What follows belongs to an exercise in optimizing a design on an open flow for small area; a production flow would make more cautious choices. Function was checked by simulation only, so behaviour that the tests miss may differ from the original. Not every run is shown, and edits may drop behaviour that the tests do not exercise. Power is estimated from default activity; no workload was simulated.

**flow/config.mk**
```make
export PLATFORM = sky130hd
export DESIGN_NAME = top
export DESIGN_NICKNAME = top
export VERILOG_FILES = /design/flow/design.v
export SDC_FILE = /design/flow/constraint.sdc
export NUM_CORES = 4
export LEC_CHECK = 0
export CAP_MARGIN = 20
export CORE_MARGIN = 2
export CORE_UTILIZATION = 40
export SLEW_MARGIN = 20
```
**flow/constraint.sdc**
```tcl
create_clock -name core_clock -period 10.0 [get_ports {clk}]
set_input_delay 2.0000 -clock core_clock [delete_from_list [all_inputs] [get_ports {clk}]]
set_output_delay 2.0000 -clock core_clock [all_outputs]
set_load 0.01 [all_outputs]
```
**flow/design.v**
```verilog
`timescale 1ns / 1ps
module top(input clk, rst, reset, start_stop, mode, edit_shift, inc, output reg buzzer, output [0:6] seg,output [3:0] digit,output reg [4:0] mode_value);
reg [1:0] edit_place;
reg [5:0] seconds,minutes;
reg [4:0] hours;
reg [5:0] seconds_temp,minutes_temp;
reg [4:0] hours_temp;
reg [5:0] al_minutes;
reg [4:0] al_hours;
reg [4:0] day_temp;
reg [3:0] month_temp;
wire [3:0] ones,tens,hundreds,thousands;
parameter clock = 0;
parameter edit =1;
parameter timer =2; 
parameter stop_watch=3;
parameter alarm=4;
parameter tm_stop=0;
parameter tm_start=1;
parameter sw_stop=0;
parameter sw_start=1;
parameter alarm_off=0;
parameter alarm_on=1;
reg tm_state, tm_nstate;
reg sw_state, sw_nstate;
reg alarm_state, alarm_nstate;
reg [2:0] state , nstate ;   
reg trigger;
reg sclk;
reg [6:0] count;
reg[31:0] scount;
reg[31:0] a_count;
digits digits_1(clk,reset,rst,state,seconds,minutes,hours,ones,tens,hundreds,thousands);
seven_seg seven_seg_1(clk,reset,rst,state,start_stop,inc,tm_state,sw_state,alarm_state,scount,edit_place,ones,tens,hundreds,thousands,seg,digit);
 always @(posedge clk) begin
     if(rst) begin
         count<=0;
         sclk<=1'b0;
     end
     else if(count==99) begin 
         count<=0;
         sclk<=~sclk;
     end 
     else count<=count+7'd1;
 end
 always @(posedge clk) begin
	if(rst) begin
		seconds_temp<=0;
		minutes_temp<=0;
		hours_temp<=0;
		buzzer<=0;
		a_count<=0;
	end
	else begin
	if(state==edit) begin
		if(edit_place==0 || edit_place==1) begin
			if (reset==1 && scount==31) begin
				hours_temp<=hours;
				minutes_temp<=minutes;
				seconds_temp<=seconds;
			end
			else if (inc==1 && scount==31) begin
				hours_temp<=hours;
				minutes_temp<=minutes;
			end
		end
	end
	if(sclk==1'b1 && count==0) begin  
		seconds_temp<=seconds_temp + 1; 
		if(seconds_temp==59) begin 
			seconds_temp<=0;  
			minutes_temp<=minutes_temp + 1;
			if(minutes_temp==59) begin 
				minutes_temp<=0; 
				hours_temp<=hours_temp + 1; 
			   if(hours_temp==23) begin  
					hours_temp<=0; 
				end 
			end
		end     
	end
	if(hours_temp==al_hours && minutes_temp==al_minutes && alarm_state==alarm_on) begin
		if(seconds_temp==0)
			buzzer<=1;
		else if(start_stop && buzzer==1) begin
			if(a_count<30)
				a_count<=a_count + 1;
			else if(start_stop && a_count==30) begin
				buzzer<=0;
				a_count<=a_count + 1;
			end
			else
				a_count<=a_count + 1;		
		end
		else
			a_count<=0;
	end
	else begin
		a_count<=0;
		buzzer<=0;
	end
	end
 end
always @(posedge clk) begin
    if(rst)
        mode_value<=5'b10000;
    else if(state==clock)
        mode_value<=5'b10000;
    else if(state==edit)
        mode_value<=5'b01000;
    else if(state==timer)
        mode_value<=5'b00100;
    else if(state==stop_watch)
        mode_value<=5'b00010;
	else if(state==alarm)
        mode_value<=5'b00001;
end
always@(posedge clk) begin
	if(rst) begin
		day_temp<=1;
		month_temp<=1;
	end
	else begin
	if(state==edit) begin
		if(edit_place==2 || edit_place==3) begin
			if (reset==1 && scount==31) begin
				day_temp<=hours;
				month_temp<=minutes;
			end
			else if (inc==1 && scount==31) begin
				day_temp<=hours;
				month_temp<=minutes;
			end
		end
	end
	if(seconds_temp==59 && minutes_temp==59 && hours_temp==23 && sclk==1 && count==99) begin
		day_temp<=day_temp + 1;
		if(month_temp==2 && day_temp==28) begin
			day_temp<=1;
			month_temp<=month_temp + 1;
		end
		else if(day_temp== (30+((month_temp & 1)^(month_temp>7)))) begin 
			day_temp<=1;
			month_temp<=month_temp + 1;
			if(month_temp==12) 
				month_temp<=1;
		end
	end
	end
end
always @(posedge(clk)) begin
	if(rst) begin
		state<=clock;
		nstate<=clock;
		trigger<=0;
		scount<=0;
		seconds<=0;
		minutes<=0;
		hours<=0;
		edit_place<=0;
		tm_state<=tm_stop;
		tm_nstate<=tm_stop;
		sw_state<=sw_stop;
		sw_nstate<=sw_stop;
		alarm_state<=alarm_off;
		alarm_nstate<=alarm_off;
		al_minutes<=0;
		al_hours<=0;
	end
	else
	case(state)
	clock: begin
		if(mode) begin
            if(scount<30)  
                scount<=scount+1;
            else begin
                if(mode && scount==30) begin  
			nstate<=edit;
			trigger<=1; 
                    	scount<=scount+1;
                end
                else begin
			nstate<=nstate;
                    	scount<=scount+1;
                end
            end
        end
		else if(alarm_state==alarm_on && start_stop) begin
			if(scount<30)
					scount<=scount + 1;
				else begin
					hours<=al_hours;
					minutes<=al_minutes;
				end
		end
		else if(inc) begin 
			if(scount<30)
				scount<=scount + 1;
			else begin
				hours<=day_temp;
				minutes<=month_temp;
			end
		end
		else begin
		    scount<=0;
			state<=nstate;
			hours<=hours_temp;
			minutes<=minutes_temp;
			seconds<=seconds_temp;
			alarm_state<=alarm_nstate;
		end
	end
	edit: begin
		if(trigger) begin
			edit_place<=0;
			trigger<=0;
		end
		if(reset) begin 
			if(scount<30)  
				scount<=scount+1;
			else begin
				if(reset && scount==30) begin  
					if(edit_place==0 || edit_place==1) begin
						seconds<=0;
						minutes<=0;
						hours<=0;
					end
					else begin
						hours<=1;
						minutes<=1;
					end
					scount<=scount+1;
				end
				else begin
					scount<=scount+1;
				end
			end
		end
		else if(mode) begin
			if(scount<30)  
				scount<=scount+1;
			else begin
				if(mode && scount==30) begin  
					nstate<=timer;
					scount<=scount+1;
				end
				else begin
					nstate<=nstate;
					scount<=scount+1;
					trigger<=1;
				end
			end
		end
		else if(edit_shift) begin
			if(scount<30)  
				scount<=scount+1;
			else begin
				if(edit_shift && scount==30) begin  
					scount<=scount+1;
					if(edit_place<3)
						edit_place<=edit_place + 1;
					else
						edit_place<=0;
				end
				else begin
					scount<=scount+1;
					edit_place<=edit_place;
				end
			end
		end
		else if(inc) begin
			if(scount<30)  
				scount<=scount+1;
			else begin
				if(inc && scount==30) begin  
					if(edit_place==0) begin  
						if(minutes<59)
							minutes<=minutes+1;
						else
							minutes<=0;
					end
					else if(edit_place==1) begin  
						if(hours<23)
							hours<=hours+1;
						else
							hours<=0;
					end 
					else if(edit_place==2) begin  
						if(minutes<12)
							minutes<=minutes + 1;
						else
							minutes<=1;
					end
					else if(edit_place==3) begin  
						if(minutes==2) begin
							if(hours<28)
								hours<=hours + 1;
							else
								hours<=1;
						end
						else begin
							if(hours < (30+((month_temp & 1)^(month_temp>7))))
								hours<=hours + 1;
							else
								hours<=1;
						end
					end
					scount<=scount+1;
				end
				else begin
					scount<=scount+1;
				end
			end
		end
		else begin
			if(edit_place==0 || edit_place==1) begin
				if(minutes!=minutes_temp || hours!=hours_temp) begin
					minutes<=minutes_temp;
					hours<=hours_temp;
				end
			end
			else begin
				if(minutes!=month_temp || hours!=day_temp) begin
					minutes<=month_temp;
					hours<=day_temp;
				end
			end
			scount<=0;
			if (nstate==timer)
				trigger<=1;
			state<=nstate;
		end
	  end
	timer: begin
		if(trigger) begin
			edit_place<=0;
			minutes<=0;
			seconds<=0;
			trigger<=0;
		end
		case(tm_state)
			tm_stop: begin
				if(reset == 1'b1) begin 
					if(scount<30)  
						scount<=scount+1;
					else begin
						if(reset && scount==30) begin  
							seconds<=0;
							minutes<=0;
							scount<=scount+1;
						end
						else begin
							seconds<=seconds;
							minutes<=minutes;
							scount<=scount+1;
						end
					end
				end
				else if(mode) begin
					if(scount<30)  
						scount<=scount+1;
					else begin
						if(mode && scount==30) begin   
							nstate<=stop_watch;
							trigger<=1;
							scount<=scount+1;
						end
						else begin
							nstate<=nstate;
							scount<=scount+1;
						end
					end
				end
				else if(inc) begin
					if(scount<30)  
						scount<=scount+1;
					else begin
						if(inc && scount==30) begin  
							if(edit_place==1) begin
								if(minutes<60)
									minutes<=minutes+1;
								else
									minutes<=0;
							end 
							else begin
								if(seconds<59)
									seconds<=seconds+1;
								else
									seconds<=0;
							end
							scount<=scount+1;
						end
						else begin
							scount<=scount+1;
							minutes<=minutes;
							seconds<=seconds;
						end
					end
				end
				else if(edit_shift) begin
					if(scount<30)  
						scount<=scount+1;
					else begin
						if(edit_shift && scount==30) begin  
							scount<=scount+1;
							if(edit_place<1)
								edit_place<=edit_place + 1;
							else
								edit_place<=0;
						end
						else begin
							edit_place<=edit_place;
							scount<=scount+1;
						end
					end
				end
				else if(start_stop) begin
					if(scount<30)  
						scount<=scount+1;
					else begin
						if(start_stop && scount==30) begin  
							tm_nstate<=tm_start;
							scount<=scount+1;
						end
						else begin
							tm_nstate<=tm_nstate;
							scount<=scount+1;
						end
					end
				end
				else begin
					scount<=0;
					if (nstate==stop_watch)
						trigger<=1;
					state<=nstate;
					tm_state<=tm_nstate;
				end
			end
			tm_start: begin
				if(start_stop) begin
					if(scount<30)  
						scount<=scount+1;
					else begin
						if(start_stop && scount==30) begin  
							tm_nstate<=tm_stop;
							scount<=scount+1;
						end
						else begin
							tm_nstate<=tm_nstate;
							scount<=scount+1;
						end
					end
				end
				else begin
					scount<=0;
					tm_state<=tm_nstate;
					if(sclk==1'b1 && count==0 && tm_nstate==tm_start) begin  
						if(minutes>0) begin
							if(seconds>0) 
								seconds<=seconds-1;
							else begin
								minutes<=minutes-1;
								seconds<=6'd59;
							end
						end
						else begin
							if(seconds==0) begin
							    tm_nstate<=tm_stop;
								seconds<=seconds;
								minutes<=minutes;
							end
							else
								seconds<=seconds-1;
						end		
					end
				end
			end
			default: begin
				tm_state<=tm_stop;
				seconds<=seconds;
				minutes<=minutes;
			end
		endcase
		end
		stop_watch: begin
			if(trigger) begin
				edit_place<=0;
				minutes<=0;
				seconds<=0;
				trigger<=0;
			end
			case(sw_state)
			sw_stop: begin
				if(reset == 1'b1) begin 
					if(scount<30)  
						scount<=scount+1;
					else begin
						if(reset && scount==30) begin  
							seconds<=0;
							minutes<=0;
							scount<=scount+1;
						end
						else begin
							seconds<=seconds;
							minutes<=minutes;
							scount<=scount+1;
						end
					end
				end
				else if(mode) begin
					if(scount<30)  
						scount<=scount+1;
					else begin
						if(mode && scount==30) begin   
							nstate<=alarm;
							scount<=scount+1;
						end
						else begin
							nstate<=nstate;
							scount<=scount+1;
							trigger<=1;
						end
					end
				end
				else if(start_stop) begin
					if(scount<30)  
						scount<=scount+1;
					else begin
						if(start_stop && scount==30) begin  
							sw_nstate<=sw_start;
							scount<=scount+1;
						end
						else begin
							sw_nstate<=sw_nstate;
							scount<=scount+1;
						end
					end
				end
				else begin
					scount<=0;
					if (nstate==alarm)
						trigger<=1;
					state<=nstate;
					sw_state<=sw_nstate;
				end
			end
			sw_start: begin
				if(start_stop) begin
					if(scount<30)  
						scount<=scount+1;
					else begin
						if(start_stop && scount==30) begin  
							sw_nstate<=sw_stop;
							scount<=scount+1;
						end
						else begin
							sw_nstate<=sw_nstate;
							scount<=scount+1;
						end
					end
				end
				else begin
					scount<=0;
					sw_state<=sw_nstate;
					if(sclk==1'b1 && count==0 && sw_nstate==sw_start) begin  
						if(minutes<59) begin
							if(seconds<59) 
								seconds<=seconds+1;
							else begin
								minutes<=minutes+1;
								seconds<=6'd00;
							end
						end
						else begin
							if(seconds==6'd59) begin
							    sw_nstate<=sw_stop;
								seconds<=seconds;
								minutes<=minutes;
							end
							else
								seconds<=seconds+1;
						end		
					end
				end
			end
			default: begin
				sw_state<=sw_stop;
				seconds<=seconds;
				minutes<=minutes;
			end
			endcase
		end
		alarm: begin
			if(trigger) begin
				edit_place<=0;
				minutes<=al_minutes;
				hours  <=al_hours;
				trigger<=0;
			end
			case(alarm_state)
				alarm_off: begin
					if(mode) begin
						if(scount<30)  
							scount<=scount+1;
						else begin
							if(mode && scount==30) begin   
								nstate<=clock;
								scount<=scount+1;
							end
							else begin
								nstate<=nstate;
								scount<=scount+1;
							end
						end
					end
					else if(start_stop) begin
						if(scount<30)  
							scount<=scount+1;
						else begin
							if(start_stop && scount==30) begin  
								alarm_nstate<=alarm_on;
								scount<=scount+1;
							end
							else begin
								alarm_nstate<=alarm_nstate;
								scount<=scount+1;
							end
						end
					end
					else if(inc) begin
						if(scount<30)  
							scount<=scount+1;
						else begin
							if(inc && scount==30) begin  
								if(edit_place==1) begin
									if(hours<23)
										hours<=hours+1;
									else
										hours<=0;
								end 
								else if(edit_place==0) begin
									if(minutes<59)
										minutes<=minutes+1;
									else
										minutes<=0;
								end
								scount<=scount+1;
							end
							else begin
								scount<=scount+1;
							end
						end
					end
					else if(edit_shift) begin
						if(scount<30)  
							scount<=scount+1;
						else begin
							if(edit_shift && scount==30) begin  
								scount<=scount+1;
								if(edit_place<1)
									edit_place<=edit_place + 1;
								else
									edit_place<=0;
							end
							else begin
								edit_place<=edit_place;
								scount<=scount+1;
							end
						end
					end
					else begin
						scount<=0;
						al_minutes<=minutes;
						al_hours<=hours;
						state<=nstate;
						alarm_state<=alarm_nstate;
					end
				end
				alarm_on: begin
					if(mode) begin
						if(scount<30)  
							scount<=scount+1;
						else begin
							if(mode && scount==30) begin   
								nstate<=clock;
								scount<=scount+1;
							end
							else begin
								nstate<=nstate;
								scount<=scount+1;
							end
						end
					end
					else if(start_stop) begin
						if(scount<30)  
							scount<=scount+1;
						else begin
							if(start_stop && scount==30) begin  
								alarm_nstate<=alarm_off;
								scount<=scount+1;
							end
							else begin
								alarm_nstate<=alarm_nstate;
								scount<=scount+1;
							end
						end
					end
					else begin
						scount<=0;
						state<=nstate;
						alarm_state<=alarm_nstate;
					end
				end
			endcase
		end
		default: begin
			state<=clock;
			seconds<=seconds;
			minutes<=minutes;
			hours<=hours;
		end
	endcase
end
endmodule
`timescale 1ns / 1ps
module digits(
    input clk,
    input reset,
    input rst,
	input [2:0] state,
    input [5:0] seconds, minutes,
    input [4:0] hours,
    output reg [3:0] ones,
    output reg [3:0] tens,
    output reg [3:0] hundreds,
    output reg [3:0] thousands
    );
    always @(posedge clk or posedge reset)
    begin
        if (reset) begin
            ones <= 0;
            tens <= 0;
            hundreds <= 0;
            thousands <= 0;
        end 
        else if (rst) begin
            ones <= 0;
            tens <= 0;
            hundreds <= 0;
            thousands <= 0;
        end
        else begin
			if(state==0 || state==1 || state==4) begin
				ones <= minutes % 10;
				tens <= minutes / 10;
				hundreds <= hours % 10;
				thousands <= hours / 10;
			end
			else if(state==2 || state==3) begin
				ones <= seconds % 10;
				tens <= seconds / 10;
				hundreds <= minutes % 10;
				thousands <= minutes / 10;
			end
        end
    end
endmodule
`timescale 1ns / 1ps
module seven_seg(
    input clk_100MHz,
    input reset,
    input rst,
    input [2:0] state,
    input start_stop,
    input inc,
    input tm_state,
	input sw_state,
	input alarm_state,
	input [31:0] scount,
    input [1:0] edit_place,
    input [3:0] ones,
    input [3:0] tens,
    input [3:0] hundreds,
    input [3:0] thousands,
    output reg [0:6] seg,       
    output reg [3:0] digit     
    );
    parameter ZERO  = 7'b000_0001;  
    parameter ONE   = 7'b100_1111;  
    parameter TWO   = 7'b001_0010;  
    parameter THREE = 7'b000_0110;  
    parameter FOUR  = 7'b100_1100;  
    parameter FIVE  = 7'b010_0100; 
    parameter SIX   = 7'b010_0000;  
    parameter SEVEN = 7'b000_1111;
    parameter EIGHT = 7'b000_0000;  
    parameter NINE  = 7'b000_0100;  
    reg [1:0] digit_select;      
    reg [1:0] digit_timer;      
     reg sclk;
     reg [5:0] count;
     always @(posedge clk_100MHz) begin
          if(rst) begin
              count<=0;
              sclk<=1'b0;
          end
          else if(count==49) begin 
              count<=0;
              sclk<=~sclk;
          end 
          else count<=count+6'd1;
     end
    always @(posedge clk_100MHz or posedge reset) begin
        if(reset) begin
            digit_select <= 0;
            digit_timer <= 0; 
        end
        else if(rst) begin
            digit_select <= 0;
            digit_timer <= 0;
        end
        else                                         
            if(digit_timer == 3 ) begin 
                digit_timer <= 0;                    
                digit_select <=  digit_select + 1;
            end
            else
                digit_timer <=  digit_timer + 1;
    end
    always @* begin
        case(digit_select) 
            2'b00 : digit = 4'b1110;  
            2'b01 : digit = 4'b1101;  
            2'b10 : digit = 4'b1011;  
            2'b11 : digit = 4'b0111;  
        endcase
    end
    always @*
        case(digit_select)
            2'b00 : begin 
						if(state==0 && alarm_state==1 && start_stop && scount>29) begin  
                            if(sclk==1'b0) begin
                                seg=7'b111_1111;
                            end
                            else begin
                                case(ones)
                                    4'b0000 : seg = ZERO;
                                    4'b0001 : seg = ONE;
                                    4'b0010 : seg = TWO;
                                    4'b0011 : seg = THREE;
                                    4'b0100 : seg = FOUR;
                                    4'b0101 : seg = FIVE;
                                    4'b0110 : seg = SIX;
                                    4'b0111 : seg = SEVEN;
                                    4'b1000 : seg = EIGHT;
                                    4'b1001 : seg = NINE;
                                default : seg = 7'b111_1111;
                                endcase
                            end
                        end
						else if(state==0 && inc && scount>29) begin  
                            if(sclk==1'b0) begin
                                seg=7'b111_1111;
                            end
                            else begin
                                case(ones)
                                    4'b0000 : seg = ZERO;
                                    4'b0001 : seg = ONE;
                                    4'b0010 : seg = TWO;
                                    4'b0011 : seg = THREE;
                                    4'b0100 : seg = FOUR;
                                    4'b0101 : seg = FIVE;
                                    4'b0110 : seg = SIX;
                                    4'b0111 : seg = SEVEN;
                                    4'b1000 : seg = EIGHT;
                                    4'b1001 : seg = NINE;
                                default : seg = 7'b111_1111;
                                endcase
                            end
                        end
                        else if(state==1  && edit_place==0) begin
                            if(sclk==1'b0) begin
                                seg=7'b111_1111;
                            end
                            else begin
                                case(ones)
                                    4'b0000 : seg = ZERO;
                                    4'b0001 : seg = ONE;
                                    4'b0010 : seg = TWO;
                                    4'b0011 : seg = THREE;
                                    4'b0100 : seg = FOUR;
                                    4'b0101 : seg = FIVE;
                                    4'b0110 : seg = SIX;
                                    4'b0111 : seg = SEVEN;
                                    4'b1000 : seg = EIGHT;
                                    4'b1001 : seg = NINE;
                                default : seg = 7'b111_1111;
                                endcase
                            end
                        end
                        else if(state==1  && edit_place==2) begin
                            if(sclk==1'b0) begin
                                seg=7'b111_1111;
                            end
                            else begin
                                case(ones)
                                    4'b0000 : seg = ZERO;
                                    4'b0001 : seg = ONE;
                                    4'b0010 : seg = TWO;
                                    4'b0011 : seg = THREE;
                                    4'b0100 : seg = FOUR;
                                    4'b0101 : seg = FIVE;
                                    4'b0110 : seg = SIX;
                                    4'b0111 : seg = SEVEN;
                                    4'b1000 : seg = EIGHT;
                                    4'b1001 : seg = NINE;
                                default : seg = 7'b111_1111;
                                endcase
                            end
                        end
                        else if(state==2 && tm_state==0 &&  edit_place==0) begin
                            if(sclk==1'b0) begin
                                seg=7'b111_1111;
                            end
                            else begin
                                case(ones)
                                    4'b0000 : seg = ZERO;
                                    4'b0001 : seg = ONE;
                                    4'b0010 : seg = TWO;
                                    4'b0011 : seg = THREE;
                                    4'b0100 : seg = FOUR;
                                    4'b0101 : seg = FIVE;
                                    4'b0110 : seg = SIX;
                                    4'b0111 : seg = SEVEN;
                                    4'b1000 : seg = EIGHT;
                                    4'b1001 : seg = NINE;
                                default : seg = 7'b111_1111;
                                endcase
                            end
                        end
						else if(state==3 && sw_state==0) begin
                            if(sclk==1'b0) begin
                                seg=7'b111_1111;
                            end
                            else begin
                                case(ones)
                                    4'b0000 : seg = ZERO;
                                    4'b0001 : seg = ONE;
                                    4'b0010 : seg = TWO;
                                    4'b0011 : seg = THREE;
                                    4'b0100 : seg = FOUR;
                                    4'b0101 : seg = FIVE;
                                    4'b0110 : seg = SIX;
                                    4'b0111 : seg = SEVEN;
                                    4'b1000 : seg = EIGHT;
                                    4'b1001 : seg = NINE;
                                default : seg = 7'b111_1111;
                                endcase
                            end
                        end
						else if(state==4 && alarm_state==0 &&  edit_place==0) begin
                            if(sclk==1'b0) begin
                                seg=7'b111_1111;
                            end
                            else begin
                                case(ones)
                                    4'b0000 : seg = ZERO;
                                    4'b0001 : seg = ONE;
                                    4'b0010 : seg = TWO;
                                    4'b0011 : seg = THREE;
                                    4'b0100 : seg = FOUR;
                                    4'b0101 : seg = FIVE;
                                    4'b0110 : seg = SIX;
                                    4'b0111 : seg = SEVEN;
                                    4'b1000 : seg = EIGHT;
                                    4'b1001 : seg = NINE;
                                default : seg = 7'b111_1111;
                                endcase
                            end
                        end
                        else begin
                            case(ones)
                                4'b0000 : seg = ZERO;
                                4'b0001 : seg = ONE;
                                4'b0010 : seg = TWO;
                                4'b0011 : seg = THREE;
                                4'b0100 : seg = FOUR;
                                4'b0101 : seg = FIVE;
                                4'b0110 : seg = SIX;
                                4'b0111 : seg = SEVEN;
                                4'b1000 : seg = EIGHT;
                                4'b1001 : seg = NINE;
                                default : seg = 7'b111_1111;
                            endcase
                        end
            end               
            2'b01 : begin      
						if(state==0 && alarm_state==1 && start_stop && scount>29) begin
                            if(sclk==1'b0) begin
                                seg=7'b111_1111;
                            end
                            else begin
                                case(tens)
                                    4'b0000 : seg = ZERO;
                                    4'b0001 : seg = ONE;
                                    4'b0010 : seg = TWO;
                                    4'b0011 : seg = THREE;
                                    4'b0100 : seg = FOUR;
                                    4'b0101 : seg = FIVE;
                                    4'b0110 : seg = SIX;
                                    4'b0111 : seg = SEVEN;
                                    4'b1000 : seg = EIGHT;
                                    4'b1001 : seg = NINE;
                                default : seg = 7'b111_1111;
                                endcase
                            end
                        end
						else if(state==0 && inc && scount>29) begin  
                            if(sclk==1'b0) begin
                                seg=7'b111_1111;
                            end
                            else begin
                                case(tens)
                                    4'b0000 : seg = ZERO;
                                    4'b0001 : seg = ONE;
                                    4'b0010 : seg = TWO;
                                    4'b0011 : seg = THREE;
                                    4'b0100 : seg = FOUR;
                                    4'b0101 : seg = FIVE;
                                    4'b0110 : seg = SIX;
                                    4'b0111 : seg = SEVEN;
                                    4'b1000 : seg = EIGHT;
                                    4'b1001 : seg = NINE;
                                default : seg = 7'b111_1111;
                                endcase
                            end
                        end
                        else if(state==1 && edit_place==0) begin
                            if(sclk==1'b0) begin
                                seg=7'b111_1111;
                            end
                            else begin
                                case(tens)
                                    4'b0000 : seg = ZERO;
                                    4'b0001 : seg = ONE;
                                    4'b0010 : seg = TWO;
                                    4'b0011 : seg = THREE;
                                    4'b0100 : seg = FOUR;
                                    4'b0101 : seg = FIVE;
                                    4'b0110 : seg = SIX;
                                    4'b0111 : seg = SEVEN;
                                    4'b1000 : seg = EIGHT;
                                    4'b1001 : seg = NINE;
                                default : seg = 7'b111_1111;
                                endcase
                            end
                        end
                        else if(state==1  && edit_place==2) begin
                            if(sclk==1'b0) begin
                                seg=7'b111_1111;
                            end
                            else begin
                                case(tens)
                                    4'b0000 : seg = ZERO;
                                    4'b0001 : seg = ONE;
                                    4'b0010 : seg = TWO;
                                    4'b0011 : seg = THREE;
                                    4'b0100 : seg = FOUR;
                                    4'b0101 : seg = FIVE;
                                    4'b0110 : seg = SIX;
                                    4'b0111 : seg = SEVEN;
                                    4'b1000 : seg = EIGHT;
                                    4'b1001 : seg = NINE;
                                default : seg = 7'b111_1111;
                                endcase
                            end
                        end
                        else if(state==2 && tm_state==0 && edit_place==0) begin
                            if(sclk==1'b0) begin
                                seg=7'b111_1111;
                            end
                            else begin
                                case(tens)
                                    4'b0000 : seg = ZERO;
                                    4'b0001 : seg = ONE;
                                    4'b0010 : seg = TWO;
                                    4'b0011 : seg = THREE;
                                    4'b0100 : seg = FOUR;
                                    4'b0101 : seg = FIVE;
                                    4'b0110 : seg = SIX;
                                    4'b0111 : seg = SEVEN;
                                    4'b1000 : seg = EIGHT;
                                    4'b1001 : seg = NINE;
                                default : seg = 7'b111_1111;
                                endcase
                            end
                        end
						else if(state==3 && sw_state==0) begin
                            if(sclk==1'b0) begin
                                seg=7'b111_1111;
                            end
                            else begin
                                case(tens)
                                    4'b0000 : seg = ZERO;
                                    4'b0001 : seg = ONE;
                                    4'b0010 : seg = TWO;
                                    4'b0011 : seg = THREE;
                                    4'b0100 : seg = FOUR;
                                    4'b0101 : seg = FIVE;
                                    4'b0110 : seg = SIX;
                                    4'b0111 : seg = SEVEN;
                                    4'b1000 : seg = EIGHT;
                                    4'b1001 : seg = NINE;
                                default : seg = 7'b111_1111;
                                endcase
                            end
                        end
						else if(state==4 && alarm_state==0 &&  edit_place==0) begin
                            if(sclk==1'b0) begin
                                seg=7'b111_1111;
                            end
                            else begin
                                case(tens)
                                    4'b0000 : seg = ZERO;
                                    4'b0001 : seg = ONE;
                                    4'b0010 : seg = TWO;
                                    4'b0011 : seg = THREE;
                                    4'b0100 : seg = FOUR;
                                    4'b0101 : seg = FIVE;
                                    4'b0110 : seg = SIX;
                                    4'b0111 : seg = SEVEN;
                                    4'b1000 : seg = EIGHT;
                                    4'b1001 : seg = NINE;
                                default : seg = 7'b111_1111;
                                endcase
                            end
                        end
                        else begin
                            case(tens)
                                4'b0000 : seg = ZERO;
                                4'b0001 : seg = ONE;
                                4'b0010 : seg = TWO;
                                4'b0011 : seg = THREE;
                                4'b0100 : seg = FOUR;
                                4'b0101 : seg = FIVE;
                                4'b0110 : seg = SIX;
                                4'b0111 : seg = SEVEN;
                                4'b1000 : seg = EIGHT;
                                4'b1001 : seg = NINE;
                                default : seg = 7'b111_1111;
                            endcase
                        end
                    end
            2'b10 : begin   
		    if(state==0 && alarm_state==1 && start_stop && scount>29) begin  
                            if(sclk==1'b0) begin
                                seg=7'b111_1111;
                            end
                            else begin
                                case(hundreds)
                                    4'b0000 : seg = ZERO;
                                    4'b0001 : seg = ONE;
                                    4'b0010 : seg = TWO;
                                    4'b0011 : seg = THREE;
                                    4'b0100 : seg = FOUR;
                                    4'b0101 : seg = FIVE;
                                    4'b0110 : seg = SIX;
                                    4'b0111 : seg = SEVEN;
                                    4'b1000 : seg = EIGHT;
                                    4'b1001 : seg = NINE;
                                default : seg = 7'b111_1111;
                                endcase
                            end
                        end
						else if(state==0 && inc && scount>29) begin  
                            if(sclk==1'b0) begin
                                seg=7'b111_1111;
                            end
                            else begin
                                case(hundreds)
                                    4'b0000 : seg = ZERO;
                                    4'b0001 : seg = ONE;
                                    4'b0010 : seg = TWO;
                                    4'b0011 : seg = THREE;
                                    4'b0100 : seg = FOUR;
                                    4'b0101 : seg = FIVE;
                                    4'b0110 : seg = SIX;
                                    4'b0111 : seg = SEVEN;
                                    4'b1000 : seg = EIGHT;
                                    4'b1001 : seg = NINE;
                                default : seg = 7'b111_1111;
                                endcase
                            end
                        end
                        else if(state==1  && edit_place==1) begin
                            if(sclk==1'b0) begin
                                seg=7'b111_1111;
                            end
                            else begin
                                case(hundreds)
                                    4'b0000 : seg = ZERO;
                                    4'b0001 : seg = ONE;
                                    4'b0010 : seg = TWO;
                                    4'b0011 : seg = THREE;
                                    4'b0100 : seg = FOUR;
                                    4'b0101 : seg = FIVE;
                                    4'b0110 : seg = SIX;
                                    4'b0111 : seg = SEVEN;
                                    4'b1000 : seg = EIGHT;
                                    4'b1001 : seg = NINE;
                                default : seg = 7'b111_1111;
                                endcase
                            end
                        end
                        else if(state==1  && edit_place==3) begin
                            if(sclk==1'b0) begin
                                seg=7'b111_1111;
                            end
                            else begin
                                case(hundreds)
                                    4'b0000 : seg = ZERO;
                                    4'b0001 : seg = ONE;
                                    4'b0010 : seg = TWO;
                                    4'b0011 : seg = THREE;
                                    4'b0100 : seg = FOUR;
                                    4'b0101 : seg = FIVE;
                                    4'b0110 : seg = SIX;
                                    4'b0111 : seg = SEVEN;
                                    4'b1000 : seg = EIGHT;
                                    4'b1001 : seg = NINE;
                                default : seg = 7'b111_1111;
                                endcase
                            end
                        end
                        else if(state==2 && tm_state==0 && edit_place==1) begin
                            if(sclk==1'b0) begin
                                seg=7'b111_1111;
                            end
                            else begin
                                case(hundreds)
                                    4'b0000 : seg = ZERO;
                                    4'b0001 : seg = ONE;
                                    4'b0010 : seg = TWO;
                                    4'b0011 : seg = THREE;
                                    4'b0100 : seg = FOUR;
                                    4'b0101 : seg = FIVE;
                                    4'b0110 : seg = SIX;
                                    4'b0111 : seg = SEVEN;
                                    4'b1000 : seg = EIGHT;
                                    4'b1001 : seg = NINE;
                                default : seg = 7'b111_1111;
                                endcase
                            end
                        end
			else if(state==3 && sw_state==0) begin
                            if(sclk==1'b0) begin
                                seg=7'b111_1111;
                            end
                            else begin
                                case(hundreds)
                                    4'b0000 : seg = ZERO;
                                    4'b0001 : seg = ONE;
                                    4'b0010 : seg = TWO;
                                    4'b0011 : seg = THREE;
                                    4'b0100 : seg = FOUR;
                                    4'b0101 : seg = FIVE;
                                    4'b0110 : seg = SIX;
                                    4'b0111 : seg = SEVEN;
                                    4'b1000 : seg = EIGHT;
                                    4'b1001 : seg = NINE;
                                default : seg = 7'b111_1111;
                                endcase
                            end
                        end
			else if(state==4 && alarm_state==0 && edit_place==1) begin
                            if(sclk==1'b0) begin
                                seg=7'b111_1111;
                            end
                            else begin
                                case(hundreds)
                                    4'b0000 : seg = ZERO;
                                    4'b0001 : seg = ONE;
                                    4'b0010 : seg = TWO;
                                    4'b0011 : seg = THREE;
                                    4'b0100 : seg = FOUR;
                                    4'b0101 : seg = FIVE;
                                    4'b0110 : seg = SIX;
                                    4'b0111 : seg = SEVEN;
                                    4'b1000 : seg = EIGHT;
                                    4'b1001 : seg = NINE;
                                default : seg = 7'b111_1111;
                                endcase
                            end
                        end
                        else begin
                            case(hundreds)
                                4'b0000 : seg = ZERO;
                                4'b0001 : seg = ONE;
                                4'b0010 : seg = TWO;
                                4'b0011 : seg = THREE;
                                4'b0100 : seg = FOUR;
                                4'b0101 : seg = FIVE;
                                4'b0110 : seg = SIX;
                                4'b0111 : seg = SEVEN;
                                4'b1000 : seg = EIGHT;
                                4'b1001 : seg = NINE;
                                default : seg = 7'b111_1111;
                            endcase
                        end
                    end
            2'b11 : begin     
			if(state==0 && alarm_state==1 && start_stop && scount>29) begin  
                            if(sclk==1'b0) begin
                                seg=7'b111_1111;
                            end
                            else begin
                                case(thousands)
                                    4'b0000 : seg = ZERO;
                                    4'b0001 : seg = ONE;
                                    4'b0010 : seg = TWO;
                                    4'b0011 : seg = THREE;
                                    4'b0100 : seg = FOUR;
                                    4'b0101 : seg = FIVE;
                                    4'b0110 : seg = SIX;
                                    4'b0111 : seg = SEVEN;
                                    4'b1000 : seg = EIGHT;
                                    4'b1001 : seg = NINE;
                                default : seg = 7'b111_1111;
                                endcase
                            end
                        end
			else if(state==0 && inc && scount>29) begin  
                            if(sclk==1'b0) begin
                                seg=7'b111_1111;
                            end
                            else begin
                                case(thousands)
                                    4'b0000 : seg = ZERO;
                                    4'b0001 : seg = ONE;
                                    4'b0010 : seg = TWO;
                                    4'b0011 : seg = THREE;
                                    4'b0100 : seg = FOUR;
                                    4'b0101 : seg = FIVE;
                                    4'b0110 : seg = SIX;
                                    4'b0111 : seg = SEVEN;
                                    4'b1000 : seg = EIGHT;
                                    4'b1001 : seg = NINE;
                                default : seg = 7'b111_1111;
                                endcase
                            end
                        end
                        else if(state==1  && edit_place==1) begin
                            if(sclk==1'b0) begin
                                seg=7'b111_1111;
                            end
                            else begin
                                case(thousands)
                                    4'b0000 : seg = ZERO;
                                    4'b0001 : seg = ONE;
                                    4'b0010 : seg = TWO;
                                    4'b0011 : seg = THREE;
                                    4'b0100 : seg = FOUR;
                                    4'b0101 : seg = FIVE;
                                    4'b0110 : seg = SIX;
                                    4'b0111 : seg = SEVEN;
                                    4'b1000 : seg = EIGHT;
                                    4'b1001 : seg = NINE;
                                default : seg = 7'b111_1111;
                                endcase
                            end
                        end
                        else if(state==1  && edit_place==3) begin
                            if(sclk==1'b0) begin
                                seg=7'b111_1111;
                            end
                            else begin
                                case(thousands)
                                    4'b0000 : seg = ZERO;
                                    4'b0001 : seg = ONE;
                                    4'b0010 : seg = TWO;
                                    4'b0011 : seg = THREE;
                                    4'b0100 : seg = FOUR;
                                    4'b0101 : seg = FIVE;
                                    4'b0110 : seg = SIX;
                                    4'b0111 : seg = SEVEN;
                                    4'b1000 : seg = EIGHT;
                                    4'b1001 : seg = NINE;
                                default : seg = 7'b111_1111;
                                endcase
                            end
                        end
                        else if(state==2 && tm_state==0 && edit_place==1) begin
                            if(sclk==1'b0) begin
                                seg=7'b111_1111;
                            end
                            else begin
                                case(thousands)
                                    4'b0000 : seg = ZERO;
                                    4'b0001 : seg = ONE;
                                    4'b0010 : seg = TWO;
                                    4'b0011 : seg = THREE;
                                    4'b0100 : seg = FOUR;
                                    4'b0101 : seg = FIVE;
                                    4'b0110 : seg = SIX;
                                    4'b0111 : seg = SEVEN;
                                    4'b1000 : seg = EIGHT;
                                    4'b1001 : seg = NINE;
                                default : seg = 7'b111_1111;
                                endcase
                            end
                        end
			else if(state==3 && sw_state==0) begin
                            if(sclk==1'b0) begin
                                seg=7'b111_1111;
                            end
                            else begin
                                case(thousands)
                                    4'b0000 : seg = ZERO;
                                    4'b0001 : seg = ONE;
                                    4'b0010 : seg = TWO;
                                    4'b0011 : seg = THREE;
                                    4'b0100 : seg = FOUR;
                                    4'b0101 : seg = FIVE;
                                    4'b0110 : seg = SIX;
                                    4'b0111 : seg = SEVEN;
                                    4'b1000 : seg = EIGHT;
                                    4'b1001 : seg = NINE;
                                default : seg = 7'b111_1111;
                                endcase
                            end
                        end
			else if(state==4 && alarm_state==0 && edit_place==1) begin
                            if(sclk==1'b0) begin
                                seg=7'b111_1111;
                            end
                            else begin
                                case(thousands)
                                    4'b0000 : seg = ZERO;
                                    4'b0001 : seg = ONE;
                                    4'b0010 : seg = TWO;
                                    4'b0011 : seg = THREE;
                                    4'b0100 : seg = FOUR;
                                    4'b0101 : seg = FIVE;
                                    4'b0110 : seg = SIX;
                                    4'b0111 : seg = SEVEN;
                                    4'b1000 : seg = EIGHT;
                                    4'b1001 : seg = NINE;
                                default : seg = 7'b111_1111;
                                endcase
                            end
                        end
                        else begin
                            case(thousands)
                                4'b0000 : seg = ZERO;
                                4'b0001 : seg = ONE;
                                4'b0010 : seg = TWO;
                                4'b0011 : seg = THREE;
                                4'b0100 : seg = FOUR;
                                4'b0101 : seg = FIVE;
                                4'b0110 : seg = SIX;
                                4'b0111 : seg = SEVEN;
                                4'b1000 : seg = EIGHT;
                                4'b1001 : seg = NINE;
                                default : seg = 7'b111_1111;
                            endcase
                        end
                    end
        endcase
endmodule
```
**flow/run.sh**
```bash
#!/bin/bash
# synth_recipe.tcl (not shown) runs the flow's synth.tcl, then flattens the netlist and writes it again
# the make line also repeats each setting of config.mk as NAME=value (left out here)
make -C /OpenROAD-flow-scripts/flow DESIGN_CONFIG=/design/flow/config.mk WORK_HOME=/design/flow/orfs CLKGATE_MAP_FILE= SYNTH_SCRIPT=/design/flow/synth_recipe.tcl finish
```
Figure 1. Met1 routing (run 1).
Scale: 2 px per um.
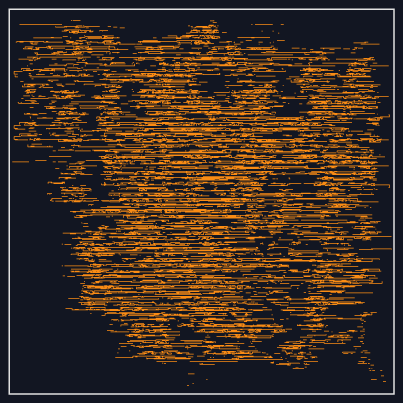
1,816 nets have wire on it. The wires run mostly horizontal. The layer carries 20.6 mm of wire.
via count: 14,770
routed wire length: 48,500 um
met1 Track Usage GR: 34.40%

Figure 2. M2 wires (run 1).
Scale: 2 px per um. Cells faint in the background.
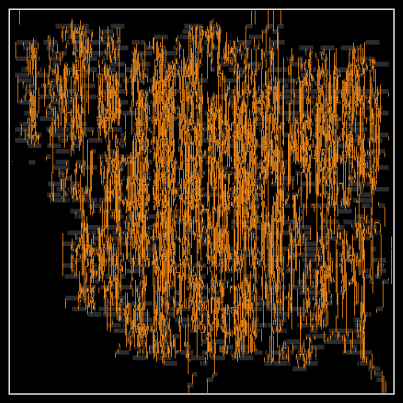
1,555 nets have wire on it. The longest straight run is 52.4 um.
met2 GRT Util: 43.27%

Figure 3. Metal 3 (run 1).
Scale: 2 px per um.
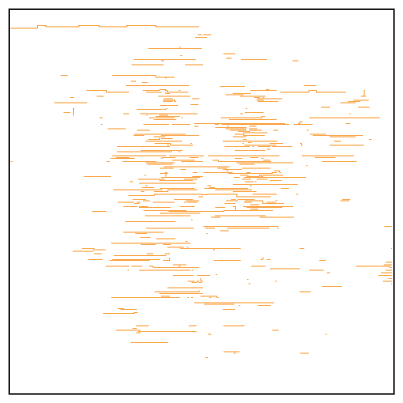
211 nets have wire on it. The layer holds 7.1% of the routed length. The layer carries 3,440 um of wire. The longest straight run is 45.1 um.

==> impl_metrics.csv, run 1 <==
group,metric,value,unit
outcome,status,"complete, no violations",
synth,syn_area,0.01408,sq mm
synth,synth_compound_area_share,25.98,%
job,max_cap_viol_count,0,
global_route,grt_max_degree,53,
synth,postSynthAreaPerCell,7.223,sq um
timing,setup_violations,0,
min_path,hp-start,"seven_seg_1.digit_timer[0]",
synth,synth_nets,2031,
finish,multi_input_area_share,63.80,%
power,intPower,1161,uW
setup_path,path_delay_family,"buffers and inverters",
finish,multi_input_area,0.009699,sq mm
setup_path,required,8000,ps
finish,final_common_cell,"nor2_1",
setup_path,rr_worst_depth,7,
die,pin_count,24,
clock_tree,cts_setup_buffers,0,
timing,slew_violations,0,
clock_tree,numClockSinks,172,
min_path,worstHoldEndpoint,"seven_seg_1.digit_timer[0]",
timing,fin_hold_ws,432.1,ps
power,p_leak,0.005482,uW
die,die_area,0.03673,sq mm
setup_path,worstSetupPathDepth,11,
timing,fmax,0.1319,GHz
synth,yosysMostFrequentCell,"nor2_1",
routing,via_per_inst,6.291,
timing,slew_headroom,26.78,%
setup_path,timing.rr.end,"month_temp[3]",
timing,rsz0062_at_grt,"no",
clock_tree,clk_latency,470,ps
die,chipWidth,191.7,um
min_path,hp-class,"register to register",
synth,synthMuxAreaShare,3.465,%
==> run 2: a larger rewrite; changed files in full <==
==> flow/design.v <==
`timescale 1ns / 1ps
module top(input clk, rst, reset, start_stop, mode, edit_shift, inc, output reg buzzer, output [0:6] seg,output [3:0] digit,output [4:0] mode_value);
reg [1:0] edit_place;
reg [5:0] seconds,minutes;
reg [4:0] hours;
reg [5:0] seconds_temp,minutes_temp;
reg [4:0] hours_temp;
reg [5:0] al_minutes;
reg [4:0] al_hours;
reg [4:0] day_temp;
reg [3:0] month_temp;
parameter clock = 0;
parameter edit =1;
parameter timer =2; 
parameter stop_watch=3;
parameter alarm=4;
parameter tm_stop=0;
parameter tm_start=1;
parameter sw_stop=0;
parameter sw_start=1;
parameter alarm_off=0;
parameter alarm_on=1;
reg tm_state, tm_nstate;
reg sw_state, sw_nstate;
reg alarm_state, alarm_nstate;
reg [2:0] state;
reg adv, chg;
reg trigger;
wire [2:0] state_nx = (state==alarm) ? clock : state + 3'd1;
wire [2:0] nstate = adv ? state_nx : state;
wire [2:0] state_pv = (state==clock) ? alarm : state - 3'd1;
wire [2:0] mstate = chg ? state_pv : state;
assign mode_value = {mstate==clock, mstate==edit, mstate==timer, mstate==stop_watch, mstate==alarm};
reg sclk;
reg [6:0] count;
reg [5:0] scount;
wire [5:0] sc_inc = scount + {5'd0, ~scount[5]};
wire lt30 = scount < 6'd30;
wire eq30 = scount == 6'd30;
wire eq31 = scount == 6'd31;
reg [4:0] a_count;
wire [4:0] ac_inc = a_count + {4'd0, ~&a_count};
wire [5:0] lo, hi;
digits digits_1(clk,reset,rst,state[1],seconds,minutes,hours,lo,hi);
seven_seg seven_seg_1(clk,reset,rst,state,start_stop,inc,tm_state,sw_state,alarm_state,~lt30,edit_place,count,lo,hi,seg,digit);
 always @(posedge clk) begin
     if(rst) begin
         count<=0;
         sclk<=1'b0;
     end
     else if(count==99) begin
         count<=0;
         sclk<=~sclk;
     end 
     else count<=count+7'd1;
 end
 always @(posedge clk) begin
	if(rst) begin
		seconds_temp<=0;
		minutes_temp<=0;
		hours_temp<=0;
		buzzer<=0;
		a_count<=0;
	end
	else begin
	if(state==edit) begin
		if(edit_place==0 || edit_place==1) begin
			if (reset==1 && eq31) begin
				hours_temp<=hours;
				minutes_temp<=minutes;
				seconds_temp<=seconds;
			end
			else if (inc==1 && eq31) begin
				hours_temp<=hours;
				minutes_temp<=minutes;
			end
		end
	end
	if(sclk==1'b1 && count==0) begin  
		seconds_temp<=seconds_temp + 1; 
		if(seconds_temp==59) begin 
			seconds_temp<=0;  
			minutes_temp<=minutes_temp + 1;
			if(minutes_temp==59) begin 
				minutes_temp<=0; 
				hours_temp<=hours_temp + 1; 
			   if(hours_temp==23) begin  
					hours_temp<=0; 
				end 
			end
		end     
	end
	if(hours_temp==al_hours && minutes_temp==al_minutes && alarm_state==alarm_on) begin
		if(seconds_temp==0)
			buzzer<=1;
		else if(start_stop && buzzer==1) begin
			a_count<=ac_inc;
			if(a_count==30)
				buzzer<=0;
		end
		else
			a_count<=0;
	end
	else begin
		a_count<=0;
		buzzer<=0;
	end
	end
 end
always@(posedge clk) begin
	if(rst) begin
		day_temp<=1;
		month_temp<=1;
	end
	else begin
	if(state==edit) begin
		if(edit_place==2 || edit_place==3) begin
			if (reset==1 && eq31) begin
				day_temp<=hours;
				month_temp<=minutes;
			end
			else if (inc==1 && eq31) begin
				day_temp<=hours;
				month_temp<=minutes;
			end
		end
	end
	if(seconds_temp==59 && minutes_temp==59 && hours_temp==23 && sclk==1 && count==99) begin
		day_temp<=day_temp + 1;
		if(month_temp==2 && day_temp==28) begin
			day_temp<=1;
			month_temp<=month_temp + 1;
		end
		else if(day_temp== (30+((month_temp & 1)^(month_temp>7)))) begin 
			day_temp<=1;
			month_temp<=month_temp + 1;
			if(month_temp==12) 
				month_temp<=1;
		end
	end
	end
end
always @(posedge(clk)) begin
	if(rst) begin
		state<=clock;
		adv<=1'b0;
		chg<=1'b0;
		trigger<=0;
		scount<=0;
		seconds<=0;
		minutes<=0;
		hours<=0;
		edit_place<=0;
		tm_state<=tm_stop;
		tm_nstate<=tm_stop;
		sw_state<=sw_stop;
		sw_nstate<=sw_stop;
		alarm_state<=alarm_off;
		alarm_nstate<=alarm_off;
		al_minutes<=0;
		al_hours<=0;
	end
	else begin
	chg<=1'b0;
	case(state)
	clock: begin
		if(mode) begin
            if(lt30)  
                scount<=sc_inc;
            else begin
                if(eq30) begin  
			adv<=1'b1;
			trigger<=1; 
                    	scount<=sc_inc;
                end
                else begin
                    	scount<=sc_inc;
                end
            end
        end
		else if(alarm_state==alarm_on && start_stop) begin
			if(lt30)
					scount<=sc_inc;
				else begin
					hours<=al_hours;
					minutes<=al_minutes;
				end
		end
		else if(inc) begin 
			if(lt30)
				scount<=sc_inc;
			else begin
				hours<=day_temp;
				minutes<=month_temp;
			end
		end
		else begin
		    scount<=0;
			begin state<=nstate; chg<=adv; adv<=1'b0; end
			hours<=hours_temp;
			minutes<=minutes_temp;
			seconds<=seconds_temp;
			alarm_state<=alarm_nstate;
		end
	end
	edit: begin
		if(trigger) begin
			edit_place<=0;
			trigger<=0;
		end
		if(reset) begin 
			if(lt30)  
				scount<=sc_inc;
			else begin
				if(eq30) begin  
					if(edit_place==0 || edit_place==1) begin
						seconds<=0;
						minutes<=0;
						hours<=0;
					end
					else begin
						hours<=1;
						minutes<=1;
					end
					scount<=sc_inc;
				end
				else begin
					scount<=sc_inc;
				end
			end
		end
		else if(mode) begin
			if(lt30)  
				scount<=sc_inc;
			else begin
				if(eq30) begin  
					adv<=1'b1;
					scount<=sc_inc;
				end
				else begin
					scount<=sc_inc;
					trigger<=1;
				end
			end
		end
		else if(edit_shift) begin
			if(lt30)  
				scount<=sc_inc;
			else begin
				if(eq30) begin  
					scount<=sc_inc;
					if(edit_place<3)
						edit_place<=edit_place + 1;
					else
						edit_place<=0;
				end
				else begin
					scount<=sc_inc;
					edit_place<=edit_place;
				end
			end
		end
		else if(inc) begin
			if(lt30)  
				scount<=sc_inc;
			else begin
				if(eq30) begin  
					if(edit_place==0) begin  
						if(minutes<59)
							minutes<=minutes+1;
						else
							minutes<=0;
					end
					else if(edit_place==1) begin  
						if(hours<23)
							hours<=hours+1;
						else
							hours<=0;
					end 
					else if(edit_place==2) begin  
						if(minutes<12)
							minutes<=minutes + 1;
						else
							minutes<=1;
					end
					else if(edit_place==3) begin  
						if(minutes==2) begin
							if(hours<28)
								hours<=hours + 1;
							else
								hours<=1;
						end
						else begin
							if(hours < (30+((month_temp & 1)^(month_temp>7))))
								hours<=hours + 1;
							else
								hours<=1;
						end
					end
					scount<=sc_inc;
				end
				else begin
					scount<=sc_inc;
				end
			end
		end
		else begin
			if(edit_place==0 || edit_place==1) begin
				if(minutes!=minutes_temp || hours!=hours_temp) begin
					minutes<=minutes_temp;
					hours<=hours_temp;
				end
			end
			else begin
				if(minutes!=month_temp || hours!=day_temp) begin
					minutes<=month_temp;
					hours<=day_temp;
				end
			end
			scount<=0;
			if (adv)
				trigger<=1;
			begin state<=nstate; chg<=adv; adv<=1'b0; end
		end
	  end
	timer: begin
		if(trigger) begin
			edit_place<=0;
			minutes<=0;
			seconds<=0;
			trigger<=0;
		end
		case(tm_state)
			tm_stop: begin
				if(reset == 1'b1) begin 
					if(lt30)  
						scount<=sc_inc;
					else begin
						if(eq30) begin  
							seconds<=0;
							minutes<=0;
							scount<=sc_inc;
						end
						else begin
							seconds<=seconds;
							minutes<=minutes;
							scount<=sc_inc;
						end
					end
				end
				else if(mode) begin
					if(lt30)  
						scount<=sc_inc;
					else begin
						if(eq30) begin   
							adv<=1'b1;
							trigger<=1;
							scount<=sc_inc;
						end
						else begin
							scount<=sc_inc;
						end
					end
				end
				else if(inc) begin
					if(lt30)  
						scount<=sc_inc;
					else begin
						if(eq30) begin  
							if(edit_place==1) begin
								if(minutes<60)
									minutes<=minutes+1;
								else
									minutes<=0;
							end 
							else begin
								if(seconds<59)
									seconds<=seconds+1;
								else
									seconds<=0;
							end
							scount<=sc_inc;
						end
						else begin
							scount<=sc_inc;
							minutes<=minutes;
							seconds<=seconds;
						end
					end
				end
				else if(edit_shift) begin
					if(lt30)  
						scount<=sc_inc;
					else begin
						if(eq30) begin  
							scount<=sc_inc;
							if(edit_place<1)
								edit_place<=edit_place + 1;
							else
								edit_place<=0;
						end
						else begin
							edit_place<=edit_place;
							scount<=sc_inc;
						end
					end
				end
				else if(start_stop) begin
					if(lt30)  
						scount<=sc_inc;
					else begin
						if(eq30) begin  
							tm_nstate<=tm_start;
							scount<=sc_inc;
						end
						else begin
							tm_nstate<=tm_nstate;
							scount<=sc_inc;
						end
					end
				end
				else begin
					scount<=0;
					if (adv)
						trigger<=1;
					begin state<=nstate; chg<=adv; adv<=1'b0; end
					tm_state<=tm_nstate;
				end
			end
			tm_start: begin
				if(start_stop) begin
					if(lt30)  
						scount<=sc_inc;
					else begin
						if(eq30) begin  
							tm_nstate<=tm_stop;
							scount<=sc_inc;
						end
						else begin
							tm_nstate<=tm_nstate;
							scount<=sc_inc;
						end
					end
				end
				else begin
					scount<=0;
					tm_state<=tm_nstate;
					if(sclk==1'b1 && count==0 && tm_nstate==tm_start) begin  
						if(minutes>0) begin
							if(seconds>0) 
								seconds<=seconds-1;
							else begin
								minutes<=minutes-1;
								seconds<=6'd59;
							end
						end
						else begin
							if(seconds==0) begin
							    tm_nstate<=tm_stop;
								seconds<=seconds;
								minutes<=minutes;
							end
							else
								seconds<=seconds-1;
						end		
					end
				end
			end
			default: begin
				tm_state<=tm_stop;
				seconds<=seconds;
				minutes<=minutes;
			end
		endcase
		end
		stop_watch: begin
			if(trigger) begin
				edit_place<=0;
				minutes<=0;
				seconds<=0;
				trigger<=0;
			end
			case(sw_state)
			sw_stop: begin
				if(reset == 1'b1) begin 
					if(lt30)  
						scount<=sc_inc;
					else begin
						if(eq30) begin  
							seconds<=0;
							minutes<=0;
							scount<=sc_inc;
						end
						else begin
							seconds<=seconds;
							minutes<=minutes;
							scount<=sc_inc;
						end
					end
				end
				else if(mode) begin
					if(lt30)  
						scount<=sc_inc;
					else begin
						if(eq30) begin   
							adv<=1'b1;
							scount<=sc_inc;
						end
						else begin
							scount<=sc_inc;
							trigger<=1;
						end
					end
				end
				else if(start_stop) begin
					if(lt30)  
						scount<=sc_inc;
					else begin
						if(eq30) begin  
							sw_nstate<=sw_start;
							scount<=sc_inc;
						end
						else begin
							sw_nstate<=sw_nstate;
							scount<=sc_inc;
						end
					end
				end
				else begin
					scount<=0;
					if (adv)
						trigger<=1;
					begin state<=nstate; chg<=adv; adv<=1'b0; end
					sw_state<=sw_nstate;
				end
			end
			sw_start: begin
				if(start_stop) begin
					if(lt30)  
						scount<=sc_inc;
					else begin
						if(eq30) begin  
							sw_nstate<=sw_stop;
							scount<=sc_inc;
						end
						else begin
							sw_nstate<=sw_nstate;
							scount<=sc_inc;
						end
					end
				end
				else begin
					scount<=0;
					sw_state<=sw_nstate;
					if(sclk==1'b1 && count==0 && sw_nstate==sw_start) begin  
						if(minutes<59) begin
							if(seconds<59) 
								seconds<=seconds+1;
							else begin
								minutes<=minutes+1;
								seconds<=6'd00;
							end
						end
						else begin
							if(seconds==6'd59) begin
							    sw_nstate<=sw_stop;
								seconds<=seconds;
								minutes<=minutes;
							end
							else
								seconds<=seconds+1;
						end		
					end
				end
			end
			default: begin
				sw_state<=sw_stop;
				seconds<=seconds;
				minutes<=minutes;
			end
			endcase
		end
		alarm: begin
			if(trigger) begin
				edit_place<=0;
				minutes<=al_minutes;
				hours  <=al_hours;
				trigger<=0;
			end
			case(alarm_state)
				alarm_off: begin
					if(mode) begin
						if(lt30)  
							scount<=sc_inc;
						else begin
							if(eq30) begin   
								adv<=1'b1;
								scount<=sc_inc;
							end
							else begin
								scount<=sc_inc;
							end
						end
					end
					else if(start_stop) begin
						if(lt30)  
							scount<=sc_inc;
						else begin
							if(eq30) begin  
								alarm_nstate<=alarm_on;
								scount<=sc_inc;
							end
							else begin
								alarm_nstate<=alarm_nstate;
								scount<=sc_inc;
							end
						end
					end
					else if(inc) begin
						if(lt30)  
							scount<=sc_inc;
						else begin
							if(eq30) begin  
								if(edit_place==1) begin
									if(hours<23)
										hours<=hours+1;
									else
										hours<=0;
								end 
								else if(edit_place==0) begin
									if(minutes<59)
										minutes<=minutes+1;
									else
										minutes<=0;
								end
								scount<=sc_inc;
							end
							else begin
								scount<=sc_inc;
							end
						end
					end
					else if(edit_shift) begin
						if(lt30)  
							scount<=sc_inc;
						else begin
							if(eq30) begin  
								scount<=sc_inc;
								if(edit_place<1)
									edit_place<=edit_place + 1;
								else
									edit_place<=0;
							end
							else begin
								edit_place<=edit_place;
								scount<=sc_inc;
							end
						end
					end
					else begin
						scount<=0;
						al_minutes<=minutes;
						al_hours<=hours;
						begin state<=nstate; chg<=adv; adv<=1'b0; end
						alarm_state<=alarm_nstate;
					end
				end
				alarm_on: begin
					if(mode) begin
						if(lt30)  
							scount<=sc_inc;
						else begin
							if(eq30) begin   
								adv<=1'b1;
								scount<=sc_inc;
							end
							else begin
								scount<=sc_inc;
							end
						end
					end
					else if(start_stop) begin
						if(lt30)  
							scount<=sc_inc;
						else begin
							if(eq30) begin  
								alarm_nstate<=alarm_off;
								scount<=sc_inc;
							end
							else begin
								alarm_nstate<=alarm_nstate;
								scount<=sc_inc;
							end
						end
					end
					else begin
						scount<=0;
						begin state<=nstate; chg<=adv; adv<=1'b0; end
						alarm_state<=alarm_nstate;
					end
				end
			endcase
		end
		default: begin
			state<=clock;
			seconds<=seconds;
			minutes<=minutes;
			hours<=hours;
		end
	endcase
end
end
endmodule
`timescale 1ns / 1ps
module digits(
    input clk,
    input reset,
    input rst,
    input sel_sec,
    input [5:0] seconds, minutes,
    input [4:0] hours,
    output reg [5:0] lo,
    output reg [5:0] hi
    );
    always @(posedge clk or posedge reset)
    begin
        if (reset) begin
            lo <= 0;
            hi <= 0;
        end
        else if (rst) begin
            lo <= 0;
            hi <= 0;
        end
        else if (sel_sec) begin
            lo <= seconds;
            hi <= minutes;
        end
        else begin
            lo <= minutes;
            hi <= {1'b0, hours};
        end
    end
endmodule
`timescale 1ns / 1ps
module seven_seg(
    input clk_100MHz,
    input reset,
    input rst,
    input [2:0] state,
    input start_stop,
    input inc,
    input tm_state,
    input sw_state,
    input alarm_state,
    input held,
    input [1:0] edit_place,
    input [6:0] count,
    input [5:0] lo,
    input [5:0] hi,
    output reg [0:6] seg,
    output [3:0] digit
    );
    reg [1:0] digit_select;
    reg [1:0] digit_timer;
    wire sclk = count > 7'd49;
    always @(posedge clk_100MHz or posedge reset) begin
        if(reset) begin
            digit_select <= 0;
            digit_timer <= 0;
        end
        else if(rst) begin
            digit_select <= 0;
            digit_timer <= 0;
        end
        else
            {digit_select, digit_timer} <= {digit_select, digit_timer} + 4'd1;
    end
    assign digit = ~(4'b0001 << digit_select);
    wire [5:0] val = digit_select[1] ? hi : lo;
    wire [3:0] dv = digit_select[0] ? val / 10 : val % 10;
    wire left = digit_select[1];
    wire blink =
        (state==0 && alarm_state && start_stop && held) ||
        (state==0 && inc && held) ||
        (state==1 && edit_place[0]==left) ||
        (state==2 && !tm_state && edit_place=={1'b0,left}) ||
        (state==3 && !sw_state) ||
        (state==4 && !alarm_state && edit_place=={1'b0,left});
    always @* begin
        if (blink && !sclk)
            seg = 7'b111_1111;
        else
            case(dv)
                4'd0 : seg = 7'b000_0001;
                4'd1 : seg = 7'b100_1111;
                4'd2 : seg = 7'b001_0010;
                4'd3 : seg = 7'b000_0110;
                4'd4 : seg = 7'b100_1100;
                4'd5 : seg = 7'b010_0100;
                4'd6 : seg = 7'b010_0000;
                4'd7 : seg = 7'b000_1111;
                4'd8 : seg = 7'b000_0000;
                4'd9 : seg = 7'b000_0100;
                default : seg = 7'b111_1111;
            endcase
    end
endmodule
==> run 2 against run 1 <==
Core utilization down 1.2 points. Setup slack better by 2.9 ps. Die area down 26%. Flip-flop and latch count down 68. Critical path depth up 7. Via count down 25%. Critical endpoint is now seg[4]. Largest cell class unchanged.
==> impl_metrics.csv, run 2 <==
group,metric,value,unit
timing,setup_violations,0,
min_path,worstHoldEndpoint,"seven_seg_1.digit_timer[0]",
die,pin_count,24,
global_route,grt_max_degree,58,
finish,layoutNonFillerInstCount,1749,
power,p_clk_share,38.9,%
synth,yosysMostFrequentCell,"nor2_1",
min_path,hp-start,"seven_seg_1.digit_timer[0]",
finish,multi_input_area_share,68.40,%
setup_path,worstSetupPathDepth,18,
min_path,hp-class,"register to register",
timing,slew_headroom,27.50,%
timing,fmax,0.1319,GHz
synth,synth_nets,1533,
global_route,met1_usage,35.56,%
power,p_leak,0.003954,uW
global_route,grt_use_met2,41.80,%
synth,syn_area,0.01040,sq mm
outcome,status,"complete, no violations",
finish,multi_input_area,0.007521,sq mm
finish,final_common_cell,"nor2_1",
routing,drc,0,
timing,fin_hold_ws,457.1,ps
timing,rsz0062_at_grt,"no",
clock_tree,clk_latency,370,ps
setup_path,timing.rr.end,"scount[3]",
job,max_cap_viol_count,0,
clock_tree,numClockSinks,104,
timing,tightest_slew,1085,ps
synth,synthMuxAreaShare,6.403,%
routing,via_per_inst,6.309,
finish,buffer_area_share,3.368,%
setup_path,required,8000,ps
power,powerComb,153,uW
clock_tree,clkTransAtPathRegs,80,ps
finish,sh_seq_area,19.66,%
setup_path,rr_worst_depth,8,
Figure 4. The metal 4 layer (run 2).
Scale: 2 px per um.
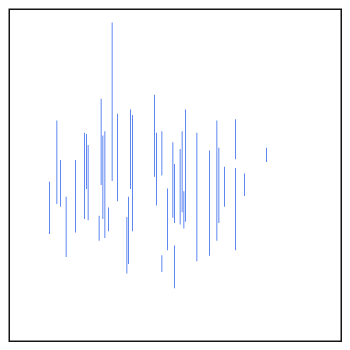
The layer holds 3.9% of the routed length. The longest straight run is 78.9 um. The layer carries 1,390 um of wire. 35 nets have wire on it.
via count: 11,030
routed wire length: 35,850 um

Figure 5. Met1 routing (run 2).
Scale: 3 px per um.
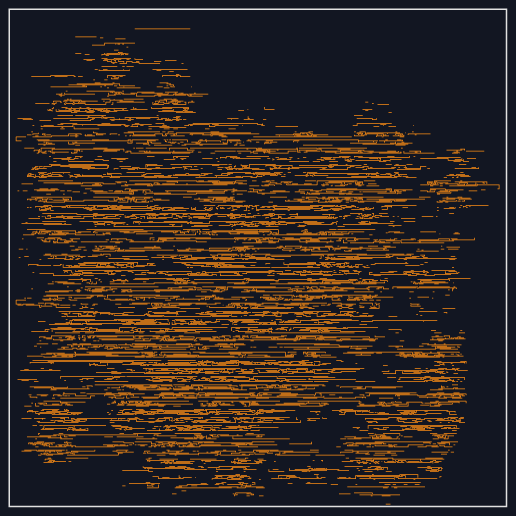
1,364 nets have wire on it. The layer carries 15,200 um of wire. The longest straight run is 42.8 um.

## Run 3: files that changed since run 2, shown whole
==> flow/design.v <==
`timescale 1ns / 1ps
module top(input clk, rst, reset, start_stop, mode, edit_shift, inc, output reg buzzer, output [0:6] seg,output [3:0] digit,output [4:0] mode_value);
reg [5:0] seconds, minutes;
reg [4:0] hours;
reg [1:0] edit_place;
reg [5:0] seconds_temp, minutes_temp;
reg [4:0] hours_temp;
reg [4:0] day_temp;
reg [3:0] month_temp;
reg [5:0] al_minutes;
reg [4:0] al_hours;
reg tm_state, tm_nstate;
reg sw_state, sw_nstate;
reg alarm_state, alarm_nstate;
reg [2:0] state;
reg adv, chg;
reg trigger;
wire sC = ~(state[2] | state[1] | state[0]);
wire sE = ~state[1] & state[0];
wire sT = state[1] & ~state[0];
wire sW = state[1] & state[0];
wire sA = state[2];
wire [2:0] state_nx = sA ? 3'd0 : state + 3'd1;
wire [2:0] state_pv = sC ? 3'd4 : state - 3'd1;
wire [2:0] mstate = chg ? state_pv : state;
assign mode_value = {mstate==3'd0, mstate==3'd1, mstate==3'd2, mstate==3'd3, mstate==3'd4};
reg sclk;
reg [6:0] count;
wire tick = sclk & (count == 7'd0);
reg [5:0] scount;
wire [5:0] sc_inc = scount + {5'd0, ~scount[5]};
wire lt30 = scount < 6'd30;
wire eq30 = scount == 6'd30;
wire eq31 = scount == 6'd31;
wire gt30 = ~lt30 & ~eq30;
reg [4:0] a_count;
wire [4:0] ac_inc = a_count + {4'd0, ~&a_count};
wire [5:0] lo, hi;
digits digits_1(clk,reset,rst,state[1],seconds,minutes,hours,lo,hi);
seven_seg seven_seg_1(clk,reset,rst,state,start_stop,inc,tm_state,sw_state,alarm_state,~lt30,edit_place,count,lo,hi,seg,digit);
always @(posedge clk) begin
    if(rst) begin
        count<=0;
        sclk<=1'b0;
    end
    else if(count==99) begin
        count<=0;
        sclk<=~sclk;
    end
    else count<=count+7'd1;
end
always @(posedge clk) begin
    if(rst) begin
        seconds_temp<=0;
        minutes_temp<=0;
        hours_temp<=0;
        buzzer<=0;
        a_count<=0;
    end
    else begin
        if(sE && !edit_place[1] && eq31 && (reset || inc)) begin
            hours_temp<=hours;
            minutes_temp<=minutes;
            if (reset)
                seconds_temp<=seconds;
        end
        if(tick) begin
            seconds_temp<=seconds_temp + 1;
            if(seconds_temp==59) begin
                seconds_temp<=0;
                minutes_temp<=minutes_temp + 1;
                if(minutes_temp==59) begin
                    minutes_temp<=0;
                    hours_temp<=hours_temp + 1;
                    if(hours_temp==23)
                        hours_temp<=0;
                end
            end
        end
        if(hours_temp==al_hours && minutes_temp==al_minutes && alarm_state) begin
            if(seconds_temp==0)
                buzzer<=1;
            else if(start_stop && buzzer) begin
                a_count<=ac_inc;
                if(a_count==30)
                    buzzer<=0;
            end
            else
                a_count<=0;
        end
        else begin
            a_count<=0;
            buzzer<=0;
        end
    end
end
always@(posedge clk) begin
    if(rst) begin
        day_temp<=1;
        month_temp<=1;
    end
    else begin
        if(sE && edit_place[1] && eq31 && (reset || inc)) begin
            day_temp<=hours;
            month_temp<=minutes[3:0];
        end
        if(seconds_temp==59 && minutes_temp==59 && hours_temp==23 && sclk && count==99) begin
            day_temp<=day_temp + 1;
            if(month_temp==2 && day_temp==28) begin
                day_temp<=1;
                month_temp<=month_temp + 1;
            end
            else if(day_temp== (30+((month_temp & 1)^(month_temp>7)))) begin
                day_temp<=1;
                month_temp<=month_temp + 1;
                if(month_temp==12)
                    month_temp<=1;
            end
        end
    end
end
wire nb_all = ~reset & ~mode & ~edit_shift & ~inc & ~start_stop;
wire c_al   = ~mode & alarm_state & start_stop;
wire c_inc  = ~mode & ~(alarm_state & start_stop) & inc;
wire idle0  = ~mode & ~(alarm_state & start_stop) & ~inc;
wire e_rst  = reset;
wire e_es   = ~reset & ~mode & edit_shift;
wire e_inc  = ~reset & ~mode & ~edit_shift & inc;
wire idle1  = ~reset & ~mode & ~edit_shift & ~inc;
wire t_rst  = ~tm_state & reset;
wire t_inc  = ~tm_state & ~reset & ~mode & inc;
wire t_es   = ~tm_state & ~reset & ~mode & ~inc & edit_shift;
wire t_ss   = ~tm_state & ~reset & ~mode & ~inc & ~edit_shift & start_stop;
wire idle2  = tm_state ? ~start_stop : nb_all;
wire w_rst  = ~sw_state & reset;
wire w_ss   = ~sw_state & ~reset & ~mode & start_stop;
wire idle3  = sw_state ? ~start_stop : (~reset & ~mode & ~start_stop);
wire a_inc  = ~alarm_state & ~mode & ~start_stop & inc;
wire a_es   = ~alarm_state & ~mode & ~start_stop & ~inc & edit_shift;
wire idle4  = ~mode & ~start_stop & (alarm_state | (~inc & ~edit_shift));
wire idle = (sC & idle0) | (sE & idle1) | (sT & idle2) | (sW & idle3) | (sA & idle4);
wire leave = (sC & idle0) | (sE & idle1) | (sT & ~tm_state & nb_all) | (sW & ~sw_state & ~reset & ~mode & ~start_stop) | (sA & idle4);
wire mode_act = mode & (sC | sA | (~reset & (sE | (sT & ~tm_state) | (sW & ~sw_state))));
wire es_act = (sE & e_es) | (sT & t_es) | (sA & a_es);
wire cd = sT & tm_state & ~start_stop & tick & tm_nstate;
wire sw = sW & sw_state & ~start_stop & tick & sw_nstate;
wire min_zero = minutes == 6'd0;
wire sec_zero = seconds == 6'd0;
wire min_ge59 = minutes >= 6'd59;
wire sec_59 = seconds == 6'd59;
wire [4:0] dim = 5'd30 + {4'd0, month_temp[0] ^ (month_temp > 4'd7)};
always @(posedge clk) begin
    if (rst) begin
        scount<=0;
        state<=0;
        adv<=0;
        chg<=0;
        trigger<=0;
        edit_place<=0;
    end
    else begin
        if (idle)
            scount<=0;
        else if (!(sC && !mode && !lt30))
            scount<=sc_inc;
        chg<=leave & adv;
        if (leave) begin
            state<=adv ? state_nx : state;
            adv<=1'b0;
        end
        else if (mode_act && eq30)
            adv<=1'b1;
        if (sC) begin
            if (mode && eq30) trigger<=1'b1;
        end
        else if ((sE | (sW & ~sw_state)) && mode_act && gt30)
            trigger<=1'b1;
        else if (sT && mode_act && eq30)
            trigger<=1'b1;
        else if ((sE | (sT & ~tm_state) | (sW & ~sw_state)) && idle && adv)
            trigger<=1'b1;
        else
            trigger<=1'b0;
        if (es_act && eq30)
            edit_place<=sE ? edit_place + 2'd1 : {1'b0, edit_place==2'd0};
        else if (trigger && !sC && !(es_act && gt30))
            edit_place<=0;
    end
end
always @(posedge clk) begin
    if (rst) begin
        seconds<=0;
        minutes<=0;
        hours<=0;
        tm_state<=0;
        tm_nstate<=0;
        sw_state<=0;
        sw_nstate<=0;
        alarm_state<=0;
        alarm_nstate<=0;
        al_minutes<=0;
        al_hours<=0;
    end
    else begin
        if (sC) begin
            if (idle0) seconds<=seconds_temp;
        end
        else if (sE) begin
            if (e_rst && eq30 && !edit_place[1]) seconds<=0;
        end
        else if (sT) begin
            if ((t_rst || t_inc) && gt30) ;
            else if (t_rst && eq30) seconds<=0;
            else if (t_inc && eq30 && edit_place!=2'd1) seconds<=(seconds<59) ? seconds+6'd1 : 6'd0;
            else if (cd) seconds<=sec_zero ? (min_zero ? 6'd0 : 6'd59) : seconds-6'd1;
            else if (trigger) seconds<=0;
        end
        else if (sW) begin
            if (w_rst && gt30) ;
            else if (w_rst && eq30) seconds<=0;
            else if (sw) seconds<=(!min_ge59 && !(seconds<59)) ? 6'd0 : (min_ge59 && sec_59) ? seconds : seconds+6'd1;
            else if (trigger) seconds<=0;
        end
        if (sC) begin
            if (c_al && !lt30) minutes<=al_minutes;
            else if (c_inc && !lt30) minutes<={2'd0, month_temp};
            else if (idle0) minutes<=minutes_temp;
        end
        else if (sE) begin
            if (e_rst && eq30) minutes<={5'd0, edit_place[1]};
            else if (e_inc && eq30 && edit_place==2'd0) minutes<=(minutes<59) ? minutes+6'd1 : 6'd0;
            else if (e_inc && eq30 && edit_place==2'd2) minutes<=(minutes<12) ? minutes+6'd1 : 6'd1;
            else if (idle1) minutes<=edit_place[1] ? {2'd0, month_temp} : minutes_temp;
        end
        else if (sT) begin
            if ((t_rst || t_inc) && gt30) ;
            else if (t_rst && eq30) minutes<=0;
            else if (t_inc && eq30 && edit_place==2'd1) minutes<=(minutes<60) ? minutes+6'd1 : 6'd0;
            else if (cd && sec_zero) minutes<=min_zero ? minutes : minutes-6'd1;
            else if (trigger) minutes<=0;
        end
        else if (sW) begin
            if (w_rst && gt30) ;
            else if (w_rst && eq30) minutes<=0;
            else if (sw && !min_ge59 && !(seconds<59)) minutes<=minutes+6'd1;
            else if (sw && min_ge59 && sec_59) ;
            else if (trigger) minutes<=0;
        end
        else if (sA) begin
            if (a_inc && eq30 && edit_place==2'd0) minutes<=(minutes<59) ? minutes+6'd1 : 6'd0;
            else if (trigger) minutes<=al_minutes;
        end
        if (sC) begin
            if (c_al && !lt30) hours<=al_hours;
            else if (c_inc && !lt30) hours<=day_temp;
            else if (idle0) hours<=hours_temp;
        end
        else if (sE) begin
            if (e_rst && eq30) hours<={4'd0, edit_place[1]};
            else if (e_inc && eq30 && edit_place==2'd1) hours<=(hours<23) ? hours+5'd1 : 5'd0;
            else if (e_inc && eq30 && edit_place==2'd3) hours<=((minutes==2) ? (hours<28) : (hours<dim)) ? hours+5'd1 : 5'd1;
            else if (idle1) hours<=edit_place[1] ? day_temp : hours_temp;
        end
        else if (sA) begin
            if (a_inc && eq30 && edit_place==2'd1) hours<=(hours<23) ? hours+5'd1 : 5'd0;
            else if (trigger) hours<=al_hours;
        end
        if (sA && !alarm_state && idle4) begin
            al_minutes<=minutes;
            al_hours<=hours;
        end
        if (sT) begin
            if (t_ss && eq30) tm_nstate<=1'b1;
            else if (tm_state && start_stop && eq30) tm_nstate<=1'b0;
            else if (cd && min_zero && sec_zero) tm_nstate<=1'b0;
            if (idle2) tm_state<=tm_nstate;
        end
        if (sW) begin
            if (w_ss && eq30) sw_nstate<=1'b1;
            else if (sw_state && start_stop && eq30) sw_nstate<=1'b0;
            else if (sw && min_ge59 && sec_59) sw_nstate<=1'b0;
            if (idle3) sw_state<=sw_nstate;
        end
        if (sA && !mode && start_stop && eq30)
            alarm_nstate<=~alarm_state;
        if ((sC && idle0) || (sA && idle4))
            alarm_state<=alarm_nstate;
    end
end
endmodule
`timescale 1ns / 1ps
module digits(
    input clk,
    input reset,
    input rst,
    input sel_sec,
    input [5:0] seconds, minutes,
    input [4:0] hours,
    output reg [5:0] lo,
    output reg [5:0] hi
    );
    always @(posedge clk or posedge reset)
    begin
        if (reset) begin
            lo <= 0;
            hi <= 0;
        end
        else if (rst) begin
            lo <= 0;
            hi <= 0;
        end
        else if (sel_sec) begin
            lo <= seconds;
            hi <= minutes;
        end
        else begin
            lo <= minutes;
            hi <= {1'b0, hours};
        end
    end
endmodule
`timescale 1ns / 1ps
module seven_seg(
    input clk_100MHz,
    input reset,
    input rst,
    input [2:0] state,
    input start_stop,
    input inc,
    input tm_state,
    input sw_state,
    input alarm_state,
    input held,
    input [1:0] edit_place,
    input [6:0] count,
    input [5:0] lo,
    input [5:0] hi,
    output reg [0:6] seg,
    output [3:0] digit
    );
    reg [1:0] digit_select;
    reg [1:0] digit_timer;
    wire sclk = count > 7'd49;
    always @(posedge clk_100MHz or posedge reset) begin
        if(reset) begin
            digit_select <= 0;
            digit_timer <= 0;
        end
        else if(rst) begin
            digit_select <= 0;
            digit_timer <= 0;
        end
        else
            {digit_select, digit_timer} <= {digit_select, digit_timer} + 4'd1;
    end
    assign digit = ~(4'b0001 << digit_select);
    wire [5:0] val = digit_select[1] ? hi : lo;
    wire [3:0] dv = digit_select[0] ? val / 10 : val % 10;
    wire left = digit_select[1];
    wire blink =
        (state==0 && alarm_state && start_stop && held) ||
        (state==0 && inc && held) ||
        (state==1 && edit_place[0]==left) ||
        (state==2 && !tm_state && edit_place=={1'b0,left}) ||
        (state==3 && !sw_state) ||
        (state==4 && !alarm_state && edit_place=={1'b0,left});
    always @* begin
        if (blink && !sclk)
            seg = 7'b111_1111;
        else
            case(dv)
                4'd0 : seg = 7'b000_0001;
                4'd1 : seg = 7'b100_1111;
                4'd2 : seg = 7'b001_0010;
                4'd3 : seg = 7'b000_0110;
                4'd4 : seg = 7'b100_1100;
                4'd5 : seg = 7'b010_0100;
                4'd6 : seg = 7'b010_0000;
                4'd7 : seg = 7'b000_1111;
                4'd8 : seg = 7'b000_0000;
                4'd9 : seg = 7'b000_0100;
                default : seg = 7'b111_1111;
            endcase
    end
endmodule
==> flow/config.mk <==
export PLATFORM = sky130hd
export DESIGN_NAME = top
export DESIGN_NICKNAME = top
export VERILOG_FILES = /design/flow/design.v
export SDC_FILE = /design/flow/constraint.sdc
export NUM_CORES = 4
export LEC_CHECK = 0
export ABC_AREA = 1
export CAP_MARGIN = 20
export CORE_MARGIN = 2
export CORE_UTILIZATION = 40
export SLEW_MARGIN = 20
Figure 6. M2 wires (run 3).
Scale: 3 px per um. Cells faint in the background.
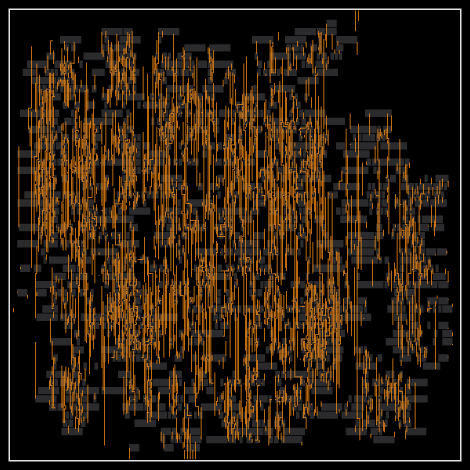
The wires run mostly vertical. The layer carries 12,300 um of wire.

==> run 3 against run 2 <==
Synthesized cell count decreased by 9.4%. Hold slack worse by 7.5 ps. Design area down 16%. Sequential power increased by 2%. Highest routed layer unchanged. Wire length shrank 23%. Critical path type is now primary input to primary output. Final cell count shrank 7.6%. Global-route usage fell by 1.6 points. Combinational power grew 6%. Non-clock buffer count decreased by 12. Clock-buffer cell count decreased by 1. Largest cell class unchanged. Critical path depth down 7.
==> impl_metrics.csv, run 3 <==
group,metric,value,unit
setup_path,crit_type,"primary input to primary output",
power,power.net_switching,300.8,uW
power,p_leak,0.003783,uW
setup_path,path_delay_family,"buffers and inverters",
synth,yosysMostFrequentCell,"nand2_1",
finish,layoutNonFillerInstCount,1616,
placement,dpl.hpwl,20740,um
finish,sh_seq_area,23.41,%
routing,via_per_inst,5.535,
power,power.density,104.3,mW/mm^2
routing,vias,8944,
power,p_clk_share,37.3,%
setup_path,rr_worst_depth,12,
min_path,hp-class,"register to register",
routing,wire_per_inst,17.14,um
clock_tree,numClockSinks,104,
routing,totalWireLength,27700,um
min_path,hp-start,"seven_seg_1.digit_timer[0]",
finish,buffer_area_share,3.061,%
global_route,grt_max_degree,60,
power,intPower,662.8,uW
setup_path,timing.rr.end,"minutes[0]",
job,max_cap_viol_count,0,
routing,drc,0,
power,sw_frac_of_total,31.22,%
clock_tree,clkTransAtPathRegs,70,ps
clock_tree,cts_setup_buffers,0,
finish,multi_input_area_share,59.29,%
timing,slew_headroom,22.52,%
clock_tree,clk_latency,380,ps
synth,syn_area,0.008527,sq mm
die,chipWidth,150.0,um
power,powerComb,162,uW
synth,synth_compound_area_share,24.70,%
global_route,met1_usage,33.49,%
power,irDropWorstVdd,0.07819,mV
synth,postSynthAreaPerCell,6.349,sq um
synth,synth-adder-area-share,6.456,%
outcome,status,"complete, no violations",
global_route,grt_use_met2,40.02,%
timing,tightest_slew,1153,ps
setup_path,required,8000,ps
timing,fmax,0.1486,GHz
finish,final_common_cell,"nand2_1",
clock_tree,clk_root_buffer_cell,"clkbuf_16",
min_path,worstHoldEndpoint,"seven_seg_1.digit_timer[0]",
global_route,grt.met3_usage,4.390,%
timing,rsz0062_at_grt,"no",
finish,multi_input_area,0.005477,sq mm
timing,setup_violations,0,
die,die_area,0.02250,sq mm
synth,synthMuxAreaShare,0,%
timing,fin_hold_ws,449.5,ps
setup_path,worstSetupPathDepth,11,
routing,drt_iter0_drc,788,
die,pin_count,24,
timing,worst_slack,3270,ps
Figure 7. Metal 3 (run 3).
Scale: 3 px per um.
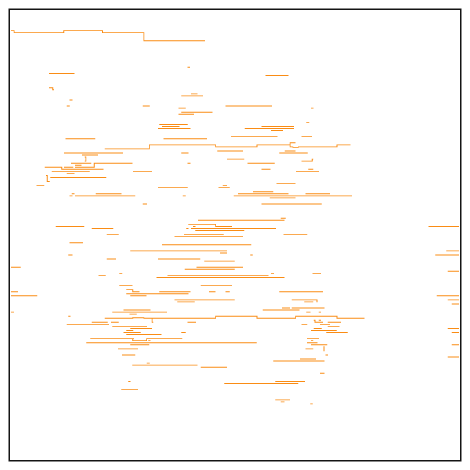
The wires run mostly horizontal. The longest straight run is 56.6 um. The layer holds 5.9% of the routed length.

Figure 8. Track usage over the die (run 3).
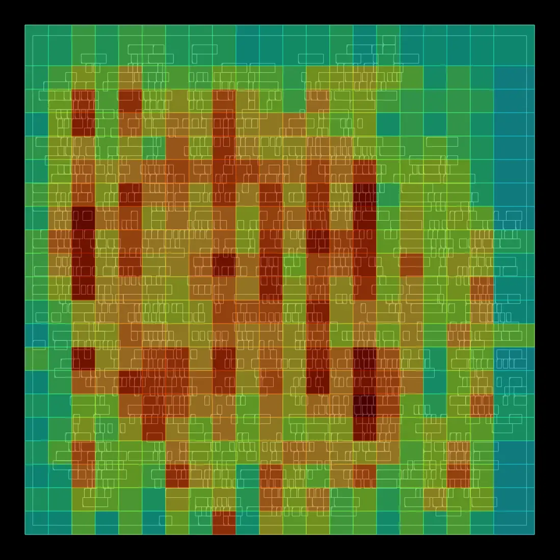

## Run 4: what changed since run 3
==> flow/flow/run.sh (new file) <==
#!/bin/bash
# Standard synthesis, then an area-oriented re-mapping of the combinational
# logic (registers untouched: same instances, names and cell types), then the
# standard layout from floorplan to finish.
set -euo pipefail
WORK=$(pwd)
R=$WORK/orfs/results/$FLOW_PLATFORM/top/base
bash standard.sh synth > $WORK/std_synth.log 2>&1
cp $R/1_2_yosys.v $WORK/std_1_2_yosys.v
LIB=$FLOW_HOME/platforms/$FLOW_PLATFORM/lib/sky130_fd_sc_hd__tt_025C_1v80.lib
DU=$(sed -n '/DONT_USE_CELLS += /,/^#/p' $FLOW_HOME/platforms/$FLOW_PLATFORM/config.mk | grep -o "sky130_fd_sc_hd__[a-z0-9_]*" | sed 's/^/-dont_use /' | tr '\n' ' ')
sed -e "s#@LIB@#$LIB#g" -e "s#@DU@#$DU#g" -e "s#@IN@#$WORK/std_1_2_yosys.v#g" -e "s#@OUT@#$WORK/reopt.v#g" -e "s#@ABC@#$WORK/flow/reopt.abc#g" $WORK/flow/reopt.ys > $WORK/reopt_run.ys
yosys -s $WORK/reopt_run.ys > $WORK/reopt.log 2>&1
cp $WORK/reopt.v $R/1_2_yosys.v
bash standard.sh "BUFFER_PORTS_ARGS=-buffer_cell sky130_fd_sc_hd__buf_1" "CTS_ARGS=-sink_clustering_enable -repair_clock_nets -dont_use_dummy_load -buf_list sky130_fd_sc_hd__clkbuf_8" finish > $WORK/std_layout.log 2>&1
==> flow/flow/reopt.abc (new file) <==
strash
&get -n
&deepsyn -T 60
&put
dch -f
amap
topo
==> flow/flow/reopt.ys (new file) <==
read_liberty -ignore_miss_func @LIB@
read_verilog @IN@
hierarchy -top top
setattr -mod -set keep_hierarchy 1 sky130_fd_sc_hd__df*
flatten
opt_clean
abc -liberty @LIB@ @DU@ -script @ABC@
opt_clean -purge
splitnets
hilomap -singleton -hicell sky130_fd_sc_hd__conb_1 HI -locell sky130_fd_sc_hd__conb_1 LO
insbuf -buf sky130_fd_sc_hd__buf_4 A X
select top
stat -liberty @LIB@
write_verilog -noattr -nohex -nodec -selected @OUT@
==> flow/standard.sh (new file) <==
#!/bin/bash
# synth_recipe.tcl (not shown) runs the flow's synth.tcl, then flattens the netlist and writes it again
# the make line also repeats each setting of config.mk as NAME=value (left out here)
make -C /OpenROAD-flow-scripts/flow DESIGN_CONFIG=/design/flow/config.mk WORK_HOME=/design/flow/orfs CLKGATE_MAP_FILE= SYNTH_SCRIPT=/design/flow/synth_recipe.tcl "${@:-finish}"
removed: flow/run.sh
Figure 9. Track usage over the die (run 4).
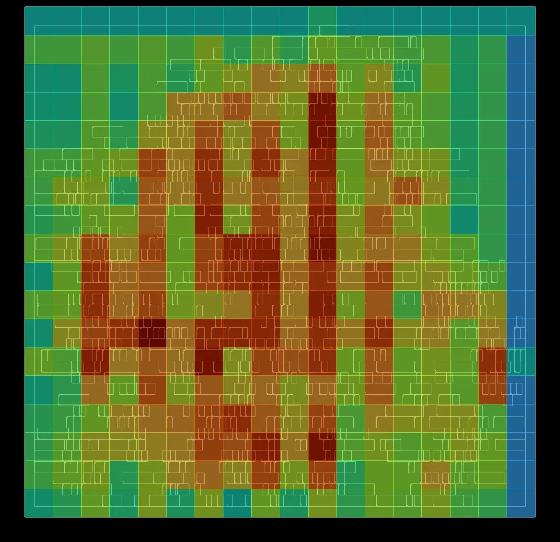
GR Util met3: 4.682%
final core utilization: 44.68%

==> run 4 against run 3 <==
Still clean. Wire length decreased by 36%. Sequential power decreased by 2%. Design area fell by 32%. Global-route usage shrank 1.9 points. Flip-flop and latch count unchanged. Synthesized area fell by 32%. Via count is 31% lower. Setup slack improved by 530 ps. Sequential share of layout area up 11 points. Non-clock buffer count decreased by 4. Critical endpoint unchanged.
==> impl_metrics.csv, run 4 <==
group,metric,value,unit
outcome,status,"complete, no violations",
finish,clock_area_share,1.982,%
synth,ys_warn_count,3,
routing,drc,0,
timing,slew_violations,0,
finish,buffer_area_share,1.762,%
clock_tree,clkTransAtPathRegs,90,ps
routing,wire_per_inst,17.17,um
finish,multi_input_area,0.003110,sq mm
routing,drt_iter0_drc,697,
power,intPower,529.4,uW
routing,vias,6127,
timing,worst_slack,3799,ps
die,pin_count,24,
power,sw_frac_of_total,27.54,%
min_path,hp-class,"register to register",
clock_tree,clk_latency,390,ps
timing,tightest_slew,892.9,ps
global_route,grt_max_degree,38,
finish,layoutNonFillerInstCount,1040,
timing,fin_hold_ws,415.3,ps
setup_path,timing.rr.end,"minutes[0]",
setup_path,worstSetupPathDepth,10,
timing,rsz0062_at_grt,"no",
power,power.density,116.9,mW/mm^2
setup_path,required,8000,ps
setup_path,path_delay_family,"buffers and inverters",
placement,dpl.hpwl,13830,um
finish,sh_seq_area,34.59,%
routing,totalWireLength,17860,um
timing,finalClockSkew,24.25,ps
power,power.net_switching,201.2,uW
timing,setup_violations,0,
timing,fin_crit_sh,62.01,%
finish,multi_input_area_share,49.77,%
global_route,overflow,0,
die,chipWidth,124.3,um
global_route,met1_usage,33.19,%
power,irDropWorstVdd,0.08560,mV
clock_tree,numClockSinks,104,
synth,syn_area,0.005784,sq mm
clock_tree,clk_root_buffer_cell,"clkbuf_8",
setup_path,rr_worst_depth,15,
power,powerComb,83.6,uW
power,pg_clk,215,uW
synth,postSynthAreaPerCell,7.011,sq um
synth,synth_nets,832,
power,p_clk_share,29.5,%
timing,slew_headroom,39.97,%
setup_path,crit_type,"primary input to primary output",
min_path,worstHoldEndpoint,"count[0]",
timing,fmax,0.1613,GHz
global_route,grt_use_met2,34.10,%
Figure 10. The metal 4 layer (run 4).
Scale: 3 px per um.
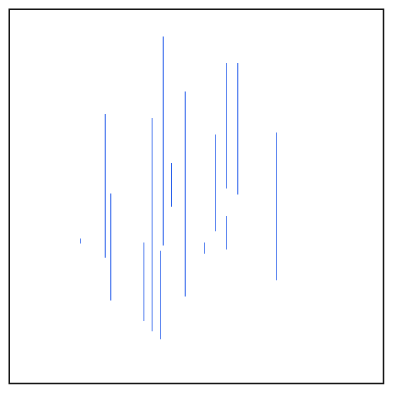
13 nets have wire on it. The longest straight run is 70.7 um. The layer holds 3.0% of the routed length. The wires run mostly vertical.

## Run 5: what changed since run 4
--- a/flow/flow/run.sh
+++ b/flow/flow/run.sh
@@ -13,3 +13,3 @@
 yosys -s $WORK/reopt_run.ys > $WORK/reopt.log 2>&1
 cp $WORK/reopt.v $R/1_2_yosys.v
-bash standard.sh "BUFFER_PORTS_ARGS=-buffer_cell sky130_fd_sc_hd__buf_1" "CTS_ARGS=-sink_clustering_enable -repair_clock_nets -dont_use_dummy_load -buf_list sky130_fd_sc_hd__clkbuf_8" finish > $WORK/std_layout.log 2>&1
+bash standard.sh > $WORK/std_layout.log 2>&1
==> run 5 against run 4 <==
Sequential share of layout area shrank 1.1 points. Via count grew 1.7%. Sequential power about the same. Clock power increased by about 60%. Setup slack got worse by 570 ps. Core utilization increased by 1.8 points. Combinational power increased by 12%. Global-route usage rose by 3.1 points.
==> impl_metrics.csv, run 5 <==
group,metric,value,unit
global_route,grt_max_degree,37,
power,powerComb,93.5,uW
timing,worst_slack,3228,ps
finish,layoutNonFillerInstCount,1012,
finish,clock_area_share,4.363,%
power,power.density,135.2,mW/mm^2
outcome,status,"complete, no violations",
power,irDropWorstVdd,0.09668,mV
routing,drc,0,
placement,dpl.hpwl,14640,um
clock_tree,cts_setup_buffers,0,
timing,slew_headroom,42.97,%
timing,fmax,0.1477,GHz
setup_path,timing.rr.end,"minutes[2]",
global_route,grt.met3_usage,4.382,%
routing,drt_iter0_drc,730,
setup_path,rr_worst_depth,11,
synth,synth_nets,798,
min_path,worstHoldEndpoint,"count[0]",
timing,slew_violations,0,
clock_tree,numClockSinks,104,
timing,setup_violations,0,
min_path,hp-class,"register to register",
finish,final_common_cell,"nor2_1",
setup_path,worstSetupPathDepth,9,
setup_path,path_delay_family,"buffers and inverters",
synth,ys_warn_count,3,
finish,sh_seq_area,33.51,%
clock_tree,clk_latency,360,ps
Figure 11. M2 wires (run 5).
Scale: 4 px per um. Cells faint in the background.
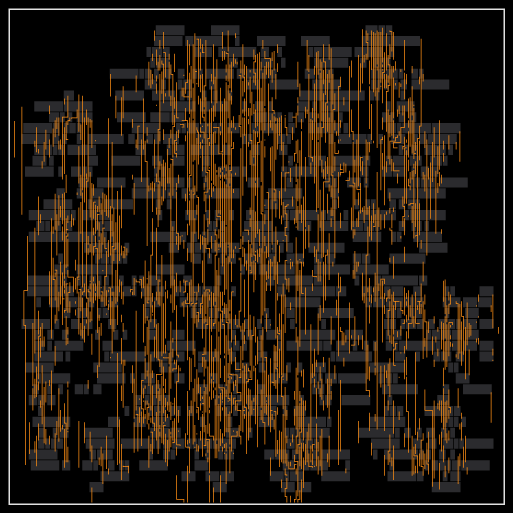
The layer holds 45% of the routed length. 724 nets have wire on it. The wires run mostly vertical. The longest straight run is 64.3 um.
met2 GRT Util: 41.41%
via count: 6,233
routed wire length: 19,200 um

Figure 12. Track usage over the die (run 5).
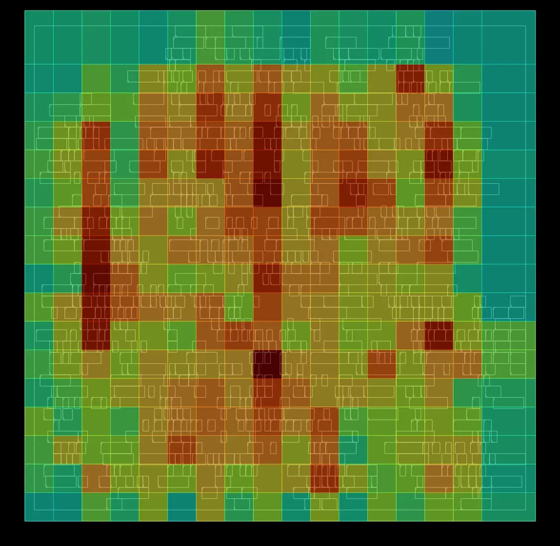
final core utilization: 46.48%
Top Usage Layer GRT: met2
global-route usage over all layers: 26.17%

Figure 13. Metal 3 (run 5).
Scale: 4 px per um.
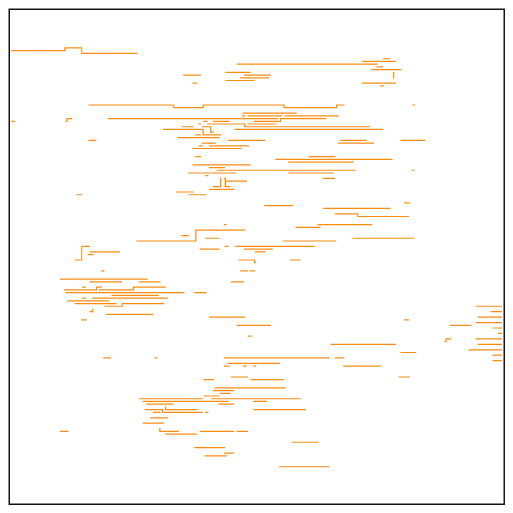

## Run 6: what changed since run 5
--- a/flow/flow/run.sh
+++ b/flow/flow/run.sh
@@ -13,3 +13,3 @@
 yosys -s $WORK/reopt_run.ys > $WORK/reopt.log 2>&1
 cp $WORK/reopt.v $R/1_2_yosys.v
-bash standard.sh > $WORK/std_layout.log 2>&1
+bash standard.sh "BUFFER_PORTS_ARGS=-buffer_cell sky130_fd_sc_hd__buf_1" "CTS_ARGS=-sink_clustering_enable -repair_clock_nets -dont_use_dummy_load -buf_list {sky130_fd_sc_hd__clkbuf_4 sky130_fd_sc_hd__clkbuf_8} -sink_clustering_size 12" finish > $WORK/std_layout.log 2>&1
Figure 14. Metal 3 (run 6).
Scale: 4 px per um.
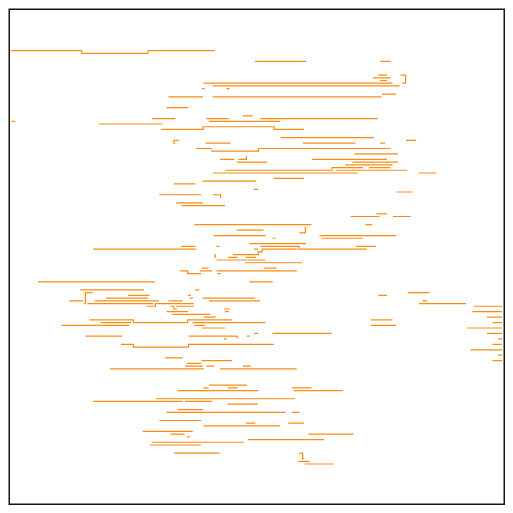
The wires run mostly horizontal. The longest straight run is 46.9 um. The layer holds 8.9% of the routed length.
via count: 6,254
routed wire length: 18,770 um
GR Util met3: 5.720%

==> run 6 against run 5 <==
Die area unchanged. Clock skew increased by 23 ps. Core utilization decreased by 2.2 points. Design area decreased by 4.7%. Fmax increased by 13%. Non-clock buffer count unchanged. Flip-flop and latch count unchanged. Register-to-register slack got worse by 70 ps. Final cell count decreased by 0.69%. Sequential share of layout area increased by 1.6 points. Sequential power about the same. First-iteration DRC count increased by 11%.
==> impl_metrics.csv, run 6 <==
group,metric,value,unit
setup_path,timing.rr.end,"minutes[0]",
die,pin_count,24,
timing,setup_violations,0,
timing,finalClockSkew,32.63,ps
global_route,grt_max_degree,37,
finish,multi_input_area,0.003084,sq mm
power,powerComb,85.8,uW
min_path,hp-start,"count[0]",
timing,worst_slack,4023,ps
finish,sh_seq_area,35.15,%
global_route,met1_usage,34.96,%
power,p_clk_share,29.7,%
finish,buffer_area_share,1.648,%
die,chipWidth,123.4,um
die,die_h,123.4,um
global_route,grt_use_met2,39.70,%
timing,slew_headroom,41.96,%
finish,multi_input_area_share,50.14,%
setup_path,path_delay_family,"compound AO/OA/AOI/OAI gates",
power,pg_clk,219,uW
timing,tightest_slew,865.3,ps
synth,syn_area,0.005699,sq mm
placement,dpl.hpwl,14410,um
power,intPower,530.2,uW
routing,drt_iter0_drc,809,
routing,wire_per_inst,18.68,um
job,max_cap_viol_count,0,
power,sw_frac_of_total,28.25,%
setup_path,worstSetupPathDepth,14,
setup_path,rr_worst_depth,12,
min_path,worstHoldEndpoint,"count[0]",
power,irDropWorstVdd,0.07584,mV
setup_path,crit_type,"register to primary output",
finish,final_common_cell,"nor2_1",
timing,slew_violations,0,
timing,fin_hold_ws,431.5,ps
outcome,status,"complete, no violations",
finish,layoutNonFillerInstCount,1005,
finish,clock_area_share,2.014,%
timing,fmax,0.1673,GHz
power,power.net_switching,208.8,uW
synth,ys_warn_count,3,
routing,drc,0,
placement,port_buffers,23,
global_route,overflow,0,
setup_path,required,8000,ps
die,rows,43,
clock_tree,clk_latency,400,ps
synth,postSynthAreaPerCell,7.205,sq um
min_path,hp-class,"register to register",
power,power.density,120.1,mW/mm^2
synth,synth_nets,798,
timing,rsz0062_at_grt,"no",
timing,fin_crit_sh,59.77,%
Figure 15. Track usage over the die (run 6).
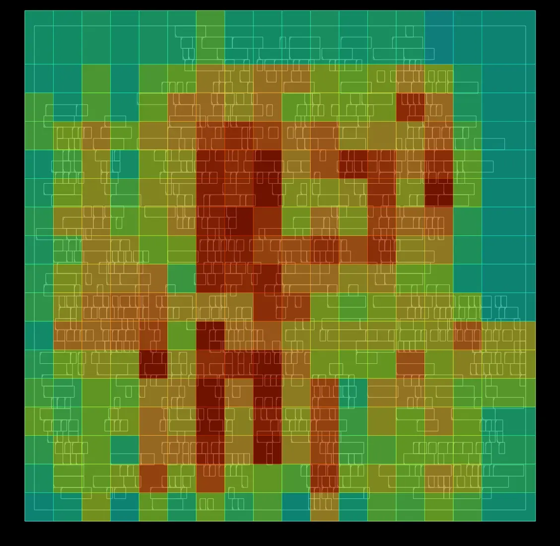
final core utilization: 44.31%
global-route usage over all layers: 25.54%

## Run 7: what changed since run 6
==> flow/flow/run.sh (replaced) <==
#!/bin/bash
# Standard synthesis; then an area-oriented re-synthesis of the combinational
# logic only (registers keep their instances, names and cell types), tried with
# a few random seeds of which the smallest is kept; then the standard layout
# from floorplan to finish, with the smallest buffers on the ports and
# mid-size clock buffers.
set -euo pipefail
WORK=$(pwd)
R=$WORK/orfs/results/$FLOW_PLATFORM/top/base
bash standard.sh synth > $WORK/std_synth.log 2>&1
cp $R/1_2_yosys.v $WORK/std_1_2_yosys.v
LIB=$FLOW_HOME/platforms/$FLOW_PLATFORM/lib/sky130_fd_sc_hd__tt_025C_1v80.lib
DU=$(sed -n '/DONT_USE_CELLS += /,/^#/p' $FLOW_HOME/platforms/$FLOW_PLATFORM/config.mk | grep -o "sky130_fd_sc_hd__[a-z0-9_]*" | sed 's/^/-dont_use /' | tr '\n' ' ')
for S in 1 2 3 4; do
  printf "strash\n&get -n\n&deepsyn -T 90 -S $S\n&put\ndch -f\namap -m -F 4 -A 10\ntopo\n" > $WORK/reopt_$S.abc
  sed -e "s#@LIB@#$LIB#g" -e "s#@DU@#$DU#g" -e "s#@IN@#$WORK/std_1_2_yosys.v#g" -e "s#@OUT@#$WORK/reopt_$S.v#g" -e "s#@ABC@#$WORK/reopt_$S.abc#g" $WORK/flow/reopt.ys > $WORK/reopt_$S.ys
  yosys -s $WORK/reopt_$S.ys > $WORK/reopt_$S.log 2>&1 &
done
wait
BEST=""; BA=""
for S in 1 2 3 4; do
  A=$(grep "Chip area for module" $WORK/reopt_$S.log | tail -1 | awk '{print $NF}')
  echo "seed $S: $A" >> $WORK/reopt_areas.txt
  if [[ -n "$A" && -s $WORK/reopt_$S.v ]] && { [[ -z "$BA" ]] || awk "BEGIN{exit !($A < $BA)}"; }; then BEST=$S; BA=$A; fi
done
echo "best: seed $BEST ($BA)" >> $WORK/reopt_areas.txt
cp $WORK/reopt_$BEST.v $R/1_2_yosys.v
bash standard.sh "BUFFER_PORTS_ARGS=-buffer_cell sky130_fd_sc_hd__buf_1" "CTS_ARGS=-sink_clustering_enable -repair_clock_nets -dont_use_dummy_load -buf_list {sky130_fd_sc_hd__clkbuf_4 sky130_fd_sc_hd__clkbuf_8} -sink_clustering_size 12" finish > $WORK/std_layout.log 2>&1
removed: flow/flow/reopt.abc
Figure 16. Met1 routing (run 7).
Scale: 4 px per um.
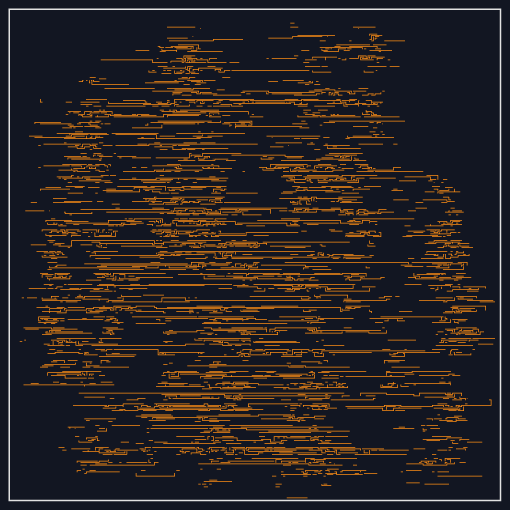
777 nets have wire on it. The longest straight run is 66.2 um. The layer carries 7,730 um of wire.
via count: 6,135
routed wire length: 18,600 um
met1 Track Usage GR: 32.26%

Figure 17. M2 wires (run 7).
Scale: 4 px per um. Cells faint in the background.
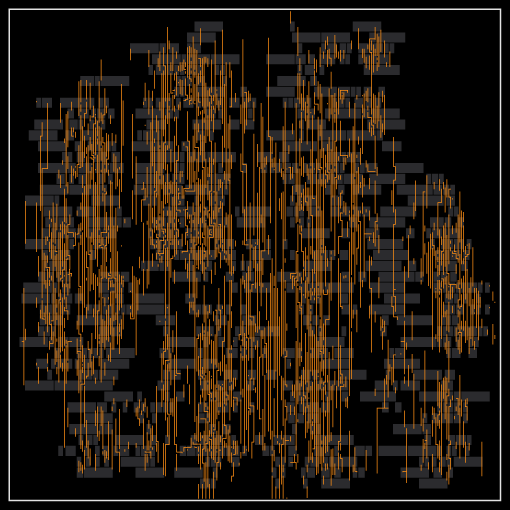
The layer carries 8,550 um of wire. The wires run mostly vertical. The longest straight run is 78.9 um. The layer holds 46% of the routed length.
met2 GRT Util: 41.67%

==> run 7 against run 6 <==
Via count down 1.9%. Setup slack worse by 490 ps. Still clean on timing, DRC and antenna. Fmax down 7.6%. Critical path type unchanged. Flip-flop and latch count unchanged. Hold slack gained 1.2 ps. Critical path depth is 3 higher. Critical endpoint is now seg[0].
==> impl_metrics.csv, run 7 <==
group,metric,value,unit
outcome,status,"complete, no violations",
timing,tightest_slew,909.3,ps
clock_tree,clk_root_buffer_cell,"clkbuf_8",
die,pin_count,24,
synth,postSynthAreaPerCell,7.347,sq um
finish,final_common_cell,"clkinv_1",
global_route,overflow,0,
global_route,groute.usage.overall,25.81,%
finish,multi_input_area_share,49.00,%
job,max_cap_viol_count,0,
routing,drt_iter0_drc,629,
die,rows,43,
die,chipWidth,122.5,um
routing,via_per_inst,6.267,
power,p_clk_share,30.2,%
power,powerComb,62.1,uW
setup_path,timing.rr.end,"minutes[5]",
power,intPower,519.7,uW
power,sw_frac_of_total,25.93,%
finish,utilization,44.09,%
global_route,grt.met3_usage,6.273,%
clock_tree,clk_latency,390,ps
finish,clock_area_share,2.040,%
min_path,hp-start,"count[0]",
die,die_h,122.5,um
clock_tree,cts_setup_buffers,0,
timing,slew_violations,0,
synth,synth_nets,771,
power,power.density,115.6,mW/mm^2
placement,port_buffers,23,
synth,syn_area,0.005613,sq mm
setup_path,worstSetupPathDepth,17,
power,pg_clk,212,uW
timing,fin_crit_sh,64.67,%
power,irDropWorstVdd,0.07966,mV
min_path,hp-class,"register to register",
setup_path,required,8000,ps
finish,layoutNonFillerInstCount,979,
synth,ys_warn_count,3,
finish,multi_input_area,0.002975,sq mm
## Run 8: what changed since run 7
--- a/flow/flow/run.sh
+++ b/flow/flow/run.sh
@@ -26,3 +26,3 @@
 echo "best: seed $BEST ($BA)" >> $WORK/reopt_areas.txt
 cp $WORK/reopt_$BEST.v $R/1_2_yosys.v
-bash standard.sh "BUFFER_PORTS_ARGS=-buffer_cell sky130_fd_sc_hd__buf_1" "CTS_ARGS=-sink_clustering_enable -repair_clock_nets -dont_use_dummy_load -buf_list {sky130_fd_sc_hd__clkbuf_4 sky130_fd_sc_hd__clkbuf_8} -sink_clustering_size 12" finish > $WORK/std_layout.log 2>&1
+bash standard.sh "BUFFER_PORTS_ARGS=-buffer_cell sky130_fd_sc_hd__buf_1" "CTS_ARGS=-sink_clustering_enable -repair_clock_nets -dont_use_dummy_load -buf_list sky130_fd_sc_hd__clkbuf_16 -sink_clustering_size 30 -sink_clustering_max_diameter 200" finish > $WORK/std_layout.log 2>&1
==> run 8 against run 7 <==
Die area unchanged. Final cell count unchanged. Clock power increased by 41%. Fmax increased by 0.23%. Critical endpoint unchanged.
==> impl_metrics.csv, run 8 <==
group,metric,value,unit
global_route,met1_usage,32.36,%
routing,via_per_inst,6.258,
finish,utilization,44.82,%
outcome,status,"complete, no violations",
power,p_clk_share,37.9,%
timing,finalClockSkew,12.01,ps
clock_tree,clkTransAtPathRegs,70,ps
min_path,hp-class,"register to register",
die,chipWidth,122.5,um
routing,drc,0,
placement,dpl.hpwl,14220,um
setup_path,rr_worst_depth,19,
global_route,grt_use_met2,41.60,%
job,max_cap_viol_count,0,
global_route,grt-busiest-layer,"met2",
timing,setup_violations,0,
timing,worst_slack,3548,ps
die,die_h,122.5,um
die,die_area,0.01500,sq mm
synth,syn_area,0.005613,sq mm
power,intPower,598.0,uW
power,power.net_switching,191.7,uW
power,power.density,127.9,mW/mm^2
finish,final_common_cell,"clkinv_1",
global_route,grt_max_degree,33,
die,pin_count,24,
clock_tree,numClockSinks,104,
finish,layoutNonFillerInstCount,979,
Figure 18. Metal 3 (run 8).
Scale: 4 px per um.
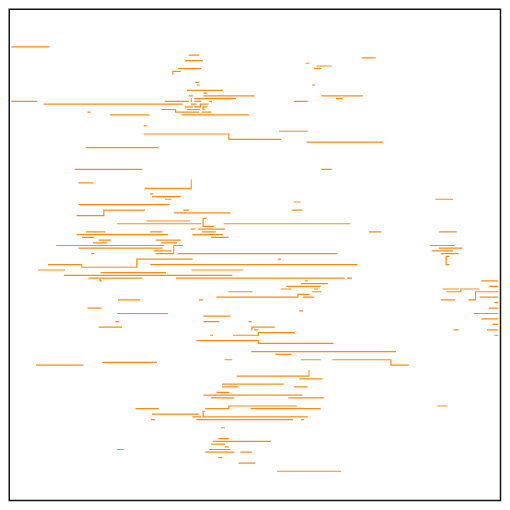
The layer carries 1,410 um of wire. The longest straight run is 51.5 um. The layer holds 7.6% of the routed length.

Figure 19. The metal 4 layer (run 8).
Scale: 3 px per um.
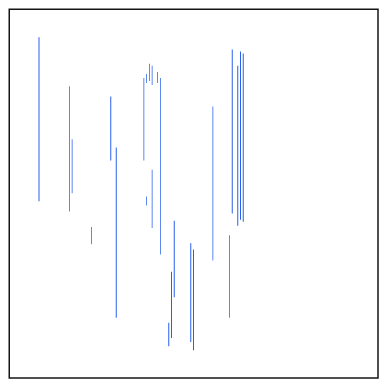
The longest straight run is 58.5 um. 23 nets have wire on it. The layer holds 4.0% of the routed length.
routed wire length: 18,550 um
via count: 6,127

## Run 9: what changed since run 8
--- a/flow/design.v
+++ b/flow/design.v
@@ -14,6 +14,7 @@
 reg alarm_state, alarm_nstate;
 reg [2:0] state;
-reg adv, chg;
+reg adv;
 reg trigger;
+wire chg;
 wire sC = ~(state[2] | state[1] | state[0]);
 wire sE = ~state[1] & state[0];
@@ -34,6 +35,9 @@
 wire eq31 = scount == 6'd31;
 wire gt30 = ~lt30 & ~eq30;
+wire sc_zero = scount == 6'd0;
+assign chg = trigger & sc_zero;
 reg [4:0] a_count;
 wire [4:0] ac_inc = a_count + {4'd0, ~&a_count};
+wire alarm_match = hours_temp==al_hours && minutes_temp==al_minutes && alarm_state;
 wire [5:0] lo, hi;
 digits digits_1(clk,reset,rst,state[1],seconds,minutes,hours,lo,hi);
@@ -56,5 +60,4 @@
         hours_temp<=0;
         buzzer<=0;
-        a_count<=0;
     end
     else begin
@@ -78,21 +81,22 @@
             end
         end
-        if(hours_temp==al_hours && minutes_temp==al_minutes && alarm_state) begin
+        if(alarm_match) begin
             if(seconds_temp==0)
                 buzzer<=1;
-            else if(start_stop && buzzer) begin
-                a_count<=ac_inc;
-                if(a_count==30)
-                    buzzer<=0;
-            end
-            else
-                a_count<=0;
+            else if(start_stop && buzzer && a_count==30)
+                buzzer<=0;
         end
-        else begin
-            a_count<=0;
+        else
             buzzer<=0;
-        end
     end
 end
+always @(posedge clk) begin
+    if(alarm_match && seconds_temp==0)
+        a_count<=a_count;
+    else if(alarm_match && start_stop && buzzer)
+        a_count<=ac_inc;
+    else
+        a_count<=0;
+end
 always@(posedge clk) begin
     if(rst) begin
@@ -155,5 +159,4 @@
         state<=0;
         adv<=0;
-        chg<=0;
         trigger<=0;
         edit_place<=0;
@@ -164,5 +167,4 @@
         else if (!(sC && !mode && !lt30))
             scount<=sc_inc;
-        chg<=leave & adv;
         if (leave) begin
             state<=adv ? state_nx : state;
@@ -171,7 +173,8 @@
         else if (mode_act && eq30)
             adv<=1'b1;
-        if (sC) begin
-            if (mode && eq30) trigger<=1'b1;
-        end
+        if (sC)
+            trigger<=(mode && eq30) || (trigger && !sc_zero);
+        else if (sA)
+            trigger<=idle4 && adv;
         else if ((sE | (sW & ~sw_state)) && mode_act && gt30)
             trigger<=1'b1;
@@ -212,5 +215,5 @@
             if ((t_rst || t_inc) && gt30) ;
             else if (t_rst && eq30) seconds<=0;
-            else if (t_inc && eq30 && edit_place!=2'd1) seconds<=(seconds<59) ? seconds+6'd1 : 6'd0;
+            else if (t_inc && eq30 && edit_place!=2'd1) seconds<=sec_59 ? 6'd0 : seconds+6'd1;
             else if (cd) seconds<=sec_zero ? (min_zero ? 6'd0 : 6'd59) : seconds-6'd1;
             else if (trigger) seconds<=0;
@@ -219,5 +222,5 @@
             if (w_rst && gt30) ;
             else if (w_rst && eq30) seconds<=0;
-            else if (sw) seconds<=(!min_ge59 && !(seconds<59)) ? 6'd0 : (min_ge59 && sec_59) ? seconds : seconds+6'd1;
+            else if (sw) seconds<=sec_59 ? (min_ge59 ? seconds : 6'd0) : seconds+6'd1;
             else if (trigger) seconds<=0;
         end
@@ -229,5 +232,5 @@
         else if (sE) begin
             if (e_rst && eq30) minutes<={5'd0, edit_place[1]};
-            else if (e_inc && eq30 && edit_place==2'd0) minutes<=(minutes<59) ? minutes+6'd1 : 6'd0;
+            else if (e_inc && eq30 && edit_place==2'd0) minutes<=(minutes!=6'd59) ? minutes+6'd1 : 6'd0;
             else if (e_inc && eq30 && edit_place==2'd2) minutes<=(minutes<12) ? minutes+6'd1 : 6'd1;
             else if (idle1) minutes<=edit_place[1] ? {2'd0, month_temp} : minutes_temp;
@@ -236,5 +239,5 @@
             if ((t_rst || t_inc) && gt30) ;
             else if (t_rst && eq30) minutes<=0;
-            else if (t_inc && eq30 && edit_place==2'd1) minutes<=(minutes<60) ? minutes+6'd1 : 6'd0;
+            else if (t_inc && eq30 && edit_place==2'd1) minutes<=(minutes!=6'd60) ? minutes+6'd1 : 6'd0;
             else if (cd && sec_zero) minutes<=min_zero ? minutes : minutes-6'd1;
             else if (trigger) minutes<=0;
@@ -243,5 +246,5 @@
             if (w_rst && gt30) ;
             else if (w_rst && eq30) minutes<=0;
-            else if (sw && !min_ge59 && !(seconds<59)) minutes<=minutes+6'd1;
+            else if (sw && !min_ge59 && sec_59) minutes<=minutes+6'd1;
             else if (sw && min_ge59 && sec_59) ;
             else if (trigger) minutes<=0;
--- a/flow/flow/run.sh
+++ b/flow/flow/run.sh
@@ -26,3 +26,3 @@
 echo "best: seed $BEST ($BA)" >> $WORK/reopt_areas.txt
 cp $WORK/reopt_$BEST.v $R/1_2_yosys.v
-bash standard.sh "BUFFER_PORTS_ARGS=-buffer_cell sky130_fd_sc_hd__buf_1" "CTS_ARGS=-sink_clustering_enable -repair_clock_nets -dont_use_dummy_load -buf_list sky130_fd_sc_hd__clkbuf_16 -sink_clustering_size 30 -sink_clustering_max_diameter 200" finish > $WORK/std_layout.log 2>&1
+bash standard.sh "BUFFER_PORTS_ARGS=-buffer_cell sky130_fd_sc_hd__buf_1" "CTS_ARGS=-sink_clustering_enable -repair_clock_nets -dont_use_dummy_load -buf_list {sky130_fd_sc_hd__clkbuf_4 sky130_fd_sc_hd__clkbuf_8} -sink_clustering_size 12" finish > $WORK/std_layout.log 2>&1
==> run 9 against run 8 <==
The flow now stops in netlist read-in after synthesis (1_synth).
==> impl_metrics.csv, run 9 <==
group,metric,value,unit
outcome,error_line,"[ERROR STA-0171] /design/flow/orfs/results/sky130hd/top/base/1_2_yosys.v line 681, syntax error",
outcome,status,"did not finish",
synth,ys_warn_count,3,
outcome,stop_stage,"netlist read-in after synthesis (1_synth)",
## Run 10: what changed since run 9
--- a/flow/flow/run.sh
+++ b/flow/flow/run.sh
@@ -13,5 +13,5 @@
 DU=$(sed -n '/DONT_USE_CELLS += /,/^#/p' $FLOW_HOME/platforms/$FLOW_PLATFORM/config.mk | grep -o "sky130_fd_sc_hd__[a-z0-9_]*" | sed 's/^/-dont_use /' | tr '\n' ' ')
 for S in 1 2 3 4; do
-  printf "strash\n&get -n\n&deepsyn -T 90 -S $S\n&put\ndch -f\namap -m -F 4 -A 10\ntopo\n" > $WORK/reopt_$S.abc
+  printf "strash\n&get -n\n&deepsyn -T 90 -S $S\n&deepsyn -T 90 -S $((S+10))\n&deepsyn -T 90 -S $((S+20))\n&put\ndch -f\namap -m -F 4 -A 10\ntopo\n" > $WORK/reopt_$S.abc
   sed -e "s#@LIB@#$LIB#g" -e "s#@DU@#$DU#g" -e "s#@IN@#$WORK/std_1_2_yosys.v#g" -e "s#@OUT@#$WORK/reopt_$S.v#g" -e "s#@ABC@#$WORK/reopt_$S.abc#g" $WORK/flow/reopt.ys > $WORK/reopt_$S.ys
   yosys -s $WORK/reopt_$S.ys > $WORK/reopt_$S.log 2>&1 &
@@ -22,7 +22,13 @@
   A=$(grep "Chip area for module" $WORK/reopt_$S.log | tail -1 | awk '{print $NF}')
   echo "seed $S: $A" >> $WORK/reopt_areas.txt
+  # keep only a netlist whose registers are exactly the standard synthesis's
+  NF=$(grep -cE "^ +sky130_fd_sc_hd__[a-z]*df[a-z0-9]*_[0-9]+ " $WORK/reopt_$S.v || true)
+  NS=$(grep -cE "^ +sky130_fd_sc_hd__[a-z]*df[a-z0-9]*_[0-9]+ " $WORK/std_1_2_yosys.v || true)
+  if grep -qE "^ *reg " $WORK/reopt_$S.v; then A=""; fi
+  if [[ "$NF" != "$NS" ]]; then A=""; fi
+  echo "seed $S: flops $NF/$NS area '$A'" >> $WORK/reopt_areas.txt
   if [[ -n "$A" && -s $WORK/reopt_$S.v ]] && { [[ -z "$BA" ]] || awk "BEGIN{exit !($A < $BA)}"; }; then BEST=$S; BA=$A; fi
 done
 echo "best: seed $BEST ($BA)" >> $WORK/reopt_areas.txt
-cp $WORK/reopt_$BEST.v $R/1_2_yosys.v
+if [[ -n "$BEST" ]]; then cp $WORK/reopt_$BEST.v $R/1_2_yosys.v; fi
 bash standard.sh "BUFFER_PORTS_ARGS=-buffer_cell sky130_fd_sc_hd__buf_1" "CTS_ARGS=-sink_clustering_enable -repair_clock_nets -dont_use_dummy_load -buf_list {sky130_fd_sc_hd__clkbuf_4 sky130_fd_sc_hd__clkbuf_8} -sink_clustering_size 12" finish > $WORK/std_layout.log 2>&1
--- a/flow/flow/reopt.ys
+++ b/flow/flow/reopt.ys
@@ -2,5 +2,5 @@
 read_verilog @IN@
 hierarchy -top top
-setattr -mod -set keep_hierarchy 1 sky130_fd_sc_hd__df*
+setattr -mod -set keep_hierarchy 1 sky130_fd_sc_hd__*df*
 flatten
 opt_clean
==> run 10 against run 9 <==
The run now finishes clean.
==> impl_metrics.csv, run 10 <==
group,metric,value,unit
outcome,status,"complete, no violations",
clock_tree,cts_setup_buffers,0,
timing,slew_headroom,50.91,%
power,intPower,528.4,uW
timing,finalClockSkew,26.80,ps
global_route,groute.usage.overall,24.59,%
finish,multi_input_area_share,48.87,%
clock_tree,numClockSinks,103,
setup_path,path_delay_family,"compound AO/OA/AOI/OAI gates",
setup_path,crit_type,"primary input to primary output",
die,die_area,0.01494,sq mm
routing,via_per_inst,6.112,
synth,syn_area,0.005592,sq mm
power,p_clk_share,29.6,%
routing,drt_iter0_drc,666,
die,die_h,122.2,um
timing,rsz0062_at_grt,"no",
synth,ys_warn_count,3,
routing,vias,5929,
power,powerComb,82.8,uW
die,chipWidth,122.2,um
placement,port_buffers,23,
timing,slew_violations,0,
finish,sh_seq_area,36.24,%
timing,fmax,0.1600,GHz
power,irDropWorstVdd,0.08286,mV
routing,wire_per_inst,18.40,um
global_route,overflow,0,
finish,clock_area_share,2.048,%
setup_path,worstSetupPathDepth,10,
timing,fin_hold_ws,455.9,ps
routing,drc,0,
global_route,grt_max_degree,35,
min_path,hp-start,"count[0]",
clock_tree,clkTransAtPathRegs,80,ps
power,p_leak,0.001947,uW
job,max_cap_viol_count,0,
die,rows,43,
finish,layoutNonFillerInstCount,970,
finish,multi_input_area,0.002957,sq mm
clock_tree,clk_root_buffer_cell,"clkbuf_8",
setup_path,rr_worst_depth,17,
finish,buffer_area_share,1.799,%
placement,dpl.hpwl,13560,um
Figure 20. Met1 routing (run 10).
Scale: 4 px per um.
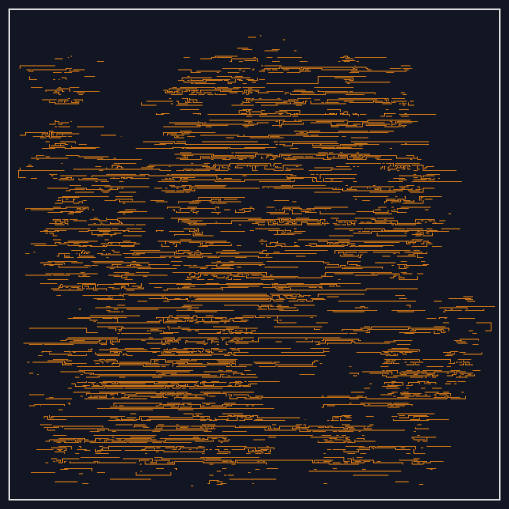
The layer carries 8,190 um of wire. 764 nets have wire on it.
met1 Track Usage GR: 33.09%
routed wire length: 17,850 um

Figure 21. Metal 3 (run 10).
Scale: 4 px per um.
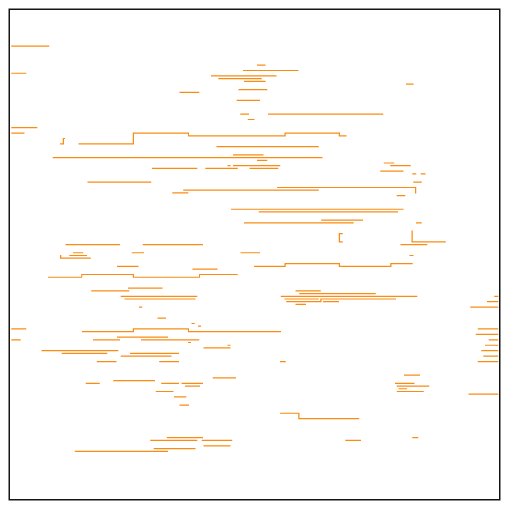
The wires run mostly horizontal. The longest straight run is 67.2 um. The layer holds 7.0% of the routed length. 97 nets have wire on it.

Figure 22. M2 wires (run 10).
Scale: 4 px per um. Cells faint in the background.
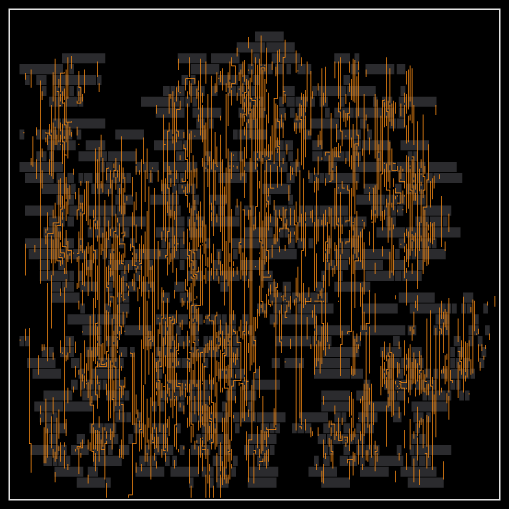

## Run 11: what changed since run 10
--- a/flow/design.v
+++ b/flow/design.v
@@ -40,7 +40,5 @@
 wire [4:0] ac_inc = a_count + {4'd0, ~&a_count};
 wire alarm_match = hours_temp==al_hours && minutes_temp==al_minutes && alarm_state;
-wire [5:0] lo, hi;
-digits digits_1(clk,reset,rst,state[1],seconds,minutes,hours,lo,hi);
-seven_seg seven_seg_1(clk,reset,rst,state,start_stop,inc,tm_state,sw_state,alarm_state,~lt30,edit_place,count,lo,hi,seg,digit);
+seven_seg seven_seg_1(clk,reset,rst,state,start_stop,inc,tm_state,sw_state,alarm_state,~lt30,edit_place,count>7'd49,seconds,minutes,hours,seg,digit);
 always @(posedge clk) begin
     if(rst) begin
@@ -294,32 +292,13 @@
 `timescale 1ns / 1ps
 module digits(
-    input clk,
-    input reset,
-    input rst,
     input sel_sec,
+    input [1:0] dsel,
     input [5:0] seconds, minutes,
     input [4:0] hours,
-    output reg [5:0] lo,
-    output reg [5:0] hi
+    output [3:0] dig
     );
-    always @(posedge clk or posedge reset)
-    begin
-        if (reset) begin
-            lo <= 0;
-            hi <= 0;
-        end
-        else if (rst) begin
-            lo <= 0;
-            hi <= 0;
-        end
-        else if (sel_sec) begin
-            lo <= seconds;
-            hi <= minutes;
-        end
-        else begin
-            lo <= minutes;
-            hi <= {1'b0, hours};
-        end
-    end
+    wire [5:0] val = dsel[1] ? (sel_sec ? minutes : {1'b0, hours})
+                             : (sel_sec ? seconds : minutes);
+    assign dig = dsel[0] ? val / 10 : val % 10;
 endmodule
 `timescale 1ns / 1ps
@@ -336,7 +315,7 @@
     input held,
     input [1:0] edit_place,
-    input [6:0] count,
-    input [5:0] lo,
-    input [5:0] hi,
+    input half,
+    input [5:0] seconds, minutes,
+    input [4:0] hours,
     output reg [0:6] seg,
     output [3:0] digit
@@ -344,20 +323,21 @@
     reg [1:0] digit_select;
     reg [1:0] digit_timer;
-    wire sclk = count > 7'd49;
+    reg [3:0] dig;
+    wire sclk = half;
+    wire [3:0] scan_nx = rst ? 4'd0 : {digit_select, digit_timer} + 4'd1;
+    wire [3:0] dig_nx;
+    digits digits_1(state[1], scan_nx[3:2], seconds, minutes, hours, dig_nx);
     always @(posedge clk_100MHz or posedge reset) begin
         if(reset) begin
             digit_select <= 0;
             digit_timer <= 0;
+            dig <= 0;
         end
-        else if(rst) begin
-            digit_select <= 0;
-            digit_timer <= 0;
+        else begin
+            {digit_select, digit_timer} <= scan_nx;
+            dig <= rst ? 4'd0 : dig_nx;
         end
-        else
-            {digit_select, digit_timer} <= {digit_select, digit_timer} + 4'd1;
     end
     assign digit = ~(4'b0001 << digit_select);
-    wire [5:0] val = digit_select[1] ? hi : lo;
-    wire [3:0] dv = digit_select[0] ? val / 10 : val % 10;
     wire left = digit_select[1];
     wire blink =
@@ -372,5 +352,5 @@
             seg = 7'b111_1111;
         else
-            case(dv)
+            case(dig)
                 4'd0 : seg = 7'b000_0001;
                 4'd1 : seg = 7'b100_1111;
Figure 23. M2 wires (run 11).
Scale: 4 px per um. Cells faint in the background.
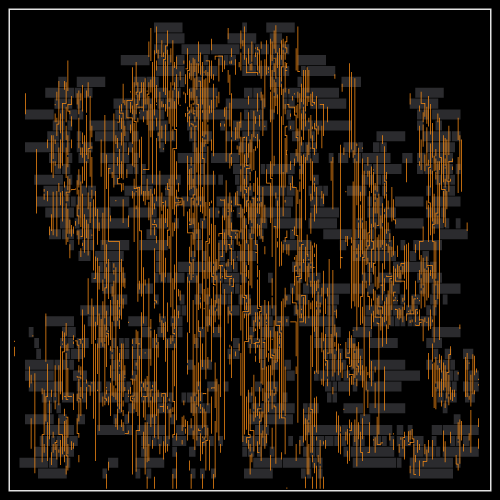
The layer holds 45% of the routed length. 698 nets have wire on it. The layer carries 8,020 um of wire.

==> run 11 against run 10 <==
Sequential share of layout area decreased by 2.1 points. Combinational power increased by 3.5%. Power decreased by 4.5%. Critical path type unchanged. Via count increased by 0.61%. Die area decreased by 3.7%. Flip-flop and latch count decreased by 8. Clock skew decreased by 1.9 ps. Largest power group unchanged. Wire length increased by 0.63%. Still clean on timing, DRC and antenna. Fmax decreased by 6.4%.
==> impl_metrics.csv, run 11 <==
group,metric,value,unit
outcome,status,"complete, no violations",
clock_tree,clkTransAtPathRegs,90,ps
timing,slew_violations,0,
timing,fin_crit_sh,66.82,%
min_path,hp-start,"sw_nstate",
clock_tree,cts_setup_buffers,0,
clock_tree,clk_latency,380,ps
setup_path,required,8000,ps
power,power.density,119.4,mW/mm^2
global_route,met1_usage,34.66,%
timing,fmax,0.1497,GHz
setup_path,timing.rr.end,"minutes[5]",
routing,totalWireLength,17960,um
setup_path,rr_worst_depth,15,
routing,vias,5965,
finish,multi_input_area_share,49.46,%
min_path,worstHoldEndpoint,"sw_state",
timing,slew_headroom,31.46,%
global_route,overflow,0,
synth,ys_warn_count,2,
finish,clock_area_share,2.121,%
die,die_area,0.01439,sq mm
die,die_h,120.0,um
power,pg_clk,208,uW
power,p_clk_share,29.9,%
global_route,grt_use_met2,38.46,%
setup_path,crit_type,"primary input to primary output",
power,intPower,497.9,uW
finish,sh_seq_area,34.10,%
finish,buffer_area_share,1.992,%
timing,rsz0062_at_grt,"no",
finish,layoutNonFillerInstCount,962,
timing,finalClockSkew,24.90,ps
clock_tree,clk_root_buffer_cell,"clkbuf_8",
global_route,groute.usage.overall,25.14,%
synth,postSynthAreaPerCell,7.174,sq um
routing,via_per_inst,6.201,
routing,drt_iter0_drc,686,
finish,utilization,44.28,%
power,p_leak,0.001891,uW
power,sw_frac_of_total,28.62,%
die,rows,42,
clock_tree,numClockSinks,95,
synth,syn_area,0.005380,sq mm
Figure 24. Metal 3 (run 11).
Scale: 4 px per um.
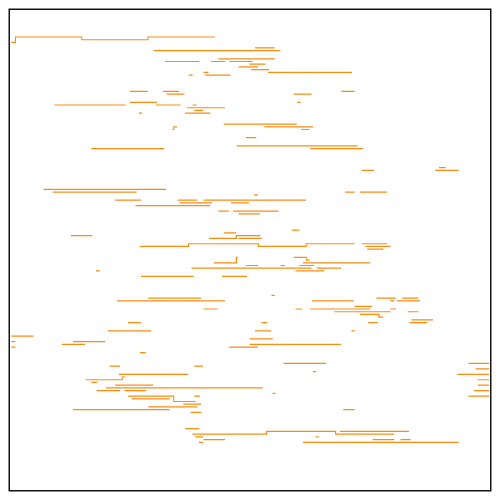
The longest straight run is 38.9 um. 107 nets have wire on it. The layer holds 6.7% of the routed length. The layer carries 1,200 um of wire. The wires run mostly horizontal.

## Run 12: what changed since run 11
--- a/flow/design.v
+++ b/flow/design.v
@@ -90,5 +90,7 @@
 end
 always @(posedge clk) begin
-    if(alarm_match && seconds_temp==0)
+    if(rst)
+        a_count<=0;
+    else if(alarm_match && seconds_temp==0)
         a_count<=a_count;
     else if(alarm_match && start_stop && buzzer)
==> flow/flow/run.sh (replaced) <==
#!/bin/bash
# Standard synthesis; then an area-oriented re-synthesis of the combinational
# logic only (registers keep their instances, names and cell types): a few
# rounds of ABC's &deepsyn with four random seeds each, every round starting
# from the smallest result so far; then the standard layout from floorplan to
# finish, with the smallest buffers on the ports and mid-size clock buffers.
set -euo pipefail
WORK=$(pwd)
R=$WORK/orfs/results/$FLOW_PLATFORM/top/base
RO=$WORK/reopt
mkdir -p $RO
bash standard.sh synth > $WORK/std_synth.log 2>&1
cp $R/1_2_yosys.v $WORK/std_1_2_yosys.v
LIB=$FLOW_HOME/platforms/$FLOW_PLATFORM/lib/sky130_fd_sc_hd__tt_025C_1v80.lib
CELLS=$(sed -n '/DONT_USE_CELLS += /,/^#/p' $FLOW_HOME/platforms/$FLOW_PLATFORM/config.mk | grep -o "sky130_fd_sc_hd__[a-z0-9_]*")
DU=$(for c in $CELLS; do echo -n "-dont_use $c "; done)
XL=$(for c in $CELLS; do echo -n "-X $c "; done)
MAP="dch -f
amap -m -F 4 -A 10
topo"

# yosys run of the re-synthesis with ABC script $1, netlist to $2
ys() {
  sed -e "s#@LIB@#$LIB#g" -e "s#@DU@#$DU#g" -e "s#@IN@#$WORK/std_1_2_yosys.v#g" -e "s#@OUT@#$2#g" -e "s#@ABC@#$1#g" $WORK/flow/reopt.ys > $1.ys
  yosys -s $1.ys > $1.log 2>&1
}

# the combinational logic as an AIG with yosys's names
printf "strash\n&get -n\n&put\nwrite_aiger -s $RO/r0.aig\n" > $RO/r0.abc
ys $RO/r0.abc $RO/r0.v
CUR=$RO/r0.aig
for ROUND in 1 2 3; do
  for S in 1 2 3 4; do
    N=r${ROUND}_$S
    yosys-abc -c "read_lib -v $XL $LIB; read_aiger $CUR; &get -n; &deepsyn -T 90 -S $((ROUND*10+S)); &put; write_aiger -s $RO/$N.aig; $(echo "$MAP" | tr '\n' ';') print_stats" > $RO/$N.log 2>&1 &
  done
  wait
  BA=""
  for S in 1 2 3 4; do
    N=r${ROUND}_$S
    A=$(grep -o "area = *[0-9.]*" $RO/$N.log | tail -1 | grep -o "[0-9.]*$" || true)
    echo "round $ROUND seed $S: $A" >> $WORK/reopt_areas.txt
    if [[ -n "$A" && -s $RO/$N.aig ]] && { [[ -z "$BA" ]] || awk "BEGIN{exit !($A < $BA)}"; }; then BA=$A; CUR=$RO/$N.aig; fi
  done
  echo "round $ROUND: best $CUR ($BA)" >> $WORK/reopt_areas.txt
done

# map the best AIG back into the netlist
yosys-abc -c "read_aiger $CUR; write_blif $RO/best.blif" > $RO/best_blif.log 2>&1
sed -i '1,5s/^\.model .*/.model netlist/' $RO/best.blif
printf "read_blif $RO/best.blif\nstrash\n$MAP\n" > $RO/final.abc
ys $RO/final.abc $RO/final.v || true
# and a single-round fallback straight from the standard netlist
printf "strash\n&get -n\n&deepsyn -T 90 -S 1\n&put\n$MAP\n" > $RO/single.abc
ys $RO/single.abc $RO/single.v || true

# keep the smaller netlist whose registers are exactly the standard synthesis's
NS=$(grep -cE "^ +sky130_fd_sc_hd__[a-z]*df[a-z0-9]*_[0-9]+ " $WORK/std_1_2_yosys.v || true)
BEST=""; BA=""
for C in final single; do
  A=$(grep "Chip area for module" $RO/$C.abc.log 2>/dev/null | tail -1 | awk '{print $NF}' || true)
  NF=$(grep -cE "^ +sky130_fd_sc_hd__[a-z]*df[a-z0-9]*_[0-9]+ " $RO/$C.v 2>/dev/null || true)
  if [[ ! -s $RO/$C.v ]] || grep -qE "^ *reg " $RO/$C.v || [[ "$NF" != "$NS" ]]; then A=""; fi
  echo "$C: flops $NF/$NS area '$A'" >> $WORK/reopt_areas.txt
  if [[ -n "$A" ]] && { [[ -z "$BA" ]] || awk "BEGIN{exit !($A < $BA)}"; }; then BEST=$C; BA=$A; fi
done
echo "chosen: $BEST ($BA)" >> $WORK/reopt_areas.txt
if [[ -n "$BEST" ]]; then cp $RO/$BEST.v $R/1_2_yosys.v; fi
bash standard.sh "BUFFER_PORTS_ARGS=-buffer_cell sky130_fd_sc_hd__buf_1" "CTS_ARGS=-sink_clustering_enable -repair_clock_nets -dont_use_dummy_load -buf_list {sky130_fd_sc_hd__clkbuf_4 sky130_fd_sc_hd__clkbuf_8} -sink_clustering_size 12" finish > $WORK/std_layout.log 2>&1
--- a/flow/flow/reopt.ys
+++ b/flow/flow/reopt.ys
@@ -9,5 +9,5 @@
 splitnets
 hilomap -singleton -hicell sky130_fd_sc_hd__conb_1 HI -locell sky130_fd_sc_hd__conb_1 LO
-insbuf -buf sky130_fd_sc_hd__buf_4 A X
+insbuf -buf sky130_fd_sc_hd__buf_1 A X
 select top
 stat -liberty @LIB@
Figure 25. Track usage over the die (run 12).
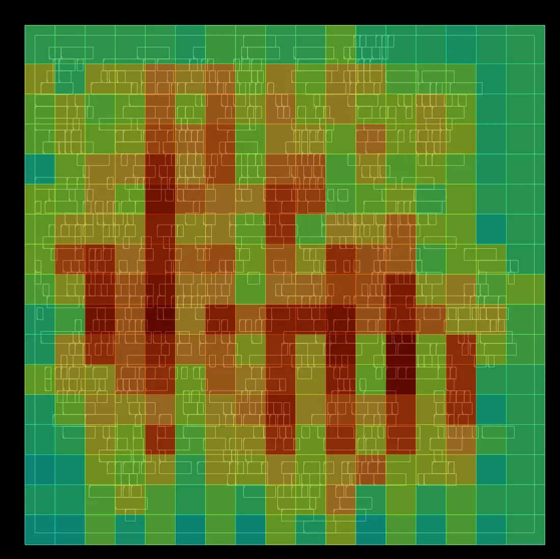
global-route usage over all layers: 24.99%
met1 Track Usage GR: 32.35%

Figure 26. M2 wires (run 12).
Scale: 4 px per um. Cells faint in the background.
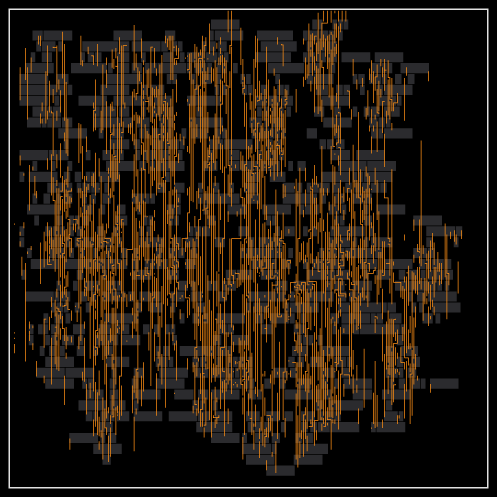
The layer holds 47% of the routed length. The wires run mostly vertical. The layer carries 8,240 um of wire.

==> run 12 against run 11 <==
Wire length decreased by 2.5%. Non-clock buffer count increased by 1. Sequential share of layout area decreased by 0.51 points. Clock power about the same. Synthesized cell count decreased by 1.5%. Sequential power decreased by 2%. Global-route usage decreased by 0.15 points. Power decreased by 2.0%. Via count decreased by 2.6%. Largest power group unchanged. Highest routed layer unchanged.
==> impl_metrics.csv, run 12 <==
group,metric,value,unit
power,power.net_switching,192.0,uW
die,pin_count,24,
synth,syn_area,0.005313,sq mm
synth,postSynthAreaPerCell,7.189,sq um
finish,clock_area_share,2.143,%
setup_path,crit_type,"primary input to primary output",
clock_tree,cts_setup_buffers,0,
finish,multi_input_area,0.002905,sq mm
finish,multi_input_area_share,50.26,%
min_path,hp-start,"count[0]",
min_path,worstHoldEndpoint,"count[0]",
clock_tree,clkTransAtPathRegs,90,ps
timing,worst_slack,3110,ps
die,die_h,119.2,um
power,powerComb,80.4,uW
placement,dpl.hpwl,13270,um
timing,finalClockSkew,20.39,ps
finish,buffer_area_share,2.143,%
timing,fin_hold_ws,460.9,ps
finish,utilization,44.18,%
timing,fin_crit_sh,68.90,%
global_route,overflow,0,
routing,drc,0,
placement,port_buffers,23,
global_route,grt_max_degree,33,
finish,sh_seq_area,33.59,%
die,chipWidth,119.2,um
finish,layoutNonFillerInstCount,952,
routing,wire_per_inst,18.39,um
job,max_cap_viol_count,0,
setup_path,timing.rr.end,"hours[2]",
clock_tree,clk_root_buffer_cell,"clkbuf_8",
outcome,status,"complete, no violations",
power,irDropWorstVdd,0.07739,mV
setup_path,rr_worst_depth,19,
clock_tree,numClockSinks,95,
timing,setup_violations,0,
routing,totalWireLength,17510,um
power,p_leak,0.001861,uW
routing,vias,5811,
setup_path,worstSetupPathDepth,12,
setup_path,path_delay_family,"compound AO/OA/AOI/OAI gates",
Figure 27. Met1 routing (run 12).
Scale: 4 px per um.
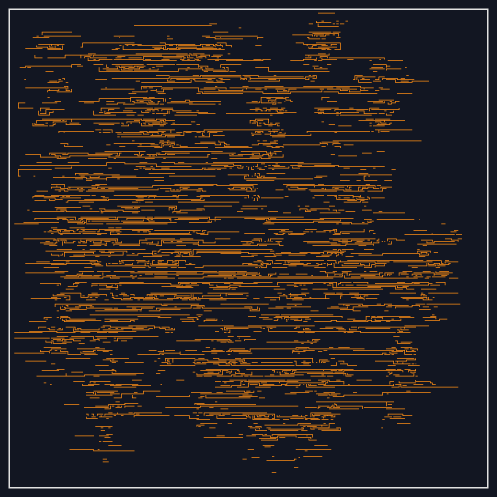

## Run 13: what changed since run 12
--- a/flow/design.v
+++ b/flow/design.v
@@ -26,29 +26,38 @@
 wire [2:0] mstate = chg ? state_pv : state;
 assign mode_value = {mstate==3'd0, mstate==3'd1, mstate==3'd2, mstate==3'd3, mstate==3'd4};
-reg sclk;
-reg [6:0] count;
-wire tick = sclk & (count == 7'd0);
+reg sclk, half;
+reg [5:0] c50;
+wire c50_first = c50 == 6'b000001;
+wire c50_last  = c50 == 6'b011010;
+wire tick = sclk & ~half & c50_first;
+localparam [5:0] SC0 = 6'b000001;
 reg [5:0] scount;
-wire [5:0] sc_inc = scount + {5'd0, ~scount[5]};
-wire lt30 = scount < 6'd30;
-wire eq30 = scount == 6'd30;
-wire eq31 = scount == 6'd31;
-wire gt30 = ~lt30 & ~eq30;
-wire sc_zero = scount == 6'd0;
+wire eq30 = scount == 6'b110010;
+wire eq31 = scount == 6'b100100;
+wire eq32 = scount == 6'b001001;
+wire [5:0] sc_inc = eq32 ? scount : {scount[4:0], scount[5] ^ scount[4]};
+wire lt30 = ~(eq30 | eq31 | eq32);
+wire gt30 = eq31 | eq32;
+wire sc_zero = scount == SC0;
 assign chg = trigger & sc_zero;
+localparam [4:0] AC0 = 5'b00001;
 reg [4:0] a_count;
-wire [4:0] ac_inc = a_count + {4'd0, ~&a_count};
+wire ac_eq30 = a_count == 5'b10000;
+wire [4:0] ac_inc = ac_eq30 ? 5'd0 : {a_count[3:0], a_count[4] ^ a_count[2]};
 wire alarm_match = hours_temp==al_hours && minutes_temp==al_minutes && alarm_state;
-seven_seg seven_seg_1(clk,reset,rst,state,start_stop,inc,tm_state,sw_state,alarm_state,~lt30,edit_place,count>7'd49,seconds,minutes,hours,seg,digit);
+seven_seg seven_seg_1(clk,reset,rst,state,start_stop,inc,tm_state,sw_state,alarm_state,~lt30,edit_place,half,seconds,minutes,hours,seg,digit);
 always @(posedge clk) begin
     if(rst) begin
-        count<=0;
+        c50<=6'b000001;
+        half<=1'b0;
         sclk<=1'b0;
     end
-    else if(count==99) begin
-        count<=0;
-        sclk<=~sclk;
+    else if(c50_last) begin
+        c50<=6'b000001;
+        half<=~half;
+        if(half)
+            sclk<=~sclk;
     end
-    else count<=count+7'd1;
+    else c50<={c50[4:0], c50[5] ^ c50[4]};
 end
 always @(posedge clk) begin
@@ -82,5 +91,5 @@
             if(seconds_temp==0)
                 buzzer<=1;
-            else if(start_stop && buzzer && a_count==30)
+            else if(start_stop && buzzer && ac_eq30)
                 buzzer<=0;
         end
@@ -91,5 +100,5 @@
 always @(posedge clk) begin
     if(rst)
-        a_count<=0;
+        a_count<=AC0;
     else if(alarm_match && seconds_temp==0)
         a_count<=a_count;
@@ -97,5 +106,5 @@
         a_count<=ac_inc;
     else
-        a_count<=0;
+        a_count<=AC0;
 end
 always@(posedge clk) begin
@@ -109,5 +118,5 @@
             month_temp<=minutes[3:0];
         end
-        if(seconds_temp==59 && minutes_temp==59 && hours_temp==23 && sclk && count==99) begin
+        if(seconds_temp==59 && minutes_temp==59 && hours_temp==23 && sclk && half && c50_last) begin
             day_temp<=day_temp + 1;
             if(month_temp==2 && day_temp==28) begin
@@ -156,5 +165,5 @@
 always @(posedge clk) begin
     if (rst) begin
-        scount<=0;
+        scount<=SC0;
         state<=0;
         adv<=0;
@@ -164,5 +173,5 @@
     else begin
         if (idle)
-            scount<=0;
+            scount<=SC0;
         else if (!(sC && !mode && !lt30))
             scount<=sc_inc;
--- a/flow/config.mk
+++ b/flow/config.mk
@@ -10,3 +10,4 @@
 export CORE_MARGIN = 2
 export CORE_UTILIZATION = 40
+export GPL_TIMING_DRIVEN = 0
 export SLEW_MARGIN = 20
Figure 28. Met1 routing (run 13).
Scale: 4 px per um.
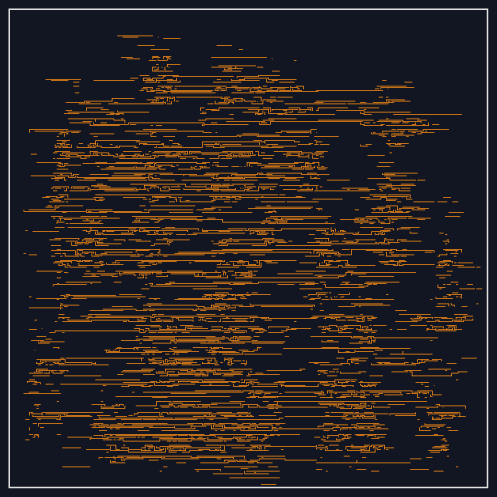
The longest straight run is 45.5 um. The layer carries 7,890 um of wire. The layer holds 45% of the routed length. 761 nets have wire on it. The wires run mostly horizontal.

==> run 13 against run 12 <==
Critical path type unchanged. Power increased by 3.3%. Final cell count grew 0.32%. Critical path depth stayed put. Via count is 1.2% higher. Flip-flop and latch count did not move. Hold slack got worse by 12 ps. Die area decreased by 0.12%. Sequential share of layout area is 0.22 points higher. First-iteration DRC count rose by 16%. Design area shrank 0.65%. Fmax grew 1.4%. Clock skew is 2.7 ps lower. Largest power group unchanged.
==> impl_metrics.csv, run 13 <==
group,metric,value,unit
clock_tree,numClockSinks,95,
placement,dpl.hpwl,13410,um
timing,worst_slack,3206,ps
routing,drc,0,
power,intPower,498.7,uW
synth,syn_area,0.005306,sq mm
timing,fin_hold_ws,449.1,ps
synth,ys_warn_count,2,
setup_path,timing.rr.end,"minutes[5]",
finish,utilization,43.89,%
die,die_h,119.2,um
die,chipWidth,119.2,um
min_path,hp-start,"c50[2]",
clock_tree,clkTransAtPathRegs,70,ps
timing,fin_crit_sh,67.94,%
die,rows,42,
min_path,hp-class,"register to register",
outcome,status,"complete, no violations",
timing,setup_violations,0,
routing,totalWireLength,17540,um
timing,tightest_slew,1021,ps
min_path,worstHoldEndpoint,"c50[3]",
placement,port_buffers,23,
finish,sh_seq_area,33.81,%
global_route,overflow,0,
finish,clock_area_share,2.157,%
global_route,grt_max_degree,31,
synth,synth_nets,754,
setup_path,worstSetupPathDepth,12,
power,power.density,122.9,mW/mm^2
job,max_cap_viol_count,0,
routing,via_per_inst,6.160,
power,powerComb,95.7,uW
power,p_leak,0.001781,uW
power,irDropWorstVdd,0.04899,mV
timing,rsz0062_at_grt,"no",
power,sw_frac_of_total,29.34,%
routing,drt_iter0_drc,544,
timing,slew_violations,0,
routing,vias,5883,
global_route,groute.usage.overall,25.42,%
Figure 29. Track usage over the die (run 13).
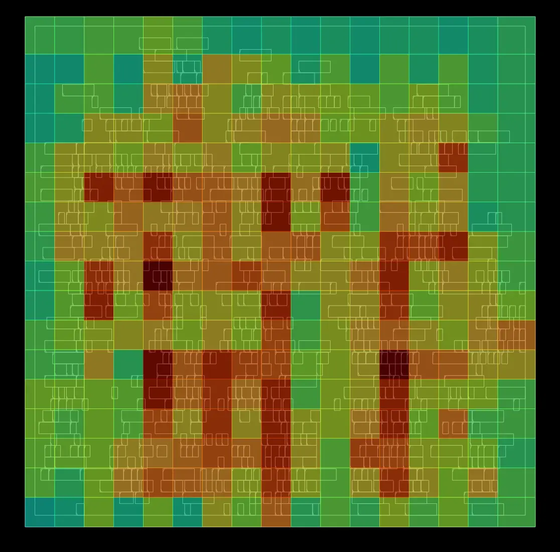
WL/cell: 18.37 um
GR Util met3: 3.975%
met1 Track Usage GR: 34.47%

## Run 14: what changed since run 13
--- a/flow/flow/run.sh
+++ b/flow/flow/run.sh
@@ -30,5 +30,5 @@
 ys $RO/r0.abc $RO/r0.v
 CUR=$RO/r0.aig
-for ROUND in 1 2 3; do
+for ROUND in 1 2 3 4 5; do
   for S in 1 2 3 4; do
     N=r${ROUND}_$S
==> run 14 against run 13 <==
Highest routed layer unchanged. Flip-flop and latch count did not move. Clock-buffer cell count did not move. Critical endpoint is now seg[3]. Sequential share of layout area rose by 0.54 points. Global-route usage fell by 0.47 points. Core utilization rose by 0.72 points. Wire length fell by 2.6%. Non-clock buffer count did not move. Clock power barely moved. Synthesized area fell by 1.5%. Clock skew fell by 0.59 ps. Die area fell by 1.5%.
==> impl_metrics.csv, run 14 <==
group,metric,value,unit
synth,ys_warn_count,2,
power,power.density,122.4,mW/mm^2
timing,setup_violations,0,
outcome,status,"complete, no violations",
timing,fin_hold_ws,426.7,ps
global_route,overflow,0,
power,intPower,493.2,uW
finish,layoutNonFillerInstCount,945,
routing,wire_per_inst,18.08,um
die,pin_count,24,
global_route,groute.usage.overall,24.95,%
finish,sh_seq_area,34.35,%
power,irDropWorstVdd,0.05181,mV
finish,final_common_cell,"clkinv_1",
power,sw_frac_of_total,28.74,%
timing,finalClockSkew,17.15,ps
timing,tightest_slew,1092,ps
min_path,hp-start,"c50[2]",
routing,vias,5768,
timing,fin_crit_sh,63.17,%
timing,slew_violations,0,
die,die_area,0.01400,sq mm
min_path,worstHoldEndpoint,"c50[3]",
power,pg_clk,209,uW
clock_tree,cts_setup_buffers,0,
placement,port_buffers,23,
setup_path,crit_type,"primary input to primary output",
die,chipWidth,118.3,um
timing,slew_headroom,26.75,%
clock_tree,clkTransAtPathRegs,90,ps
routing,drt_iter0_drc,586,
clock_tree,clk_latency,390,ps
die,die_h,118.3,um
power,p_clk_share,30.3,%
routing,drc,0,
Figure 30. Track usage over the die (run 14).
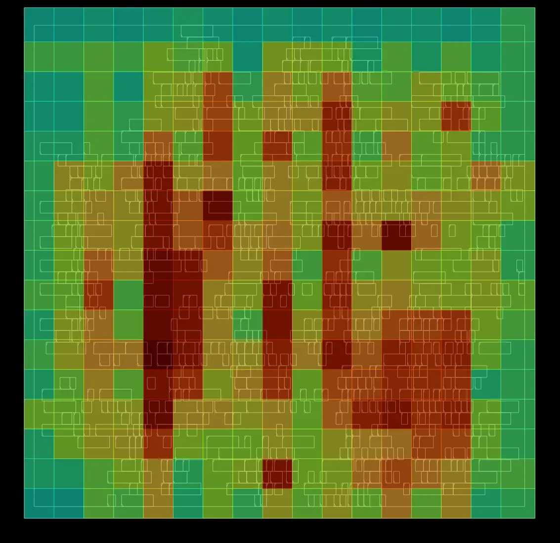
met2 GRT Util: 38.58%
GR Util met3: 4.102%

Figure 31. Metal 3 (run 14).
Scale: 4 px per um.
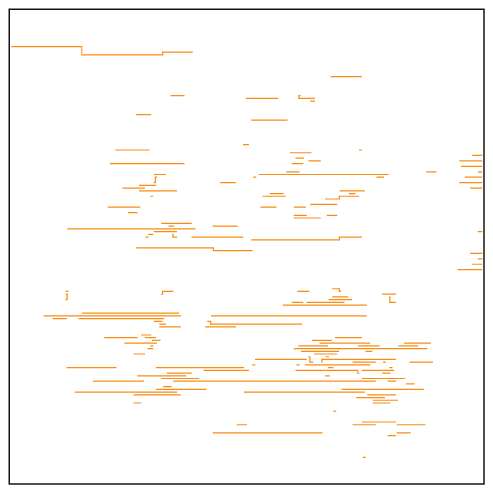
The wires run mostly horizontal. The layer carries 1,180 um of wire. 106 nets have wire on it. The layer holds 6.9% of the routed length. The longest straight run is 50.4 um.

## Run 15: what changed since run 14
--- a/flow/flow/run.sh
+++ b/flow/flow/run.sh
@@ -30,5 +30,5 @@
 ys $RO/r0.abc $RO/r0.v
 CUR=$RO/r0.aig
-for ROUND in 1 2 3 4 5; do
+for ROUND in 1 2 3 4 5 6 7 8; do
   for S in 1 2 3 4; do
     N=r${ROUND}_$S
==> run 15 against run 14 <==
Clock skew grew 6.6 ps. Synthesized cell count up 2.4%. Clock-buffer cell count unchanged. Still clean.
==> impl_metrics.csv, run 15 <==
group,metric,value,unit
outcome,status,"complete, no violations",
power,intPower,498.1,uW
global_route,grt-busiest-layer,"met2",
finish,utilization,44.09,%
synth,syn_area,0.005321,sq mm
setup_path,path_delay_family,"compound AO/OA/AOI/OAI gates",
synth,postSynthAreaPerCell,7.011,sq um
timing,finalClockSkew,23.72,ps
timing,fin_hold_ws,442.4,ps
timing,fmax,0.1550,GHz
synth,ys_warn_count,2,
min_path,hp-start,"c50[2]",
setup_path,crit_type,"primary input to primary output",
routing,drt_iter0_drc,532,
finish,sh_seq_area,33.53,%
finish,final_common_cell,"clkinv_1",
placement,port_buffers,23,
global_route,grt.met3_usage,4.598,%
timing,setup_violations,0,
global_route,groute.usage.overall,25.19,%
timing,rsz0062_at_grt,"no",
finish,buffer_area_share,1.987,%
die,die_h,119.3,um
setup_path,rr_worst_depth,15,
power,power.net_switching,204.0,uW
timing,worst_slack,3550,ps
synth,synth_nets,766,
die,pin_count,24,
timing,slew_headroom,34.34,%
routing,drc,0,
die,rows,42,
finish,layoutNonFillerInstCount,968,
placement,dpl.hpwl,13570,um
Figure 32. The metal 4 layer (run 15).
Scale: 3 px per um.
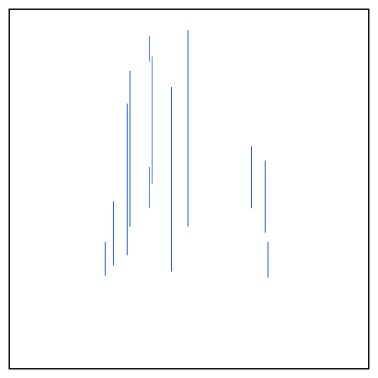
The layer carries 380 um of wire. The layer holds 2.2% of the routed length. 10 nets have wire on it. The longest straight run is 65.3 um. The wires run mostly vertical.
via count: 5,894
routed wire length: 17,570 um

Figure 33. Met1 routing (run 15).
Scale: 4 px per um.
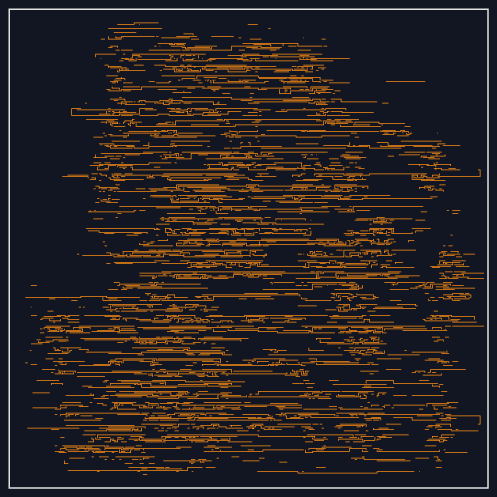
The longest straight run is 30.8 um. The layer holds 44% of the routed length. The wires run mostly horizontal. 768 nets have wire on it.

## Run 16: what changed since run 15
--- a/flow/flow/run.sh
+++ b/flow/flow/run.sh
@@ -30,5 +30,6 @@
 ys $RO/r0.abc $RO/r0.v
 CUR=$RO/r0.aig
-for ROUND in 1 2 3 4 5 6 7 8; do
+BA=""
+for ROUND in 1 2 3 4 5 6; do
   for S in 1 2 3 4; do
     N=r${ROUND}_$S
@@ -36,5 +37,5 @@
   done
   wait
-  BA=""
+  # keep the smallest result of all rounds so far
   for S in 1 2 3 4; do
     N=r${ROUND}_$S
@@ -43,5 +44,5 @@
     if [[ -n "$A" && -s $RO/$N.aig ]] && { [[ -z "$BA" ]] || awk "BEGIN{exit !($A < $BA)}"; }; then BA=$A; CUR=$RO/$N.aig; fi
   done
-  echo "round $ROUND: best $CUR ($BA)" >> $WORK/reopt_areas.txt
+  echo "round $ROUND: best so far $CUR ($BA)" >> $WORK/reopt_areas.txt
 done
 
Figure 34. Metal 3 (run 16).
Scale: 4 px per um.
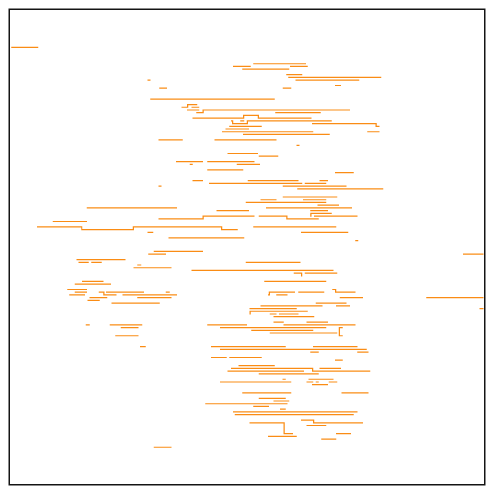
The layer holds 9.3% of the routed length. The longest straight run is 36.6 um. 111 nets have wire on it.

==> run 16 against run 15 <==
Still clean on timing, DRC and antenna. Register-to-register slack worse by 1800 ps. Sequential power about the same. Setup slack worse by 190 ps. Synthesized area down 1.5%. First-iteration DRC count up 11%. Non-clock buffer count down 1. Wire length down 6.4%. Via count down 2.0%. Global-route usage down 1.6 points. Hold slack worse by 14 ps. Largest cell class unchanged. Highest routed layer unchanged.
==> impl_metrics.csv, run 16 <==
group,metric,value,unit
outcome,status,"complete, no violations",
power,powerComb,77.1,uW
synth,ys_warn_count,2,
routing,totalWireLength,16460,um
timing,rsz0062_at_grt,"no",
timing,fin_hold_ws,428.5,ps
power,power.density,119.4,mW/mm^2
timing,tightest_slew,1126,ps
global_route,grt_max_degree,29,
power,p_leak,0.001761,uW
routing,drc,0,
placement,port_buffers,23,
min_path,hp-start,"c50[2]",
global_route,overflow,0,
finish,buffer_area_share,1.541,%
power,intPower,490.0,uW
finish,utilization,44.68,%
die,die_area,0.01404,sq mm
setup_path,crit_type,"primary input to primary output",
placement,dpl.hpwl,12710,um
timing,worst_slack,3359,ps
power,power.net_switching,188.6,uW
setup_path,rr_worst_depth,18,
die,rows,41,
power,irDropWorstVdd,0.07316,mV
routing,via_per_inst,6.141,
finish,multi_input_area,0.002790,sq mm
setup_path,worstSetupPathDepth,10,
timing,setup_violations,0,
timing,slew_violations,0,
setup_path,path_delay_family,"compound AO/OA/AOI/OAI gates",
setup_path,required,8000,ps
global_route,grt-busiest-layer,"met2",
synth,syn_area,0.005244,sq mm
die,pin_count,24,
timing,fmax,0.1506,GHz
timing,fin_crit_sh,66.41,%
timing,slew_headroom,24.15,%
timing,finalClockSkew,27.36,ps
finish,sh_seq_area,34.16,%
clock_tree,numClockSinks,95,
finish,clock_area_share,2.179,%
synth,postSynthAreaPerCell,7.115,sq um
clock_tree,clk_root_buffer_cell,"clkbuf_8",
routing,drt_iter0_drc,590,
die,chipWidth,118.5,um
clock_tree,cts_setup_buffers,0,
min_path,hp-class,"register to register",
clock_tree,clkTransAtPathRegs,100,ps
Figure 35. Track usage over the die (run 16).
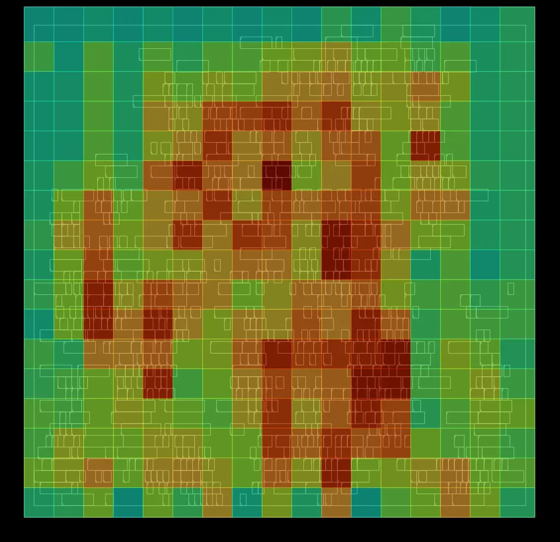
global-route usage over all layers: 23.55%
GR Util met3: 5.309%
met2 GRT Util: 35.22%
met1 Track Usage GR: 32.12%
WL/cell: 17.49 um

## Run 17: what changed since run 16
--- a/flow/flow/run.sh
+++ b/flow/flow/run.sh
@@ -30,6 +30,5 @@
 ys $RO/r0.abc $RO/r0.v
 CUR=$RO/r0.aig
-BA=""
-for ROUND in 1 2 3 4 5 6; do
+for ROUND in 1 2 3; do
   for S in 1 2 3 4; do
     N=r${ROUND}_$S
@@ -37,5 +36,5 @@
   done
   wait
-  # keep the smallest result of all rounds so far
+  BA=""
   for S in 1 2 3 4; do
     N=r${ROUND}_$S
@@ -44,5 +43,5 @@
     if [[ -n "$A" && -s $RO/$N.aig ]] && { [[ -z "$BA" ]] || awk "BEGIN{exit !($A < $BA)}"; }; then BA=$A; CUR=$RO/$N.aig; fi
   done
-  echo "round $ROUND: best so far $CUR ($BA)" >> $WORK/reopt_areas.txt
+  echo "round $ROUND: best $CUR ($BA)" >> $WORK/reopt_areas.txt
 done
 
@@ -68,3 +67,3 @@
 echo "chosen: $BEST ($BA)" >> $WORK/reopt_areas.txt
 if [[ -n "$BEST" ]]; then cp $RO/$BEST.v $R/1_2_yosys.v; fi
-bash standard.sh "BUFFER_PORTS_ARGS=-buffer_cell sky130_fd_sc_hd__buf_1" "CTS_ARGS=-sink_clustering_enable -repair_clock_nets -dont_use_dummy_load -buf_list {sky130_fd_sc_hd__clkbuf_4 sky130_fd_sc_hd__clkbuf_8} -sink_clustering_size 12" finish > $WORK/std_layout.log 2>&1
+bash standard.sh "BUFFER_PORTS_ARGS=-buffer_cell sky130_fd_sc_hd__buf_1" "CTS_ARGS=-sink_clustering_enable -repair_clock_nets -dont_use_dummy_load -buf_list sky130_fd_sc_hd__clkbuf_16 -root_buf sky130_fd_sc_hd__clkbuf_16 -sink_clustering_size 35 -sink_clustering_max_diameter 400 -sink_clustering_levels 1" finish > $WORK/std_layout.log 2>&1
Figure 36. Track usage over the die (run 17).
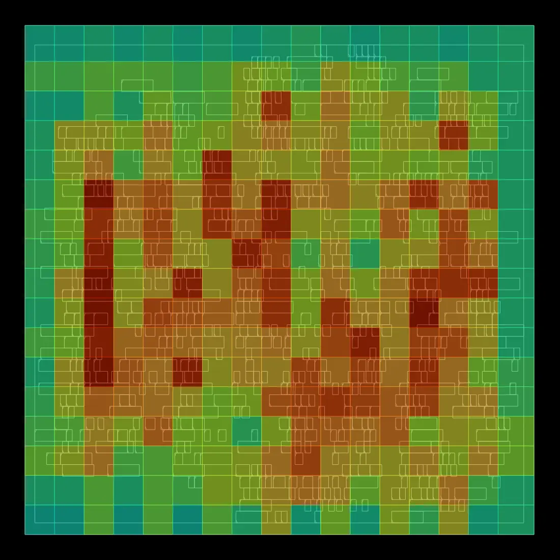
WL/cell: 18.61 um
global-route usage over all layers: 25.44%

==> run 17 against run 16 <==
Still clean. Die area up 0.48%. Register-to-register slack improved by 330 ps. Clock skew is 14 ps lower. Non-clock buffer count grew 1. Critical path type unchanged. Largest power group unchanged.
==> impl_metrics.csv, run 17 <==
group,metric,value,unit
outcome,status,"complete, no violations",
min_path,worstHoldEndpoint,"c50[2]",
power,irDropWorstVdd,0.1021,mV
synth,ys_warn_count,2,
min_path,hp-start,"c50[1]",
finish,multi_input_area_share,48.66,%
timing,fin_hold_ws,449.4,ps
clock_tree,clkTransAtPathRegs,70,ps
global_route,met1_usage,33.50,%
power,intPower,576.8,uW
power,pg_clk,294,uW
timing,rsz0062_at_grt,"no",
setup_path,rr_worst_depth,16,
global_route,overflow,0,
power,power.density,135.5,mW/mm^2
power,powerComb,94.5,uW
timing,worst_slack,3846,ps
timing,fmax,0.1625,GHz
die,rows,41,
setup_path,timing.rr.end,"minutes[5]",
clock_tree,cts_setup_buffers,0,
finish,multi_input_area,0.002831,sq mm
synth,postSynthAreaPerCell,7.083,sq um
global_route,grt_max_degree,31,
setup_path,required,8000,ps
power,p_leak,0.001848,uW
routing,drt_iter0_drc,523,
die,die_area,0.01411,sq mm
global_route,grt.met3_usage,5.550,%
routing,via_per_inst,6.009,
timing,slew_violations,0,
Figure 37. The metal 4 layer (run 17).
Scale: 3 px per um.
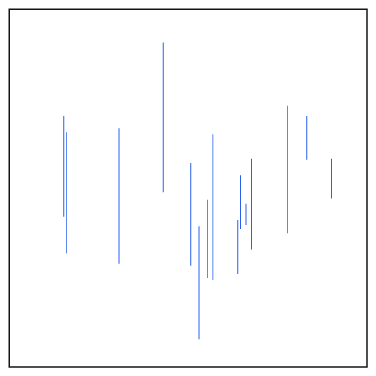
13 nets have wire on it. The wires run mostly vertical. The layer holds 2.6% of the routed length. The longest straight run is 49.6 um. The layer carries 455 um of wire.

[what the ideal ports hide]
Ports are ideal in the flow. The routed layouts listed here were re-timed in OpenROAD.
Step 1 (the two cells are an assumption about what drives the block):
set clk [get_ports {clk}]
set_driving_cell -lib_cell sky130_fd_sc_hd__clkbuf_16 $clk
set_driving_cell -lib_cell sky130_fd_sc_hd__buf_2 [delete_from_list [all_inputs] $clk]
Step 2 also shifts input and output timing later by t, the mid clock arrival at the registers, as if the neighbouring blocks saw the same clock.
a / b / c = no drivers / after step 1 / after step 2; a / b = the first two.
run | t, ns | slack for setup (ns) | worst setup path after step 2 | worst data-port slew with drivers (ns)
run 1 | 0.514 | 2.417 / 2.392 / 2.392 | input to output | 0.07
run 2 | 0.407 | 2.420 / 2.370 / 2.777 | register to output | 0.04
run 3 | 0.418 | 3.270 / 3.241 / 3.241 | input to output | 0.03
run 4 | 0.418 | 3.799 / 3.778 / 3.553 | input to register | 0.03
run 5 | 0.398 | 3.228 / 3.203 / 3.203 | input to output | 0.03
run 6 | 0.416 | 4.023 / 3.986 / 4.008 | input to output | 0.03
run 7 | 0.420 | 3.533 / 3.493 / 3.513 | input to output | 0.03
run 8 | 0.393 | 3.548 / 3.526 / 3.526 | input to output | 0.03
run 10 | 0.422 | 3.748 / 3.723 / 3.723 | input to output | 0.04
run 11 | 0.408 | 3.318 / 3.296 / 3.296 | input to output | 0.03
run 12 | 0.411 | 3.110 / 3.086 / 3.086 | input to output | 0.03
run 13 | 0.411 | 3.206 / 3.184 / 3.184 | input to output | 0.03
run 14 | 0.413 | 3.683 / 3.661 / 3.661 | input to output | 0.03
run 15 | 0.418 | 3.550 / 3.526 / 3.381 | input to register | 0.03
run 16 | 0.404 | 3.359 / 3.336 / 3.095 | input to register | 0.04
run 17 | 0.384 | 3.846 / 3.822 / 3.558 | input to register | 0.03
After both steps setup and hold are still met in every run listed. The setup slack of run 17, which loses most, moves by -0.024 ns with the drivers and by -0.288 ns with both steps.
